From an optimization exercise on the open Yosys and OpenROAD flow, aimed at small area, a short achievable clock period and few clock cycles; shortcuts taken in it are not production practice.
At most, simulation tests tie the RTL to the original design; equivalence was not proved.
Not every run is shown, and edits may drop behaviour that the tests do not exercise.
Only the layout flow was run in runs 1, 2 and 14; the RTL was not checked for function there.

Figure 1. Layout detail (run 1).
Bar = 10 um. Region (35, 136) to (65, 166) um. Cells in gray, sequential cells in the stronger gray; small squares are vias.
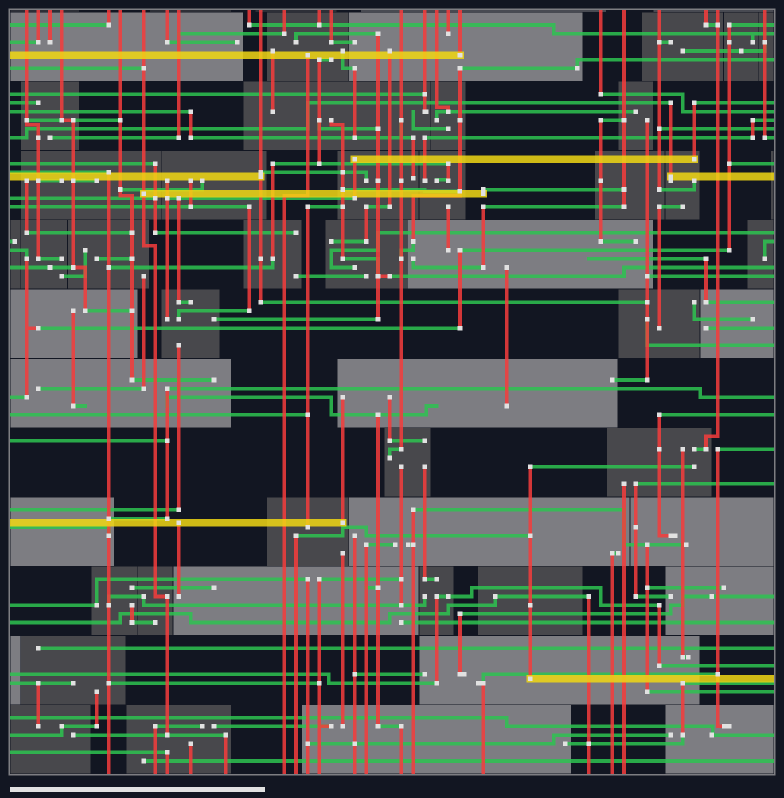
Figure 2. Routed metal, one color a layer (run 1).
Bar = 50 um.
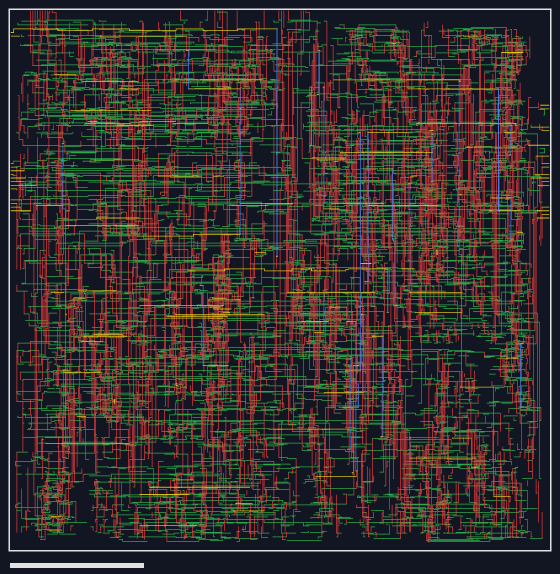
Figure 3. Placed standard cells (run 1).
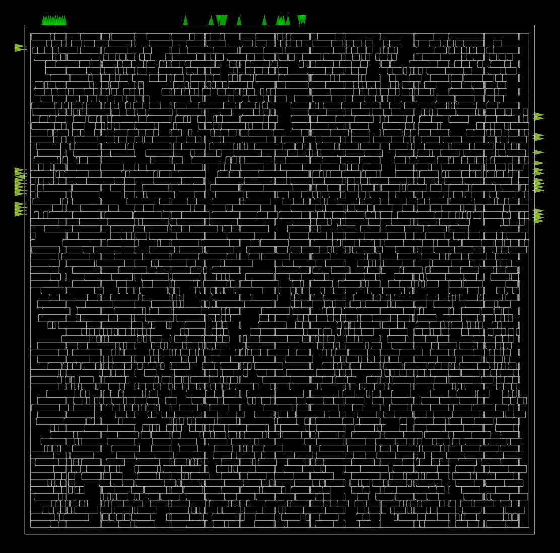
Figure 4. Gate families picked out (run 1).
Bar = 50 um.
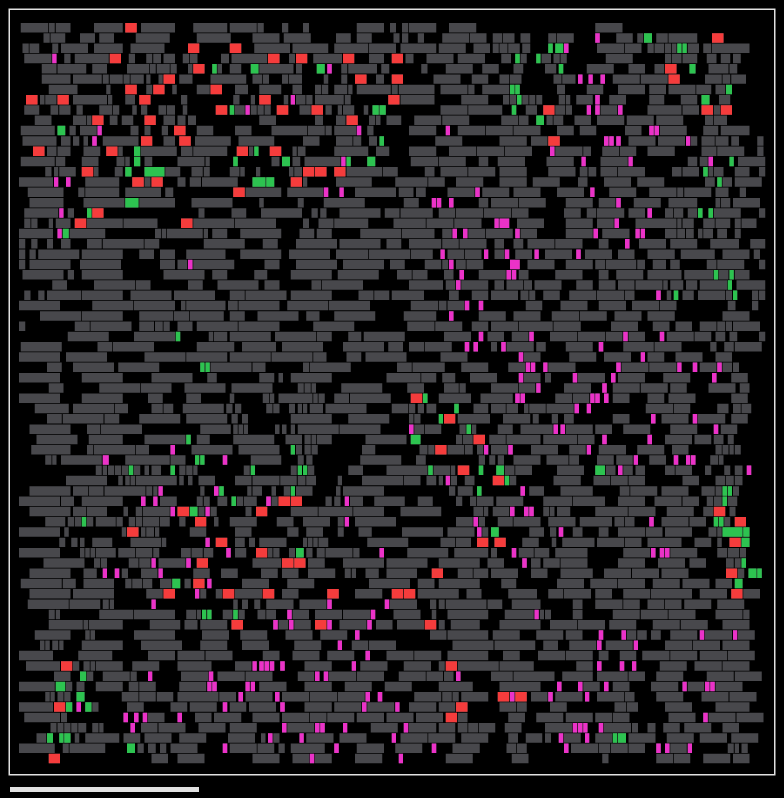
==> design.v <==
typedef enum logic [2:0] {
	S_IDLE,
	S_UART_RX,
	S_Milestone2,
	S_Milestone1
} top_state_type;
typedef enum logic [31:0] {
	M1_IDLE,
	LI_0,
	LI_1,
	LI_2,
	LI_3,
	LI_4,
	LI_5,
	LI_6,
	LI_7,
	LI_8,
	LI_9,
	CC_10,
	CC_11,
	CC_12,
	CC_13,
	CC_14,
	CC_15,
	CC_16,
	CC_17,
	CC_18,
	CC_19,
	CC_20,
	CC_21,
	CC_22,	
	CC_23,
	CC_24,
	CC_25,
	CC_26,
	CC_27,
	CC_28,
	CC_29,
	LO_30,
	LO_31,
	LO_32,
	LO_33,
	LO_34,
	LO_35,
	LO_36,
	LO_37,
	LO_38,
	LO_39,
	LO_40,
	LO_41,
	LO_42,
	LO_43,
	LO_44,
	LO_45,
	LO_46,
	LO_47,
	LO_48,
	LO_49,
	LO_50,
	LO_51,
	LO_52,
	LO_53,
	LO_54,
	LO_55,
	LO_56,
	LO_57,
	LO_58,
	LO_59,
	LO_60,
	LO_61,
	LO_62,
	LO_63,
	LO_64,
	LO_65,
	LO_66,
	LO_finish,
	M1_finish
} M1_state_type;
typedef enum logic [31:0] {
	M2_IDLE,
	LI_FS_0,
	LI_FS_1,
	CC_FS_2,
	CC_FS_3,
	CC_FS_4,
	CC_FS_5,
	CC_FS_6,
	CC_FS_7,
	CC_FS_8,
	CC_FS_9,
	LO_FS_10,
	LO_FS_11,
	LO_FS_12,
	LO_FS_13,
	LO_FS_14,
	LO_FS_15,
	LO_FS_16,
	LO_FS_17,
	LO_FS_17_5,
	LI_CT_18,
	LI_CT_19,
	CC_CT_20,
	CC_CT_21,
	CC_CT_22,
	CC_CT_23,
	CC_CT_24,
	CC_CT_25,
	CC_CT_26,
	CC_CT_27,
	LO_CT_28,
	LO_CT_29,
	LO_CT_30,
	LO_CT_31,
	LO_CT_32,
	LO_CT_33,
	LO_CT_34,
	LI_CS_FS_35,
	LI_CS_FS_35_5,
	LI_CS_FS_36,
	LI_CS_FS_37,
	CC_CS_FS_38,
	CC_CS_FS_39,
	CC_CS_FS_40,
	CC_CS_FS_41,
	CC_CS_FS_42,
	CC_CS_FS_43,
	CC_CS_FS_44,
	CC_CS_FS_45,
	LO_CS_FS_46,
	LO_CS_FS_47,
	LO_CS_FS_48,
	LO_CS_FS_49,
	LO_CS_FS_50,
	LO_CS_FS_51,
	LO_CS_FS_52,
	LI_WS_CT_53,
	LI_WS_CT_54,
	LI_WS_CT_55,
	CC_WS_CT_56,
	CC_WS_CT_57,
	CC_WS_CT_58,
	CC_WS_CT_59,
	CC_WS_CT_60,
	CC_WS_CT_61,
	CC_WS_CT_62,
	CC_WS_CT_63,
	LO_WS_CT_64,
	LO_WS_CT_65,
	LO_WS_CT_66,
	LO_WS_CT_67,
	LO_WS_CT_68,
	LO_WS_CT_69,
	LO_WS_CT_70,
	LO_IF_71,
	L2_finish,
	M2_finish
} M2_state_type;
typedef enum logic [1:0] {
	S_RXC_IDLE,
	S_RXC_SYNC,
	S_RXC_ASSEMBLE_DATA,
	S_RXC_STOP_BIT
} RX_Controller_state_type;
typedef enum logic [2:0] {
	S_US_IDLE,
	S_US_STRIP_FILE_HEADER_1,
	S_US_STRIP_FILE_HEADER_2,
	S_US_START_FIRST_BYTE_RECEIVE,
	S_US_WRITE_FIRST_BYTE,
	S_US_START_SECOND_BYTE_RECEIVE,
	S_US_WRITE_SECOND_BYTE
} UART_SRAM_state_type;
typedef enum logic [3:0] {
	S_VS_WAIT_NEW_PIXEL_ROW,
	S_VS_NEW_PIXEL_ROW_DELAY_1,
	S_VS_NEW_PIXEL_ROW_DELAY_2,
	S_VS_NEW_PIXEL_ROW_DELAY_3,
	S_VS_NEW_PIXEL_ROW_DELAY_4,
	S_VS_NEW_PIXEL_ROW_DELAY_5,
	S_VS_FETCH_PIXEL_DATA_0,
	S_VS_FETCH_PIXEL_DATA_1,
	S_VS_FETCH_PIXEL_DATA_2,
	S_VS_FETCH_PIXEL_DATA_3
} VGA_SRAM_state_type;
`timescale 1ns/100ps
`default_nettype none
module Milestone1(
	 input logic Clock,
	 input logic resetn,
	 input logic start,
	 input logic  [15:0] SRAM_read_data,
	 output logic [15:0] SRAM_write_data,
	 output logic done,
	 output logic SRAM_we_n,
	 output logic [17:0] SRAM_address
);
localparam logic [17:0] U_START   = 18'd38400;
localparam logic [17:0] V_START   = 18'd57600;
localparam logic [17:0] RGB_START = 18'd146944;
logic        run, fin;
logic        start_r;      
logic        we;           
assign SRAM_we_n = ~we;
logic [4:0]  ph;           
logic        odd;          
logic        wr_en;        
logic [15:0] yaddr;        
logic [17:0] waddr;        
logic [7:0]  qw;           
logic [7:0]  uw0, uw1, uw2, uw3, uw4, uw5;
logic [7:0]  vw0, vw1, vw2, vw3, vw4, vw5;
logic [7:0]  ustage;
logic [15:0] vstage;
logic [15:0] yreg;
logic [7:0]  uodd, vodd;
logic [7:0] iw0, iw1, iw2, iw3, iw4, iw5;
logic [7:0] e0, e1, e2, e3, e4, e5;
logic [8:0] ip1, ip2, ip3;
logic [7:0] ia, ib;              
logic       ic;                  
logic [7:0] it_a, it_b;
logic       it_c;
logic [7:0] iout;
logic       q_first, q_second, q_156, q_157, q_158, q_last;    
wire [7:0] vnew = odd ? vstage[7:0] : vstage[15:8];
wire isel_v = ph[2];
assign iw0 = isel_v ? vw1  : uw0;
assign iw1 = isel_v ? vw2  : uw1;
assign iw2 = isel_v ? vw3  : uw2;
assign iw3 = isel_v ? vw4  : uw3;
assign iw4 = isel_v ? vw5  : uw4;
assign iw5 = isel_v ? vnew : uw5;
wire c_first  = q_first;
wire c_second = q_second;
wire c_157    = q_157;
wire c_158    = q_158;
wire c_last   = q_last;
assign e0 = c_first ? iw2 : c_second ? iw1 : iw0;
assign e1 = c_first ? iw2 : iw1;
assign e2 = iw2;
assign e3 = c_last ? iw2 : iw3;
assign e4 = c_last ? iw2 : c_158 ? iw3 : iw4;
assign e5 = c_last ? iw2 : c_158 ? iw3 : c_157 ? iw4 : iw5;
always_ff @(posedge Clock) begin
	ip1 <= {1'b0, e2} + {1'b0, e3};
	ip2 <= {1'b0, e1} + {1'b0, e4};
	ip3 <= {1'b0, e0} + {1'b0, e5};
	ia  <= it_a;
	ib  <= it_b;
	ic  <= it_c;
end
interp_tree u_interp (.p1(ip1), .p2(ip2), .p3(ip3), .a(it_a), .b(it_b), .c(it_c));
assign iout = ia + ib + {7'd0, ic};
logic [7:0] ry, rv, gy, gu, gv, by, bu;
logic [8:0] gs;       
logic [24:0] r_out, g_out, b_out;
logic [24:0] ro, go, bo;
function automatic [7:0] clip(input logic [24:0] t);
	logic [11:0] x;
	x = t[24:13] + t[12:1] + {11'd0, t[0]};
	clip = x[11] ? 8'd0 : (|x[10:8]) ? 8'd255 : x[7:0];
endfunction
always_ff @(posedge Clock) begin
	ry <= ph[0] ? yreg[7:0] : yreg[15:8];
	rv <= ph[0] ? vodd : vw2;
	gy <= ph[1] ? yreg[7:0] : yreg[15:8];
	gu <= ph[1] ? uodd : uw2;
	gv <= ph[1] ? vodd : vw2;
	gs <= ph[1] ? {1'b0, uodd} + {1'b0, vodd} : {1'b0, uw2} + {1'b0, vw2};
	by <= ph[1] ? yreg[7:0] : yreg[15:8];
	bu <= ph[1] ? uodd : uw2;
	ro <= r_out;
	go <= g_out;
	bo <= b_out;
end
csc_r u_r (.y(ry), .v(rv), .o(r_out));
csc_g u_g (.y(gy), .u(gu), .v(gv), .s(gs), .o(g_out));
csc_b u_b (.y(by), .u(bu), .o(b_out));
wire        last_pair = (yaddr == 16'd38400);
wire        y_neg     = yaddr[15] & ~wr_en;    
wire [17:0] c_addr    = {{3{y_neg}}, yaddr[15:1]} + (odd ? U_START + 18'd2 : V_START + 18'd3);
always_ff @(posedge Clock) begin
	if (ph[2]) begin
		uw0 <= uw1; uw1 <= uw2; uw2 <= uw3; uw3 <= uw4; uw4 <= uw5;
		vw0 <= vw1; vw1 <= vw2; vw2 <= vw3; vw3 <= vw4; vw4 <= vw5;
		if (!odd) begin
			uw5 <= SRAM_read_data[15:8];
			ustage <= SRAM_read_data[7:0];
			vw5 <= vstage[15:8];
		end else begin
			uw5 <= ustage;
			vw5 <= vstage[7:0];
			vstage <= SRAM_read_data;
		end
	end
	if (ph[3]) yreg <= SRAM_read_data;
	if (ph[0]) uodd <= iout;
	if (ph[4]) vodd <= iout;
	SRAM_write_data <= ph[1] ? {clip(ro), clip(go)} : ph[2] ? {clip(bo), clip(ro)} : {clip(go), clip(bo)};
end
always_ff @(posedge Clock) begin
	if (ph[4]) SRAM_address <= c_addr;
	else if (ph[0]) SRAM_address <= {2'd0, yaddr};
	else SRAM_address <= waddr;
end
always_ff @(posedge Clock or negedge resetn) begin
	if (!resetn) begin
		run   <= 1'b0;
		fin   <= 1'b0;
		done  <= 1'b0;
		start_r <= 1'b0;
		ph    <= 5'b10000;
		odd   <= 1'b0;         
		wr_en <= 1'b0;
		yaddr <= 16'hFFFB;     
		waddr <= RGB_START;
		qw    <= 8'd155;       
		q_first  <= 1'b0;
		q_second <= 1'b0;
		q_156    <= 1'b0;
		q_157    <= 1'b0;
		q_158    <= 1'b0;
		q_last   <= 1'b0;
		we    <= 1'b0;
	end else begin
		done <= 1'b0;
		start_r <= start;
		if ((run || (start_r && !fin)) && !(run && ph[4] && last_pair)) begin
			if (!run) run <= 1'b1;
			ph <= {ph[3:0], ph[4]};
			if (ph[4]) begin  
				odd   <= ~odd;
				yaddr <= yaddr + 16'd1;
				if (yaddr == 16'd0) wr_en <= 1'b1;
			end
			if (ph[4] || ph[0]) we <= 1'b0;
			else begin  
				we <= wr_en;
				if (wr_en) waddr <= waddr + 18'd1;
			end
			if (ph[1]) begin
				qw       <= q_last ? 8'd0 : qw + 8'd1;
				q_first  <= q_last;
				q_second <= q_first;
				q_156    <= (qw == 8'd155);
				q_157    <= q_156;
				q_158    <= q_157;
				q_last   <= q_158;
			end
		end else if (run) begin
			run  <= 1'b0;
			fin  <= 1'b1;
			done <= 1'b1;
			we   <= 1'b0;
		end
	end
end
endmodule
module csc_r(input logic [7:0] y, input logic [7:0] v, output logic [24:0] o);
wire r_0 = y[7] ^ y[5] ^ y[3];
wire r_1 = (y[7] & y[5]) | (y[7] & y[3]) | (y[5] & y[3]);
wire r_2 = y[0] ^ v[5];
wire r_3 = y[0] & v[5];
wire r_4 = y[6] ^ y[4] ^ y[1];
wire r_5 = (y[6] & y[4]) | (y[6] & y[1]) | (y[4] & y[1]);
wire r_6 = v[6] ^ v[5];
wire r_7 = v[6] & v[5];
wire r_8 = y[7] ^ y[5] ^ y[2];
wire r_9 = (y[7] & y[5]) | (y[7] & y[2]) | (y[5] & y[2]);
wire r_10 = v[7] ^ v[6];
wire r_11 = v[7] & v[6];
wire r_12 = y[6] ^ y[3];
wire r_13 = y[6] & y[3];
wire r_14 = ~y[4] ^ v[6];
wire r_15 = ~y[4] & v[6];
wire r_16 = ~y[5] ^ v[7] ^ v[6];
wire r_17 = (~y[5] & v[7]) | (~y[5] & v[6]) | (v[7] & v[6]);
wire r_18 = v[3] ^ v[0];
wire r_19 = v[3] & v[0];
wire r_20 = ~y[6] ^ v[7] ^ v[4];
wire r_21 = (~y[6] & v[7]) | (~y[6] & v[4]) | (v[7] & v[4]);
wire r_22 = ~y[7] ^ y[0] ^ v[5];
wire r_23 = (~y[7] & y[0]) | (~y[7] & v[5]) | (y[0] & v[5]);
wire r_24 = y[2] ^ y[0];
wire r_25 = y[2] & y[0];
wire r_26 = y[3] ^ y[1] ^ v[5];
wire r_27 = (y[3] & y[1]) | (y[3] & v[5]) | (y[1] & v[5]);
wire r_28 = v[1] ^ v[0];
wire r_29 = v[1] & v[0];
wire r_30 = y[4] ^ y[2] ^ y[0];
wire r_31 = (y[4] & y[2]) | (y[4] & y[0]) | (y[2] & y[0]);
wire r_32 = v[6] ^ v[2] ^ v[1];
wire r_33 = (v[6] & v[2]) | (v[6] & v[1]) | (v[2] & v[1]);
wire r_34 = y[5] ^ y[3] ^ y[1];
wire r_35 = (y[5] & y[3]) | (y[5] & y[1]) | (y[3] & y[1]);
wire r_36 = v[7] ^ v[3] ^ v[2];
wire r_37 = (v[7] & v[3]) | (v[7] & v[2]) | (v[3] & v[2]);
wire r_38 = y[6] ^ y[4] ^ y[2];
wire r_39 = (y[6] & y[4]) | (y[6] & y[2]) | (y[4] & y[2]);
wire r_40 = v[4] ^ v[3] ^ v[0];
wire r_41 = (v[4] & v[3]) | (v[4] & v[0]) | (v[3] & v[0]);
wire r_42 = r_0 ^ r_2 ^ v[4];
wire r_43 = (r_0 & r_2) | (r_0 & v[4]) | (r_2 & v[4]);
wire r_44 = ~(v[1] ^ v[0]);
wire r_45 = v[1] | v[0];
wire r_46 = r_1 ^ r_3 ^ r_4;
wire r_47 = (r_1 & r_3) | (r_1 & r_4) | (r_3 & r_4);
wire r_48 = r_6 ^ v[2] ^ v[1];
wire r_49 = (r_6 & v[2]) | (r_6 & v[1]) | (v[2] & v[1]);
wire r_50 = r_5 ^ r_7 ^ r_8;
wire r_51 = (r_5 & r_7) | (r_5 & r_8) | (r_7 & r_8);
wire r_52 = r_10 ^ v[3] ^ v[2];
wire r_53 = (r_10 & v[3]) | (r_10 & v[2]) | (v[3] & v[2]);
wire r_54 = r_9 ^ r_11 ^ r_12;
wire r_55 = (r_9 & r_11) | (r_9 & r_12) | (r_11 & r_12);
wire r_56 = v[7] ^ v[4] ^ v[3];
wire r_57 = (v[7] & v[4]) | (v[7] & v[3]) | (v[4] & v[3]);
wire r_58 = r_13 ^ y[7] ^ y[4];
wire r_59 = (r_13 & y[7]) | (r_13 & y[4]) | (y[7] & y[4]);
wire r_60 = v[5] ^ v[4];
wire r_61 = v[5] & v[4];
wire r_62 = y[5] ^ v[6] ^ v[5];
wire r_63 = (y[5] & v[6]) | (y[5] & v[5]) | (v[6] & v[5]);
wire r_64 = ~y[0] ^ v[2];
wire r_65 = ~y[0] & v[2];
wire r_66 = ~y[1] ^ v[3];
wire r_67 = ~y[1] & v[3];
wire r_68 = ~y[2] ^ v[4] ^ v[3];
wire r_69 = (~y[2] & v[4]) | (~y[2] & v[3]) | (v[4] & v[3]);
wire r_70 = ~y[3] ^ v[5] ^ v[4];
wire r_71 = (~y[3] & v[5]) | (~y[3] & v[4]) | (v[5] & v[4]);
wire r_72 = r_14 ^ v[5] ^ v[2];
wire r_73 = (r_14 & v[5]) | (r_14 & v[2]) | (v[5] & v[2]);
wire r_74 = r_15 ^ r_16 ^ r_18;
wire r_75 = (r_15 & r_16) | (r_15 & r_18) | (r_16 & r_18);
wire r_76 = r_17 ^ r_19 ^ r_20;
wire r_77 = (r_17 & r_19) | (r_17 & r_20) | (r_19 & r_20);
wire r_78 = r_21 ^ r_22 ^ v[2];
wire r_79 = (r_21 & r_22) | (r_21 & v[2]) | (r_22 & v[2]);
wire r_80 = r_23 ^ y[1] ^ v[6];
wire r_81 = (r_23 & y[1]) | (r_23 & v[6]) | (y[1] & v[6]);
wire r_82 = r_24 ^ v[7] ^ v[4];
wire r_83 = (r_24 & v[7]) | (r_24 & v[4]) | (v[7] & v[4]);
wire r_84 = r_25 ^ r_26 ^ r_28;
wire r_85 = (r_25 & r_26) | (r_25 & r_28) | (r_26 & r_28);
wire r_86 = r_27 ^ r_29 ^ r_30;
wire r_87 = (r_27 & r_29) | (r_27 & r_30) | (r_29 & r_30);
wire r_88 = r_31 ^ r_33 ^ r_34;
wire r_89 = (r_31 & r_33) | (r_31 & r_34) | (r_33 & r_34);
wire r_90 = r_35 ^ r_37 ^ r_38;
wire r_91 = (r_35 & r_37) | (r_35 & r_38) | (r_37 & r_38);
wire r_92 = r_39 ^ r_41 ^ r_42;
wire r_93 = (r_39 & r_41) | (r_39 & r_42) | (r_41 & r_42);
wire r_94 = r_43 ^ r_45 ^ r_46;
wire r_95 = (r_43 & r_45) | (r_43 & r_46) | (r_45 & r_46);
wire r_96 = r_47 ^ r_49 ^ r_50;
wire r_97 = (r_47 & r_49) | (r_47 & r_50) | (r_49 & r_50);
wire r_98 = r_51 ^ r_53 ^ r_54;
wire r_99 = (r_51 & r_53) | (r_51 & r_54) | (r_53 & r_54);
wire r_100 = r_55 ^ r_57 ^ r_58;
wire r_101 = (r_55 & r_57) | (r_55 & r_58) | (r_57 & r_58);
wire r_102 = r_59 ^ r_61 ^ r_62;
wire r_103 = (r_59 & r_61) | (r_59 & r_62) | (r_61 & r_62);
wire r_104 = r_63 ^ y[6] ^ v[7];
wire r_105 = (r_63 & y[6]) | (r_63 & v[7]) | (y[6] & v[7]);
wire r_106 = r_64 ^ v[1];
wire r_107 = r_64 & v[1];
wire r_108 = r_65 ^ r_66 ^ v[2];
wire r_109 = (r_65 & r_66) | (r_65 & v[2]) | (r_66 & v[2]);
wire r_110 = r_67 ^ r_68 ^ v[0];
wire r_111 = (r_67 & r_68) | (r_67 & v[0]) | (r_68 & v[0]);
wire r_112 = r_69 ^ r_70 ^ v[1];
wire r_113 = (r_69 & r_70) | (r_69 & v[1]) | (r_70 & v[1]);
wire r_114 = ~(r_71 ^ r_72);
wire r_115 = r_71 | r_72;
wire r_116 = ~(r_73 ^ r_74);
wire r_117 = r_73 | r_74;
wire r_118 = r_75 ^ r_76 ^ v[1];
wire r_119 = (r_75 & r_76) | (r_75 & v[1]) | (r_76 & v[1]);
wire r_120 = ~(r_77 ^ r_78);
wire r_121 = r_77 | r_78;
wire r_122 = r_79 ^ r_80 ^ v[3];
wire r_123 = (r_79 & r_80) | (r_79 & v[3]) | (r_80 & v[3]);
wire r_124 = r_81 ^ r_82 ^ v[0];
wire r_125 = (r_81 & r_82) | (r_81 & v[0]) | (r_82 & v[0]);
wire r_126 = ~(r_83 ^ r_84);
wire r_127 = r_83 | r_84;
wire r_128 = r_85 ^ r_86 ^ r_32;
wire r_129 = (r_85 & r_86) | (r_85 & r_32) | (r_86 & r_32);
wire r_130 = r_87 ^ r_88 ^ r_36;
wire r_131 = (r_87 & r_88) | (r_87 & r_36) | (r_88 & r_36);
wire r_132 = r_89 ^ r_90 ^ r_40;
wire r_133 = (r_89 & r_90) | (r_89 & r_40) | (r_90 & r_40);
wire r_134 = r_91 ^ r_92 ^ r_44;
wire r_135 = (r_91 & r_92) | (r_91 & r_44) | (r_92 & r_44);
wire r_136 = r_93 ^ r_94 ^ r_48;
wire r_137 = (r_93 & r_94) | (r_93 & r_48) | (r_94 & r_48);
wire r_138 = r_95 ^ r_96 ^ r_52;
wire r_139 = (r_95 & r_96) | (r_95 & r_52) | (r_96 & r_52);
wire r_140 = r_97 ^ r_98 ^ r_56;
wire r_141 = (r_97 & r_98) | (r_97 & r_56) | (r_98 & r_56);
wire r_142 = r_99 ^ r_100 ^ r_60;
wire r_143 = (r_99 & r_100) | (r_99 & r_60) | (r_100 & r_60);
wire r_144 = ~(r_101 ^ r_102);
wire r_145 = r_101 | r_102;
wire r_146 = r_103 ^ r_104 ^ v[6];
wire r_147 = (r_103 & r_104) | (r_103 & v[6]) | (r_104 & v[6]);
wire r_148 = r_105 ^ y[7] ^ v[7];
wire r_149 = (r_105 & y[7]) | (r_105 & v[7]) | (y[7] & v[7]);
wire [27:0] r_a = {1'b1, 1'b1, 1'b1, r_149, r_147, r_145, r_143, r_141, r_139, r_137, r_135, r_133, r_131, r_129, r_127, r_125, r_123, r_121, r_119, r_117, r_115, r_113, r_111, r_109, r_107, r_106, v[1], v[0]};
wire [27:0] r_b = {1'b0, 1'b0, 1'b0, 1'b1, r_148, r_146, r_144, r_142, r_140, r_138, r_136, r_134, r_132, r_130, r_128, r_126, r_124, r_122, r_120, r_118, r_116, r_114, r_112, r_110, r_108, 1'b1, v[0], 1'b0};
wire [16:0] r_lo = {1'b0, r_a[15:0]} + {1'b0, r_b[15:0]};
assign o = {r_a[27:16], r_b[27:16], r_lo[16]};
endmodule
module csc_g(input logic [7:0] y, input logic [7:0] u, input logic [7:0] v, input logic [8:0] s, output logic [24:0] o);
wire g_0 = y[4] ^ y[2];
wire g_1 = y[4] & y[2];
wire g_2 = y[5] ^ y[3] ^ y[1];
wire g_3 = (y[5] & y[3]) | (y[5] & y[1]) | (y[3] & y[1]);
wire g_4 = y[6] ^ y[4] ^ y[2];
wire g_5 = (y[6] & y[4]) | (y[6] & y[2]) | (y[4] & y[2]);
wire g_6 = ~u[5] ^ u[2];
wire g_7 = ~u[5] & u[2];
wire g_8 = y[7] ^ y[5] ^ y[3];
wire g_9 = (y[7] & y[5]) | (y[7] & y[3]) | (y[5] & y[3]);
wire g_10 = y[0] ^ ~u[6] ^ u[3];
wire g_11 = (y[0] & ~u[6]) | (y[0] & u[3]) | (~u[6] & u[3]);
wire g_12 = ~v[4] ^ ~v[2];
wire g_13 = ~v[4] & ~v[2];
wire g_14 = y[6] ^ y[4] ^ y[1];
wire g_15 = (y[6] & y[4]) | (y[6] & y[1]) | (y[4] & y[1]);
wire g_16 = ~u[7] ^ u[4] ^ ~v[5];
wire g_17 = (~u[7] & u[4]) | (~u[7] & ~v[5]) | (u[4] & ~v[5]);
wire g_18 = ~v[3] ^ ~s[2];
wire g_19 = ~v[3] & ~s[2];
wire g_20 = y[7] ^ y[5] ^ y[2];
wire g_21 = (y[7] & y[5]) | (y[7] & y[2]) | (y[5] & y[2]);
wire g_22 = u[5] ^ ~v[6] ^ ~v[4];
wire g_23 = (u[5] & ~v[6]) | (u[5] & ~v[4]) | (~v[6] & ~v[4]);
wire g_24 = ~~s[3];
wire g_25 = y[6] ^ y[3] ^ u[6];
wire g_26 = (y[6] & y[3]) | (y[6] & u[6]) | (y[3] & u[6]);
wire g_27 = ~v[7] ^ ~v[5];
wire g_28 = ~v[7] & ~v[5];
wire g_29 = y[7] ^ y[4] ^ u[7];
wire g_30 = (y[7] & y[4]) | (y[7] & u[7]) | (y[4] & u[7]);
wire g_31 = ~y[3] ^ u[2];
wire g_32 = ~y[3] & u[2];
wire g_33 = ~y[4] ^ u[3] ^ ~v[6];
wire g_34 = (~y[4] & u[3]) | (~y[4] & ~v[6]) | (u[3] & ~v[6]);
wire g_35 = ~y[5] ^ u[4] ^ ~v[7];
wire g_36 = (~y[5] & u[4]) | (~y[5] & ~v[7]) | (u[4] & ~v[7]);
wire g_37 = ~y[6] ^ u[5];
wire g_38 = ~y[6] & u[5];
wire g_39 = ~y[7] ^ y[0] ^ u[6];
wire g_40 = (~y[7] & y[0]) | (~y[7] & u[6]) | (y[0] & u[6]);
wire g_41 = y[1] ^ u[7];
wire g_42 = y[1] & u[7];
wire g_43 = y[2] ^ y[0] ^ ~u[1];
wire g_44 = (y[2] & y[0]) | (y[2] & ~u[1]) | (y[0] & ~u[1]);
wire g_45 = y[3] ^ y[1] ^ ~u[2];
wire g_46 = (y[3] & y[1]) | (y[3] & ~u[2]) | (y[1] & ~u[2]);
wire g_47 = g_0 ^ y[0] ^ ~u[3];
wire g_48 = (g_0 & y[0]) | (g_0 & ~u[3]) | (y[0] & ~u[3]);
wire g_49 = u[0] ^ ~v[1];
wire g_50 = u[0] & ~v[1];
wire g_51 = g_1 ^ g_2 ^ ~u[4];
wire g_52 = (g_1 & g_2) | (g_1 & ~u[4]) | (g_2 & ~u[4]);
wire g_53 = u[1] ^ ~v[2] ^ ~v[0];
wire g_54 = (u[1] & ~v[2]) | (u[1] & ~v[0]) | (~v[2] & ~v[0]);
wire g_55 = g_3 ^ g_4 ^ g_6;
wire g_56 = (g_3 & g_4) | (g_3 & g_6) | (g_4 & g_6);
wire g_57 = ~v[3] ^ ~v[1] ^ ~s[0];
wire g_58 = (~v[3] & ~v[1]) | (~v[3] & ~s[0]) | (~v[1] & ~s[0]);
wire g_59 = g_5 ^ g_7 ^ g_8;
wire g_60 = (g_5 & g_7) | (g_5 & g_8) | (g_7 & g_8);
wire g_61 = g_10 ^ g_12 ^ ~s[1];
wire g_62 = (g_10 & g_12) | (g_10 & ~s[1]) | (g_12 & ~s[1]);
wire g_63 = g_9 ^ g_11 ^ g_13;
wire g_64 = (g_9 & g_11) | (g_9 & g_13) | (g_11 & g_13);
wire g_65 = g_14 ^ g_16 ^ g_18;
wire g_66 = (g_14 & g_16) | (g_14 & g_18) | (g_16 & g_18);
wire g_67 = g_15 ^ g_17 ^ g_19;
wire g_68 = (g_15 & g_17) | (g_15 & g_19) | (g_17 & g_19);
wire g_69 = g_20 ^ g_22 ^ g_24;
wire g_70 = (g_20 & g_22) | (g_20 & g_24) | (g_22 & g_24);
wire g_71 = g_21 ^ g_23 ^ ~s[3];
wire g_72 = (g_21 & g_23) | (g_21 & ~s[3]) | (g_23 & ~s[3]);
wire g_73 = g_25 ^ g_27 ^ ~s[4];
wire g_74 = (g_25 & g_27) | (g_25 & ~s[4]) | (g_27 & ~s[4]);
wire g_75 = g_26 ^ g_28 ^ g_29;
wire g_76 = (g_26 & g_28) | (g_26 & g_29) | (g_28 & g_29);
wire g_77 = ~(~v[6] ^ ~s[5]);
wire g_78 = ~v[6] | ~s[5];
wire g_79 = g_30 ^ y[5] ^ ~v[7];
wire g_80 = (g_30 & y[5]) | (g_30 & ~v[7]) | (y[5] & ~v[7]);
wire g_81 = ~~s[6];
wire g_82 = g_31 ^ ~v[5];
wire g_83 = g_31 & ~v[5];
wire g_84 = g_32 ^ g_33 ^ ~s[1];
wire g_85 = (g_32 & g_33) | (g_32 & ~s[1]) | (g_33 & ~s[1]);
wire g_86 = g_34 ^ g_35 ^ ~s[2];
wire g_87 = (g_34 & g_35) | (g_34 & ~s[2]) | (g_35 & ~s[2]);
wire g_88 = g_36 ^ g_37 ^ ~s[3];
wire g_89 = (g_36 & g_37) | (g_36 & ~s[3]) | (g_37 & ~s[3]);
wire g_90 = g_38 ^ g_39 ^ ~s[4];
wire g_91 = (g_38 & g_39) | (g_38 & ~s[4]) | (g_39 & ~s[4]);
wire g_92 = g_40 ^ g_41 ^ ~u[0];
wire g_93 = (g_40 & g_41) | (g_40 & ~u[0]) | (g_41 & ~u[0]);
wire g_94 = g_42 ^ g_43 ^ ~s[6];
wire g_95 = (g_42 & g_43) | (g_42 & ~s[6]) | (g_43 & ~s[6]);
wire g_96 = g_44 ^ g_45 ^ ~v[0];
wire g_97 = (g_44 & g_45) | (g_44 & ~v[0]) | (g_45 & ~v[0]);
wire g_98 = g_46 ^ g_47 ^ g_49;
wire g_99 = (g_46 & g_47) | (g_46 & g_49) | (g_47 & g_49);
wire g_100 = g_48 ^ g_50 ^ g_51;
wire g_101 = (g_48 & g_50) | (g_48 & g_51) | (g_50 & g_51);
wire g_102 = g_52 ^ g_54 ^ g_55;
wire g_103 = (g_52 & g_54) | (g_52 & g_55) | (g_54 & g_55);
wire g_104 = g_56 ^ g_58 ^ g_59;
wire g_105 = (g_56 & g_58) | (g_56 & g_59) | (g_58 & g_59);
wire g_106 = g_60 ^ g_62 ^ g_63;
wire g_107 = (g_60 & g_62) | (g_60 & g_63) | (g_62 & g_63);
wire g_108 = g_64 ^ g_66 ^ g_67;
wire g_109 = (g_64 & g_66) | (g_64 & g_67) | (g_66 & g_67);
wire g_110 = g_68 ^ g_70 ^ g_71;
wire g_111 = (g_68 & g_70) | (g_68 & g_71) | (g_70 & g_71);
wire g_112 = g_72 ^ g_74 ^ g_75;
wire g_113 = (g_72 & g_74) | (g_72 & g_75) | (g_74 & g_75);
wire g_114 = g_76 ^ g_78 ^ g_79;
wire g_115 = (g_76 & g_78) | (g_76 & g_79) | (g_78 & g_79);
wire g_116 = g_80 ^ ~s[6] ^ y[6];
wire g_117 = (g_80 & ~s[6]) | (g_80 & y[6]) | (~s[6] & y[6]);
wire g_118 = ~y[0] ^ ~v[2];
wire g_119 = ~y[0] & ~v[2];
wire g_120 = ~y[1] ^ u[0] ^ ~v[3];
wire g_121 = (~y[1] & u[0]) | (~y[1] & ~v[3]) | (u[0] & ~v[3]);
wire g_122 = ~y[2] ^ u[1] ^ ~v[4];
wire g_123 = (~y[2] & u[1]) | (~y[2] & ~v[4]) | (u[1] & ~v[4]);
wire g_124 = ~(g_82 ^ ~s[0]);
wire g_125 = g_82 | ~s[0];
wire g_126 = ~(g_83 ^ g_84);
wire g_127 = g_83 | g_84;
wire g_128 = ~(g_85 ^ g_86);
wire g_129 = g_85 | g_86;
wire g_130 = ~(g_87 ^ g_88);
wire g_131 = g_87 | g_88;
wire g_132 = ~(g_89 ^ g_90);
wire g_133 = g_89 | g_90;
wire g_134 = g_91 ^ g_92 ^ ~s[5];
wire g_135 = (g_91 & g_92) | (g_91 & ~s[5]) | (g_92 & ~s[5]);
wire g_136 = ~(g_93 ^ g_94);
wire g_137 = g_93 | g_94;
wire g_138 = g_95 ^ g_96 ^ ~s[7];
wire g_139 = (g_95 & g_96) | (g_95 & ~s[7]) | (g_96 & ~s[7]);
wire g_140 = g_97 ^ g_98 ^ ~s[8];
wire g_141 = (g_97 & g_98) | (g_97 & ~s[8]) | (g_98 & ~s[8]);
wire g_142 = g_99 ^ g_100 ^ g_53;
wire g_143 = (g_99 & g_100) | (g_99 & g_53) | (g_100 & g_53);
wire g_144 = g_101 ^ g_102 ^ g_57;
wire g_145 = (g_101 & g_102) | (g_101 & g_57) | (g_102 & g_57);
wire g_146 = g_103 ^ g_104 ^ g_61;
wire g_147 = (g_103 & g_104) | (g_103 & g_61) | (g_104 & g_61);
wire g_148 = g_105 ^ g_106 ^ g_65;
wire g_149 = (g_105 & g_106) | (g_105 & g_65) | (g_106 & g_65);
wire g_150 = g_107 ^ g_108 ^ g_69;
wire g_151 = (g_107 & g_108) | (g_107 & g_69) | (g_108 & g_69);
wire g_152 = g_109 ^ g_110 ^ g_73;
wire g_153 = (g_109 & g_110) | (g_109 & g_73) | (g_110 & g_73);
wire g_154 = g_111 ^ g_112 ^ g_77;
wire g_155 = (g_111 & g_112) | (g_111 & g_77) | (g_112 & g_77);
wire g_156 = g_113 ^ g_114 ^ g_81;
wire g_157 = (g_113 & g_114) | (g_113 & g_81) | (g_114 & g_81);
wire g_158 = g_115 ^ g_116 ^ ~s[7];
wire g_159 = (g_115 & g_116) | (g_115 & ~s[7]) | (g_116 & ~s[7]);
wire g_160 = g_117 ^ y[7] ^ ~s[8];
wire g_161 = (g_117 & y[7]) | (g_117 & ~s[8]) | (y[7] & ~s[8]);
wire [27:0] g_a = {1'b1, 1'b1, 1'b1, g_161, g_159, g_157, g_155, g_153, g_151, g_149, g_147, g_145, g_143, g_141, g_139, g_137, g_135, g_133, g_131, g_129, g_127, g_125, g_123, g_121, g_119, g_118, ~v[1], ~v[0]};
wire [27:0] g_b = {1'b0, 1'b0, 1'b0, 1'b1, g_160, g_158, g_156, g_154, g_152, g_150, g_148, g_146, g_144, g_142, g_140, g_138, g_136, g_134, g_132, g_130, g_128, g_126, g_124, g_122, g_120, 1'b1, 1'b0, 1'b1};
wire [16:0] g_lo = {1'b0, g_a[15:0]} + {1'b0, g_b[15:0]};
assign o = {g_a[27:16], g_b[27:16], g_lo[16]};
endmodule
module csc_b(input logic [7:0] y, input logic [7:0] u, output logic [24:0] o);
wire b_0 = ~y[4] ^ ~u[6];
wire b_1 = ~y[4] & ~u[6];
wire b_2 = ~y[5] ^ ~u[7] ^ ~u[5];
wire b_3 = (~y[5] & ~u[7]) | (~y[5] & ~u[5]) | (~u[7] & ~u[5]);
wire b_4 = u[2] ^ u[0];
wire b_5 = u[2] & u[0];
wire b_6 = ~y[6] ^ ~u[6] ^ u[3];
wire b_7 = (~y[6] & ~u[6]) | (~y[6] & u[3]) | (~u[6] & u[3]);
wire b_8 = ~u[1];
wire b_9 = ~y[7] ^ y[0] ^ ~u[7];
wire b_10 = (~y[7] & y[0]) | (~y[7] & ~u[7]) | (y[0] & ~u[7]);
wire b_11 = u[4] ^ u[2];
wire b_12 = u[4] & u[2];
wire b_13 = y[1] ^ u[5] ^ u[3];
wire b_14 = (y[1] & u[5]) | (y[1] & u[3]) | (u[5] & u[3]);
wire b_15 = y[2] ^ y[0] ^ u[6];
wire b_16 = (y[2] & y[0]) | (y[2] & u[6]) | (y[0] & u[6]);
wire b_17 = u[4] ^ u[1];
wire b_18 = u[4] & u[1];
wire b_19 = y[3] ^ y[1] ^ u[7];
wire b_20 = (y[3] & y[1]) | (y[3] & u[7]) | (y[1] & u[7]);
wire b_21 = u[5] ^ u[2];
wire b_22 = u[5] & u[2];
wire b_23 = y[4] ^ y[2] ^ y[0];
wire b_24 = (y[4] & y[2]) | (y[4] & y[0]) | (y[2] & y[0]);
wire b_25 = u[6] ^ u[3];
wire b_26 = u[6] & u[3];
wire b_27 = y[5] ^ y[3] ^ y[1];
wire b_28 = (y[5] & y[3]) | (y[5] & y[1]) | (y[3] & y[1]);
wire b_29 = u[7] ^ u[4];
wire b_30 = u[7] & u[4];
wire b_31 = y[6] ^ y[4] ^ y[2];
wire b_32 = (y[6] & y[4]) | (y[6] & y[2]) | (y[4] & y[2]);
wire b_33 = y[7] ^ y[5] ^ y[3];
wire b_34 = (y[7] & y[5]) | (y[7] & y[3]) | (y[5] & y[3]);
wire b_35 = y[0] ^ u[6];
wire b_36 = y[0] & u[6];
wire b_37 = y[6] ^ y[4] ^ y[1];
wire b_38 = (y[6] & y[4]) | (y[6] & y[1]) | (y[4] & y[1]);
wire b_39 = ~(u[7] ^ u[0]);
wire b_40 = u[7] | u[0];
wire b_41 = y[7] ^ y[5] ^ y[2];
wire b_42 = (y[7] & y[5]) | (y[7] & y[2]) | (y[5] & y[2]);
wire b_43 = y[6] ^ y[3];
wire b_44 = y[6] & y[3];
wire b_45 = ~y[1] ^ ~u[3];
wire b_46 = ~y[1] & ~u[3];
wire b_47 = ~y[2] ^ ~u[4];
wire b_48 = ~y[2] & ~u[4];
wire b_49 = ~y[3] ^ ~u[5] ^ ~u[3];
wire b_50 = (~y[3] & ~u[5]) | (~y[3] & ~u[3]) | (~u[5] & ~u[3]);
wire b_51 = b_0 ^ ~u[4] ^ u[1];
wire b_52 = (b_0 & ~u[4]) | (b_0 & u[1]) | (~u[4] & u[1]);
wire b_53 = b_1 ^ b_2 ^ b_4;
wire b_54 = (b_1 & b_2) | (b_1 & b_4) | (b_2 & b_4);
wire b_55 = b_3 ^ b_5 ^ b_6;
wire b_56 = (b_3 & b_5) | (b_3 & b_6) | (b_5 & b_6);
wire b_57 = b_7 ^ u[1] ^ b_9;
wire b_58 = (b_7 & u[1]) | (b_7 & b_9) | (u[1] & b_9);
wire b_59 = b_10 ^ b_12 ^ b_13;
wire b_60 = (b_10 & b_12) | (b_10 & b_13) | (b_12 & b_13);
wire b_61 = b_14 ^ b_15 ^ b_17;
wire b_62 = (b_14 & b_15) | (b_14 & b_17) | (b_15 & b_17);
wire b_63 = b_16 ^ b_18 ^ b_19;
wire b_64 = (b_16 & b_18) | (b_16 & b_19) | (b_18 & b_19);
wire b_65 = b_20 ^ b_22 ^ b_23;
wire b_66 = (b_20 & b_22) | (b_20 & b_23) | (b_22 & b_23);
wire b_67 = b_24 ^ b_26 ^ b_27;
wire b_68 = (b_24 & b_26) | (b_24 & b_27) | (b_26 & b_27);
wire b_69 = b_28 ^ b_30 ^ b_31;
wire b_70 = (b_28 & b_30) | (b_28 & b_31) | (b_30 & b_31);
wire b_71 = b_32 ^ b_33 ^ b_35;
wire b_72 = (b_32 & b_33) | (b_32 & b_35) | (b_33 & b_35);
wire b_73 = b_34 ^ b_36 ^ b_37;
wire b_74 = (b_34 & b_36) | (b_34 & b_37) | (b_36 & b_37);
wire b_75 = b_38 ^ b_40 ^ b_41;
wire b_76 = (b_38 & b_40) | (b_38 & b_41) | (b_40 & b_41);
wire b_77 = b_42 ^ b_43 ^ u[2];
wire b_78 = (b_42 & b_43) | (b_42 & u[2]) | (b_43 & u[2]);
wire b_79 = b_44 ^ y[7] ^ y[4];
wire b_80 = (b_44 & y[7]) | (b_44 & y[4]) | (y[7] & y[4]);
wire b_81 = y[5] ^ u[4];
wire b_82 = y[5] & u[4];
wire b_83 = y[6] ^ u[5];
wire b_84 = y[6] & u[5];
wire b_85 = y[7] ^ u[6];
wire b_86 = y[7] & u[6];
wire b_87 = ~y[0] ^ ~u[2];
wire b_88 = ~y[0] & ~u[2];
wire b_89 = ~(b_45 ^ ~u[1]);
wire b_90 = b_45 | ~u[1];
wire b_91 = b_46 ^ b_47 ^ ~u[2];
wire b_92 = (b_46 & b_47) | (b_46 & ~u[2]) | (b_47 & ~u[2]);
wire b_93 = b_48 ^ b_49 ^ u[0];
wire b_94 = (b_48 & b_49) | (b_48 & u[0]) | (b_49 & u[0]);
wire b_95 = ~(b_50 ^ b_51);
wire b_96 = b_50 | b_51;
wire b_97 = ~(b_52 ^ b_53);
wire b_98 = b_52 | b_53;
wire b_99 = b_54 ^ b_55 ^ b_8;
wire b_100 = (b_54 & b_55) | (b_54 & b_8) | (b_55 & b_8);
wire b_101 = b_56 ^ b_57 ^ b_11;
wire b_102 = (b_56 & b_57) | (b_56 & b_11) | (b_57 & b_11);
wire b_103 = b_58 ^ b_59 ^ u[0];
wire b_104 = (b_58 & b_59) | (b_58 & u[0]) | (b_59 & u[0]);
wire b_105 = ~(b_60 ^ b_61);
wire b_106 = b_60 | b_61;
wire b_107 = b_62 ^ b_63 ^ b_21;
wire b_108 = (b_62 & b_63) | (b_62 & b_21) | (b_63 & b_21);
wire b_109 = b_64 ^ b_65 ^ b_25;
wire b_110 = (b_64 & b_65) | (b_64 & b_25) | (b_65 & b_25);
wire b_111 = b_66 ^ b_67 ^ b_29;
wire b_112 = (b_66 & b_67) | (b_66 & b_29) | (b_67 & b_29);
wire b_113 = b_68 ^ b_69 ^ u[5];
wire b_114 = (b_68 & b_69) | (b_68 & u[5]) | (b_69 & u[5]);
wire b_115 = ~(b_70 ^ b_71);
wire b_116 = b_70 | b_71;
wire b_117 = b_72 ^ b_73 ^ b_39;
wire b_118 = (b_72 & b_73) | (b_72 & b_39) | (b_73 & b_39);
wire b_119 = b_74 ^ b_75 ^ u[1];
wire b_120 = (b_74 & b_75) | (b_74 & u[1]) | (b_75 & u[1]);
wire b_121 = ~(b_76 ^ b_77);
wire b_122 = b_76 | b_77;
wire b_123 = b_78 ^ b_79 ^ u[3];
wire b_124 = (b_78 & b_79) | (b_78 & u[3]) | (b_79 & u[3]);
wire b_125 = ~(b_80 ^ b_81);
wire b_126 = b_80 | b_81;
wire b_127 = ~(b_82 ^ b_83);
wire b_128 = b_82 | b_83;
wire b_129 = ~(b_84 ^ b_85);
wire b_130 = b_84 | b_85;
wire b_131 = b_86 ^ u[7];
wire b_132 = b_86 & u[7];
wire [27:0] b_a = {1'b1, 1'b1, b_132, b_130, b_128, b_126, b_124, b_122, b_120, b_118, b_116, b_114, b_112, b_110, b_108, b_106, b_104, b_102, b_100, b_98, b_96, b_94, b_92, b_90, b_88, b_87, ~u[1], ~u[0]};
wire [27:0] b_b = {1'b0, 1'b0, 1'b1, b_131, b_129, b_127, b_125, b_123, b_121, b_119, b_117, b_115, b_113, b_111, b_109, b_107, b_105, b_103, b_101, b_99, b_97, b_95, b_93, b_91, b_89, ~u[0], 1'b0, 1'b1};
wire [16:0] b_lo = {1'b0, b_a[15:0]} + {1'b0, b_b[15:0]};
assign o = {b_a[27:16], b_b[27:16], b_lo[16]};
endmodule
module interp_tree(input logic [8:0] p1, input logic [8:0] p2, input logic [8:0] p3,
                   output logic [7:0] a, output logic [7:0] b, output logic c);
wire it_0 = ~p1[7] ^ p1[2];
wire it_1 = ~p1[7] & p1[2];
wire it_2 = ~p1[8] ^ p1[3];
wire it_3 = ~p1[8] & p1[3];
wire it_4 = ~p1[5] ^ p1[0];
wire it_5 = ~p1[5] & p1[0];
wire it_6 = ~p1[6] ^ p1[1] ^ ~p2[4];
wire it_7 = (~p1[6] & p1[1]) | (~p1[6] & ~p2[4]) | (p1[1] & ~p2[4]);
wire it_8 = p2[2] ^ ~p2[0] ^ p3[6];
wire it_9 = (p2[2] & ~p2[0]) | (p2[2] & p3[6]) | (~p2[0] & p3[6]);
wire it_10 = it_0 ^ p1[0] ^ ~p2[5];
wire it_11 = (it_0 & p1[0]) | (it_0 & ~p2[5]) | (p1[0] & ~p2[5]);
wire it_12 = p2[3] ^ ~p2[1] ^ p3[7];
wire it_13 = (p2[3] & ~p2[1]) | (p2[3] & p3[7]) | (~p2[1] & p3[7]);
wire it_14 = p3[5] ^ p3[3];
wire it_15 = p3[5] & p3[3];
wire it_16 = it_1 ^ it_2 ^ p1[1];
wire it_17 = (it_1 & it_2) | (it_1 & p1[1]) | (it_2 & p1[1]);
wire it_18 = ~p2[6] ^ p2[4] ^ ~p2[2];
wire it_19 = (~p2[6] & p2[4]) | (~p2[6] & ~p2[2]) | (p2[4] & ~p2[2]);
wire it_20 = p3[8] ^ p3[6] ^ p3[4];
wire it_21 = (p3[8] & p3[6]) | (p3[8] & p3[4]) | (p3[6] & p3[4]);
wire it_22 = it_3 ^ p1[4] ^ p1[2];
wire it_23 = (it_3 & p1[4]) | (it_3 & p1[2]) | (p1[4] & p1[2]);
wire it_24 = ~p2[7] ^ p2[5] ^ ~p2[3];
wire it_25 = (~p2[7] & p2[5]) | (~p2[7] & ~p2[3]) | (p2[5] & ~p2[3]);
wire it_26 = ~(p3[7] ^ p3[5]);
wire it_27 = p3[7] | p3[5];
wire it_28 = p1[5] ^ p1[3] ^ ~p2[8];
wire it_29 = (p1[5] & p1[3]) | (p1[5] & ~p2[8]) | (p1[3] & ~p2[8]);
wire it_30 = p2[6] ^ ~p2[4] ^ p3[8];
wire it_31 = (p2[6] & ~p2[4]) | (p2[6] & p3[8]) | (~p2[4] & p3[8]);
wire it_32 = ~p3[6];
wire it_33 = p1[6] ^ p1[4] ^ p2[7];
wire it_34 = (p1[6] & p1[4]) | (p1[6] & p2[7]) | (p1[4] & p2[7]);
wire it_35 = p1[7] ^ p1[5];
wire it_36 = p1[7] & p1[5];
wire it_37 = ~p1[2] ^ ~p2[0];
wire it_38 = ~p1[2] & ~p2[0];
wire it_39 = ~p1[3] ^ ~p2[1];
wire it_40 = ~p1[3] & ~p2[1];
wire it_41 = ~p1[4] ^ ~p2[2] ^ p2[0];
wire it_42 = (~p1[4] & ~p2[2]) | (~p1[4] & p2[0]) | (~p2[2] & p2[0]);
wire it_43 = p3[4] ^ p3[2];
wire it_44 = p3[4] & p3[2];
wire it_45 = it_4 ^ ~p2[3] ^ p2[1];
wire it_46 = (it_4 & ~p2[3]) | (it_4 & p2[1]) | (~p2[3] & p2[1]);
wire it_47 = p3[5] ^ p3[3] ^ p3[1];
wire it_48 = (p3[5] & p3[3]) | (p3[5] & p3[1]) | (p3[3] & p3[1]);
wire it_49 = it_5 ^ it_6 ^ it_8;
wire it_50 = (it_5 & it_6) | (it_5 & it_8) | (it_6 & it_8);
wire it_51 = ~(p3[4] ^ p3[2]);
wire it_52 = p3[4] | p3[2];
wire it_53 = it_7 ^ it_9 ^ it_10;
wire it_54 = (it_7 & it_9) | (it_7 & it_10) | (it_9 & it_10);
wire it_55 = ~(it_12 ^ it_14);
wire it_56 = it_12 | it_14;
wire it_57 = it_11 ^ it_13 ^ it_15;
wire it_58 = (it_11 & it_13) | (it_11 & it_15) | (it_13 & it_15);
wire it_59 = it_16 ^ it_18 ^ it_20;
wire it_60 = (it_16 & it_18) | (it_16 & it_20) | (it_18 & it_20);
wire it_61 = it_17 ^ it_19 ^ it_21;
wire it_62 = (it_17 & it_19) | (it_17 & it_21) | (it_19 & it_21);
wire it_63 = it_22 ^ it_24 ^ it_26;
wire it_64 = (it_22 & it_24) | (it_22 & it_26) | (it_24 & it_26);
wire it_65 = it_23 ^ it_25 ^ it_27;
wire it_66 = (it_23 & it_25) | (it_23 & it_27) | (it_25 & it_27);
wire it_67 = it_28 ^ it_30 ^ it_32;
wire it_68 = (it_28 & it_30) | (it_28 & it_32) | (it_30 & it_32);
wire it_69 = it_29 ^ it_31 ^ p3[6];
wire it_70 = (it_29 & it_31) | (it_29 & p3[6]) | (it_31 & p3[6]);
wire it_71 = it_33 ^ ~p2[5] ^ p3[7];
wire it_72 = (it_33 & ~p2[5]) | (it_33 & p3[7]) | (~p2[5] & p3[7]);
wire it_73 = it_34 ^ it_35 ^ p2[8];
wire it_74 = (it_34 & it_35) | (it_34 & p2[8]) | (it_35 & p2[8]);
wire it_75 = ~(~p2[6] ^ p3[8]);
wire it_76 = ~p2[6] | p3[8];
wire it_77 = it_36 ^ p1[8] ^ p1[6];
wire it_78 = (it_36 & p1[8]) | (it_36 & p1[6]) | (p1[8] & p1[6]);
wire it_79 = ~~p2[7];
wire it_80 = p1[7] ^ ~p2[8];
wire it_81 = p1[7] & ~p2[8];
wire it_82 = it_37 ^ p3[2];
wire it_83 = it_37 & p3[2];
wire it_84 = it_38 ^ it_39 ^ p3[3];
wire it_85 = (it_38 & it_39) | (it_38 & p3[3]) | (it_39 & p3[3]);
wire it_86 = it_40 ^ it_41 ^ it_43;
wire it_87 = (it_40 & it_41) | (it_40 & it_43) | (it_41 & it_43);
wire it_88 = it_42 ^ it_44 ^ it_45;
wire it_89 = (it_42 & it_44) | (it_42 & it_45) | (it_44 & it_45);
wire it_90 = it_46 ^ it_48 ^ it_49;
wire it_91 = (it_46 & it_48) | (it_46 & it_49) | (it_48 & it_49);
wire it_92 = it_50 ^ it_52 ^ it_53;
wire it_93 = (it_50 & it_52) | (it_50 & it_53) | (it_52 & it_53);
wire it_94 = it_54 ^ it_56 ^ it_57;
wire it_95 = (it_54 & it_56) | (it_54 & it_57) | (it_56 & it_57);
wire it_96 = it_58 ^ it_60 ^ it_61;
wire it_97 = (it_58 & it_60) | (it_58 & it_61) | (it_60 & it_61);
wire it_98 = it_62 ^ it_64 ^ it_65;
wire it_99 = (it_62 & it_64) | (it_62 & it_65) | (it_64 & it_65);
wire it_100 = it_66 ^ it_68 ^ it_69;
wire it_101 = (it_66 & it_68) | (it_66 & it_69) | (it_68 & it_69);
wire it_102 = it_70 ^ it_72 ^ it_73;
wire it_103 = (it_70 & it_72) | (it_70 & it_73) | (it_72 & it_73);
wire it_104 = it_74 ^ it_76 ^ it_77;
wire it_105 = (it_74 & it_76) | (it_74 & it_77) | (it_76 & it_77);
wire it_106 = it_78 ^ ~p2[7] ^ it_80;
wire it_107 = (it_78 & ~p2[7]) | (it_78 & it_80) | (~p2[7] & it_80);
wire it_108 = ~p1[0] ^ p3[0];
wire it_109 = ~p1[0] & p3[0];
wire it_110 = ~p1[1] ^ p3[1];
wire it_111 = ~p1[1] & p3[1];
wire it_112 = ~(it_82 ^ p3[0]);
wire it_113 = it_82 | p3[0];
wire it_114 = it_83 ^ it_84 ^ p3[1];
wire it_115 = (it_83 & it_84) | (it_83 & p3[1]) | (it_84 & p3[1]);
wire it_116 = it_85 ^ it_86 ^ p3[0];
wire it_117 = (it_85 & it_86) | (it_85 & p3[0]) | (it_86 & p3[0]);
wire it_118 = it_87 ^ it_88 ^ it_47;
wire it_119 = (it_87 & it_88) | (it_87 & it_47) | (it_88 & it_47);
wire it_120 = it_89 ^ it_90 ^ it_51;
wire it_121 = (it_89 & it_90) | (it_89 & it_51) | (it_90 & it_51);
wire it_122 = it_91 ^ it_92 ^ it_55;
wire it_123 = (it_91 & it_92) | (it_91 & it_55) | (it_92 & it_55);
wire it_124 = it_93 ^ it_94 ^ it_59;
wire it_125 = (it_93 & it_94) | (it_93 & it_59) | (it_94 & it_59);
wire it_126 = it_95 ^ it_96 ^ it_63;
wire it_127 = (it_95 & it_96) | (it_95 & it_63) | (it_96 & it_63);
wire it_128 = it_97 ^ it_98 ^ it_67;
wire it_129 = (it_97 & it_98) | (it_97 & it_67) | (it_98 & it_67);
wire it_130 = it_99 ^ it_100 ^ it_71;
wire it_131 = (it_99 & it_100) | (it_99 & it_71) | (it_100 & it_71);
wire it_132 = it_101 ^ it_102 ^ it_75;
wire it_133 = (it_101 & it_102) | (it_101 & it_75) | (it_102 & it_75);
wire it_134 = it_103 ^ it_104 ^ it_79;
wire it_135 = (it_103 & it_104) | (it_103 & it_79) | (it_104 & it_79);
wire it_136 = ~(it_105 ^ it_106);
wire it_137 = it_105 | it_106;
wire it_138 = it_107 ^ it_81 ^ p1[8];
wire it_139 = (it_107 & it_81) | (it_107 & p1[8]) | (it_81 & p1[8]);
wire [15:0] it_a = {it_137, it_135, it_133, it_131, it_129, it_127, it_125, it_123, it_121, it_119, it_117, it_115, it_113, it_111, it_109, it_108};
wire [15:0] it_b = {it_138, it_136, it_134, it_132, it_130, it_128, it_126, it_124, it_122, it_120, it_118, it_116, it_114, it_112, it_110, 1'b1};
wire [8:0] it_lo = {1'b0, it_a[7:0]} + {1'b0, it_b[7:0]};
assign a = it_a[15:8];
assign b = it_b[15:8];
assign c = it_lo[8];
endmodule
==> flow/run.sh <==
#!/bin/bash
# The standard layout (standard.sh) with three changes:
#  - timing repair aims MARGIN ns below the clock period (SETUP_SLACK_MARGIN);
#  - the port buffers are buf_2 cells (the default picks a delay buffer);
#  - after the standard synthesis, flow/polarity.py removes inverters around
#    full adders (a full adder with all inputs and outputs inverted is the
#    same full adder); registers are untouched.
set -euo pipefail
MARGIN=${MARGIN:-7.8}
sed -e "s/SETUP_SLACK_MARGIN=[0-9.]*/SETUP_SLACK_MARGIN=$MARGIN/" \
    -e "s/CLKGATE_MAP_FILE= /CLKGATE_MAP_FILE= 'BUFFER_PORTS_ARGS=-buffer_cell sky130_fd_sc_hd__buf_2' /" \
    standard.sh > standard_margin.sh
grep -q "BUFFER_PORTS_ARGS" standard_margin.sh
grep -q "SETUP_SLACK_MARGIN=$MARGIN" standard_margin.sh
bash standard_margin.sh synth > synth.log 2>&1
RES=orfs/results/${FLOW_PLATFORM}/Milestone1/base
cp $RES/1_2_yosys.v 1_2_yosys.orig.v
python3 flow/polarity.py 1_2_yosys.orig.v $RES/1_2_yosys.v > polarity.log 2>&1
rm -f $RES/1_synth.odb $RES/1_synth.sdc
bash standard_margin.sh > layout.log 2>&1
==> flow/polarity.py <==
#!/usr/bin/env python3
"""Removes inverters around full adders in a mapped sky130 netlist.

A full adder is self-dual: FA(~a, ~b, ~c) = (~sum, ~cout). Yosys' adder
extraction often leaves inverters on full-adder inputs and outputs; this
pass chooses, per full adder, whether to use it "flipped" (inverted inputs
and outputs) so that as few inverters as possible remain, then rewrites the
netlist. Registers and all other cells are untouched; the logic function of
every register input and output port is unchanged.

usage: polarity.py in.v out.v
"""
import re, sys, random

OUT_PINS = {"X", "Y", "Q", "Q_N", "SUM", "COUT", "HI", "LO"}
FA_IN = ("A", "B", "CIN")
INV = "sky130_fd_sc_hd__inv_1"

src = open(sys.argv[1]).read()
cell_re = re.compile(r"^  (sky130_fd_sc_hd__\w+) (\\\S+ |\S+) \((.*?)\n  \);\n", re.S | re.M)
pin_re = re.compile(r"\.(\w+)\(([^()]*)\)")

cells = []   # [type, name, [(pin, net)], span]
for m in cell_re.finditer(src):
    pins = [(p, n.strip()) for p, n in pin_re.findall(m.group(3))]
    cells.append([m.group(1), m.group(2), pins, m.span()])

# module ports: never rename or remove the nets they are on
hdr = src[:cells[0][3][0]]
ports = set()
for m in re.finditer(r"^\s*(input|output)\s*(\[\d+:\d+\])?\s*(\S+);", hdr, re.M):
    ports.add(m.group(3))
def is_port(net):
    return net.split("[")[0].lstrip("\\").strip() in ports or net.startswith("\\") and net[1:].split("[")[0] in ports

driver = {}
loads = {}
for i, (t, name, pins, _) in enumerate(cells):
    for p, n in pins:
        if p in OUT_PINS:
            driver[n] = (i, p)
        else:
            loads.setdefault(n, []).append((i, p))

# removable inverters: output net internal
removable = set()
for i, (t, name, pins, _) in enumerate(cells):
    if t == INV:
        d = dict(pins)
        if not is_port(d["Y"]) and d["Y"] not in ("1'h0", "1'h1"):
            removable.add(i)

def lit(net, depth=0):
    """(base net, polarity) of a net through removable inverters."""
    if net in driver and driver[net][0] in removable and depth < 50:
        a = dict(cells[driver[net][0]][2])["A"]
        b, p = lit(a, depth + 1)
        return b, p ^ 1
    return net, 0

# consumers of every base net
cons = {}          # base -> list of (cell, pin, r)
for i, (t, name, pins, _) in enumerate(cells):
    if i in removable:
        continue
    for p, n in pins:
        if p in OUT_PINS:
            continue
        b, r = lit(n)
        cons.setdefault(b, []).append((i, p, r))
# ports that are driven through an inverter chain: keep these inverters (skip)
fa = [i for i, c in enumerate(cells) if c[0] == "sky130_fd_sc_hd__fa_1" or c[0].startswith("sky130_fd_sc_hd__fa_")]
faset = set(fa)
flip = {i: 0 for i in fa}

def drv_flip(b):
    if b in driver and driver[b][0] in faset:
        return flip[driver[b][0]]
    return 0

def need_inv(b):
    d = drv_flip(b)
    for (i, p, r) in cons.get(b, []):
        rr = r ^ (flip[i] if (i in faset and p in FA_IN) else 0)
        if rr != d:
            return 1
    return 0

# nets touched by each FA
touch = {}
for i in fa:
    d = dict(cells[i][2])
    s = set()
    for p in FA_IN:
        s.add(lit(d[p])[0])
    s.add(d["SUM"]); s.add(d["COUT"])
    touch[i] = s

base_nets = set(cons.keys())
before = sum(need_inv(b) for b in base_nets)
def greedy():
    improved = True
    rounds = 0
    while improved and rounds < 50:
        improved = False
        rounds += 1
        for i in fa:
            nets = touch[i]
            c0 = sum(need_inv(b) for b in nets)
            flip[i] ^= 1
            c1 = sum(need_inv(b) for b in nets)
            if c1 < c0:
                improved = True
            else:
                flip[i] ^= 1

# greedy descent, then random perturbations (kept when not worse)
greedy()
cur = sum(need_inv(b) for b in base_nets)
rng = random.Random(1)
for it in range(300):
    saved = dict(flip)
    for i in rng.sample(fa, min(len(fa), 4)):
        flip[i] ^= 1
    greedy()
    c = sum(need_inv(b) for b in base_nets)
    if c <= cur:
        cur = c
    else:
        flip.clear(); flip.update(saved)
after = sum(need_inv(b) for b in base_nets)

# rewrite
new_inv = {}    # base -> inverted net name
decls = []
k = [0]
def inv_net(b):
    if b not in new_inv:
        n = f"_polinv_{k[0]}_"
        k[0] += 1
        new_inv[b] = n
        decls.append(f"  wire {n};\n")
    return new_inv[b]

def esc(n):
    return n + " " if n.startswith("\\") else n


out_cells = {}
for i, (t, name, pins, span) in enumerate(cells):
    if i in removable:
        out_cells[i] = ""
        continue
    newpins = []
    for p, n in pins:
        if p in OUT_PINS:
            newpins.append((p, n))
            continue
        b, r = lit(n)
        rr = r ^ (flip[i] if (i in faset and p in FA_IN) else 0)
        d = drv_flip(b)
        newpins.append((p, b if rr == d else inv_net(b)))
    body = ",\n".join(f"    .{p}({esc(n)})" for p, n in newpins)
    out_cells[i] = f"  {t} {name} (\n{body}\n  );\n"

inv_cells = []
for j, (b, n) in enumerate(sorted(new_inv.items(), key=lambda x: x[1])):
    inv_cells.append(f"  {INV} _polinv_cell_{j}_ (\n    .A({esc(b)}),\n    .Y({n})\n  );\n")

res = []
pos = 0
for i, (t, name, pins, span) in enumerate(cells):
    if i == 0:
        res.append(src[pos:span[0]])
        res.extend(decls)
    else:
        res.append(src[pos:span[0]])
    res.append(out_cells[i])
    pos = span[1]
    if i == len(cells) - 1:
        res.extend(inv_cells)
res.append(src[pos:])
open(sys.argv[2], "w").write("".join(res))
print(f"full adders {len(fa)}, flipped {sum(flip.values())}; inverters: {len(removable)} removable,"
      f" needed before {before}, after {after}, written {len(new_inv)}")
==> standard.sh <==
#!/bin/bash
# synth_recipe.tcl (not shown) runs the flow's synth.tcl, then flattens the netlist and writes it again
# the make line also repeats each setting of config.mk as NAME=value (left out here)
make -C /OpenROAD-flow-scripts/flow DESIGN_CONFIG=/design/flow/config.mk WORK_HOME=/design/flow/orfs CLKGATE_MAP_FILE= SYNTH_SCRIPT=/design/flow/synth_recipe.tcl "${@:-finish}"
==> config.mk <==
export PLATFORM = sky130hd
export DESIGN_NAME = Milestone1
export DESIGN_NICKNAME = Milestone1
export VERILOG_FILES = /design/flow/design.v
export SDC_FILE = /design/flow/constraint.sdc
export NUM_CORES = 4
export LEC_CHECK = 0
export CAP_MARGIN = 20
export CORE_MARGIN = 2
export CORE_UTILIZATION = 60
export CTS_CLUSTER_DIAMETER = 80
export CTS_CLUSTER_SIZE = 24
export SETUP_SLACK_MARGIN = 5
export SLEW_MARGIN = 20
==> constraint.sdc <==
create_clock -name core_clock -period 11.0 [get_ports {Clock}]
set_input_delay 2.2000 -clock core_clock [delete_from_list [all_inputs] [get_ports {Clock}]]
set_output_delay 2.2000 -clock core_clock [all_outputs]
set_load 0.01 [all_outputs]
==> flow_summary.ini, run 1 <==
[clock_network]
clk_pin_slew_worst_paths_ns = 0.10
worst_skew_pair.late_latency_ns = 0.59
buffer_depth_of_the_longest_clock_path = 3
cts_made_buffers = 26
master_cell_of_the_clock_root_buffer = clkbuf_16
tritoncts_clock_tree = yes
ctsHtreeMaxLevel = 1
clock_sink_count = 387

[layout]
design_area_um2 = 25800
final_cell_mix = inv_1 (230), fa_1 (211), ha_1 (209)
num-nets-final = 2486
multi_input_comb_area_um2 = 13000
areaGrowthSynthToFinish_pct = 9.95
share_of_post_route_cells_with_drive_strength_above_1_pct = 16.4
sequential_cell_area_um2 = 9640
most_common_cell_after_layout_fill_and_taps_aside = inv_1
n_antenna_cell = 0
layout.filler_cells = 2900

[setup_path]
worst_path_max_delay_cell = dfrtp_1
start_kind = flip-flop
timing.critical_path.fanout_max = 2
worst_setup_path_end_kind = output pin
longest_individual_stage_delay_on_the_worst_path_ns = 0.40
setup.worst_path.class = flip-flop to output pin
worst-r2r-cell-count = 11
cp_data_required_time_ns = 8.80
cp.arrival_ns = 1.15
worstPathCellList = inv_1, buf_2

[flow_run]
max-cap-violations = 0

[floorplan]
core_um2 = 38600
dieArea_um2 = 40700
start_util_pct = 60.8
pin_count = 55
fp.dieH_um = 202
die_w_um = 202

[global_route]
grt_remaining_overflow = 0
grt_max_degree = 61
grt_pass1_wl_um = 82000
grt_pass1_vias = 14900
track_usage_pct = 26.0
antenna_found_initial = 0

[min_path]
hold-path-cell-count = 0
holdCritPathClass = flip-flop to flip-flop

[placement]
io_buffer_count = 54
placed_inst_area_um2 = 24300
detailed_place_hpwl_um = 39800
finalWeightedCongestion = 0.905

[route]
drc_errors = 0
viasPerCell = 5.59
dr.pass1.iters = 4
detailed_route_iter0_violations = 873
detailroute.via_count = 14400
route.final.wire_length_um = 51200
wl_per_cell_um = 19.9
ant_nets = 0

[sta]
fmax_ghz = 0.298
finalCritPeriodShare_pct = 30.5
whs_ns = 0.449
finalSetupViolations = 0
clock_tree_skew_after_final_layout_ns = 0.0344
post-route-min-period_ns = 3.35
grt_setup_unrepaired = yes
final.setup.tns_ns = 0
tightestPinTransition_ns = 1.03
slew_violations = 0
max-slew-margin-rel_pct = 31.3
hold_violations = 0

[synthesis]
synth_fp_nets = 2411
synth_area_um2 = 23500
syn-instance-count = 1962
syn-mean-instance-area_um2 = 12.0
ys.warnings.count = 1

[run_status]
run_status = timing/DRC/antenna clean
Notes on Figure 1 above:
Red marks met2. Yellow marks met3. Green marks met1.
Sequential cells in the window: 11. Most frequent: nand2_1 (5), mux2_2 (4), xnor2_1 (4). 40 logic cells have their middle in the window. Netlist names of flops here include `ph` (3), `yaddr` (3), `vstage` (2).

Notes on Figure 2 above:
Red marks met2, wire length 25.9 mm. Yellow marks met3, wire length 1610 um. Blue marks met4, wire length 1140 um. Green marks met1, wire length 22.6 mm.

Notes on Figure 3 above:
share of the core filled with cells in the final layout: 66.8%
count of standard-cell rows: 72

Notes on Figure 4 above:
Green marks NOR gates, cells 105, most used nor2_1, where spread over the die. Red marks XOR/XNOR gates, cells 94, most used xnor2_1, where spread over the die. Magenta marks inverters, cells 234, most used inv_1, where spread over the die.

[run 1: final cells by class]
type                    count  share of cell area (%)
multi-input cells        1293                    50.2
clock buffers              28                    2.55
clock inverters            20                    1.18
flip-flops and latches    387                    37.3
inverters                 234                    3.43
well taps                 518                    2.51
repair buffers             95                    2.80
[run 1: through the flow]
stage               instances  setup WS, ns  util, %
CTS                      2550          7.59     65.9
global placement         2492          7.03     62.8
floorplan                1962          7.62        -
global route             2575          7.59     66.8
finish                   2575          7.65     66.8
detailed placement       2492          6.97     62.8
[run 1: worst max-delay path, delay by kind of cell, from the launching register on]
family | cells | cell delay [ns]
DFF | 1 | 0.40
buffers and inverters | 2 | 0.17
[run 1: registers in the layout, indices dropped and copies added, names as in the netlist, 16 cells and up]
signal and cells:
SRAM_address 18, SRAM_write_data 16, bo 20, go 18, ro 18, vstage 16, waddr 18, yaddr 16
yreg 16
[run 1: routing by layer]
| metal | wire (um) | GRT usage [%] | up-vias |
|---|---|---|---|
| met5 | 0 | 0 | - |
| met4 | 1140 | 5.62 | 0 |
| met3 | 1610 | 2.55 | 70 |
| met2 | 25900 | 46.2 | 253 |
| met1 | 22600 | 34.8 | 7205 |
| li1 | - | - | 6860 |
[run 1: worst paths after layout]
check | from | end | slack, ns
min in group asynchronous | resetn | waddr[3] | 1.77
worst min register to register | uw4[4] | uw3[4] | 0.45
worst min-delay path | uw4[4] | uw3[4] | 0.45
max in group asynchronous | resetn | q_last | 8.62
worst max register to register | ip1[7] | ic | 7.79
worst max-delay path | we | SRAM_we_n | 7.65
[run 1: timing repair]
item,4_1_cts,5_1_grt
endpoints found under the setup margin,74,62
buffers inserted,9,25
pin swaps,3,10
cloned,1,0
hold buffers,0,0
gates resized for setup,50,49
Figure 5. Port wiring (run 1).
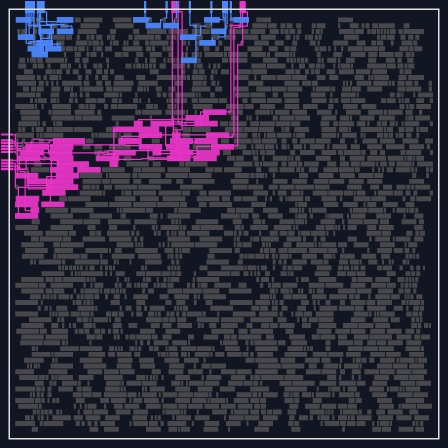

==> run 1 -> run 2 <==
--- a/design.v
+++ b/design.v
@@ -261,13 +261,19 @@
 	clip = x[11] ? 8'd0 : (|x[10:8]) ? 8'd255 : x[7:0];
 endfunction
+wire [7:0] gy_n = ph[1] ? yreg[7:0] : yreg[15:8];
+wire [7:0] gu_n = ph[1] ? uodd : uw2;
+wire [7:0] gv_n = ph[1] ? vodd : vw2;
+wire [7:0] r_c = clip(ro);
+wire [7:0] g_c = clip(go);
+wire [7:0] b_c = clip(bo);
 always_ff @(posedge Clock) begin
 	ry <= ph[0] ? yreg[7:0] : yreg[15:8];
 	rv <= ph[0] ? vodd : vw2;
-	gy <= ph[1] ? yreg[7:0] : yreg[15:8];
-	gu <= ph[1] ? uodd : uw2;
-	gv <= ph[1] ? vodd : vw2;
-	gs <= ph[1] ? {1'b0, uodd} + {1'b0, vodd} : {1'b0, uw2} + {1'b0, vw2};
-	by <= ph[1] ? yreg[7:0] : yreg[15:8];
-	bu <= ph[1] ? uodd : uw2;
+	gy <= gy_n;
+	gu <= gu_n;
+	gv <= gv_n;
+	gs <= {1'b0, gu_n} + {1'b0, gv_n};
+	by <= gy_n;
+	bu <= gu_n;
 	ro <= r_out;
 	go <= g_out;
@@ -297,5 +303,5 @@
 	if (ph[0]) uodd <= iout;
 	if (ph[4]) vodd <= iout;
-	SRAM_write_data <= ph[1] ? {clip(ro), clip(go)} : ph[2] ? {clip(bo), clip(ro)} : {clip(go), clip(bo)};
+	SRAM_write_data <= ph[1] ? {r_c, g_c} : ph[2] ? {b_c, r_c} : {g_c, b_c};
 end
 always_ff @(posedge Clock) begin
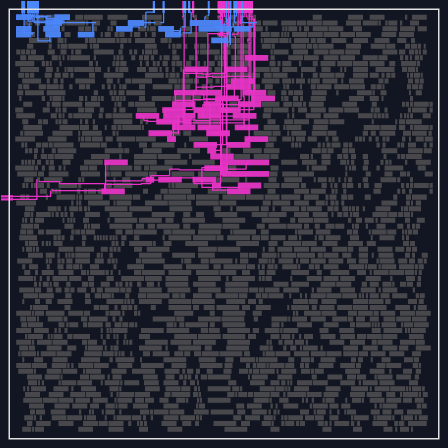
Figure 6: run 2, port wiring.
Blue marks `SRAM_address`, bits 18, direction output, end cells 18, buffers 18, wire 320 um. Magenta marks `SRAM_read_data`, bits 16, direction input, end cells 48, buffers 16, wire 1550 um.

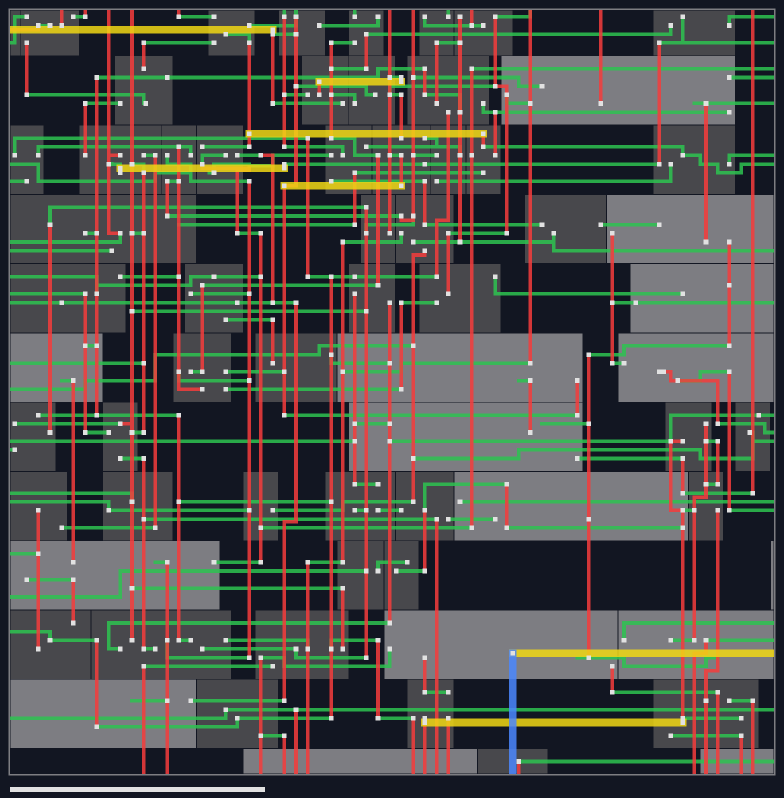
Figure 7: run 2, layout detail.
Bar = 10 um. Region (35, 135) to (65, 165) um. Cells in gray, sequential cells in the stronger gray; small squares are vias.
Yellow marks met3. Red marks met2. Blue marks met4. Green marks met1.
Netlist names of flops here include `yaddr` (5), `ph` (2). Sequential cells in the window: 11. Most frequent: nand2_1 (6), dfstp_2 (6), nor3_1 (5). 58 logic cells have their middle in the window.

==> run 2 against run 1 <==
Clock skew fell by 0.015 ns. Non-clock buffer count up 5. Utilization decreased by 0.33 points. Via count shrank 0.41%. Global-route usage up 0.70 points. Final area fell by 1.2%. Wire length is 1.3% higher. Register-to-register slack hardly changed. Die area shrank 1.3%. Hold slack barely moved. Sequential cell count is the same. Synthesized cell count shrank 2.0%.
==> flow_summary.ini, run 2 <==
[global_route]
grt_max_degree = 75
grt_pass1_vias = 14900
grt_pass1_wl_um = 83600
track_usage_pct = 26.7
antenna_found_initial = 0
grt_remaining_overflow = 0

[setup_path]
r2r-start = by[7]
start_kind = flip-flop
worst-r2r-cell-count = 11
timing.critical_path.fanout_max = 1
worst_path_max_delay_cell = dfrtp_1
worst_r2r_endpoint = bo[0]
worst_setup_path_end_kind = output pin
longest_individual_stage_delay_on_the_worst_path_ns = 0.41
worst_setup_path_startpoint = done
cp_data_required_time_ns = 8.80
cp.arrival_ns = 1.11
critical_path.top_delay_family = flip-flops
register_to_register_setup_slack_ns = 7.80
critical_path_endpoint = done
setup.worst_path.class = flip-flop to output pin
worstPathBufferInverterCount = 1
worstPathCellList = buf_2
path_depth = 1

[layout]
share_of_post_route_cells_with_drive_strength_above_1_pct = 17.6
regMostFlops = bo
areaGrowthSynthToFinish_pct = 10.1
most_common_cell_after_layout_fill_and_taps_aside = inv_1
num-nets-final = 2443
n_antenna_cell = 0
largest_reg_flops = 20
final_cell_mix = inv_1 (212), fa_1 (210), ha_1 (199)
design_area_um2 = 25500

[sta]
slew_violations = 0
final.setup.tns_ns = 0
fmax_ghz = 0.302
finalCritPeriodShare_pct = 30.1
max-slew-margin-rel_pct = 37.9
clock_tree_skew_after_final_layout_ns = 0.0193
post-route-min-period_ns = 3.31
grt_setup_unrepaired = yes
hold_violations = 0
finalSetupViolations = 0
tightestPinTransition_ns = 0.932

[route]
dr.pass1.iters = 5
wl_per_cell_um = 20.4
detailroute.wirelength.met2_um = 25900
wl_met3_um = 2060
viasPerCell = 5.64
detailroute.via_count = 14300
wirelength_met1_um = 23000
detailed_route_iter0_violations = 1096
top_layer_used = met4
route.final.wire_length_um = 51900
ant_nets = 0
drc_errors = 0

[placement]
finalWeightedCongestion = 0.839
io_buffer_count = 54
placed_inst_area_um2 = 24100
detailed_place_hpwl_um = 40100

[floorplan]
core_um2 = 38400
pin_count = 55
dieArea_um2 = 40200
die_w_um = 201
start_util_pct = 60.4
fp.dieH_um = 201
rows = 72

[flow_run]
max-cap-violations = 0

[clock_network]
clk_pin_slew_worst_paths_ns = 0.09
master_cell_of_the_clock_root_buffer = clkbuf_16
clock_sink_count = 387
cts-hold-fix-buffers = 0
tritoncts_clock_tree = yes
cts_made_buffers = 25
buffer_depth_of_the_longest_clock_path = 3
ctsHtreeMaxLevel = 1
worst_skew_pair.late_latency_ns = 0.57

[synthesis]
syn-instance-count = 1922
synth_area_um2 = 23200
ys.warnings.count = 1
synth_fp_nets = 2362
syn-mean-instance-area_um2 = 12.1

[run_status]
run_status = timing/DRC/antenna clean

[min_path]
timing.hold.worst.start = vw3[6]
holdCritPathClass = flip-flop to flip-flop
-- run 2: timing repair --
item / 4_1_cts / 5_1_grt
gates cloned: 0 / 1
pin swaps: 10 / 1
buffers inserted: 20 / 17
hold endpoints to repair: 0 / 0
gates resized for setup: 48 / 52
setup endpoints to repair: 98 / 56
-- run 2: metal layers --
metal | global-route usage, % | vias to the layer above
met5 | 0 | -
met4 | 5.69 | 0
met2 | 46.2 | 278
li1 | - | 6795
met3 | 2.68 | 66
met1 | 36.9 | 7190
-- run 2: final cells by class --
| class | count | area [um2] |
|---|---|---|
| Clock buffer | 32 | 652 |
| Clock inverter | 14 | 178 |
| Fill cell | 3068 | 12900 |
| Inverter | 218 | 831 |
| Multi-Input combinational cell | 1271 | 12800 |
| Sequential cell | 387 | 9630 |
| Tap cell | 518 | 648 |
| Timing Repair Buffer | 100 | 786 |
-- run 2: worst min path at each step --
stage / cells after the start / end
2_1_floorplan: 0 / vw2[3]
3_3_place_gp: 0 / vw3[1]
3_5_place_dp: 0 / uw3[7]
4_1_cts: 0 / vw2[6]
5_1_grt: 0 / vw2[6]
6_report: 0 / vw2[6]
-- run 2: per-stage QoR --
stage	instances	utilization (%)	worst slack [ns]	hold WS [ns]
6_report	2540	66.5	7.69	0.448
5_1_grt	2540	66.5	7.65	0.444
4_1_cts	2522	65.7	7.65	0.436
3_5_place_dp	2456	62.7	6.61	0.430
3_3_place_gp	2456	62.7	6.74	0.426
2_1_floorplan	1922	-	7.64	0.420
Figure 8. Gate families picked out (run 2).
Bar = 50 um.
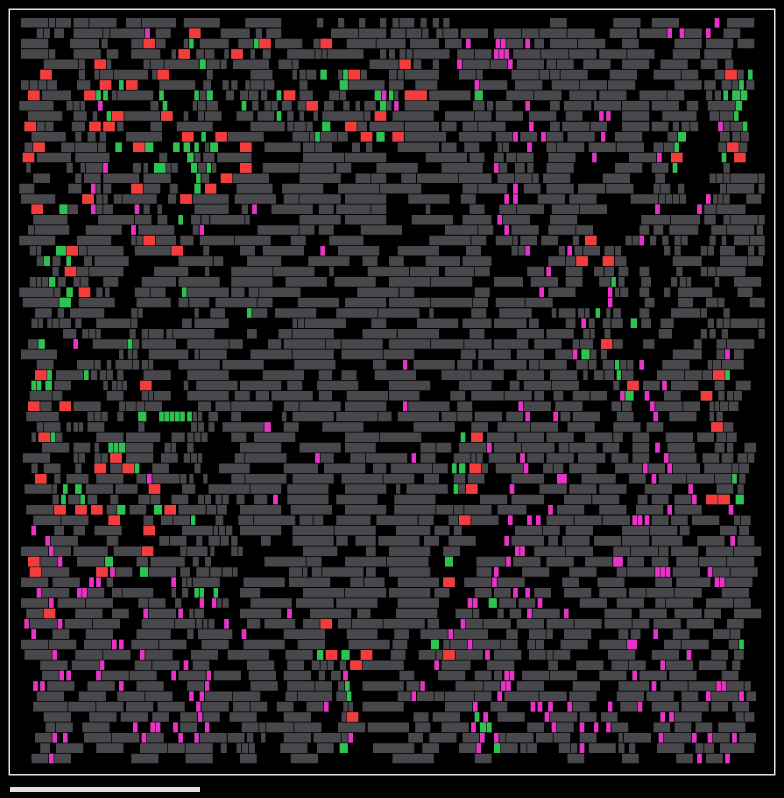

==> run 2 -> run 3 <==
--- a/design.v
+++ b/design.v
@@ -243,7 +243,7 @@
 assign e5 = c_last ? iw2 : c_158 ? iw3 : c_157 ? iw4 : iw5;
 always_ff @(posedge Clock) begin
-	ip1 <= {1'b0, e2} + {1'b0, e3};
+	ip1 <= {1'b0, e2} + {1'b0, e3} + 9'd1;
 	ip2 <= {1'b0, e1} + {1'b0, e4};
-	ip3 <= {1'b0, e0} + {1'b0, e5};
+	ip3 <= {1'b0, e0} + {1'b0, e5} + 9'd1;
 	ia  <= it_a;
 	ib  <= it_b;
@@ -828,146 +828,129 @@
 module interp_tree(input logic [8:0] p1, input logic [8:0] p2, input logic [8:0] p3,
                    output logic [7:0] a, output logic [7:0] b, output logic c);
-wire it_0 = ~p1[7] ^ p1[2];
-wire it_1 = ~p1[7] & p1[2];
-wire it_2 = ~p1[8] ^ p1[3];
-wire it_3 = ~p1[8] & p1[3];
-wire it_4 = ~p1[5] ^ p1[0];
-wire it_5 = ~p1[5] & p1[0];
-wire it_6 = ~p1[6] ^ p1[1] ^ ~p2[4];
-wire it_7 = (~p1[6] & p1[1]) | (~p1[6] & ~p2[4]) | (p1[1] & ~p2[4]);
-wire it_8 = p2[2] ^ ~p2[0] ^ p3[6];
-wire it_9 = (p2[2] & ~p2[0]) | (p2[2] & p3[6]) | (~p2[0] & p3[6]);
-wire it_10 = it_0 ^ p1[0] ^ ~p2[5];
-wire it_11 = (it_0 & p1[0]) | (it_0 & ~p2[5]) | (p1[0] & ~p2[5]);
-wire it_12 = p2[3] ^ ~p2[1] ^ p3[7];
-wire it_13 = (p2[3] & ~p2[1]) | (p2[3] & p3[7]) | (~p2[1] & p3[7]);
-wire it_14 = p3[5] ^ p3[3];
-wire it_15 = p3[5] & p3[3];
-wire it_16 = it_1 ^ it_2 ^ p1[1];
-wire it_17 = (it_1 & it_2) | (it_1 & p1[1]) | (it_2 & p1[1]);
-wire it_18 = ~p2[6] ^ p2[4] ^ ~p2[2];
-wire it_19 = (~p2[6] & p2[4]) | (~p2[6] & ~p2[2]) | (p2[4] & ~p2[2]);
-wire it_20 = p3[8] ^ p3[6] ^ p3[4];
-wire it_21 = (p3[8] & p3[6]) | (p3[8] & p3[4]) | (p3[6] & p3[4]);
-wire it_22 = it_3 ^ p1[4] ^ p1[2];
-wire it_23 = (it_3 & p1[4]) | (it_3 & p1[2]) | (p1[4] & p1[2]);
-wire it_24 = ~p2[7] ^ p2[5] ^ ~p2[3];
-wire it_25 = (~p2[7] & p2[5]) | (~p2[7] & ~p2[3]) | (p2[5] & ~p2[3]);
-wire it_26 = ~(p3[7] ^ p3[5]);
-wire it_27 = p3[7] | p3[5];
-wire it_28 = p1[5] ^ p1[3] ^ ~p2[8];
-wire it_29 = (p1[5] & p1[3]) | (p1[5] & ~p2[8]) | (p1[3] & ~p2[8]);
-wire it_30 = p2[6] ^ ~p2[4] ^ p3[8];
-wire it_31 = (p2[6] & ~p2[4]) | (p2[6] & p3[8]) | (~p2[4] & p3[8]);
-wire it_32 = ~p3[6];
-wire it_33 = p1[6] ^ p1[4] ^ p2[7];
-wire it_34 = (p1[6] & p1[4]) | (p1[6] & p2[7]) | (p1[4] & p2[7]);
-wire it_35 = p1[7] ^ p1[5];
-wire it_36 = p1[7] & p1[5];
-wire it_37 = ~p1[2] ^ ~p2[0];
-wire it_38 = ~p1[2] & ~p2[0];
-wire it_39 = ~p1[3] ^ ~p2[1];
-wire it_40 = ~p1[3] & ~p2[1];
-wire it_41 = ~p1[4] ^ ~p2[2] ^ p2[0];
-wire it_42 = (~p1[4] & ~p2[2]) | (~p1[4] & p2[0]) | (~p2[2] & p2[0]);
-wire it_43 = p3[4] ^ p3[2];
-wire it_44 = p3[4] & p3[2];
-wire it_45 = it_4 ^ ~p2[3] ^ p2[1];
-wire it_46 = (it_4 & ~p2[3]) | (it_4 & p2[1]) | (~p2[3] & p2[1]);
-wire it_47 = p3[5] ^ p3[3] ^ p3[1];
-wire it_48 = (p3[5] & p3[3]) | (p3[5] & p3[1]) | (p3[3] & p3[1]);
-wire it_49 = it_5 ^ it_6 ^ it_8;
-wire it_50 = (it_5 & it_6) | (it_5 & it_8) | (it_6 & it_8);
-wire it_51 = ~(p3[4] ^ p3[2]);
-wire it_52 = p3[4] | p3[2];
-wire it_53 = it_7 ^ it_9 ^ it_10;
-wire it_54 = (it_7 & it_9) | (it_7 & it_10) | (it_9 & it_10);
-wire it_55 = ~(it_12 ^ it_14);
-wire it_56 = it_12 | it_14;
-wire it_57 = it_11 ^ it_13 ^ it_15;
-wire it_58 = (it_11 & it_13) | (it_11 & it_15) | (it_13 & it_15);
-wire it_59 = it_16 ^ it_18 ^ it_20;
-wire it_60 = (it_16 & it_18) | (it_16 & it_20) | (it_18 & it_20);
-wire it_61 = it_17 ^ it_19 ^ it_21;
-wire it_62 = (it_17 & it_19) | (it_17 & it_21) | (it_19 & it_21);
-wire it_63 = it_22 ^ it_24 ^ it_26;
-wire it_64 = (it_22 & it_24) | (it_22 & it_26) | (it_24 & it_26);
-wire it_65 = it_23 ^ it_25 ^ it_27;
-wire it_66 = (it_23 & it_25) | (it_23 & it_27) | (it_25 & it_27);
-wire it_67 = it_28 ^ it_30 ^ it_32;
-wire it_68 = (it_28 & it_30) | (it_28 & it_32) | (it_30 & it_32);
-wire it_69 = it_29 ^ it_31 ^ p3[6];
-wire it_70 = (it_29 & it_31) | (it_29 & p3[6]) | (it_31 & p3[6]);
-wire it_71 = it_33 ^ ~p2[5] ^ p3[7];
-wire it_72 = (it_33 & ~p2[5]) | (it_33 & p3[7]) | (~p2[5] & p3[7]);
-wire it_73 = it_34 ^ it_35 ^ p2[8];
-wire it_74 = (it_34 & it_35) | (it_34 & p2[8]) | (it_35 & p2[8]);
-wire it_75 = ~(~p2[6] ^ p3[8]);
-wire it_76 = ~p2[6] | p3[8];
-wire it_77 = it_36 ^ p1[8] ^ p1[6];
-wire it_78 = (it_36 & p1[8]) | (it_36 & p1[6]) | (p1[8] & p1[6]);
-wire it_79 = ~~p2[7];
-wire it_80 = p1[7] ^ ~p2[8];
-wire it_81 = p1[7] & ~p2[8];
-wire it_82 = it_37 ^ p3[2];
-wire it_83 = it_37 & p3[2];
-wire it_84 = it_38 ^ it_39 ^ p3[3];
-wire it_85 = (it_38 & it_39) | (it_38 & p3[3]) | (it_39 & p3[3]);
-wire it_86 = it_40 ^ it_41 ^ it_43;
-wire it_87 = (it_40 & it_41) | (it_40 & it_43) | (it_41 & it_43);
-wire it_88 = it_42 ^ it_44 ^ it_45;
-wire it_89 = (it_42 & it_44) | (it_42 & it_45) | (it_44 & it_45);
-wire it_90 = it_46 ^ it_48 ^ it_49;
-wire it_91 = (it_46 & it_48) | (it_46 & it_49) | (it_48 & it_49);
-wire it_92 = it_50 ^ it_52 ^ it_53;
-wire it_93 = (it_50 & it_52) | (it_50 & it_53) | (it_52 & it_53);
-wire it_94 = it_54 ^ it_56 ^ it_57;
-wire it_95 = (it_54 & it_56) | (it_54 & it_57) | (it_56 & it_57);
-wire it_96 = it_58 ^ it_60 ^ it_61;
-wire it_97 = (it_58 & it_60) | (it_58 & it_61) | (it_60 & it_61);
-wire it_98 = it_62 ^ it_64 ^ it_65;
-wire it_99 = (it_62 & it_64) | (it_62 & it_65) | (it_64 & it_65);
-wire it_100 = it_66 ^ it_68 ^ it_69;
-wire it_101 = (it_66 & it_68) | (it_66 & it_69) | (it_68 & it_69);
-wire it_102 = it_70 ^ it_72 ^ it_73;
-wire it_103 = (it_70 & it_72) | (it_70 & it_73) | (it_72 & it_73);
-wire it_104 = it_74 ^ it_76 ^ it_77;
-wire it_105 = (it_74 & it_76) | (it_74 & it_77) | (it_76 & it_77);
-wire it_106 = it_78 ^ ~p2[7] ^ it_80;
-wire it_107 = (it_78 & ~p2[7]) | (it_78 & it_80) | (~p2[7] & it_80);
-wire it_108 = ~p1[0] ^ p3[0];
-wire it_109 = ~p1[0] & p3[0];
-wire it_110 = ~p1[1] ^ p3[1];
-wire it_111 = ~p1[1] & p3[1];
-wire it_112 = ~(it_82 ^ p3[0]);
-wire it_113 = it_82 | p3[0];
-wire it_114 = it_83 ^ it_84 ^ p3[1];
-wire it_115 = (it_83 & it_84) | (it_83 & p3[1]) | (it_84 & p3[1]);
-wire it_116 = it_85 ^ it_86 ^ p3[0];
-wire it_117 = (it_85 & it_86) | (it_85 & p3[0]) | (it_86 & p3[0]);
-wire it_118 = it_87 ^ it_88 ^ it_47;
-wire it_119 = (it_87 & it_88) | (it_87 & it_47) | (it_88 & it_47);
-wire it_120 = it_89 ^ it_90 ^ it_51;
-wire it_121 = (it_89 & it_90) | (it_89 & it_51) | (it_90 & it_51);
-wire it_122 = it_91 ^ it_92 ^ it_55;
-wire it_123 = (it_91 & it_92) | (it_91 & it_55) | (it_92 & it_55);
-wire it_124 = it_93 ^ it_94 ^ it_59;
-wire it_125 = (it_93 & it_94) | (it_93 & it_59) | (it_94 & it_59);
-wire it_126 = it_95 ^ it_96 ^ it_63;
-wire it_127 = (it_95 & it_96) | (it_95 & it_63) | (it_96 & it_63);
-wire it_128 = it_97 ^ it_98 ^ it_67;
-wire it_129 = (it_97 & it_98) | (it_97 & it_67) | (it_98 & it_67);
-wire it_130 = it_99 ^ it_100 ^ it_71;
-wire it_131 = (it_99 & it_100) | (it_99 & it_71) | (it_100 & it_71);
-wire it_132 = it_101 ^ it_102 ^ it_75;
-wire it_133 = (it_101 & it_102) | (it_101 & it_75) | (it_102 & it_75);
-wire it_134 = it_103 ^ it_104 ^ it_79;
-wire it_135 = (it_103 & it_104) | (it_103 & it_79) | (it_104 & it_79);
-wire it_136 = ~(it_105 ^ it_106);
-wire it_137 = it_105 | it_106;
-wire it_138 = it_107 ^ it_81 ^ p1[8];
-wire it_139 = (it_107 & it_81) | (it_107 & p1[8]) | (it_81 & p1[8]);
-wire [15:0] it_a = {it_137, it_135, it_133, it_131, it_129, it_127, it_125, it_123, it_121, it_119, it_117, it_115, it_113, it_111, it_109, it_108};
-wire [15:0] it_b = {it_138, it_136, it_134, it_132, it_130, it_128, it_126, it_124, it_122, it_120, it_118, it_116, it_114, it_112, it_110, 1'b1};
+wire it_0 = ~p1[5] ^ p1[0] ^ ~p2[3];
+wire it_1 = (~p1[5] & p1[0]) | (~p1[5] & ~p2[3]) | (p1[0] & ~p2[3]);
+wire it_2 = ~p1[6] ^ p1[1] ^ ~p2[4];
+wire it_3 = (~p1[6] & p1[1]) | (~p1[6] & ~p2[4]) | (p1[1] & ~p2[4]);
+wire it_4 = ~p2[2] ^ ~p2[1];
+wire it_5 = ~p2[2] & ~p2[1];
+wire it_6 = ~p1[7] ^ p1[2] ^ p1[0];
+wire it_7 = (~p1[7] & p1[2]) | (~p1[7] & p1[0]) | (p1[2] & p1[0]);
+wire it_8 = ~p2[5] ^ ~p2[3] ^ ~p2[2];
+wire it_9 = (~p2[5] & ~p2[3]) | (~p2[5] & ~p2[2]) | (~p2[3] & ~p2[2]);
+wire it_10 = p3[7] ^ p3[5];
+wire it_11 = p3[7] & p3[5];
+wire it_12 = ~p1[8] ^ p1[3] ^ p1[1];
+wire it_13 = (~p1[8] & p1[3]) | (~p1[8] & p1[1]) | (p1[3] & p1[1]);
+wire it_14 = ~p2[6] ^ ~p2[4] ^ ~p2[3];
+wire it_15 = (~p2[6] & ~p2[4]) | (~p2[6] & ~p2[3]) | (~p2[4] & ~p2[3]);
+wire it_16 = p3[8] ^ p3[6] ^ p3[4];
+wire it_17 = (p3[8] & p3[6]) | (p3[8] & p3[4]) | (p3[6] & p3[4]);
+wire it_18 = p1[4] ^ p1[2] ^ ~p2[7];
+wire it_19 = (p1[4] & p1[2]) | (p1[4] & ~p2[7]) | (p1[2] & ~p2[7]);
+wire it_20 = ~p2[5] ^ ~p2[4] ^ p3[7];
+wire it_21 = (~p2[5] & ~p2[4]) | (~p2[5] & p3[7]) | (~p2[4] & p3[7]);
+wire it_22 = ~p3[5];
+wire it_23 = p1[5] ^ p1[3] ^ ~p2[8];
+wire it_24 = (p1[5] & p1[3]) | (p1[5] & ~p2[8]) | (p1[3] & ~p2[8]);
+wire it_25 = ~p2[6] ^ ~p2[5] ^ p3[8];
+wire it_26 = (~p2[6] & ~p2[5]) | (~p2[6] & p3[8]) | (~p2[5] & p3[8]);
+wire it_27 = ~p3[6];
+wire it_28 = p1[6] ^ p1[4] ^ ~p2[7];
+wire it_29 = (p1[6] & p1[4]) | (p1[6] & ~p2[7]) | (p1[4] & ~p2[7]);
+wire it_30 = p1[7] ^ p1[5];
+wire it_31 = p1[7] & p1[5];
+wire it_32 = ~p1[4] ^ ~p2[2] ^ ~p2[0];
+wire it_33 = (~p1[4] & ~p2[2]) | (~p1[4] & ~p2[0]) | (~p2[2] & ~p2[0]);
+wire it_34 = it_0 ^ ~p2[1] ^ ~p2[0];
+wire it_35 = (it_0 & ~p2[1]) | (it_0 & ~p2[0]) | (~p2[1] & ~p2[0]);
+wire it_36 = p3[5] ^ p3[3];
+wire it_37 = p3[5] & p3[3];
+wire it_38 = it_1 ^ it_2 ^ it_4;
+wire it_39 = (it_1 & it_2) | (it_1 & it_4) | (it_2 & it_4);
+wire it_40 = p3[6] ^ p3[4] ^ p3[2];
+wire it_41 = (p3[6] & p3[4]) | (p3[6] & p3[2]) | (p3[4] & p3[2]);
+wire it_42 = it_3 ^ it_5 ^ it_6;
+wire it_43 = (it_3 & it_5) | (it_3 & it_6) | (it_5 & it_6);
+wire it_44 = it_8 ^ it_10 ^ p3[3];
+wire it_45 = (it_8 & it_10) | (it_8 & p3[3]) | (it_10 & p3[3]);
+wire it_46 = it_7 ^ it_9 ^ it_11;
+wire it_47 = (it_7 & it_9) | (it_7 & it_11) | (it_9 & it_11);
+wire it_48 = it_12 ^ it_14 ^ it_16;
+wire it_49 = (it_12 & it_14) | (it_12 & it_16) | (it_14 & it_16);
+wire it_50 = it_13 ^ it_15 ^ it_17;
+wire it_51 = (it_13 & it_15) | (it_13 & it_17) | (it_15 & it_17);
+wire it_52 = it_18 ^ it_20 ^ it_22;
+wire it_53 = (it_18 & it_20) | (it_18 & it_22) | (it_20 & it_22);
+wire it_54 = it_19 ^ it_21 ^ p3[5];
+wire it_55 = (it_19 & it_21) | (it_19 & p3[5]) | (it_21 & p3[5]);
+wire it_56 = it_23 ^ it_25 ^ it_27;
+wire it_57 = (it_23 & it_25) | (it_23 & it_27) | (it_25 & it_27);
+wire it_58 = it_24 ^ it_26 ^ p3[6];
+wire it_59 = (it_24 & it_26) | (it_24 & p3[6]) | (it_26 & p3[6]);
+wire it_60 = it_28 ^ ~p2[6] ^ p3[7];
+wire it_61 = (it_28 & ~p2[6]) | (it_28 & p3[7]) | (~p2[6] & p3[7]);
+wire it_62 = it_29 ^ it_30 ^ ~p2[8];
+wire it_63 = (it_29 & it_30) | (it_29 & ~p2[8]) | (it_30 & ~p2[8]);
+wire it_64 = ~(~p2[7] ^ p3[8]);
+wire it_65 = ~p2[7] | p3[8];
+wire it_66 = it_31 ^ p1[8] ^ p1[6];
+wire it_67 = (it_31 & p1[8]) | (it_31 & p1[6]) | (p1[8] & p1[6]);
+wire it_68 = ~p1[2] ^ ~p2[0];
+wire it_69 = ~p1[2] & ~p2[0];
+wire it_70 = ~p1[3] ^ ~p2[1] ^ p3[3];
+wire it_71 = (~p1[3] & ~p2[1]) | (~p1[3] & p3[3]) | (~p2[1] & p3[3]);
+wire it_72 = it_32 ^ p3[4] ^ p3[2];
+wire it_73 = (it_32 & p3[4]) | (it_32 & p3[2]) | (p3[4] & p3[2]);
+wire it_74 = it_33 ^ it_34 ^ it_36;
+wire it_75 = (it_33 & it_34) | (it_33 & it_36) | (it_34 & it_36);
+wire it_76 = it_35 ^ it_37 ^ it_38;
+wire it_77 = (it_35 & it_37) | (it_35 & it_38) | (it_37 & it_38);
+wire it_78 = it_39 ^ it_41 ^ it_42;
+wire it_79 = (it_39 & it_41) | (it_39 & it_42) | (it_41 & it_42);
+wire it_80 = it_43 ^ it_45 ^ it_46;
+wire it_81 = (it_43 & it_45) | (it_43 & it_46) | (it_45 & it_46);
+wire it_82 = it_47 ^ it_49 ^ it_50;
+wire it_83 = (it_47 & it_49) | (it_47 & it_50) | (it_49 & it_50);
+wire it_84 = it_51 ^ it_53 ^ it_54;
+wire it_85 = (it_51 & it_53) | (it_51 & it_54) | (it_53 & it_54);
+wire it_86 = it_55 ^ it_57 ^ it_58;
+wire it_87 = (it_55 & it_57) | (it_55 & it_58) | (it_57 & it_58);
+wire it_88 = it_59 ^ it_61 ^ it_62;
+wire it_89 = (it_59 & it_61) | (it_59 & it_62) | (it_61 & it_62);
+wire it_90 = it_63 ^ it_65 ^ it_66;
+wire it_91 = (it_63 & it_65) | (it_63 & it_66) | (it_65 & it_66);
+wire it_92 = ~p1[0] ^ p3[0];
+wire it_93 = ~p1[0] & p3[0];
+wire it_94 = ~p1[1] ^ p3[1];
+wire it_95 = ~p1[1] & p3[1];
+wire it_96 = it_68 ^ p3[2] ^ p3[0];
+wire it_97 = (it_68 & p3[2]) | (it_68 & p3[0]) | (p3[2] & p3[0]);
+wire it_98 = it_69 ^ it_70 ^ p3[1];
+wire it_99 = (it_69 & it_70) | (it_69 & p3[1]) | (it_70 & p3[1]);
+wire it_100 = it_71 ^ it_72 ^ p3[0];
+wire it_101 = (it_71 & it_72) | (it_71 & p3[0]) | (it_72 & p3[0]);
+wire it_102 = it_73 ^ it_74 ^ p3[1];
+wire it_103 = (it_73 & it_74) | (it_73 & p3[1]) | (it_74 & p3[1]);
+wire it_104 = it_75 ^ it_76 ^ it_40;
+wire it_105 = (it_75 & it_76) | (it_75 & it_40) | (it_76 & it_40);
+wire it_106 = it_77 ^ it_78 ^ it_44;
+wire it_107 = (it_77 & it_78) | (it_77 & it_44) | (it_78 & it_44);
+wire it_108 = it_79 ^ it_80 ^ it_48;
+wire it_109 = (it_79 & it_80) | (it_79 & it_48) | (it_80 & it_48);
+wire it_110 = it_81 ^ it_82 ^ it_52;
+wire it_111 = (it_81 & it_82) | (it_81 & it_52) | (it_82 & it_52);
+wire it_112 = it_83 ^ it_84 ^ it_56;
+wire it_113 = (it_83 & it_84) | (it_83 & it_56) | (it_84 & it_56);
+wire it_114 = it_85 ^ it_86 ^ it_60;
+wire it_115 = (it_85 & it_86) | (it_85 & it_60) | (it_86 & it_60);
+wire it_116 = it_87 ^ it_88 ^ it_64;
+wire it_117 = (it_87 & it_88) | (it_87 & it_64) | (it_88 & it_64);
+wire it_118 = it_89 ^ it_90 ^ ~p2[8];
+wire it_119 = (it_89 & it_90) | (it_89 & ~p2[8]) | (it_90 & ~p2[8]);
+wire it_120 = it_91 ^ it_67 ^ p1[7];
+wire it_121 = (it_91 & it_67) | (it_91 & p1[7]) | (it_67 & p1[7]);
+wire it_122 = ~p1[8];
+wire [15:0] it_a = {it_121, it_119, it_117, it_115, it_113, it_111, it_109, it_107, it_105, it_103, it_101, it_99, it_97, it_95, it_93, it_92};
+wire [15:0] it_b = {it_122, it_120, it_118, it_116, it_114, it_112, it_110, it_108, it_106, it_104, it_102, it_100, it_98, it_96, it_94, 1'b1};
 wire [8:0] it_lo = {1'b0, it_a[7:0]} + {1'b0, it_b[7:0]};
 assign a = it_a[15:8];
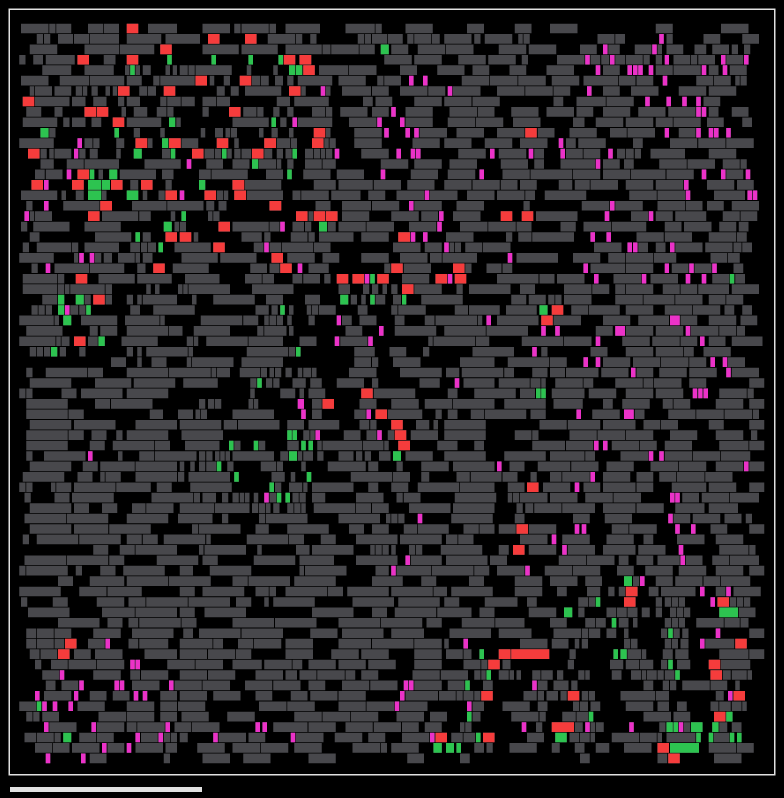
Figure 9: run 3, gate families picked out.
Bar = 50 um.
Green marks NOR gates, cells 95, most used nor2_1, where spread over the die. Magenta marks inverters, cells 201, most used inv_1, where spread over the die. Red marks XOR/XNOR gates, cells 96, most used xnor2_1, where spread over the die.

==> run 3 against run 2 <==
Final area fell by 1.0%. Die area fell by 1.3%. Sequential cell count did not move. Via count fell by 2.1%. Sequential share of layout area rose by 0.39 points. Utilization rose by 0.73 points. Synthesized area fell by 1.3%. First-iteration DRC count fell by 35%. Register-to-register slack barely moved. Hold slack got worse by 0.0090 ns.
==> flow_summary.ini, run 3 <==
[clock_network]
cts-hold-fix-buffers = 0
clk_pin_slew_worst_paths_ns = 0.10
ctsHtreeMaxLevel = 1
clock_sink_count = 387
master_cell_of_the_clock_root_buffer = clkbuf_16
worst_skew_pair.late_latency_ns = 0.57
tritoncts_clock_tree = yes
cts_made_buffers = 24
buffer_depth_of_the_longest_clock_path = 3

[route]
dr.pass1.iters = 5
route.final.wire_length_um = 53600
ant_nets = 0
wl_per_cell_um = 21.6
drc_errors = 0
detailed_route_iter0_violations = 713
viasPerCell = 5.64
detailroute.via_count = 14000

[floorplan]
core_um2 = 37600
rows = 71
die_w_um = 199
start_util_pct = 60.9
fp.dieH_um = 199
pin_count = 55
dieArea_um2 = 39700

[global_route]
track_usage_pct = 28.1
antenna_found_initial = 6
grt_max_degree = 66
grt_pass1_wl_um = 83100
grt_remaining_overflow = 0
grt_pass1_vias = 14700

[sta]
post-route-min-period_ns = 3.32
finalSetupViolations = 0
tightestPinTransition_ns = 0.961
fmax_ghz = 0.301
clock_tree_skew_after_final_layout_ns = 0.0350
grt_setup_unrepaired = yes
final.setup.tns_ns = 0
max-slew-margin-rel_pct = 35.7
hold_violations = 0
slew_violations = 0
finalCritPeriodShare_pct = 30.2

[synthesis]
ys.warnings.count = 1
synth_fp_nets = 2308
syn-mean-instance-area_um2 = 12.2
synth_area_um2 = 22900
syn-instance-count = 1876

[setup_path]
register_to_register_setup_slack_ns = 7.81
r2r-start = by[6]
worst_r2r_endpoint = go[0]
worst-r2r-cell-count = 8
start_kind = flip-flop
timing.critical_path.fanout_max = 2
setup.worst_path.class = flip-flop to output pin
cp_data_required_time_ns = 8.80
cp.arrival_ns = 1.12
worst_setup_path_end_kind = output pin

[layout]
share_of_post_route_cells_with_drive_strength_above_1_pct = 17.8
final_cell_mix = fa_1 (208), inv_1 (193), ha_1 (190)
num-nets-final = 2386
largest_reg_flops = 20
regMostFlops = bo
utilization_pct = 67.2
layout.filler_cells = 2831
areaGrowthSynthToFinish_pct = 10.4
most_common_cell_after_layout_fill_and_taps_aside = fa_1

[placement]
finalWeightedCongestion = 0.907
detailed_place_hpwl_um = 42200
io_buffer_count = 54

[run_status]
run_status = timing/DRC/antenna clean

[min_path]
hold-path-cell-count = 0
timing.hold.worst_endpoint = vw4[6]
timing.hold.worst.start = vw5[6]
holdCritPathClass = flip-flop to flip-flop

[flow_run]
max-cap-violations = 0
Testbench counts for the RTL of run 3, summed over its fixed seeds: cycles 1,152,162.
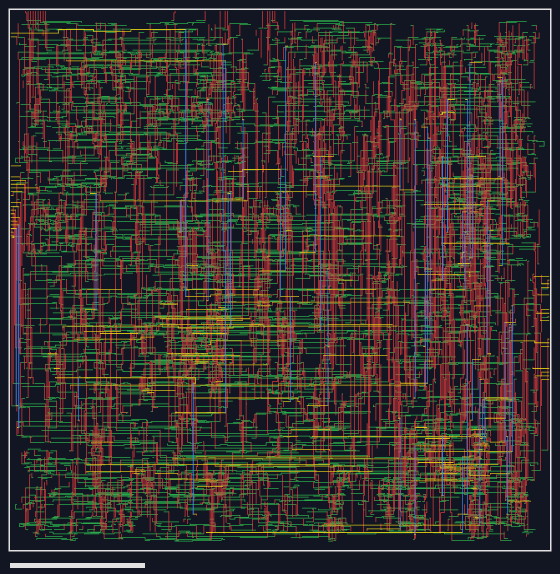
Figure 10: run 3, routed metal, one color a layer.
Bar = 50 um.
Green marks met1, wire length 22.0 mm. Yellow marks met3, wire length 2540 um. Red marks met2, wire length 26.7 mm. Blue marks met4, wire length 2360 um.

-- run 3: how the worst max path moves through the flow --
| stage | slack, ns | end | cells past startpoint | start |
|---|---|---|---|---|
| after floorplan | 7.54 | ip3[8] | 14 | ph[2] |
| after global placement | 7.22 | ip3[8] | 15 | ph[2] |
| after detailed placement | 7.12 | ip3[8] | 15 | ph[2] |
| after CTS | 7.65 | SRAM_we_n | 2 | we |
| after global routing | 7.63 | SRAM_we_n | 2 | we |
| final | 7.68 | SRAM_we_n | 2 | we |
-- run 3: layout make-up --
class,count,area [um2],area share (%)
Antenna cell,3,7.51,0.0297
Clock buffer,32,673,2.66
Clock inverter,12,149,0.589
Inverter,201,767,3.04
Multi-Input combinational cell,1244,12600,49.8
Sequential cell,387,9640,38.1
Tap cell,511,639,2.53
Timing Repair Buffer,96,798,3.16
-- run 3: timing repair --
action	in CTS	in global routing
setup buffers	16	16
endpoints found under the setup margin	56	52
gates resized for setup	65	58
gates cloned	0	1
pin swaps	18	8
-- run 3: per-stage QoR --
stage / hold slack [ns] / setup WS [ns] / area, um2 / std cells
global route: 0.456 / 7.63 / 25300 / 2486
global placement: 0.424 / 7.22 / 23700 / 2406
floorplan: 0.408 / 7.54 / 23000 / 1876
finish: 0.439 / 7.68 / 25300 / 2486
CTS: 0.445 / 7.65 / 24900 / 2466
detailed placement: 0.431 / 7.12 / 23700 / 2406
-- run 3: routing by layer --
layer	vias to the layer above	part of all wire [%]	track usage (%)
met5	-	0	0
met4	0	4.4	11.9
li1	6580	-	-
met1	7021	41	35.2
met2	325	50	48.7
met3	105	4.7	4.54
-- run 3: worst max-delay path, cell delays in order, from the launching register on --
cell and delay, ns:
dfrtp_1 0.40, inv_1 0.05, buf_2 0.11
Figure 11. Congestion heat map (run 3).
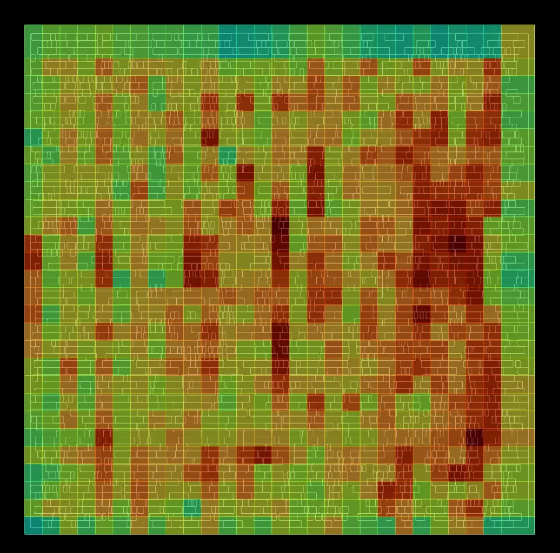

==> run 3 -> run 4 <==
--- a/config.mk
+++ b/config.mk
@@ -8,7 +8,7 @@
 export CAP_MARGIN = 20
 export CORE_MARGIN = 2
-export CORE_UTILIZATION = 60
-export CTS_CLUSTER_DIAMETER = 80
-export CTS_CLUSTER_SIZE = 24
+export CORE_UTILIZATION = 78
+export CTS_CLUSTER_DIAMETER = 90
+export CTS_CLUSTER_SIZE = 28
 export SETUP_SLACK_MARGIN = 5
 export SLEW_MARGIN = 20
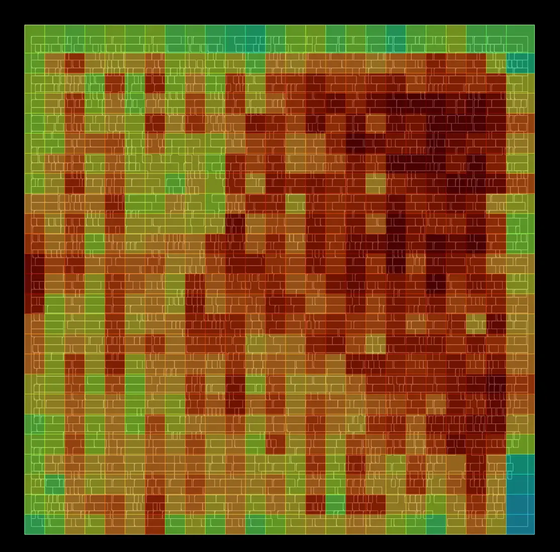
Figure 12: run 4, congestion heat map.
gr busiest metal: met2
post-DR wirelength/cell: 26.0 um

==> run 4 against run 3 <==
Synthesized cell count unchanged. Sequential share of layout area is 0.57 points higher. Critical path depth increased by 10. Sequential cell count did not move. Highest routed layer is now met5.
==> flow_summary.ini, run 4 <==
[run_status]
run_status = timing/DRC/antenna clean

[sta]
finalSetupViolations = 0
finalCritPeriodShare_pct = 30.9
max-slew-margin-rel_pct = 41.6
slew_violations = 0
clock_tree_skew_after_final_layout_ns = 0.0281
final.setup.tns_ns = 0
hold_violations = 0
post-route-min-period_ns = 3.40
grt_setup_unrepaired = yes
tightestPinTransition_ns = 0.873
fmax_ghz = 0.294

[clock_network]
ctsHtreeMaxLevel = 1
worst_skew_pair.late_latency_ns = 0.55
clk_pin_slew_worst_paths_ns = 0.11
buffer_depth_of_the_longest_clock_path = 3
cts_made_buffers = 18
master_cell_of_the_clock_root_buffer = clkbuf_16
clock_sink_count = 387
tritoncts_clock_tree = yes
cts-hold-fix-buffers = 0

[setup_path]
worst_setup_path_end_kind = flip-flop
start_kind = flip-flop
timing.critical_path.fanout_max = 5
worst-r2r-cell-count = 12
setup.worst_path.class = flip-flop to flip-flop
cp_data_required_time_ns = 11.40
cp.arrival_ns = 3.80

[layout]
areaGrowthSynthToFinish_pct = 8.82
largest_reg_flops = 20
design_area_um2 = 24900
num-nets-final = 2388
final_cell_mix = fa_1 (208), inv_1 (193), ha_1 (191)
layout.filler_cells = 1335
finish.cell_count_without_fillers = 2357
regMostFlops = bo
utilization_pct = 86.5
share_of_post_route_cells_with_drive_strength_above_1_pct = 17.7
most_common_cell_after_layout_fill_and_taps_aside = fa_1

[global_route]
grt_remaining_overflow = 0
track_usage_pct = 38.8
grt_pass1_vias = 15900
grt_max_degree = 61
antenna_found_initial = 7
grt_pass1_wl_um = 89000

[floorplan]
rows = 62
dieArea_um2 = 30700
die_w_um = 175
start_util_pct = 79.5
core_um2 = 28800
fp.dieH_um = 175
pin_count = 55

[synthesis]
syn-mean-instance-area_um2 = 12.2
ys.warnings.count = 1
synth_fp_nets = 2308
synth_area_um2 = 22900
syn-instance-count = 1876

[placement]
finalWeightedCongestion = 1.02
place_inst = 2277
detailed_place_hpwl_um = 42600
io_buffer_count = 54
placed_inst_area_um2 = 23600

[min_path]
holdCritPathClass = flip-flop to flip-flop
hold-path-cell-count = 0

[route]
route.final.wire_length_um = 61200
detailroute.via_count = 15300
viasPerCell = 6.51
ant_nets = 0
detailed_route_iter0_violations = 1698
drc_errors = 0
dr.pass1.iters = 5

[flow_run]
max-cap-violations = 0
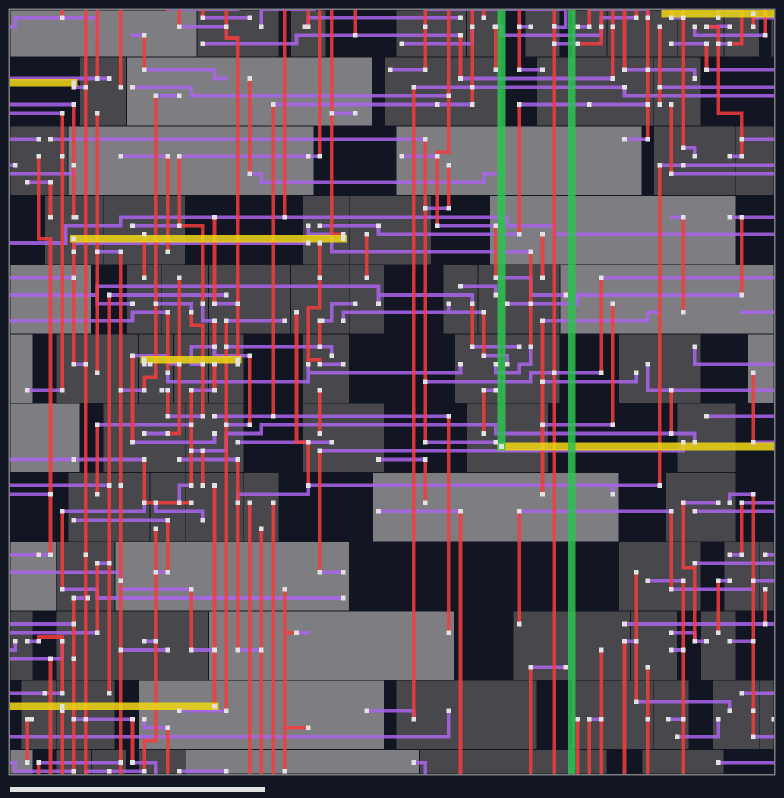
Figure 13: run 4, layout detail.
Bar = 10 um. Region (29, 116) to (59, 146) um. Cells in gray, sequential cells in the stronger gray; small squares are vias.
Red marks met2. Green marks met4. Yellow marks met3. Purple marks met1.
Netlist names of flops here include `yaddr` (8). Sequential cells in the window: 10. Most frequent: xnor2_1 (10), nand2_1 (9), dfstp_2 (8). 67 logic cells have their middle in the window.

==> run 4: changes by cell type in the layout (fill, tap and decap cells not counted), sizes merged <==
cell	before	now
clkbuf	33	28
buf	95	103
clkinvlp	3	2
inv	204	200
clkinv	6	3
bufbuf	0	1
diode	3	5
==> run 4: repair_timing <==
action,in CTS,in global routing
setup buffers,18,24
pin swaps,14,7
endpoints found under the setup margin,65,66
cloned,1,0
gates resized for setup,69,52
==> run 4: worst paths after layout <==
path / from / endpoint / slack (ns)
setup / recovery: bu[6] / go[0] / 7.60
hold / removal: uw5[3] / uw4[3] / 0.45
setup reg to reg: bu[6] / go[0] / 7.60
hold reg to reg: uw5[3] / uw4[3] / 0.45
max in group asynchronous: resetn / ph[2] / 8.61
min in group asynchronous: resetn / waddr[6] / 1.81
==> run 4: routing by layer <==
metal  part of all wire, %  wire, um  track usage (%)
met4                   8.2      5030             24.0
met5                  0.12        71                0
met3                   8.5      5190             5.91
met2                    49     29900             66.9
met1                    34     21000             46.1
==> run 4: critical path, stage by stage (launching register included) <==
cell	delay [ns]
dfxtp_4	0.35
buf_4	0.17
fa_1	0.50
fa_1	0.55
inv_1	0.05
ha_1	0.28
inv_1	0.12
ha_4	0.22
a21o_1	0.21
a21o_1	0.29
a21oi_2	0.17
o21a_1	0.20
o211ai_1	0.14
==> run 4: cell type report <==
type                       count  area [um2]  area share, %
tap                          384         480           1.93
clock buffer                  28         509           2.04
multi-input combinational   1244       12600           50.6
clock inverter                 4        40.0          0.161
inverter                     201         763           3.06
timing repair buffer         104         850           3.41
sequential                   387        9640           38.7
antenna                        5        12.5         0.0502
==> run 4: per-stage QoR <==
step | hold slack [ns] | setup slack (ns)
floorplan | 0.408 | 7.54
global placement | 0.425 | 6.79
detailed placement | 0.430 | 6.57
CTS | 0.454 | 7.68
global route | 0.471 | 7.56
finish | 0.453 | 7.60
Figure 14. Routed metal, one color a layer (run 4).
Bar = 50 um.
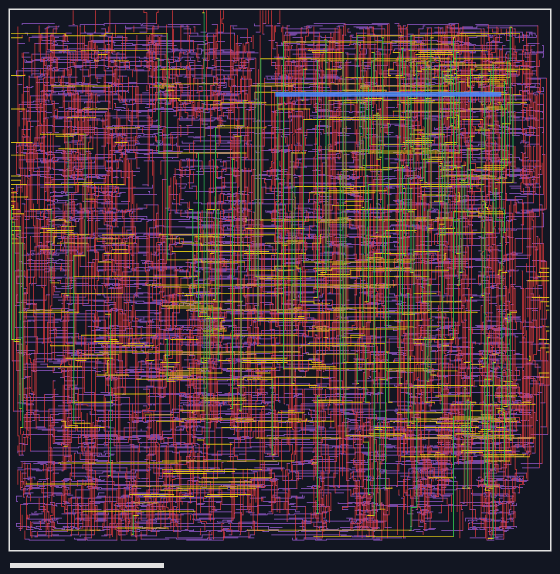

==> run 4 -> run 5 <==
--- a/config.mk
+++ b/config.mk
@@ -8,5 +8,5 @@
 export CAP_MARGIN = 20
 export CORE_MARGIN = 2
-export CORE_UTILIZATION = 78
+export CORE_UTILIZATION = 70
 export CTS_CLUSTER_DIAMETER = 90
 export CTS_CLUSTER_SIZE = 28
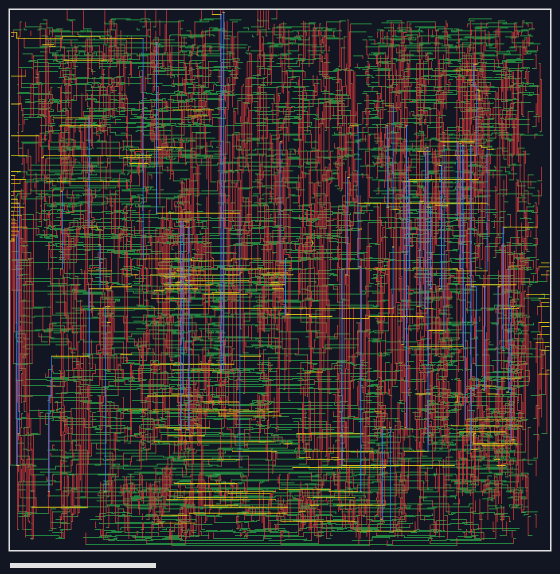
Figure 15: run 5, routed metal, one color a layer.
Bar = 50 um.
Red marks met2, wire length 26.4 mm. Yellow marks met3, wire length 1980 um. Green marks met1, wire length 21.0 mm. Blue marks met4, wire length 2590 um.

==> run 5 against run 4 <==
Largest cell class unchanged. Non-clock buffer count decreased by 19. Critical path depth down 10. Highest routed layer is now met4. Utilization is 9.8 points lower. Still clean.
==> flow_summary.ini, run 5 <==
[run_status]
run_status = timing/DRC/antenna clean

[layout]
largest_reg_flops = 20
multi_input_comb_area_um2 = 12600
finish.cell_count_without_fillers = 2396
num-nets-final = 2369
share_of_post_route_cells_with_drive_strength_above_1_pct = 16.6
final_cell_mix = fa_1 (213), inv_1 (193), ha_1 (190)
sequential_cell_area_um2 = 9640
design_area_um2 = 24800
regMostFlops = bo
most_common_cell_after_layout_fill_and_taps_aside = fa_1
layout.filler_cells = 2111
areaGrowthSynthToFinish_pct = 8.57

[setup_path]
longest_individual_stage_delay_on_the_worst_path_ns = 0.40
cp.arrival_ns = 1.11
setup.worst_path.class = flip-flop to output pin
register_to_register_setup_slack_ns = 7.84
worst_setup_path_end_kind = output pin
r2r-start = by[6]
timing.critical_path.fanout_max = 2
worst_setup_path_startpoint = we
worst_r2r_endpoint = go[0]
worst_path_max_delay_cell = dfrtp_1
start_kind = flip-flop
cp_data_required_time_ns = 8.80
worst-r2r-cell-count = 8
critical_path_endpoint = SRAM_we_n
worstPathCellList = inv_1, buf_2

[flow_run]
max-cap-violations = 0

[placement]
place_inst = 2334
detailed_place_hpwl_um = 39700
placed_inst_area_um2 = 23600
io_buffer_count = 54
pre_cts_ws_ns = 6.59
finalWeightedCongestion = 0.943

[clock_network]
ctsHtreeMaxLevel = 1
buffer_depth_of_the_longest_clock_path = 3
cts-hold-fix-buffers = 0
worst_skew_pair.late_latency_ns = 0.56
master_cell_of_the_clock_root_buffer = clkbuf_16
cts_made_buffers = 18
tritoncts_clock_tree = yes
clk_pin_slew_worst_paths_ns = 0.11
clock_sink_count = 387

[route]
detailed_route_iter0_violations = 862
ant_nets = 0
detailroute.via_count = 14100
viasPerCell = 5.90
dr.pass1.iters = 5
route.final.wire_length_um = 51900
drc_errors = 0

[sta]
slew_violations = 0
finalCritPeriodShare_pct = 30.1
fmax_ghz = 0.302
max-slew-margin-rel_pct = 46.4
finalSetupViolations = 0
finalWorstSetupSlack_ns = 7.69
clock_tree_skew_after_final_layout_ns = 0.0434
final.setup.tns_ns = 0
grt_setup_unrepaired = yes
tightestPinTransition_ns = 0.803
post-route-min-period_ns = 3.31
hold_violations = 0

[synthesis]
syn-instance-count = 1876
ys.warnings.count = 1
syn-mean-instance-area_um2 = 12.2
synth_area_um2 = 22900
synth_fp_nets = 2308

[floorplan]
rows = 66
dieArea_um2 = 34200
core_um2 = 32400
pin_count = 55
die_w_um = 185
fp.dieH_um = 185
start_util_pct = 70.7

[min_path]
holdCritPathClass = flip-flop to flip-flop

[global_route]
grt_max_degree = 74
antenna_found_initial = 4
grt_pass1_wl_um = 80500
grt_pass1_vias = 14500
grt_remaining_overflow = 0
track_usage_pct = 31.4
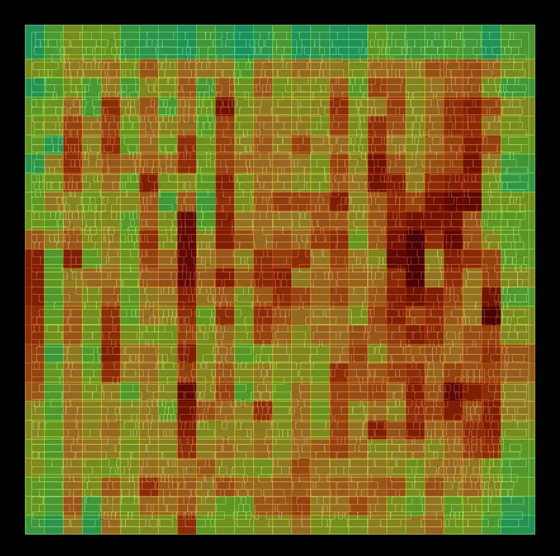
Figure 16: run 5, congestion heat map.
met2 GRT Util: 55.2%
post-DR wirelength/cell: 21.7 um
share of the core filled with cells in the final layout: 76.8%
met1 Track Usage GR: 40.2%

## run 5: worst min-delay path by stage
| stage | startpoint | to | slack (ns) | depth (start not counted) |
|---|---|---|---|---|
| finish | uw4[4] | uw3[4] | 0.44 | 0 |
| floorplan | ip1[8] | ib[7] | 0.41 | 1 |
| detailed placement | vw5[4] | vw4[4] | 0.43 | 0 |
| global route | vw5[7] | vw4[7] | 0.45 | 0 |
| CTS | uw4[4] | uw3[4] | 0.45 | 0 |
| global placement | vw5[4] | vw4[4] | 0.42 | 0 |
## run 5: metrics by stage
stage / hold slack [ns] / utilization (%)
4_1_cts: 0.450 / 75.6
2_1_floorplan: 0.408 / -
6_report: 0.445 / 76.8
3_5_place_dp: 0.427 / 73.0
5_1_grt: 0.447 / 76.7
3_3_place_gp: 0.424 / 73.0
## run 5: cell type report
cell class	count	share of cell area [%]
Antenna cell	5	0.0504
Clock buffer	28	1.96
Clock inverter	4	0.232
Inverter	201	3.11
Multi-Input combinational cell	1244	50.7
Sequential cell	387	38.8
Tap cell	442	2.23
Timing Repair Buffer	85	2.95
## run 5: critical path, delay by kind of cell, from the launching register on
kind / cells / cell delay [ns]
flip-flops: 1 / 0.40
buffers and inverters: 2 / 0.16
## run 5: layer usage
layer  wire (um)  vias to the layer above  share of wire, %  GRT usage, %
li1            -                     6535                 -             -
met1       21000                     7134                40          40.2
met2       26400                      349                51          55.2
met3        1980                      109               3.8          2.93
met4        2590                        0               5.0          13.4
met5           0                        -                 0             0
## run 5: timing repair
item / 4_1_cts / 5_1_grt
buffers inserted: 15 / 8
gates resized for setup: 54 / 63
cloned: 0 / 2
pin swaps: 14 / 10
setup endpoints to repair: 70 / 51
==> run 5 -> run 6 <==
--- a/config.mk
+++ b/config.mk
@@ -6,5 +6,5 @@
 export NUM_CORES = 4
 export LEC_CHECK = 0
-export CAP_MARGIN = 20
+export CAP_MARGIN = 0
 export CORE_MARGIN = 2
 export CORE_UTILIZATION = 70
@@ -12,3 +12,3 @@
 export CTS_CLUSTER_SIZE = 28
 export SETUP_SLACK_MARGIN = 5
-export SLEW_MARGIN = 20
+export SLEW_MARGIN = 0
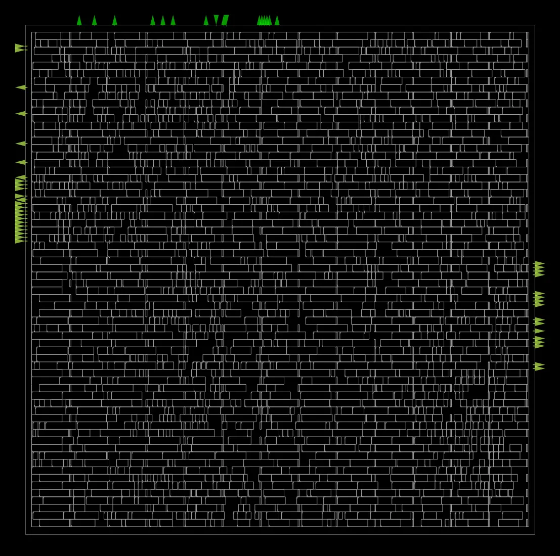
Figure 17: run 6, placed standard cells.
flip-flop and latch share of the layout cell area: 38.8%
area of the core region: 32400 um2
sequential cell count: 387
fill cell total of the finished layout: 2111
filler-free cell count of the finished design: 2396

==> run 6 against run 5 <==
Final area stayed put. Utilization unchanged. Critical path type unchanged.
==> flow_summary.ini, run 6 <==
[clock_network]
worst_skew_pair.late_latency_ns = 0.56
buffer_depth_of_the_longest_clock_path = 3
cts-hold-fix-buffers = 0
clk_pin_slew_worst_paths_ns = 0.11
ctsHtreeMaxLevel = 1
master_cell_of_the_clock_root_buffer = clkbuf_16
tritoncts_clock_tree = yes
cts_made_buffers = 18
clock_sink_count = 387

[synthesis]
syn-mean-instance-area_um2 = 12.2
synth_fp_nets = 2308
synth_area_um2 = 22900
ys.warnings.count = 1
syn-instance-count = 1876

[setup_path]
cp_data_required_time_ns = 8.80
setup.worst_path.class = flip-flop to output pin
start_kind = flip-flop
worst_path_max_delay_cell = dfrtp_1
worstPathBufferInverterCount = 2
longest_individual_stage_delay_on_the_worst_path_ns = 0.40
cp.arrival_ns = 1.11
worst_setup_path_end_kind = output pin
worstPathCellList = inv_1, buf_2
timing.critical_path.fanout_max = 2
critical_path.top_delay_family = flip-flops

[sta]
grt_setup_unrepaired = yes
finalSetupViolations = 0
max-slew-margin-rel_pct = 46.4
fmax_ghz = 0.302
finalCritPeriodShare_pct = 30.1
final.setup.tns_ns = 0
post-route-min-period_ns = 3.31
slew_violations = 0
tightestPinTransition_ns = 0.803
clock_tree_skew_after_final_layout_ns = 0.0434
hold_violations = 0

[route]
detailroute.via_count = 14100
ant_nets = 0
route.final.wire_length_um = 51900
dr.pass1.iters = 5
drc_errors = 0
wl_per_cell_um = 21.7
viasPerCell = 5.90
detailed_route_iter0_violations = 862

[global_route]
track_usage_pct = 31.4
grt.met2_usage_pct = 55.2
grt_max_degree = 74
grtUsageMet3_pct = 2.93
grt_util_met1_pct = 40.2
grt-busiest-layer = met2
grt_pass1_wl_um = 80500
grt_pass1_vias = 14500
antenna_found_initial = 4
grt_remaining_overflow = 0

[layout]
regMostFlops = bo
sequential_cell_area_um2 = 9640
most_common_cell_after_layout_fill_and_taps_aside = fa_1
multi_input_comb_area_um2 = 12600
largest_reg_flops = 20
areaGrowthSynthToFinish_pct = 8.57
final_cell_mix = fa_1 (213), inv_1 (193), ha_1 (190)
share_of_post_route_cells_with_drive_strength_above_1_pct = 16.6
num-nets-final = 2369

[floorplan]
start_util_pct = 70.7
dieArea_um2 = 34200
rows = 66
die_w_um = 185
fp.dieH_um = 185
pin_count = 55

[flow_run]
max-cap-violations = 0

[run_status]
run_status = timing/DRC/antenna clean

[min_path]
holdCritPathClass = flip-flop to flip-flop

[placement]
io_buffer_count = 54
detailed_place_hpwl_um = 39700
finalWeightedCongestion = 0.943
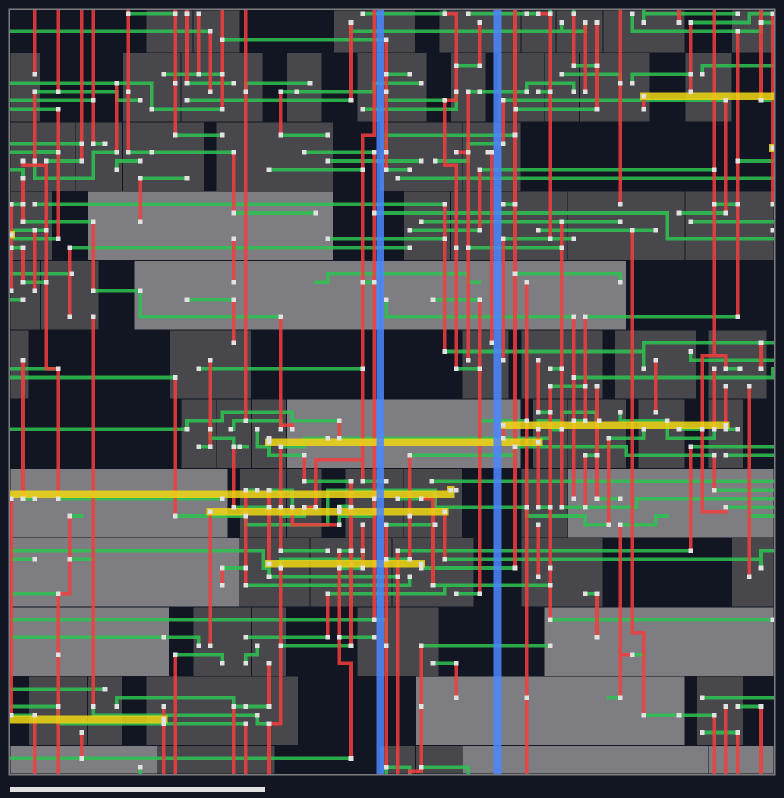
Figure 18: run 6, layout detail.
Bar = 10 um. Region (31, 124) to (61, 154) um. Cells in gray, sequential cells in the stronger gray; small squares are vias.
Green marks met1. Yellow marks met3. Red marks met2. Blue marks met4.
Netlist names of flops here include `yaddr` (6). Most frequent: xnor2_1 (10), nand2_1 (8), dfstp_2 (6). Sequential cells in the window: 10. 69 logic cells have their middle in the window.

-- run 6: repair_timing --
| action | 4_1_cts | 5_1_grt |
|---|---|---|
| buffers inserted | 15 | 8 |
| gates resized for setup | 54 | 63 |
| gates cloned | 0 | 2 |
| setup endpoints to repair | 70 | 51 |
| pin swaps | 14 | 10 |
-- run 6: cell type report --
cell class	instances	area share (%)
tap	442	2.23
clock buffer	28	1.96
sequential	387	38.8
timing repair buffer	85	2.95
multi-input combinational	1244	50.7
inverter	201	3.11
clock inverter	4	0.232
antenna	5	0.0504
-- run 6: final timing paths --
| kind | startpoint | slack, ns | cells after the start | to |
|---|---|---|---|---|
| worst min-delay path | uw4[4] | 0.44 | 0 | uw3[4] |
| worst max register to register | by[6] | 7.84 | 8 | go[0] |
| worst max-delay path | we | 7.69 | 2 | SRAM_we_n |
| worst min register to register | uw4[4] | 0.44 | 0 | uw3[4] |
| min in group asynchronous | resetn | 1.78 | 2 | waddr[5] |
| max in group asynchronous | resetn | 8.64 | 2 | odd |
-- run 6: through the flow --
| step | instances | worst slack, ns | utilization [%] | area [um2] | hold slack [ns] |
|---|---|---|---|---|---|
| after floorplan | 1876 | 7.54 | - | 23000 | 0.408 |
| after global placement | 2334 | 6.67 | 73.0 | 23600 | 0.424 |
| after detailed placement | 2334 | 6.59 | 73.0 | 23600 | 0.427 |
| after CTS | 2381 | 7.66 | 75.6 | 24500 | 0.450 |
| after global routing | 2395 | 7.65 | 76.7 | 24800 | 0.447 |
| final | 2396 | 7.69 | 76.8 | 24800 | 0.445 |
-- run 6: layer usage --
| layer | vias up | wire, um |
|---|---|---|
| li1 | 6535 | - |
| met1 | 7134 | 21000 |
| met2 | 349 | 26400 |
| met3 | 109 | 1980 |
| met4 | 0 | 2590 |
| met5 | - | 0 |
-- run 6: worst register-to-register path: cells and delay by family, from the launching register on --
kind                     cells  cell delay [ns]
adder cells (fa/ha/maj)      5             2.28
flip-flops                   1             0.39
AO/OA/AOI/OAI                1             0.17
buffers and inverters        1             0.16
AND/OR/NAND/NOR              1             0.07
Figure 19. Gate families picked out (run 6).
Bar = 50 um.
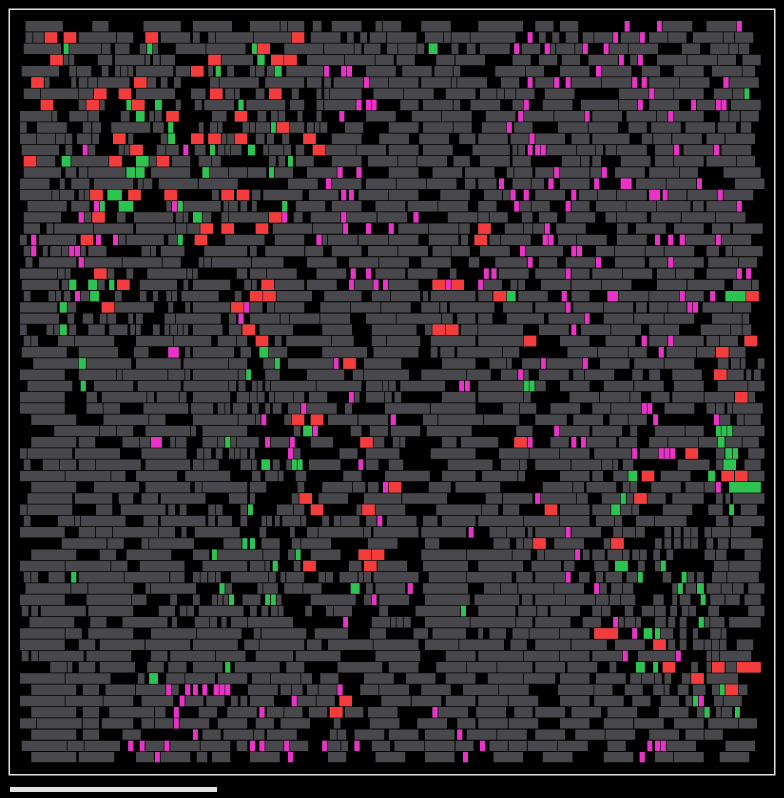

==> run 6 -> run 7 <==
--- a/config.mk
+++ b/config.mk
@@ -6,9 +6,9 @@
 export NUM_CORES = 4
 export LEC_CHECK = 0
-export CAP_MARGIN = 0
+export CAP_MARGIN = 20
 export CORE_MARGIN = 2
 export CORE_UTILIZATION = 70
-export CTS_CLUSTER_DIAMETER = 90
-export CTS_CLUSTER_SIZE = 28
+export CTS_CLUSTER_DIAMETER = 100
+export CTS_CLUSTER_SIZE = 32
 export SETUP_SLACK_MARGIN = 5
-export SLEW_MARGIN = 0
+export SLEW_MARGIN = 20
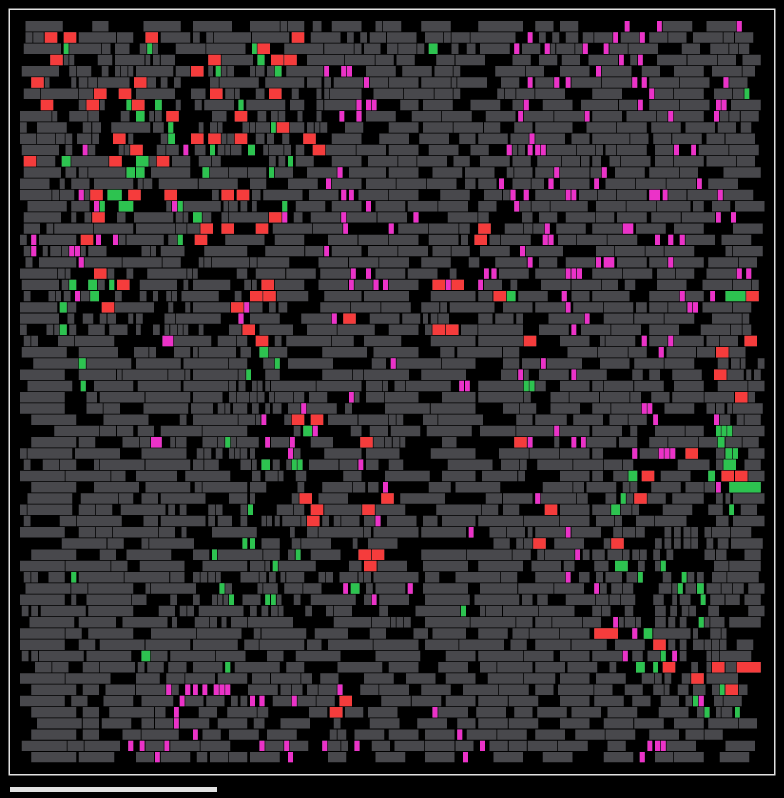
Figure 20: run 7, gate families picked out.
Bar = 50 um.
Magenta marks inverters, cells 201, most used inv_1, where spread over the die. Green marks NOR gates, cells 95, most used nor2_1, where spread over the die. Red marks XOR/XNOR gates, cells 96, most used xnor2_1, where spread over the die.

==> run 7 against run 6 <==
Wire length down 0.22%. Sequential share of layout area about the same. Critical path depth unchanged. Cell count about the same. Non-clock buffer count up 2. Setup slack better by 0.017 ns. Hold slack better by 0.0072 ns. Highest routed layer unchanged.
==> flow_summary.ini, run 7 <==
[run_status]
run_status = timing/DRC/antenna clean

[setup_path]
worst_setup_path_end_kind = output pin
critical_path_endpoint = SRAM_we_n
critical_path.top_delay_family = flip-flops
setup.worst_path.class = flip-flop to output pin
cp.arrival_ns = 1.09
r2r-start = by[6]
worst_setup_path_startpoint = we
cp_data_required_time_ns = 8.80
worstPathBufferInverterCount = 2
path_depth = 2
worst-r2r-cell-count = 8
longest_individual_stage_delay_on_the_worst_path_ns = 0.40
worstPathCellList = inv_1, buf_2
register_to_register_setup_slack_ns = 7.86
start_kind = flip-flop

[clock_network]
clk_pin_slew_worst_paths_ns = 0.11
clock_sink_count = 387
buffer_depth_of_the_longest_clock_path = 3
tritoncts_clock_tree = yes
cts_made_buffers = 16
worst_skew_pair.late_latency_ns = 0.53
master_cell_of_the_clock_root_buffer = clkbuf_16
ctsHtreeMaxLevel = 1

[floorplan]
rows = 66
start_util_pct = 70.7
fp.dieH_um = 185
dieArea_um2 = 34200
pin_count = 55
core_um2 = 32400
die_w_um = 185

[synthesis]
synth_area_um2 = 22900
syn-instance-count = 1876
ys.warnings.count = 1
synth_fp_nets = 2308
syn-mean-instance-area_um2 = 12.2

[global_route]
track_usage_pct = 31.2
grt_remaining_overflow = 0
grt_max_degree = 74
grt_pass1_vias = 14500
antenna_found_initial = 6

[route]
detailroute.via_count = 14100
wl_per_cell_um = 21.6
dr.pass1.iters = 5
drc_errors = 0
viasPerCell = 5.89
route.final.wire_length_um = 51800

[placement]
finalWeightedCongestion = 0.943
io_buffer_count = 54
placed_inst_area_um2 = 23600
pre_cts_ws_ns = 6.59
detailed_place_hpwl_um = 39700

[sta]
finalWorstSetupSlack_ns = 7.71
post-route-min-period_ns = 3.29
finalCritPeriodShare_pct = 29.9
final.setup.tns_ns = 0
grt_setup_unrepaired = yes
max-slew-margin-rel_pct = 45.2
slew_violations = 0
finalSetupViolations = 0
fmax_ghz = 0.304
hold_violations = 0

[min_path]
timing.hold.worst.start = uw4[4]
holdCritPathClass = flip-flop to flip-flop

[layout]
design_area_um2 = 24800
areaGrowthSynthToFinish_pct = 8.43
largest_reg_flops = 20
num-nets-final = 2369
most_common_cell_after_layout_fill_and_taps_aside = fa_1
layout.filler_cells = 2113
utilization_pct = 76.7
regMostFlops = bo
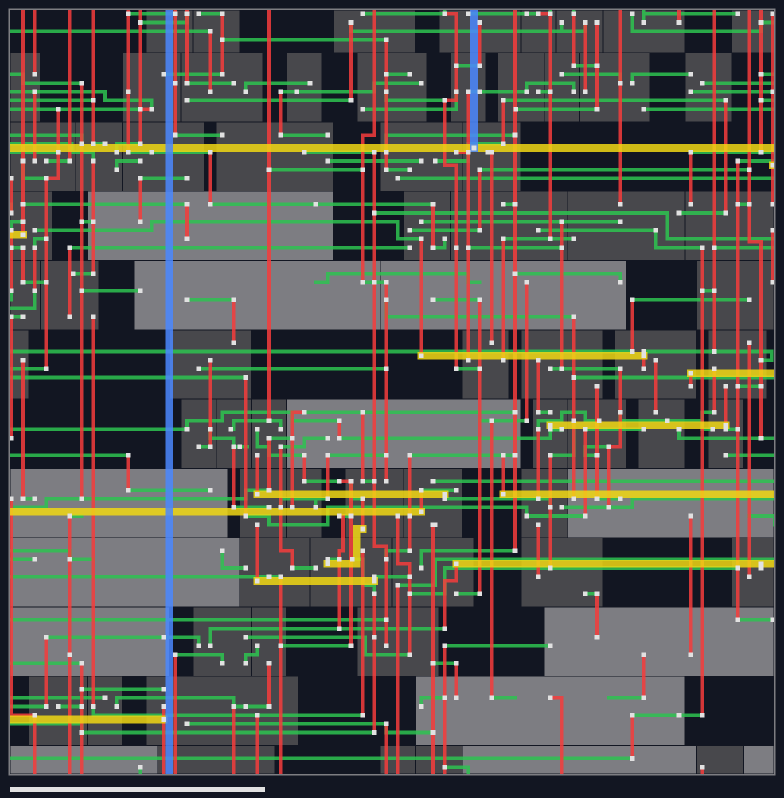
Figure 21: run 7, layout detail.
Bar = 10 um. Region (31, 124) to (61, 154) um. Cells in gray, sequential cells in the stronger gray; small squares are vias.
Red marks met2. Yellow marks met3. Blue marks met4. Green marks met1.
Netlist names of flops here include `yaddr` (6). 69 logic cells have their middle in the window. Sequential cells in the window: 10. Most frequent: xnor2_1 (10), nand2_1 (8), dfstp_2 (6).

==> run 7: cell type report <==
type                    count  area, um2  area share, %
clock inverters             3       36.3          0.146
repair buffers             87        748           3.02
diodes                      5       12.5         0.0504
clock buffers              25        455           1.84
multi-input cells        1244      12600           50.8
well taps                 442        553           2.23
inverters                 201        773           3.12
flip-flops and latches    387       9640           38.8
==> run 7: repair_timing <==
action	4_1_cts	5_1_grt
endpoints found under the setup margin	53	49
setup buffers	17	8
hold buffers	0	0
cloned	0	2
hold endpoints to repair	0	0
pin swaps	12	12
gates resized for setup	56	60
==> run 7: per-layer routing <==
layer  up-vias  part of all wire, %  GRT usage [%]
li1       6531                    -              -
met1      7075                   40           40.2
met2       379                   51           54.6
met3       111                  4.3           3.01
met4         0                  4.9           13.3
met5         -                    0              0
==> run 7: how the worst min path moves through the flow <==
stage	slack, ns	cells after the start	end
5_1_grt	0.45	0	vw4[7]
2_1_floorplan	0.41	1	ib[7]
4_1_cts	0.45	0	vw4[7]
3_5_place_dp	0.43	0	vw4[4]
6_report	0.45	0	uw3[4]
3_3_place_gp	0.42	0	vw4[4]
==> run 7: stage by stage <==
step | hold WS (ns) | instances
global route | 0.452 | 2392
CTS | 0.451 | 2379
floorplan | 0.408 | 1876
finish | 0.452 | 2394
global placement | 0.424 | 2334
detailed placement | 0.427 | 2334
==> run 7: worst register-to-register path: cells and delay by family, from the launching register on <==
kind	cells	cell delay [ns]
DFF	1	0.39
buffers and inverters	1	0.16
adders and majority gates	5	2.27
AOI/OAI and AO/OA	1	0.18
and+or+nand+nor	1	0.07
Figure 22. Routed metal, one color a layer (run 7).
Bar = 50 um.
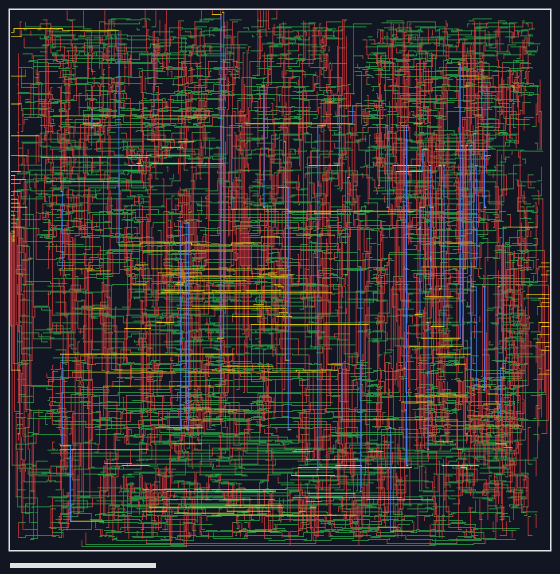

==> run 7 -> run 8 <==
--- a/flow/run.sh
+++ b/flow/run.sh
@@ -7,5 +7,5 @@
 #    same full adder); registers are untouched.
 set -euo pipefail
-MARGIN=${MARGIN:-7.8}
+MARGIN=${MARGIN:-7.7}
 sed -e "s/SETUP_SLACK_MARGIN=[0-9.]*/SETUP_SLACK_MARGIN=$MARGIN/" \
     -e "s/CLKGATE_MAP_FILE= /CLKGATE_MAP_FILE= 'BUFFER_PORTS_ARGS=-buffer_cell sky130_fd_sc_hd__buf_2' /" \
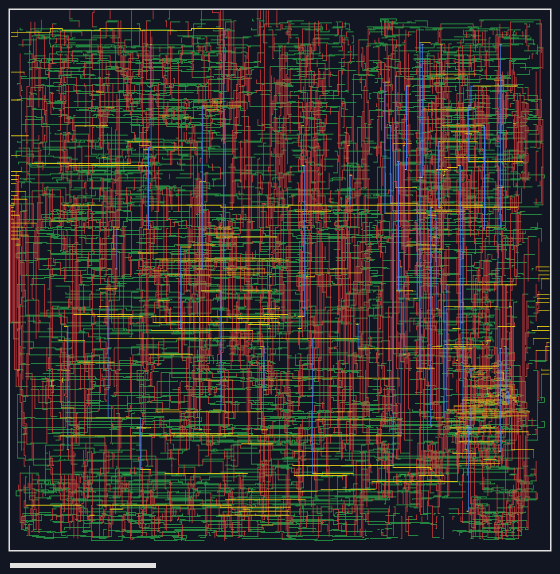
Figure 23: run 8, routed metal, one color a layer.
Bar = 50 um.
Green marks met1, wire length 20.9 mm. Blue marks met4, wire length 2380 um. Yellow marks met3, wire length 2470 um. Red marks met2, wire length 26.1 mm.

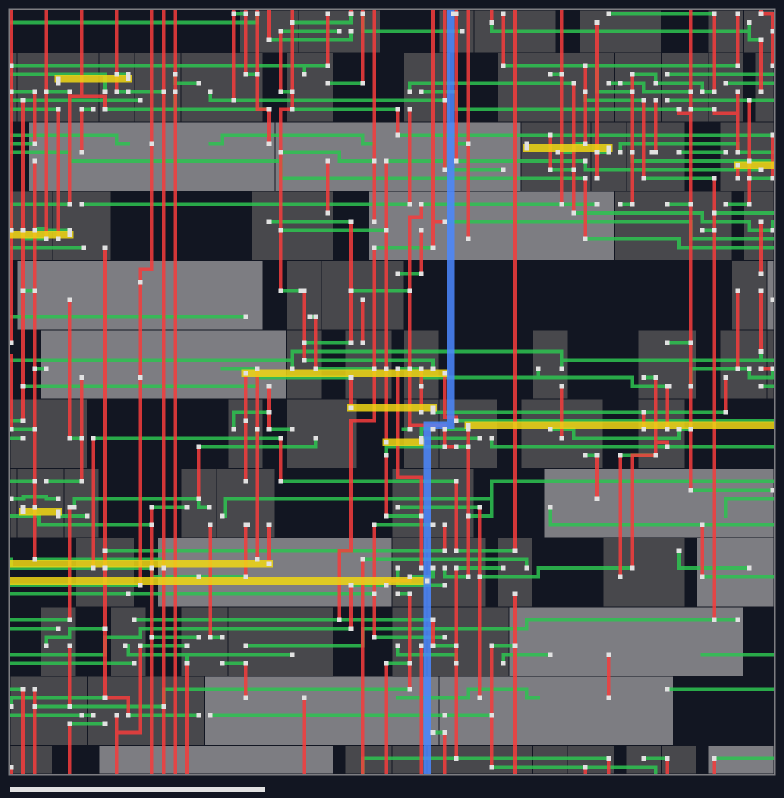
Figure 24: run 8, layout detail.
Bar = 10 um. Region (31, 124) to (61, 154) um. Cells in gray, sequential cells in the stronger gray; small squares are vias.
Yellow marks met3. Green marks met1. Red marks met2. Blue marks met4.
69 logic cells have their middle in the window. Sequential cells in the window: 10. Most frequent: nand2_1 (11), xnor2_1 (9), dfstp_2 (5). Netlist names of flops here include `yaddr` (5), `ph` (2).

==> run 8 against run 7 <==
Wire length grew 0.15%. Utilization shrank 1.1 points. Clock skew grew 0.012 ns. Cell count shrank 0.25%. Die area is the same. Register-to-register slack lost 0.19 ns. Sequential share of layout area grew 0.40 points. Hold slack gained 0.0029 ns. Final area shrank 1.4%. Global-route usage grew 0.54 points. Highest routed layer unchanged.
==> flow_summary.ini, run 8 <==
[run_status]
run_status = timing/DRC/antenna clean

[setup_path]
timing.critical_path.fanout_max = 4
cp.arrival_ns = 3.74
critical_path.top_delay_family = adder cells
longest_individual_stage_delay_on_the_worst_path_ns = 0.57
cp_data_required_time_ns = 11.40
worst_setup_path_end_kind = flip-flop
worstPathBufferInverterCount = 1
start_kind = flip-flop
setup.worst_path.class = flip-flop to flip-flop
critical_path.most_common_cell = fa_1
worst_path_max_delay_cell = fa_1
worstPathCellList = clkinvlp_4, fa_1, fa_1, fa_1, ha_4, a21o_1, a21o_1, a21oi_2, nor2_1, a211oi_1, o31ai_1

[flow_run]
max-cap-violations = 0

[layout]
design_area_um2 = 24500
most_common_cell_after_layout_fill_and_taps_aside = fa_1
largest_reg_flops = 20
regMostFlops = bo
share_of_post_route_cells_with_drive_strength_above_1_pct = 14.4
areaGrowthSynthToFinish_pct = 6.90
layout.filler_cells = 2181
num-nets-final = 2367
final_cell_mix = fa_1 (213), inv_1 (198), ha_1 (193)

[synthesis]
synth_area_um2 = 22900
syn-instance-count = 1876
ys.warnings.count = 1
synth_fp_nets = 2308
syn-mean-instance-area_um2 = 12.2

[sta]
finalSetupViolations = 0
clock_tree_skew_after_final_layout_ns = 0.0276
finalCritPeriodShare_pct = 30.3
post-route-min-period_ns = 3.33
fmax_ghz = 0.300
hold_violations = 0
final.setup.tns_ns = 0
tightestPinTransition_ns = 0.921
slew_violations = 0
max-slew-margin-rel_pct = 38.6
grt_setup_unrepaired = yes

[global_route]
grt_pass1_wl_um = 81400
grtUsageMet3_pct = 3.01
antenna_found_initial = 4
grt_util_met1_pct = 40.7
grt-busiest-layer = met2
grt.met2_usage_pct = 56.0
grt_max_degree = 71
grt_remaining_overflow = 0
track_usage_pct = 31.8
grt_pass1_vias = 14800

[route]
detailed_route_iter0_violations = 1007
drc_errors = 0
viasPerCell = 5.89
ant_nets = 0
wl_per_cell_um = 21.7
dr.pass1.iters = 6
route.final.wire_length_um = 51900
detailroute.via_count = 14100

[min_path]
holdCritPathClass = flip-flop to flip-flop

[clock_network]
tritoncts_clock_tree = yes
worst_skew_pair.late_latency_ns = 0.53
clock_sink_count = 387
ctsHtreeMaxLevel = 1
cts_made_buffers = 16
clk_pin_slew_worst_paths_ns = 0.12
master_cell_of_the_clock_root_buffer = clkbuf_16
buffer_depth_of_the_longest_clock_path = 3

[placement]
finalWeightedCongestion = 0.950
detailed_place_hpwl_um = 40300
placed_inst_area_um2 = 23600
io_buffer_count = 54

[floorplan]
fp.dieH_um = 185
dieArea_um2 = 34200
die_w_um = 185
rows = 66
start_util_pct = 70.7
core_um2 = 32400
pin_count = 55
[run 8: final timing paths]
| kind | startpoint | to | slack [ns] | depth (start not counted) |
|---|---|---|---|---|
| worst max-delay path | bu[7] | bo[0] | 7.67 | 11 |
| worst max register to register | bu[7] | bo[0] | 7.67 | 11 |
| max in group asynchronous | resetn | ph[2] | 8.64 | 2 |
| worst min-delay path | vw5[5] | vw4[5] | 0.45 | 0 |
| min in group asynchronous | resetn | waddr[4] | 1.80 | 2 |
| worst min register to register | vw5[5] | vw4[5] | 0.45 | 0 |
[run 8: final cells by class]
class                   instances  area (um2)  share of cell area, %
diodes                          1        2.50                 0.0102
clock buffers                  26         459                   1.88
clock inverters                 2        36.3                  0.148
inverters                     201         758                   3.10
multi-input cells            1244       12500                   51.1
flip-flops and latches        387        9600                   39.2
well taps                     442         553                   2.26
repair buffers                 85         558                   2.28
[run 8: repair_timing]
| item | CTS | global route |
|---|---|---|
| endpoints found under the setup margin | 19 | 20 |
| gates resized for setup | 31 | 21 |
| pin swaps | 5 | 9 |
| hold buffers | 0 | 0 |
| buffers inserted | 7 | 16 |
[run 8: metrics by stage]
stage	hold WS, ns	setup slack, ns	instances	utilization (%)
after floorplan	0.408	7.54	1876	-
after global placement	0.425	7.16	2336	73.0
after detailed placement	0.429	7.09	2336	73.0
after CTS	0.458	7.70	2371	74.9
after global routing	0.467	7.59	2388	75.6
final	0.455	7.67	2388	75.6
[run 8: routing by layer]
metal	up-vias	share of wire, %
li1	6510	-
met1	7028	40
met2	411	50
met3	125	4.8
met4	0	4.6
met5	-	0
Figure 25. Port wiring (run 8).
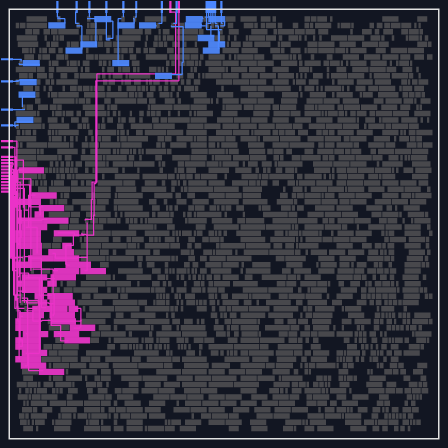

==> run 8 -> run 9 <==
--- a/flow/run.sh
+++ b/flow/run.sh
@@ -7,7 +7,7 @@
 #    same full adder); registers are untouched.
 set -euo pipefail
-MARGIN=${MARGIN:-7.7}
+MARGIN=${MARGIN:-7.8}
 sed -e "s/SETUP_SLACK_MARGIN=[0-9.]*/SETUP_SLACK_MARGIN=$MARGIN/" \
-    -e "s/CLKGATE_MAP_FILE= /CLKGATE_MAP_FILE= 'BUFFER_PORTS_ARGS=-buffer_cell sky130_fd_sc_hd__buf_2' /" \
+    -e "s/CLKGATE_MAP_FILE= /CLKGATE_MAP_FILE= 'BUFFER_PORTS_ARGS=-buffer_cell sky130_fd_sc_hd__buf_2' 'CTS_ARGS=-sink_clustering_enable -repair_clock_nets -sink_clustering_size 28 -sink_clustering_max_diameter 90 -distance_between_buffers 500 -branching_point_buffers_distance 500' /" \
     standard.sh > standard_margin.sh
 grep -q "BUFFER_PORTS_ARGS" standard_margin.sh
--- a/config.mk
+++ b/config.mk
@@ -9,6 +9,6 @@
 export CORE_MARGIN = 2
 export CORE_UTILIZATION = 70
-export CTS_CLUSTER_DIAMETER = 100
-export CTS_CLUSTER_SIZE = 32
+export CTS_CLUSTER_DIAMETER = 90
+export CTS_CLUSTER_SIZE = 28
 export SETUP_SLACK_MARGIN = 5
 export SLEW_MARGIN = 20
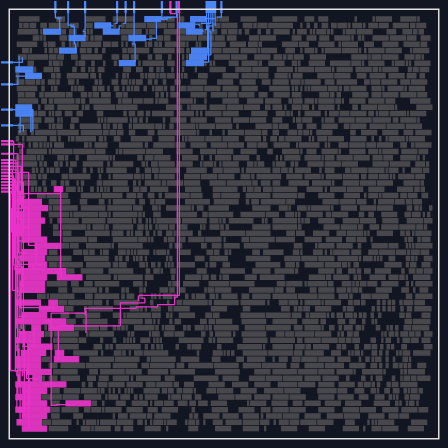
Figure 26: run 9, port wiring.
Magenta marks `SRAM_read_data`, bits 16, direction input, end cells 48, buffers 16, wire 1670 um. Blue marks `SRAM_address`, bits 18, direction output, end cells 18, buffers 18, wire 303 um.

==> run 9 against run 8 <==
Still clean. Register-to-register slack improved by 0.17 ns. Clock skew increased by 0.016 ns. Critical path depth decreased by 9. Final area increased by 1.6%. Global-route usage decreased by 0.37 points. Hold slack got worse by 0.010 ns. Via count increased by 0.38%. Setup slack improved by 0.025 ns.
==> flow_summary.ini, run 9 <==
[run_status]
run_status = timing/DRC/antenna clean

[synthesis]
syn-mean-instance-area_um2 = 12.2
syn-instance-count = 1876
ys.warnings.count = 1
synth_area_um2 = 22900
synth_fp_nets = 2308

[clock_network]
master_cell_of_the_clock_root_buffer = clkbuf_16
worst_skew_pair.late_latency_ns = 0.56
cts_made_buffers = 18
ctsHtreeMaxLevel = 1
clk_pin_slew_worst_paths_ns = 0.11
buffer_depth_of_the_longest_clock_path = 3
clock_sink_count = 387
cts-hold-fix-buffers = 0
tritoncts_clock_tree = yes

[sta]
finalSetupViolations = 0
finalWorstSetupSlack_ns = 7.69
slew_violations = 0
finalCritPeriodShare_pct = 30.1
max-slew-margin-rel_pct = 46.4
grt_setup_unrepaired = yes
post-route-min-period_ns = 3.31
final.setup.tns_ns = 0
tightestPinTransition_ns = 0.803
whs_ns = 0.445
fmax_ghz = 0.302
hold_violations = 0
clock_tree_skew_after_final_layout_ns = 0.0434

[route]
wl_met3_um = 1980
route.final.wire_length_um = 51900
detailed_route_iter0_violations = 862
ant_nets = 0
detailroute.via_count = 14100
detailroute.wirelength.met2_um = 26400
wirelength_met1_um = 21000
top_layer_used = met4
dr.pass1.iters = 5
drc_errors = 0
viasPerCell = 5.90
wl_per_cell_um = 21.7

[floorplan]
die_w_um = 185
start_util_pct = 70.7
rows = 66
fp.dieH_um = 185
core_um2 = 32400
dieArea_um2 = 34200
pin_count = 55

[setup_path]
worst_setup_path_end_kind = output pin
critical_path.top_delay_family = flip-flops
setup.worst_path.class = flip-flop to output pin
r2r-start = by[6]
longest_individual_stage_delay_on_the_worst_path_ns = 0.40
start_kind = flip-flop
worst_setup_path_startpoint = we
cp.arrival_ns = 1.11
cp_data_required_time_ns = 8.80
worst_path_max_delay_cell = dfrtp_1
worstPathCellList = inv_1, buf_2
timing.critical_path.fanout_max = 2
worstPathBufferInverterCount = 2

[global_route]
antenna_found_initial = 4
grt_remaining_overflow = 0
grt_max_degree = 74
grt_pass1_wl_um = 80500
grt_pass1_vias = 14500
track_usage_pct = 31.4

[layout]
share_of_post_route_cells_with_drive_strength_above_1_pct = 16.6
largest_reg_flops = 20
num-nets-final = 2369
most_common_cell_after_layout_fill_and_taps_aside = fa_1
final_cell_mix = fa_1 (213), inv_1 (193), ha_1 (190)
areaGrowthSynthToFinish_pct = 8.57
regMostFlops = bo
design_area_um2 = 24800

[placement]
io_buffer_count = 54
finalWeightedCongestion = 0.943
pre_cts_ws_ns = 6.59
placed_inst_area_um2 = 23600
detailed_place_hpwl_um = 39700

[min_path]
timing.hold.worst.start = uw4[4]
holdCritPathClass = flip-flop to flip-flop

[flow_run]
max-cap-violations = 0
## run 9: cell type report
class	count	area (um2)
clock buffer	28	488
timing repair buffer	85	733
clock inverter	4	57.6
multi-input combinational	1244	12600
fill	2111	7530
tap	442	553
antenna	5	12.5
sequential	387	9640
inverter	201	773
## run 9: final timing paths
| path | slack [ns] | cells past startpoint | end |
|---|---|---|---|
| min in group asynchronous | 1.78 | 2 | waddr[5] |
| setup / recovery | 7.69 | 2 | SRAM_we_n |
| max in group asynchronous | 8.64 | 2 | odd |
| hold reg to reg | 0.44 | 0 | uw3[4] |
| setup reg to reg | 7.84 | 8 | go[0] |
| hold / removal | 0.44 | 0 | uw3[4] |
## run 9: what timing repair did
action,4_1_cts,5_1_grt
resized for setup,54,63
pin swaps,14,10
endpoints found under the setup margin,70,51
gates cloned,0,2
setup buffers,15,8
endpoints found under the hold margin,0,0
## run 9: routing by layer
| layer | track usage (%) | up-vias |
|---|---|---|
| met2 | 55.2 | 349 |
| met1 | 40.2 | 7134 |
| met3 | 2.93 | 109 |
| met5 | 0 | - |
| li1 | - | 6535 |
| met4 | 13.4 | 0 |
## run 9: stage by stage
step | cells | util, %
after global placement | 2334 | 73.0
final | 2396 | 76.8
after floorplan | 1876 | -
after detailed placement | 2334 | 73.0
after CTS | 2381 | 75.6
after global routing | 2395 | 76.7
==> run 9 -> run 10 <==
--- a/flow/run.sh
+++ b/flow/run.sh
@@ -9,5 +9,5 @@
 MARGIN=${MARGIN:-7.8}
 sed -e "s/SETUP_SLACK_MARGIN=[0-9.]*/SETUP_SLACK_MARGIN=$MARGIN/" \
-    -e "s/CLKGATE_MAP_FILE= /CLKGATE_MAP_FILE= 'BUFFER_PORTS_ARGS=-buffer_cell sky130_fd_sc_hd__buf_2' 'CTS_ARGS=-sink_clustering_enable -repair_clock_nets -sink_clustering_size 28 -sink_clustering_max_diameter 90 -distance_between_buffers 500 -branching_point_buffers_distance 500' /" \
+    -e "s/CLKGATE_MAP_FILE= /CLKGATE_MAP_FILE= 'BUFFER_PORTS_ARGS=-buffer_cell sky130_fd_sc_hd__buf_2' 'CTS_ARGS=-sink_clustering_enable -repair_clock_nets -sink_clustering_size 28 -sink_clustering_max_diameter 90 -sink_clustering_levels 1' /" \
     standard.sh > standard_margin.sh
 grep -q "BUFFER_PORTS_ARGS" standard_margin.sh
==> run 10 against run 9 <==
Cell count did not move. Register-to-register slack about the same. Final area stayed put. Highest routed layer unchanged. Utilization unchanged. Global-route usage stayed put. Critical path type unchanged.
==> flow_summary.ini, run 10 <==
[layout]
regMostFlops = bo
most_common_cell_after_layout_fill_and_taps_aside = fa_1
share_of_post_route_cells_with_drive_strength_above_1_pct = 16.6
areaGrowthSynthToFinish_pct = 8.57
finish.cell_count_without_fillers = 2396
multi_input_comb_area_um2 = 12600
layout.filler_cells = 2111
num-nets-final = 2369
sequential_cell_area_um2 = 9640
largest_reg_flops = 20
final_cell_mix = fa_1 (213), inv_1 (193), ha_1 (190)

[route]
detailed_route_iter0_violations = 862
ant_nets = 0
detailroute.via_count = 14100
dr.pass1.iters = 5
viasPerCell = 5.90
wl_per_cell_um = 21.7
drc_errors = 0
route.final.wire_length_um = 51900

[sta]
max-slew-margin-rel_pct = 46.4
post-route-min-period_ns = 3.31
hold_violations = 0
finalSetupViolations = 0
slew_violations = 0
fmax_ghz = 0.302
tightestPinTransition_ns = 0.803
grt_setup_unrepaired = yes
finalCritPeriodShare_pct = 30.1
clock_tree_skew_after_final_layout_ns = 0.0434
final.setup.tns_ns = 0

[setup_path]
worst_setup_path_end_kind = output pin
cp_data_required_time_ns = 8.80
setup.worst_path.class = flip-flop to output pin
timing.critical_path.fanout_max = 2
cp.arrival_ns = 1.11
start_kind = flip-flop

[placement]
io_buffer_count = 54
finalWeightedCongestion = 0.943
place_inst = 2334
detailed_place_hpwl_um = 39700

[clock_network]
clk_pin_slew_worst_paths_ns = 0.11
cts-hold-fix-buffers = 0
cts_made_buffers = 18
tritoncts_clock_tree = yes
master_cell_of_the_clock_root_buffer = clkbuf_16
buffer_depth_of_the_longest_clock_path = 3
ctsHtreeMaxLevel = 1
clock_sink_count = 387
worst_skew_pair.late_latency_ns = 0.56

[global_route]
grt_max_degree = 74
track_usage_pct = 31.4
grt_remaining_overflow = 0
grt_pass1_vias = 14500
grt_pass1_wl_um = 80500
antenna_found_initial = 4

[floorplan]
dieArea_um2 = 34200
die_w_um = 185
core_um2 = 32400
rows = 66
start_util_pct = 70.7
fp.dieH_um = 185
pin_count = 55

[synthesis]
syn-instance-count = 1876
synth_fp_nets = 2308
ys.warnings.count = 1
syn-mean-instance-area_um2 = 12.2
synth_area_um2 = 22900

[flow_run]
max-cap-violations = 0

[run_status]
run_status = timing/DRC/antenna clean

[min_path]
holdCritPathClass = flip-flop to flip-flop
run 10: cell counts in the layout (fill, tap and decap cells not counted):
No cell type changed its count.
run 10: timing repair:
action,in CTS,in global routing
endpoints found under the setup margin,70,51
cloned,0,2
buffers inserted,15,8
hold endpoints to repair,0,0
resized for setup,54,63
pin swaps,14,10
run 10: layer usage:
metal / track usage [%] / routed length [um] / share of wire [%]
met1: 40.2 / 21000 / 40
met2: 55.2 / 26400 / 51
met3: 2.93 / 1980 / 3.8
met4: 13.4 / 2590 / 5.0
met5: 0 / 0 / 0
run 10: final cells by class:
| cell class | count | area share (%) |
|---|---|---|
| multi-input cells | 1244 | 50.7 |
| flip-flops and latches | 387 | 38.8 |
| inverters | 201 | 3.11 |
| repair buffers | 85 | 2.95 |
| well taps | 442 | 2.23 |
| clock buffers | 28 | 1.96 |
| clock inverters | 4 | 0.232 |
| diodes | 5 | 0.0504 |
run 10: path summary, 6_finish.rpt:
check | from | to | slack, ns | cells past startpoint
max | we | SRAM_we_n | 7.69 | 2
max reg2reg | by[6] | go[0] | 7.84 | 8
min | uw4[4] | uw3[4] | 0.44 | 0
min in group asynchronous | resetn | waddr[5] | 1.78 | 2
max in group asynchronous | resetn | odd | 8.64 | 2
min reg2reg | uw4[4] | uw3[4] | 0.44 | 0
run 10: critical path, cell delays in order (launching register included):
cell	delay (ns)
dfrtp_1	0.40
inv_1	0.05
buf_2	0.11
run 10: metrics by stage:
stage	utilization [%]	cell area, um2	worst slack [ns]	hold slack (ns)
final	76.8	24800	7.69	0.445
after global routing	76.7	24800	7.65	0.447
after CTS	75.6	24500	7.66	0.450
after detailed placement	73.0	23600	6.59	0.427
after global placement	73.0	23600	6.67	0.424
after floorplan	-	23000	7.54	0.408
==> run 10 -> run 11 <==
--- a/flow/run.sh
+++ b/flow/run.sh
@@ -9,5 +9,5 @@
 MARGIN=${MARGIN:-7.8}
 sed -e "s/SETUP_SLACK_MARGIN=[0-9.]*/SETUP_SLACK_MARGIN=$MARGIN/" \
-    -e "s/CLKGATE_MAP_FILE= /CLKGATE_MAP_FILE= 'BUFFER_PORTS_ARGS=-buffer_cell sky130_fd_sc_hd__buf_2' 'CTS_ARGS=-sink_clustering_enable -repair_clock_nets -sink_clustering_size 28 -sink_clustering_max_diameter 90 -sink_clustering_levels 1' /" \
+    -e "s/CLKGATE_MAP_FILE= /CLKGATE_MAP_FILE= 'BUFFER_PORTS_ARGS=-buffer_cell sky130_fd_sc_hd__buf_2' 'CTS_ARGS=-sink_clustering_enable -repair_clock_nets -sink_clustering_size 28 -sink_clustering_max_diameter 90 -dont_use_dummy_load' /" \
     standard.sh > standard_margin.sh
 grep -q "BUFFER_PORTS_ARGS" standard_margin.sh
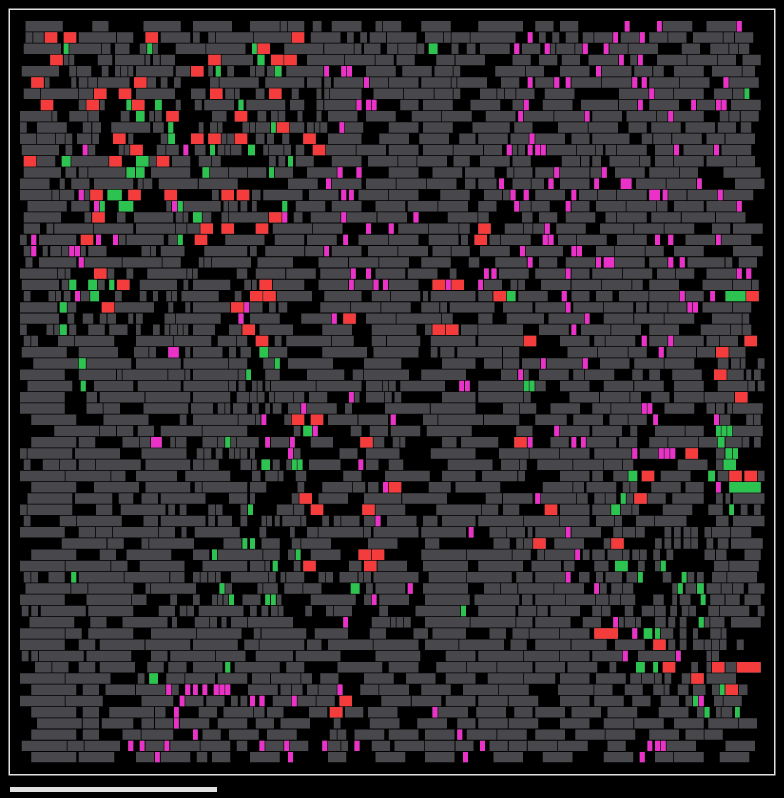
Figure 27: run 11, gate families picked out.
Bar = 50 um.
Magenta marks inverters, cells 201, most used inv_1, where spread over the die. Green marks NOR gates, cells 95, most used nor2_1, where spread over the die. Red marks XOR/XNOR gates, cells 96, most used xnor2_1, where spread over the die.

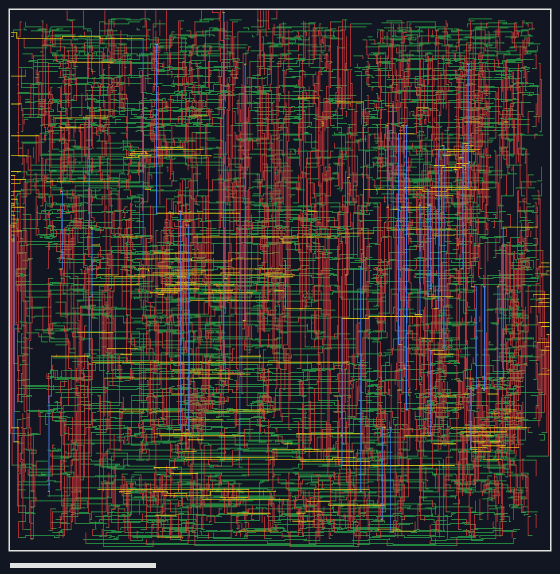
Figure 28: run 11, routed metal, one color a layer.
Bar = 50 um.
Blue marks met4, wire length 2340 um. Green marks met1, wire length 20.9 mm. Yellow marks met3, wire length 2050 um. Red marks met2, wire length 26.5 mm.

==> run 11 against run 10 <==
Still clean on timing, DRC and antenna. Utilization fell by 0.38 points. Synthesized area did not move. Register-to-register slack got worse by 0.03 ns. Cell count fell by 0.42%. Global-route usage fell by 0.10 points. Synthesized cell count did not move. Critical endpoint unchanged.
==> flow_summary.ini, run 11 <==
[clock_network]
clock_sink_count = 387
buffer_depth_of_the_longest_clock_path = 3
cts_made_buffers = 18
worst_skew_pair.late_latency_ns = 0.55
master_cell_of_the_clock_root_buffer = clkbuf_16
ctsHtreeMaxLevel = 1
clk_pin_slew_worst_paths_ns = 0.11
tritoncts_clock_tree = yes

[placement]
placed_inst_area_um2 = 23600
io_buffer_count = 54
place_inst = 2334
detailed_place_hpwl_um = 39700
finalWeightedCongestion = 0.943

[setup_path]
cp.arrival_ns = 1.11
cp_data_required_time_ns = 8.80
longest_individual_stage_delay_on_the_worst_path_ns = 0.40
critical_path.top_delay_family = flip-flops
worstPathBufferInverterCount = 2
worst_path_max_delay_cell = dfrtp_1
timing.critical_path.fanout_max = 2
start_kind = flip-flop
worstPathCellList = inv_1, buf_2
setup.worst_path.class = flip-flop to output pin
worst_setup_path_end_kind = output pin

[route]
detailroute.via_count = 14100
drc_errors = 0
ant_nets = 0
dr.pass1.iters = 7
viasPerCell = 5.90
detailed_route_iter0_violations = 906
route.final.wire_length_um = 51800
wl_per_cell_um = 21.7

[synthesis]
syn-mean-instance-area_um2 = 12.2
ys.warnings.count = 1
synth_area_um2 = 22900
synth_fp_nets = 2308
syn-instance-count = 1876

[run_status]
run_status = timing/DRC/antenna clean

[layout]
share_of_post_route_cells_with_drive_strength_above_1_pct = 16.4
design_area_um2 = 24700
most_common_cell_after_layout_fill_and_taps_aside = fa_1
utilization_pct = 76.4
num-nets-final = 2373
finish.cell_count_without_fillers = 2386
final_cell_mix = fa_1 (212), inv_1 (193), ha_1 (190)
largest_reg_flops = 20
areaGrowthSynthToFinish_pct = 8.03
regMostFlops = bo

[global_route]
grt_pass1_wl_um = 80100
grt_max_degree = 74
antenna_found_initial = 6
track_usage_pct = 31.3
grt_pass1_vias = 14500
grt_remaining_overflow = 0

[flow_run]
max-cap-violations = 0

[sta]
finalCritPeriodShare_pct = 30.1
clock_tree_skew_after_final_layout_ns = 0.0800
max-slew-margin-rel_pct = 45.3
finalSetupViolations = 0
slew_violations = 0
grt_setup_unrepaired = yes
tightestPinTransition_ns = 0.821
post-route-min-period_ns = 3.31
fmax_ghz = 0.302
hold_violations = 0
final.setup.tns_ns = 0

[floorplan]
core_um2 = 32400
start_util_pct = 70.7
pin_count = 55
die_w_um = 185
fp.dieH_um = 185
dieArea_um2 = 34200
rows = 66

[min_path]
holdCritPathClass = flip-flop to flip-flop
## run 11: final timing paths
kind,startpoint,end,slack [ns],cells past startpoint
setup / recovery,we,SRAM_we_n,7.69,2
hold / removal,vw5[7],vw4[7],0.42,0
setup reg to reg,by[7],go[0],7.81,13
hold reg to reg,vw5[7],vw4[7],0.42,0
max in group asynchronous,resetn,odd,8.64,2
min in group asynchronous,resetn,waddr[6],1.78,2
## run 11: per-stage QoR
| step | hold slack, ns | setup slack, ns |
|---|---|---|
| floorplan | 0.408 | 7.54 |
| global placement | 0.424 | 6.67 |
| detailed placement | 0.427 | 6.59 |
| CTS | 0.425 | 7.66 |
| global route | 0.419 | 7.65 |
| finish | 0.422 | 7.69 |
## run 11: layer usage
layer | track usage (%) | up-vias | wire length (um)
li1 | - | 6526 | -
met1 | 40.1 | 7066 | 20900
met2 | 55.4 | 394 | 26500
met3 | 2.65 | 97 | 2050
met4 | 12.8 | 0 | 2340
met5 | 0 | - | 0
## run 11: cell type report
type                    count  area, um2
diodes                      5       12.5
fillers                  2134       7650
inverters                 201        773
repair buffers             89        707
clock buffers              18        450
multi-input cells        1244      12600
well taps                 442        553
flip-flops and latches    387       9640
## run 11: what timing repair did
action | in CTS | in global routing
resized for setup | 54 | 50
hold buffers | 0 | 0
setup buffers | 17 | 10
pin swaps | 16 | 11
gates cloned | 0 | 2
setup endpoints to repair | 67 | 44
## run 11: worst reg2reg max path, stage by stage (launching register included)
cell        delay [ns]
dfxtp_4           0.41
clkinvlp_4        0.16
buf_6             0.16
fa_1              0.49
fa_1              0.53
inv_1             0.05
ha_1              0.27
inv_1             0.09
ha_4              0.20
a21o_1            0.17
a21o_1            0.18
a21oi_2           0.12
o21a_1            0.15
o211ai_1          0.08
Figure 29. Port wiring (run 11).
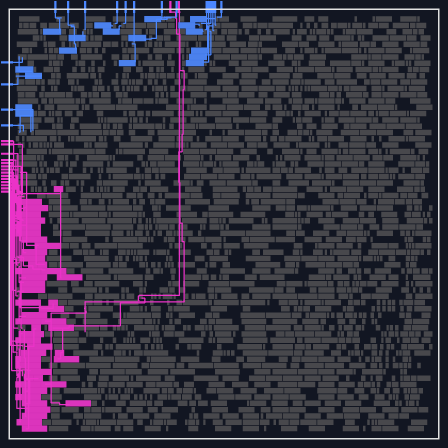

==> run 11 -> run 12 <==
--- a/flow/run.sh
+++ b/flow/run.sh
@@ -9,5 +9,5 @@
 MARGIN=${MARGIN:-7.8}
 sed -e "s/SETUP_SLACK_MARGIN=[0-9.]*/SETUP_SLACK_MARGIN=$MARGIN/" \
-    -e "s/CLKGATE_MAP_FILE= /CLKGATE_MAP_FILE= 'BUFFER_PORTS_ARGS=-buffer_cell sky130_fd_sc_hd__buf_2' 'CTS_ARGS=-sink_clustering_enable -repair_clock_nets -sink_clustering_size 28 -sink_clustering_max_diameter 90 -dont_use_dummy_load' /" \
+    -e "s/CLKGATE_MAP_FILE= /CLKGATE_MAP_FILE= 'BUFFER_PORTS_ARGS=-buffer_cell sky130_fd_sc_hd__buf_2' 'CTS_ARGS=-sink_clustering_enable -repair_clock_nets -sink_clustering_size 32 -sink_clustering_max_diameter 100 -dont_use_dummy_load' /" \
     standard.sh > standard_margin.sh
 grep -q "BUFFER_PORTS_ARGS" standard_margin.sh
--- a/config.mk
+++ b/config.mk
@@ -9,6 +9,6 @@
 export CORE_MARGIN = 2
 export CORE_UTILIZATION = 70
-export CTS_CLUSTER_DIAMETER = 90
-export CTS_CLUSTER_SIZE = 28
+export CTS_CLUSTER_DIAMETER = 100
+export CTS_CLUSTER_SIZE = 32
 export SETUP_SLACK_MARGIN = 5
 export SLEW_MARGIN = 20
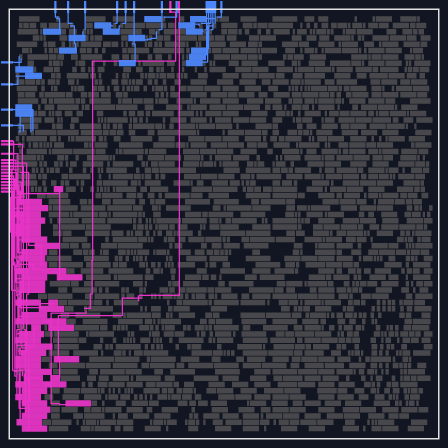
Figure 30: run 12, port wiring.
Magenta marks `SRAM_read_data`, bits 16, direction input, end cells 48, buffers 16, wire 1690 um. Blue marks `SRAM_address`, bits 18, direction output, end cells 18, buffers 18, wire 291 um.

==> run 12 against run 11 <==
Still clean. Register-to-register slack is essentially flat. Wire length shrank 0.13%. Cell count shrank 0.25%. Sequential share of layout area grew 0.076 points. Die area is the same. Final area shrank 0.23%. Utilization shrank 0.18 points. Critical path depth is the same. Synthesized area is the same. Global-route usage shrank 0.10 points. Synthesized cell count is the same. Sequential cell count is the same. Critical endpoint unchanged.
==> flow_summary.ini, run 12 <==
[sta]
tightestPinTransition_ns = 0.811
finalCritPeriodShare_pct = 29.7
final.setup.tns_ns = 0
slew_violations = 0
hold_violations = 0
finalWorstSetupSlack_ns = 7.73
max-slew-margin-rel_pct = 45.9
finalSetupViolations = 0
post-route-min-period_ns = 3.27
clock_tree_skew_after_final_layout_ns = 0.0404
fmax_ghz = 0.306
grt_setup_unrepaired = yes

[placement]
io_buffer_count = 54
pre_cts_ws_ns = 6.59
finalWeightedCongestion = 0.943
detailed_place_hpwl_um = 39700

[floorplan]
die_w_um = 185
pin_count = 55
dieArea_um2 = 34200
fp.dieH_um = 185
start_util_pct = 70.7
rows = 66
core_um2 = 32400

[clock_network]
clock_sink_count = 387
cts_made_buffers = 16
buffer_depth_of_the_longest_clock_path = 3
ctsHtreeMaxLevel = 1
tritoncts_clock_tree = yes
master_cell_of_the_clock_root_buffer = clkbuf_16
clk_pin_slew_worst_paths_ns = 0.12
worst_skew_pair.late_latency_ns = 0.53

[route]
wl_per_cell_um = 21.7
route.final.wire_length_um = 51700
ant_nets = 0
detailed_route_iter0_violations = 851
drc_errors = 0
detailroute.via_count = 14100
viasPerCell = 5.92
dr.pass1.iters = 5

[global_route]
grt_pass1_vias = 14600
antenna_found_initial = 7
grt_max_degree = 74
grt_remaining_overflow = 0
track_usage_pct = 31.2
grt_pass1_wl_um = 79800

[layout]
num-nets-final = 2368
largest_reg_flops = 20
share_of_post_route_cells_with_drive_strength_above_1_pct = 16.3
final_cell_mix = fa_1 (211), inv_1 (192), ha_1 (190)
most_common_cell_after_layout_fill_and_taps_aside = fa_1
areaGrowthSynthToFinish_pct = 7.77
layout.filler_cells = 2129
regMostFlops = bo

[setup_path]
worst_path_max_delay_cell = dfrtp_1
timing.critical_path.fanout_max = 2
worstPathCellList = inv_1, buf_2
longest_individual_stage_delay_on_the_worst_path_ns = 0.40
cp.arrival_ns = 1.07
setup.worst_path.class = flip-flop to output pin
cp_data_required_time_ns = 8.80
worst_setup_path_end_kind = output pin
start_kind = flip-flop

[synthesis]
ys.warnings.count = 1
syn-mean-instance-area_um2 = 12.2
synth_fp_nets = 2308
syn-instance-count = 1876
synth_area_um2 = 22900

[min_path]
holdCritPathClass = flip-flop to flip-flop

[flow_run]
max-cap-violations = 0

[run_status]
run_status = timing/DRC/antenna clean
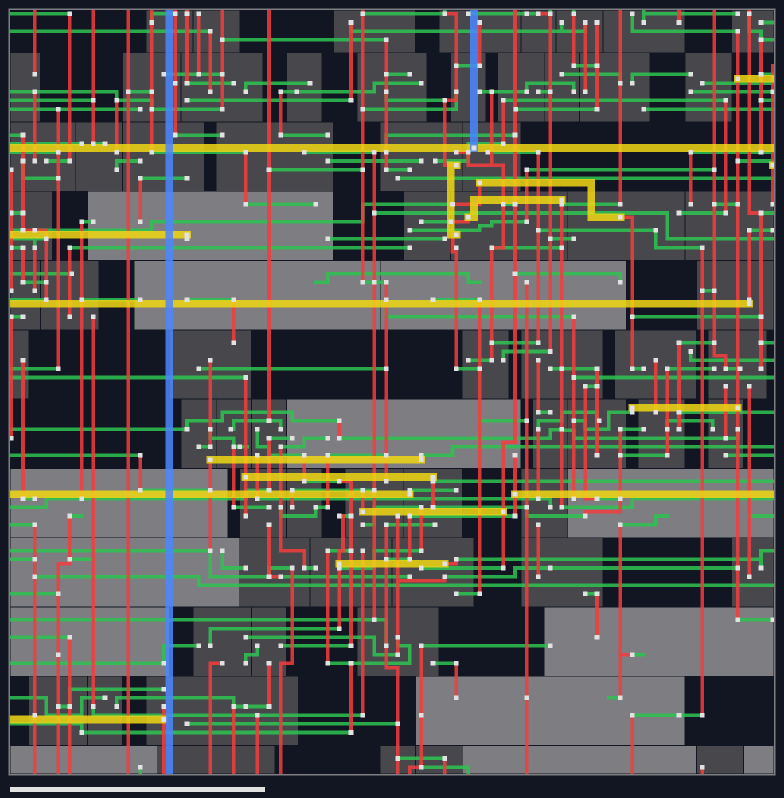
Figure 31: run 12, layout detail.
Bar = 10 um. Region (31, 124) to (61, 154) um. Cells in gray, sequential cells in the stronger gray; small squares are vias.
Yellow marks met3. Red marks met2. Blue marks met4. Green marks met1.
69 logic cells have their middle in the window. Most frequent: xnor2_1 (10), nand2_1 (8), dfstp_2 (6). Netlist names of flops here include `yaddr` (6). Sequential cells in the window: 10.

## run 12: final timing paths
check,start,depth (start not counted),to,slack (ns)
max,we,2,SRAM_we_n,7.73
min,vw5[7],0,vw4[7],0.42
max reg2reg,by[6],8,go[0],7.81
min reg2reg,vw5[7],0,vw4[7],0.42
max in group asynchronous,resetn,2,odd,8.61
min in group asynchronous,resetn,2,waddr[3],1.82
## run 12: metrics by stage
stage / hold slack (ns) / area [um2] / std cells / util, %
after global placement: 0.424 / 23600 / 2334 / 73.0
after CTS: 0.423 / 24400 / 2368 / 75.3
final: 0.423 / 24700 / 2380 / 76.2
after global routing: 0.422 / 24700 / 2380 / 76.2
after floorplan: 0.408 / 23000 / 1876 / -
after detailed placement: 0.427 / 23600 / 2334 / 73.0
## run 12: repair_timing
action | 4_1_cts | 5_1_grt
resized for setup | 59 | 50
gates cloned | 0 | 2
setup endpoints to repair | 51 | 41
hold buffers | 0 | 0
buffers inserted | 18 | 6
pin swaps | 18 | 7
## run 12: worst max-delay path: cells and delay by family (launching register included)
kind                   cells  cell delay [ns]
buffers and inverters      2             0.16
DFF                        1             0.40
## run 12: layout make-up
cell class | count | area [um2] | area share, %
Antenna cell | 4 | 10.0 | 0.0406
Sequential cell | 387 | 9630 | 39.1
Timing Repair Buffer | 86 | 703 | 2.85
Tap cell | 442 | 553 | 2.24
Inverter | 201 | 773 | 3.14
Clock buffer | 16 | 400 | 1.62
Multi-Input combinational cell | 1244 | 12600 | 51.0
## run 12: metal layers
metal,track usage [%],vias to the layer above,share of wire (%)
met5,0,-,0
met4,14.6,0,4.9
met3,3.19,105,4.3
met2,53.9,423,50
met1,40.0,7049,40
li1,-,6513,-
==> run 12 -> run 13 <==
--- a/flow/run.sh
+++ b/flow/run.sh
@@ -1,6 +1,7 @@
 #!/bin/bash
-# The standard layout (standard.sh) with three changes:
+# The standard layout (standard.sh) with four changes:
 #  - timing repair aims MARGIN ns below the clock period (SETUP_SLACK_MARGIN);
 #  - the port buffers are buf_2 cells (the default picks a delay buffer);
+#  - clock tree synthesis with the flow's own arguments plus -dont_use_dummy_load;
 #  - after the standard synthesis, flow/polarity.py removes inverters around
 #    full adders (a full adder with all inputs and outputs inverted is the
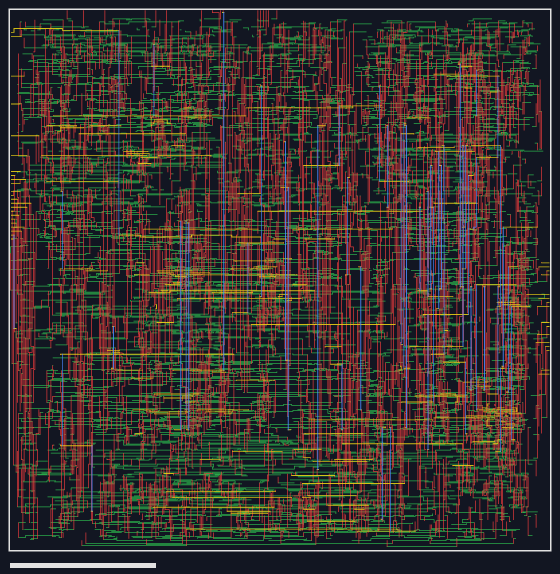
Figure 32: run 13, routed metal, one color a layer.
Bar = 50 um.
Yellow marks met3, wire length 2210 um. Red marks met2, wire length 26.0 mm. Green marks met1, wire length 20.9 mm. Blue marks met4, wire length 2520 um.

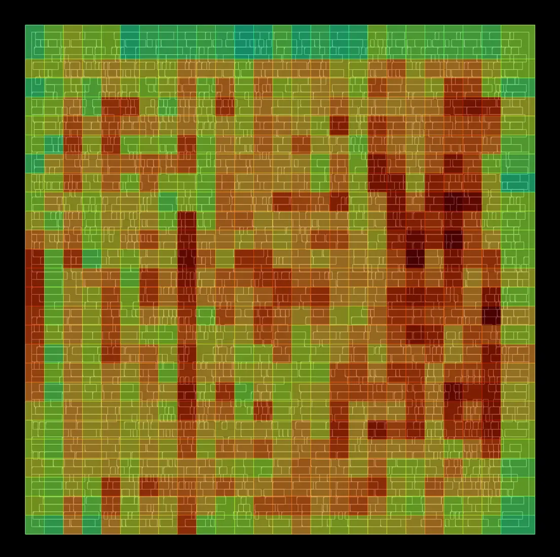
Figure 33: run 13, congestion heat map.
met1 Track Usage GR: 40.0%
met3 Resource Use GR: 3.19%
total routing usage reported by global routing: 31.2%
post-DR wirelength/cell: 21.7 um
share of the core filled with cells in the final layout: 76.2%

==> run 13 against run 12 <==
Critical endpoint unchanged. Critical path depth unchanged. Highest routed layer unchanged. Die area unchanged.
==> flow_summary.ini, run 13 <==
[run_status]
run_status = timing/DRC/antenna clean

[layout]
num-nets-final = 2368
final_cell_mix = fa_1 (211), inv_1 (192), ha_1 (190)
share_of_post_route_cells_with_drive_strength_above_1_pct = 16.3
finish.cell_count_without_fillers = 2380
largest_reg_flops = 20
regMostFlops = bo
most_common_cell_after_layout_fill_and_taps_aside = fa_1
areaGrowthSynthToFinish_pct = 7.77

[global_route]
grt_remaining_overflow = 0
grt_max_degree = 74
grt_pass1_vias = 14600
grt_pass1_wl_um = 79800
antenna_found_initial = 7

[sta]
max-slew-margin-rel_pct = 45.9
fmax_ghz = 0.306
hold_violations = 0
grt_setup_unrepaired = yes
whs_ns = 0.423
slew_violations = 0
tightestPinTransition_ns = 0.811
final.setup.tns_ns = 0
finalSetupViolations = 0
clock_tree_skew_after_final_layout_ns = 0.0404
post-route-min-period_ns = 3.27
finalCritPeriodShare_pct = 29.7

[route]
drc_errors = 0
detailed_route_iter0_violations = 851
dr.pass1.iters = 5
route.final.wire_length_um = 51700
detailroute.via_count = 14100
viasPerCell = 5.92
ant_nets = 0

[floorplan]
pin_count = 55
core_um2 = 32400
fp.dieH_um = 185
rows = 66
start_util_pct = 70.7
dieArea_um2 = 34200
die_w_um = 185

[synthesis]
ys.warnings.count = 1
synth_area_um2 = 22900
synth_fp_nets = 2308
syn-mean-instance-area_um2 = 12.2
syn-instance-count = 1876

[setup_path]
worst_setup_path_end_kind = output pin
cp_data_required_time_ns = 8.80
start_kind = flip-flop
timing.critical_path.fanout_max = 2
register_to_register_setup_slack_ns = 7.81
worst_r2r_endpoint = go[0]
worst-r2r-cell-count = 8
setup.worst_path.class = flip-flop to output pin
r2r-start = by[6]
cp.arrival_ns = 1.07

[clock_network]
clk_pin_slew_worst_paths_ns = 0.12
tritoncts_clock_tree = yes
ctsHtreeMaxLevel = 1
clock_sink_count = 387
cts-hold-fix-buffers = 0
buffer_depth_of_the_longest_clock_path = 3
cts_made_buffers = 16
master_cell_of_the_clock_root_buffer = clkbuf_16
worst_skew_pair.late_latency_ns = 0.53

[placement]
detailed_place_hpwl_um = 39700
io_buffer_count = 54
finalWeightedCongestion = 0.943
place_inst = 2334

[min_path]
timing.hold.worst.start = vw5[7]
hold-path-cell-count = 0
holdCritPathClass = flip-flop to flip-flop
timing.hold.worst_endpoint = vw4[7]

[flow_run]
max-cap-violations = 0
-- run 13: how the worst max path moves through the flow --
stage          startpoint   endpoint  slack [ns]  cells past startpoint
2_1_floorplan       ph[2]     ip3[8]        7.54                     14
3_3_place_gp        ph[2]     ip3[8]        6.67                     16
3_5_place_dp        ph[2]     ip3[8]        6.59                     16
4_1_cts                we  SRAM_we_n        7.70                      2
5_1_grt                we  SRAM_we_n        7.68                      2
6_report               we  SRAM_we_n        7.73                      2
-- run 13: cell type report --
class                      count  area [um2]
antenna                        4        10.0
fill                        2129        7710
tap                          442         553
inverter                     201         773
sequential                   387        9630
multi-input combinational   1244       12600
timing repair buffer          86         703
clock buffer                  16         400
-- run 13: critical path: stages, from the launching register on --
cell and delay [ns]:
dfrtp_1 0.40, inv_1 0.05, buf_2 0.11
-- run 13: through the flow --
step	setup WS [ns]	utilization, %	area, um2
after global placement	6.67	73.0	23600
after floorplan	7.54	-	23000
after detailed placement	6.59	73.0	23600
after global routing	7.68	76.2	24700
final	7.73	76.2	24700
after CTS	7.70	75.3	24400
-- run 13: routing by layer --
layer	part of all wire [%]	track usage (%)	vias to the layer above
met1	40	40.0	7049
met2	50	53.9	423
li1	-	-	6513
met5	0	0	-
met4	4.9	14.6	0
met3	4.3	3.19	105
-- run 13: what timing repair did --
item	CTS	global route
pin swaps	18	7
endpoints found under the setup margin	51	41
gates resized for setup	59	50
buffers inserted	18	6
gates cloned	0	2
Figure 34. Gate families picked out (run 13).
Bar = 50 um.
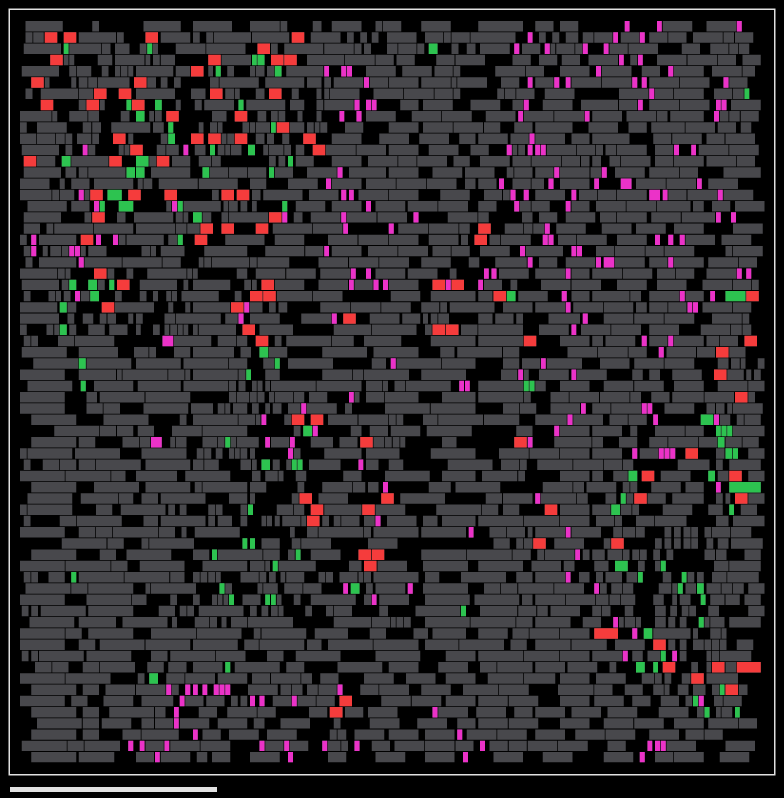

==> run 13 -> run 14 <==
--- a/design.v
+++ b/design.v
@@ -254,10 +254,12 @@
 logic [7:0] ry, rv, gy, gu, gv, by, bu;
 logic [8:0] gs;       
-logic [24:0] r_out, g_out, b_out;
-logic [24:0] ro, go, bo;
+logic [24:0] r_out, g_out;
+logic [24:0] ro, go;
+logic [11:0] b_out, bo;            
+function automatic [7:0] clip12(input logic [11:0] x);
+	clip12 = x[11] ? 8'd0 : (|x[10:8]) ? 8'd255 : x[7:0];
+endfunction
 function automatic [7:0] clip(input logic [24:0] t);
-	logic [11:0] x;
-	x = t[24:13] + t[12:1] + {11'd0, t[0]};
-	clip = x[11] ? 8'd0 : (|x[10:8]) ? 8'd255 : x[7:0];
+	clip = clip12(t[24:13] + t[12:1] + {11'd0, t[0]});
 endfunction
 wire [7:0] gy_n = ph[1] ? yreg[7:0] : yreg[15:8];
@@ -266,5 +268,5 @@
 wire [7:0] r_c = clip(ro);
 wire [7:0] g_c = clip(go);
-wire [7:0] b_c = clip(bo);
+wire [7:0] b_c = clip12(bo);
 always_ff @(posedge Clock) begin
 	ry <= ph[0] ? yreg[7:0] : yreg[15:8];
@@ -687,5 +689,5 @@
 assign o = {g_a[27:16], g_b[27:16], g_lo[16]};
 endmodule
-module csc_b(input logic [7:0] y, input logic [7:0] u, output logic [24:0] o);
+module csc_b(input logic [7:0] y, input logic [7:0] u, output logic [11:0] o);
 wire b_0 = ~y[4] ^ ~u[6];
 wire b_1 = ~y[4] & ~u[6];
@@ -823,6 +825,6 @@
 wire [27:0] b_a = {1'b1, 1'b1, b_132, b_130, b_128, b_126, b_124, b_122, b_120, b_118, b_116, b_114, b_112, b_110, b_108, b_106, b_104, b_102, b_100, b_98, b_96, b_94, b_92, b_90, b_88, b_87, ~u[1], ~u[0]};
 wire [27:0] b_b = {1'b0, 1'b0, 1'b1, b_131, b_129, b_127, b_125, b_123, b_121, b_119, b_117, b_115, b_113, b_111, b_109, b_107, b_105, b_103, b_101, b_99, b_97, b_95, b_93, b_91, b_89, ~u[0], 1'b0, 1'b1};
-wire [16:0] b_lo = {1'b0, b_a[15:0]} + {1'b0, b_b[15:0]};
-assign o = {b_a[27:16], b_b[27:16], b_lo[16]};
+wire [27:0] b_s = b_a + b_b;
+assign o = b_s[27:16];
 endmodule
 module interp_tree(input logic [8:0] p1, input logic [8:0] p2, input logic [8:0] p3,
==> flow/run.sh (replaced) <==
#!/bin/bash
# The standard layout (standard.sh) with three changes:
#  - timing repair aims MARGIN ns below the clock period (SETUP_SLACK_MARGIN);
#  - the port buffers are buf_2 cells (the default picks a delay buffer);
#  - after the standard synthesis, flow/polarity.py removes inverters around
#    full adders (a full adder with all inputs and outputs inverted is the
#    same full adder); registers are untouched.
set -euo pipefail
MARGIN=${MARGIN:-7.8}
sed -e "s/SETUP_SLACK_MARGIN=[0-9.]*/SETUP_SLACK_MARGIN=$MARGIN/" \
    -e "s/CLKGATE_MAP_FILE= /CLKGATE_MAP_FILE= 'BUFFER_PORTS_ARGS=-buffer_cell sky130_fd_sc_hd__buf_2' /" \
    standard.sh > standard_margin.sh
grep -q "BUFFER_PORTS_ARGS" standard_margin.sh
grep -q "SETUP_SLACK_MARGIN=$MARGIN" standard_margin.sh
bash standard_margin.sh synth > synth.log 2>&1
RES=orfs/results/${FLOW_PLATFORM}/Milestone1/base
cp $RES/1_2_yosys.v 1_2_yosys.orig.v
python3 flow/polarity.py 1_2_yosys.orig.v $RES/1_2_yosys.v > polarity.log 2>&1
rm -f $RES/1_synth.odb $RES/1_synth.sdc
bash standard_margin.sh > layout.log 2>&1
--- a/config.mk
+++ b/config.mk
@@ -9,6 +9,6 @@
 export CORE_MARGIN = 2
 export CORE_UTILIZATION = 70
-export CTS_CLUSTER_DIAMETER = 100
-export CTS_CLUSTER_SIZE = 32
+export CTS_CLUSTER_DIAMETER = 90
+export CTS_CLUSTER_SIZE = 28
 export SETUP_SLACK_MARGIN = 5
 export SLEW_MARGIN = 20
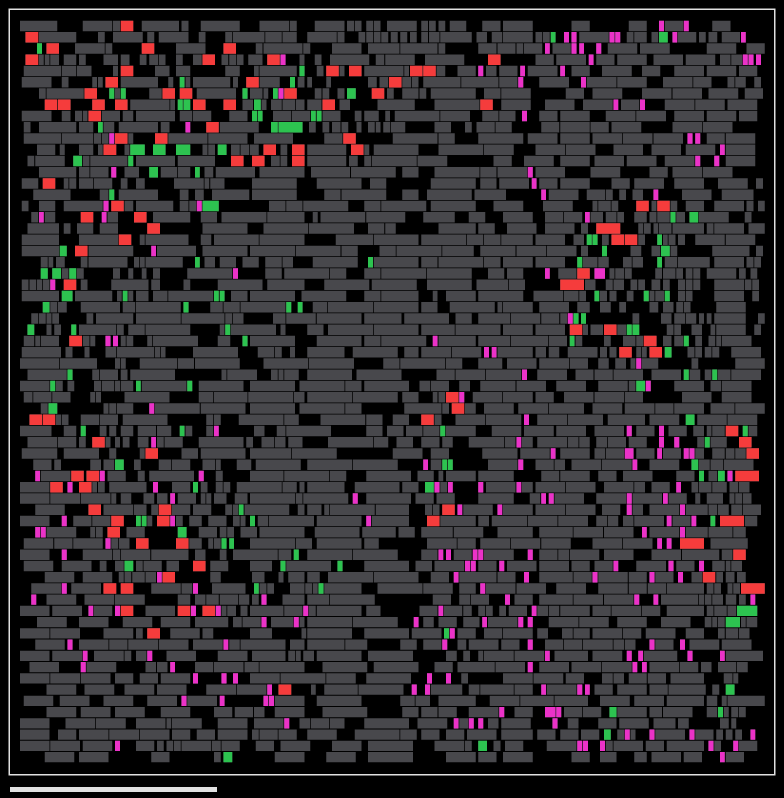
Figure 35: run 14, gate families picked out.
Bar = 50 um.
Red marks XOR/XNOR gates, cells 101, most used xnor2_1, where spread over the die. Green marks NOR gates, cells 113, most used nor2_1, where spread over the die. Magenta marks inverters, cells 201, most used inv_1, where spread over the die.

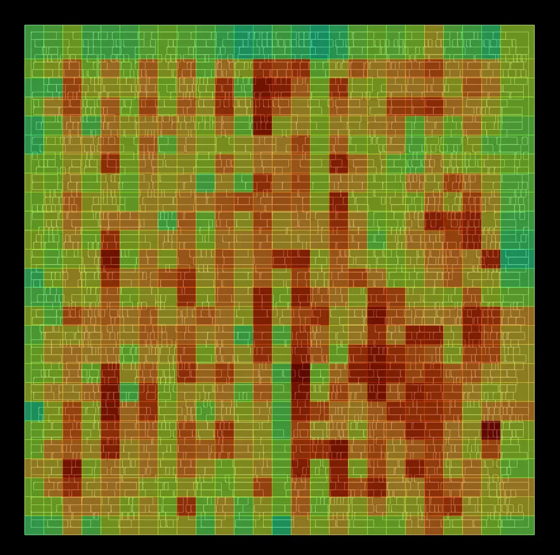
Figure 36: run 14, congestion heat map.
met3 Resource Use GR: 4.33%
post-DR wirelength/cell: 20.4 um

==> run 14 against run 13 <==
Still clean. Synthesized area about the same. Count of clock-buffer cells in the layout increased by 11. Synthesized cell count increased by 1.3%. Critical endpoint is now bo[7].
==> flow_summary.ini, run 14 <==
[run_status]
run_status = timing/DRC/antenna clean

[min_path]
hold-path-cell-count = 0
timing.hold.worst_endpoint = uw3[4]
timing.hold.worst.start = uw4[4]
holdCritPathClass = flip-flop to flip-flop

[route]
wirelength_met1_um = 20500
detailroute.wirelength.met2_um = 24600
detailed_route_iter0_violations = 910
route.final.wire_length_um = 49600
detailroute.via_count = 14300
dr.pass1.iters = 7
wl_met3_um = 2640
viasPerCell = 5.90
drc_errors = 0
top_layer_used = met4

[sta]
fmax_ghz = 0.274
post-route-min-period_ns = 3.64
clock_tree_skew_after_final_layout_ns = 0.0280
finalCritPeriodShare_pct = 33.1
final.setup.tns_ns = 0
hold_violations = 0
grt_setup_unrepaired = yes
finalSetupViolations = 0
tightestPinTransition_ns = 0.895
slew_violations = 0

[clock_network]
clk_pin_slew_worst_paths_ns = 0.11
cts_made_buffers = 18
clock_sink_count = 379
tritoncts_clock_tree = yes
master_cell_of_the_clock_root_buffer = clkbuf_16
cts-hold-fix-buffers = 0
worst_skew_pair.late_latency_ns = 0.54
ctsHtreeMaxLevel = 1

[layout]
share_of_post_route_cells_with_drive_strength_above_1_pct = 18.4
layout.filler_cells = 2116
final_cell_mix = fa_1 (204), inv_1 (192), ha_1 (181)
areaGrowthSynthToFinish_pct = 9.60
num-nets-final = 2409
n_antenna_cell = 0
most_common_cell_after_layout_fill_and_taps_aside = fa_1
sequential_cell_area_um2 = 9460

[floorplan]
core_um2 = 32400
dieArea_um2 = 34100
pin_count = 55
die_w_um = 185
rows = 66
fp.dieH_um = 185

[setup_path]
critical_path.top_delay_family = adder cells
worstPathBufferInverterCount = 3
start_kind = flip-flop
timing.critical_path.fanout_max = 7
worst_setup_path_end_kind = flip-flop
worst-r2r-cell-count = 13
cp.arrival_ns = 4.08
setup.worst_path.class = flip-flop to flip-flop
longest_individual_stage_delay_on_the_worst_path_ns = 0.61
register_to_register_setup_slack_ns = 7.36
worst_path_max_delay_cell = fa_2
worstPathCellList = buf_4, fa_2, fa_1, fa_1, ha_4, nand2_1, nor2b_4, nand2_1, o221a_4, a21oi_4, buf_4, buf_6, xor2_1
worst_r2r_endpoint = bo[7]

[global_route]
grt_remaining_overflow = 0
antenna_found_initial = 1
track_usage_pct = 30.1
grt_pass1_wl_um = 78400
grt_max_degree = 63

[flow_run]
max-cap-violations = 0

[synthesis]
syn-instance-count = 1901
ys.warnings.count = 1
syn-mean-instance-area_um2 = 12.0
synth_area_um2 = 22900
synth_fp_nets = 2333

[placement]
io_buffer_count = 54
detailed_place_hpwl_um = 37700
placed_inst_area_um2 = 23700
finalWeightedCongestion = 0.945
run 14: metrics by stage:
step	std cells	hold WS (ns)	util [%]	worst slack (ns)
after CTS	2411	0.454	76.3	7.43
after detailed placement	2352	0.431	73.4	7.05
after global routing	2431	0.468	77.4	7.28
final	2431	0.461	77.4	7.36
after global placement	2352	0.425	73.4	7.17
after floorplan	1901	0.408	-	7.51
run 14: area by class of cell:
| type | count | share of cell area, % |
|---|---|---|
| Clock buffer | 27 | 1.97 |
| Clock inverter | 5 | 0.255 |
| Inverter | 201 | 3.05 |
| Multi-Input combinational cell | 1268 | 51.5 |
| Sequential cell | 379 | 37.7 |
| Tap cell | 442 | 2.21 |
| Timing Repair Buffer | 109 | 3.29 |
run 14: how the worst max path moves through the flow:
| stage | start | endpoint | slack, ns | cells past startpoint |
|---|---|---|---|---|
| final | by[2] | bo[7] | 7.36 | 13 |
| after detailed placement | ph[2] | ip3[8] | 7.05 | 13 |
| after global placement | ph[2] | ip3[8] | 7.17 | 13 |
| after global routing | by[2] | bo[10] | 7.28 | 12 |
| after CTS | by[1] | bo[10] | 7.43 | 11 |
| after floorplan | ph[2] | ip2[8] | 7.51 | 17 |
run 14: repair_timing:
item / 4_1_cts / 5_1_grt
buffers inserted: 27 / 17
gates cloned: 0 / 3
pin swaps: 20 / 31
gates resized for setup: 44 / 48
endpoints found under the setup margin: 45 / 54
run 14: worst register-to-register path: cells and delay by family (launching register included):
kind,cells,cell delay [ns]
adder cells (fa/ha/maj),4,1.88
flip-flops,1,0.40
XOR/XNOR,1,0.16
AO/OA/AOI/OAI,2,0.42
AND/OR/NAND/NOR,3,0.35
buffers and inverters,3,0.36
run 14: per-layer routing:
metal,vias up,track usage (%)
met2,416,51.6
li1,6639,-
met4,0,10.5
met1,7193,39.6
met3,101,4.33
met5,-,0

[static timing again, ports no longer ideal]
In the flow no input, the clock included, has a driving cell. The finished layouts below were timed again as built, in two steps.
Step 1, drivers: a clkbuf_16 drives Clock and a buf_2 each remaining input, both assumed.
Step 2 moves the port delays by t, midway between the first and last clock arrival at a register: inputs arrive t later, outputs are due t later. That takes back most of the time a late clock gives input paths.
Three values: ideal ports, drivers, drivers and shift; two values: the first two.
run | t, ns | setup slack, ns | worst data-port slew with drivers (ns)
run 1 | 0.623 | 7.645 / 7.589 / 7.793 | 0.06
run 2 | 0.613 | 7.686 / 7.633 / 7.796 | 0.04
run 3 | 0.611 | 7.683 / 7.626 / 7.810 | 0.13
run 4 | 0.583 | 7.603 / 7.603 / 7.603 | 0.15
run 5 | 0.587 | 7.691 / 7.638 / 7.841 | 0.18
run 6 | 0.587 | 7.691 / 7.638 / 7.841 | 0.18
run 7 | 0.572 | 7.707 / 7.656 / 7.856 | 0.18
run 8 | 0.569 | 7.666 / 7.666 / 7.666 | 0.13
run 9 | 0.587 | 7.691 / 7.638 / 7.841 | 0.18
run 10 | 0.587 | 7.691 / 7.638 / 7.841 | 0.18
run 11 | 0.566 | 7.693 / 7.640 / 7.815 | 0.16
run 12 | 0.557 | 7.728 / 7.676 / 7.810 | 0.14
run 13 | 0.557 | 7.728 / 7.676 / 7.810 | 0.14
run 14 | 0.574 | 7.357 / 7.357 / 7.357 | 0.05
After both steps setup and hold are still met in every run listed.
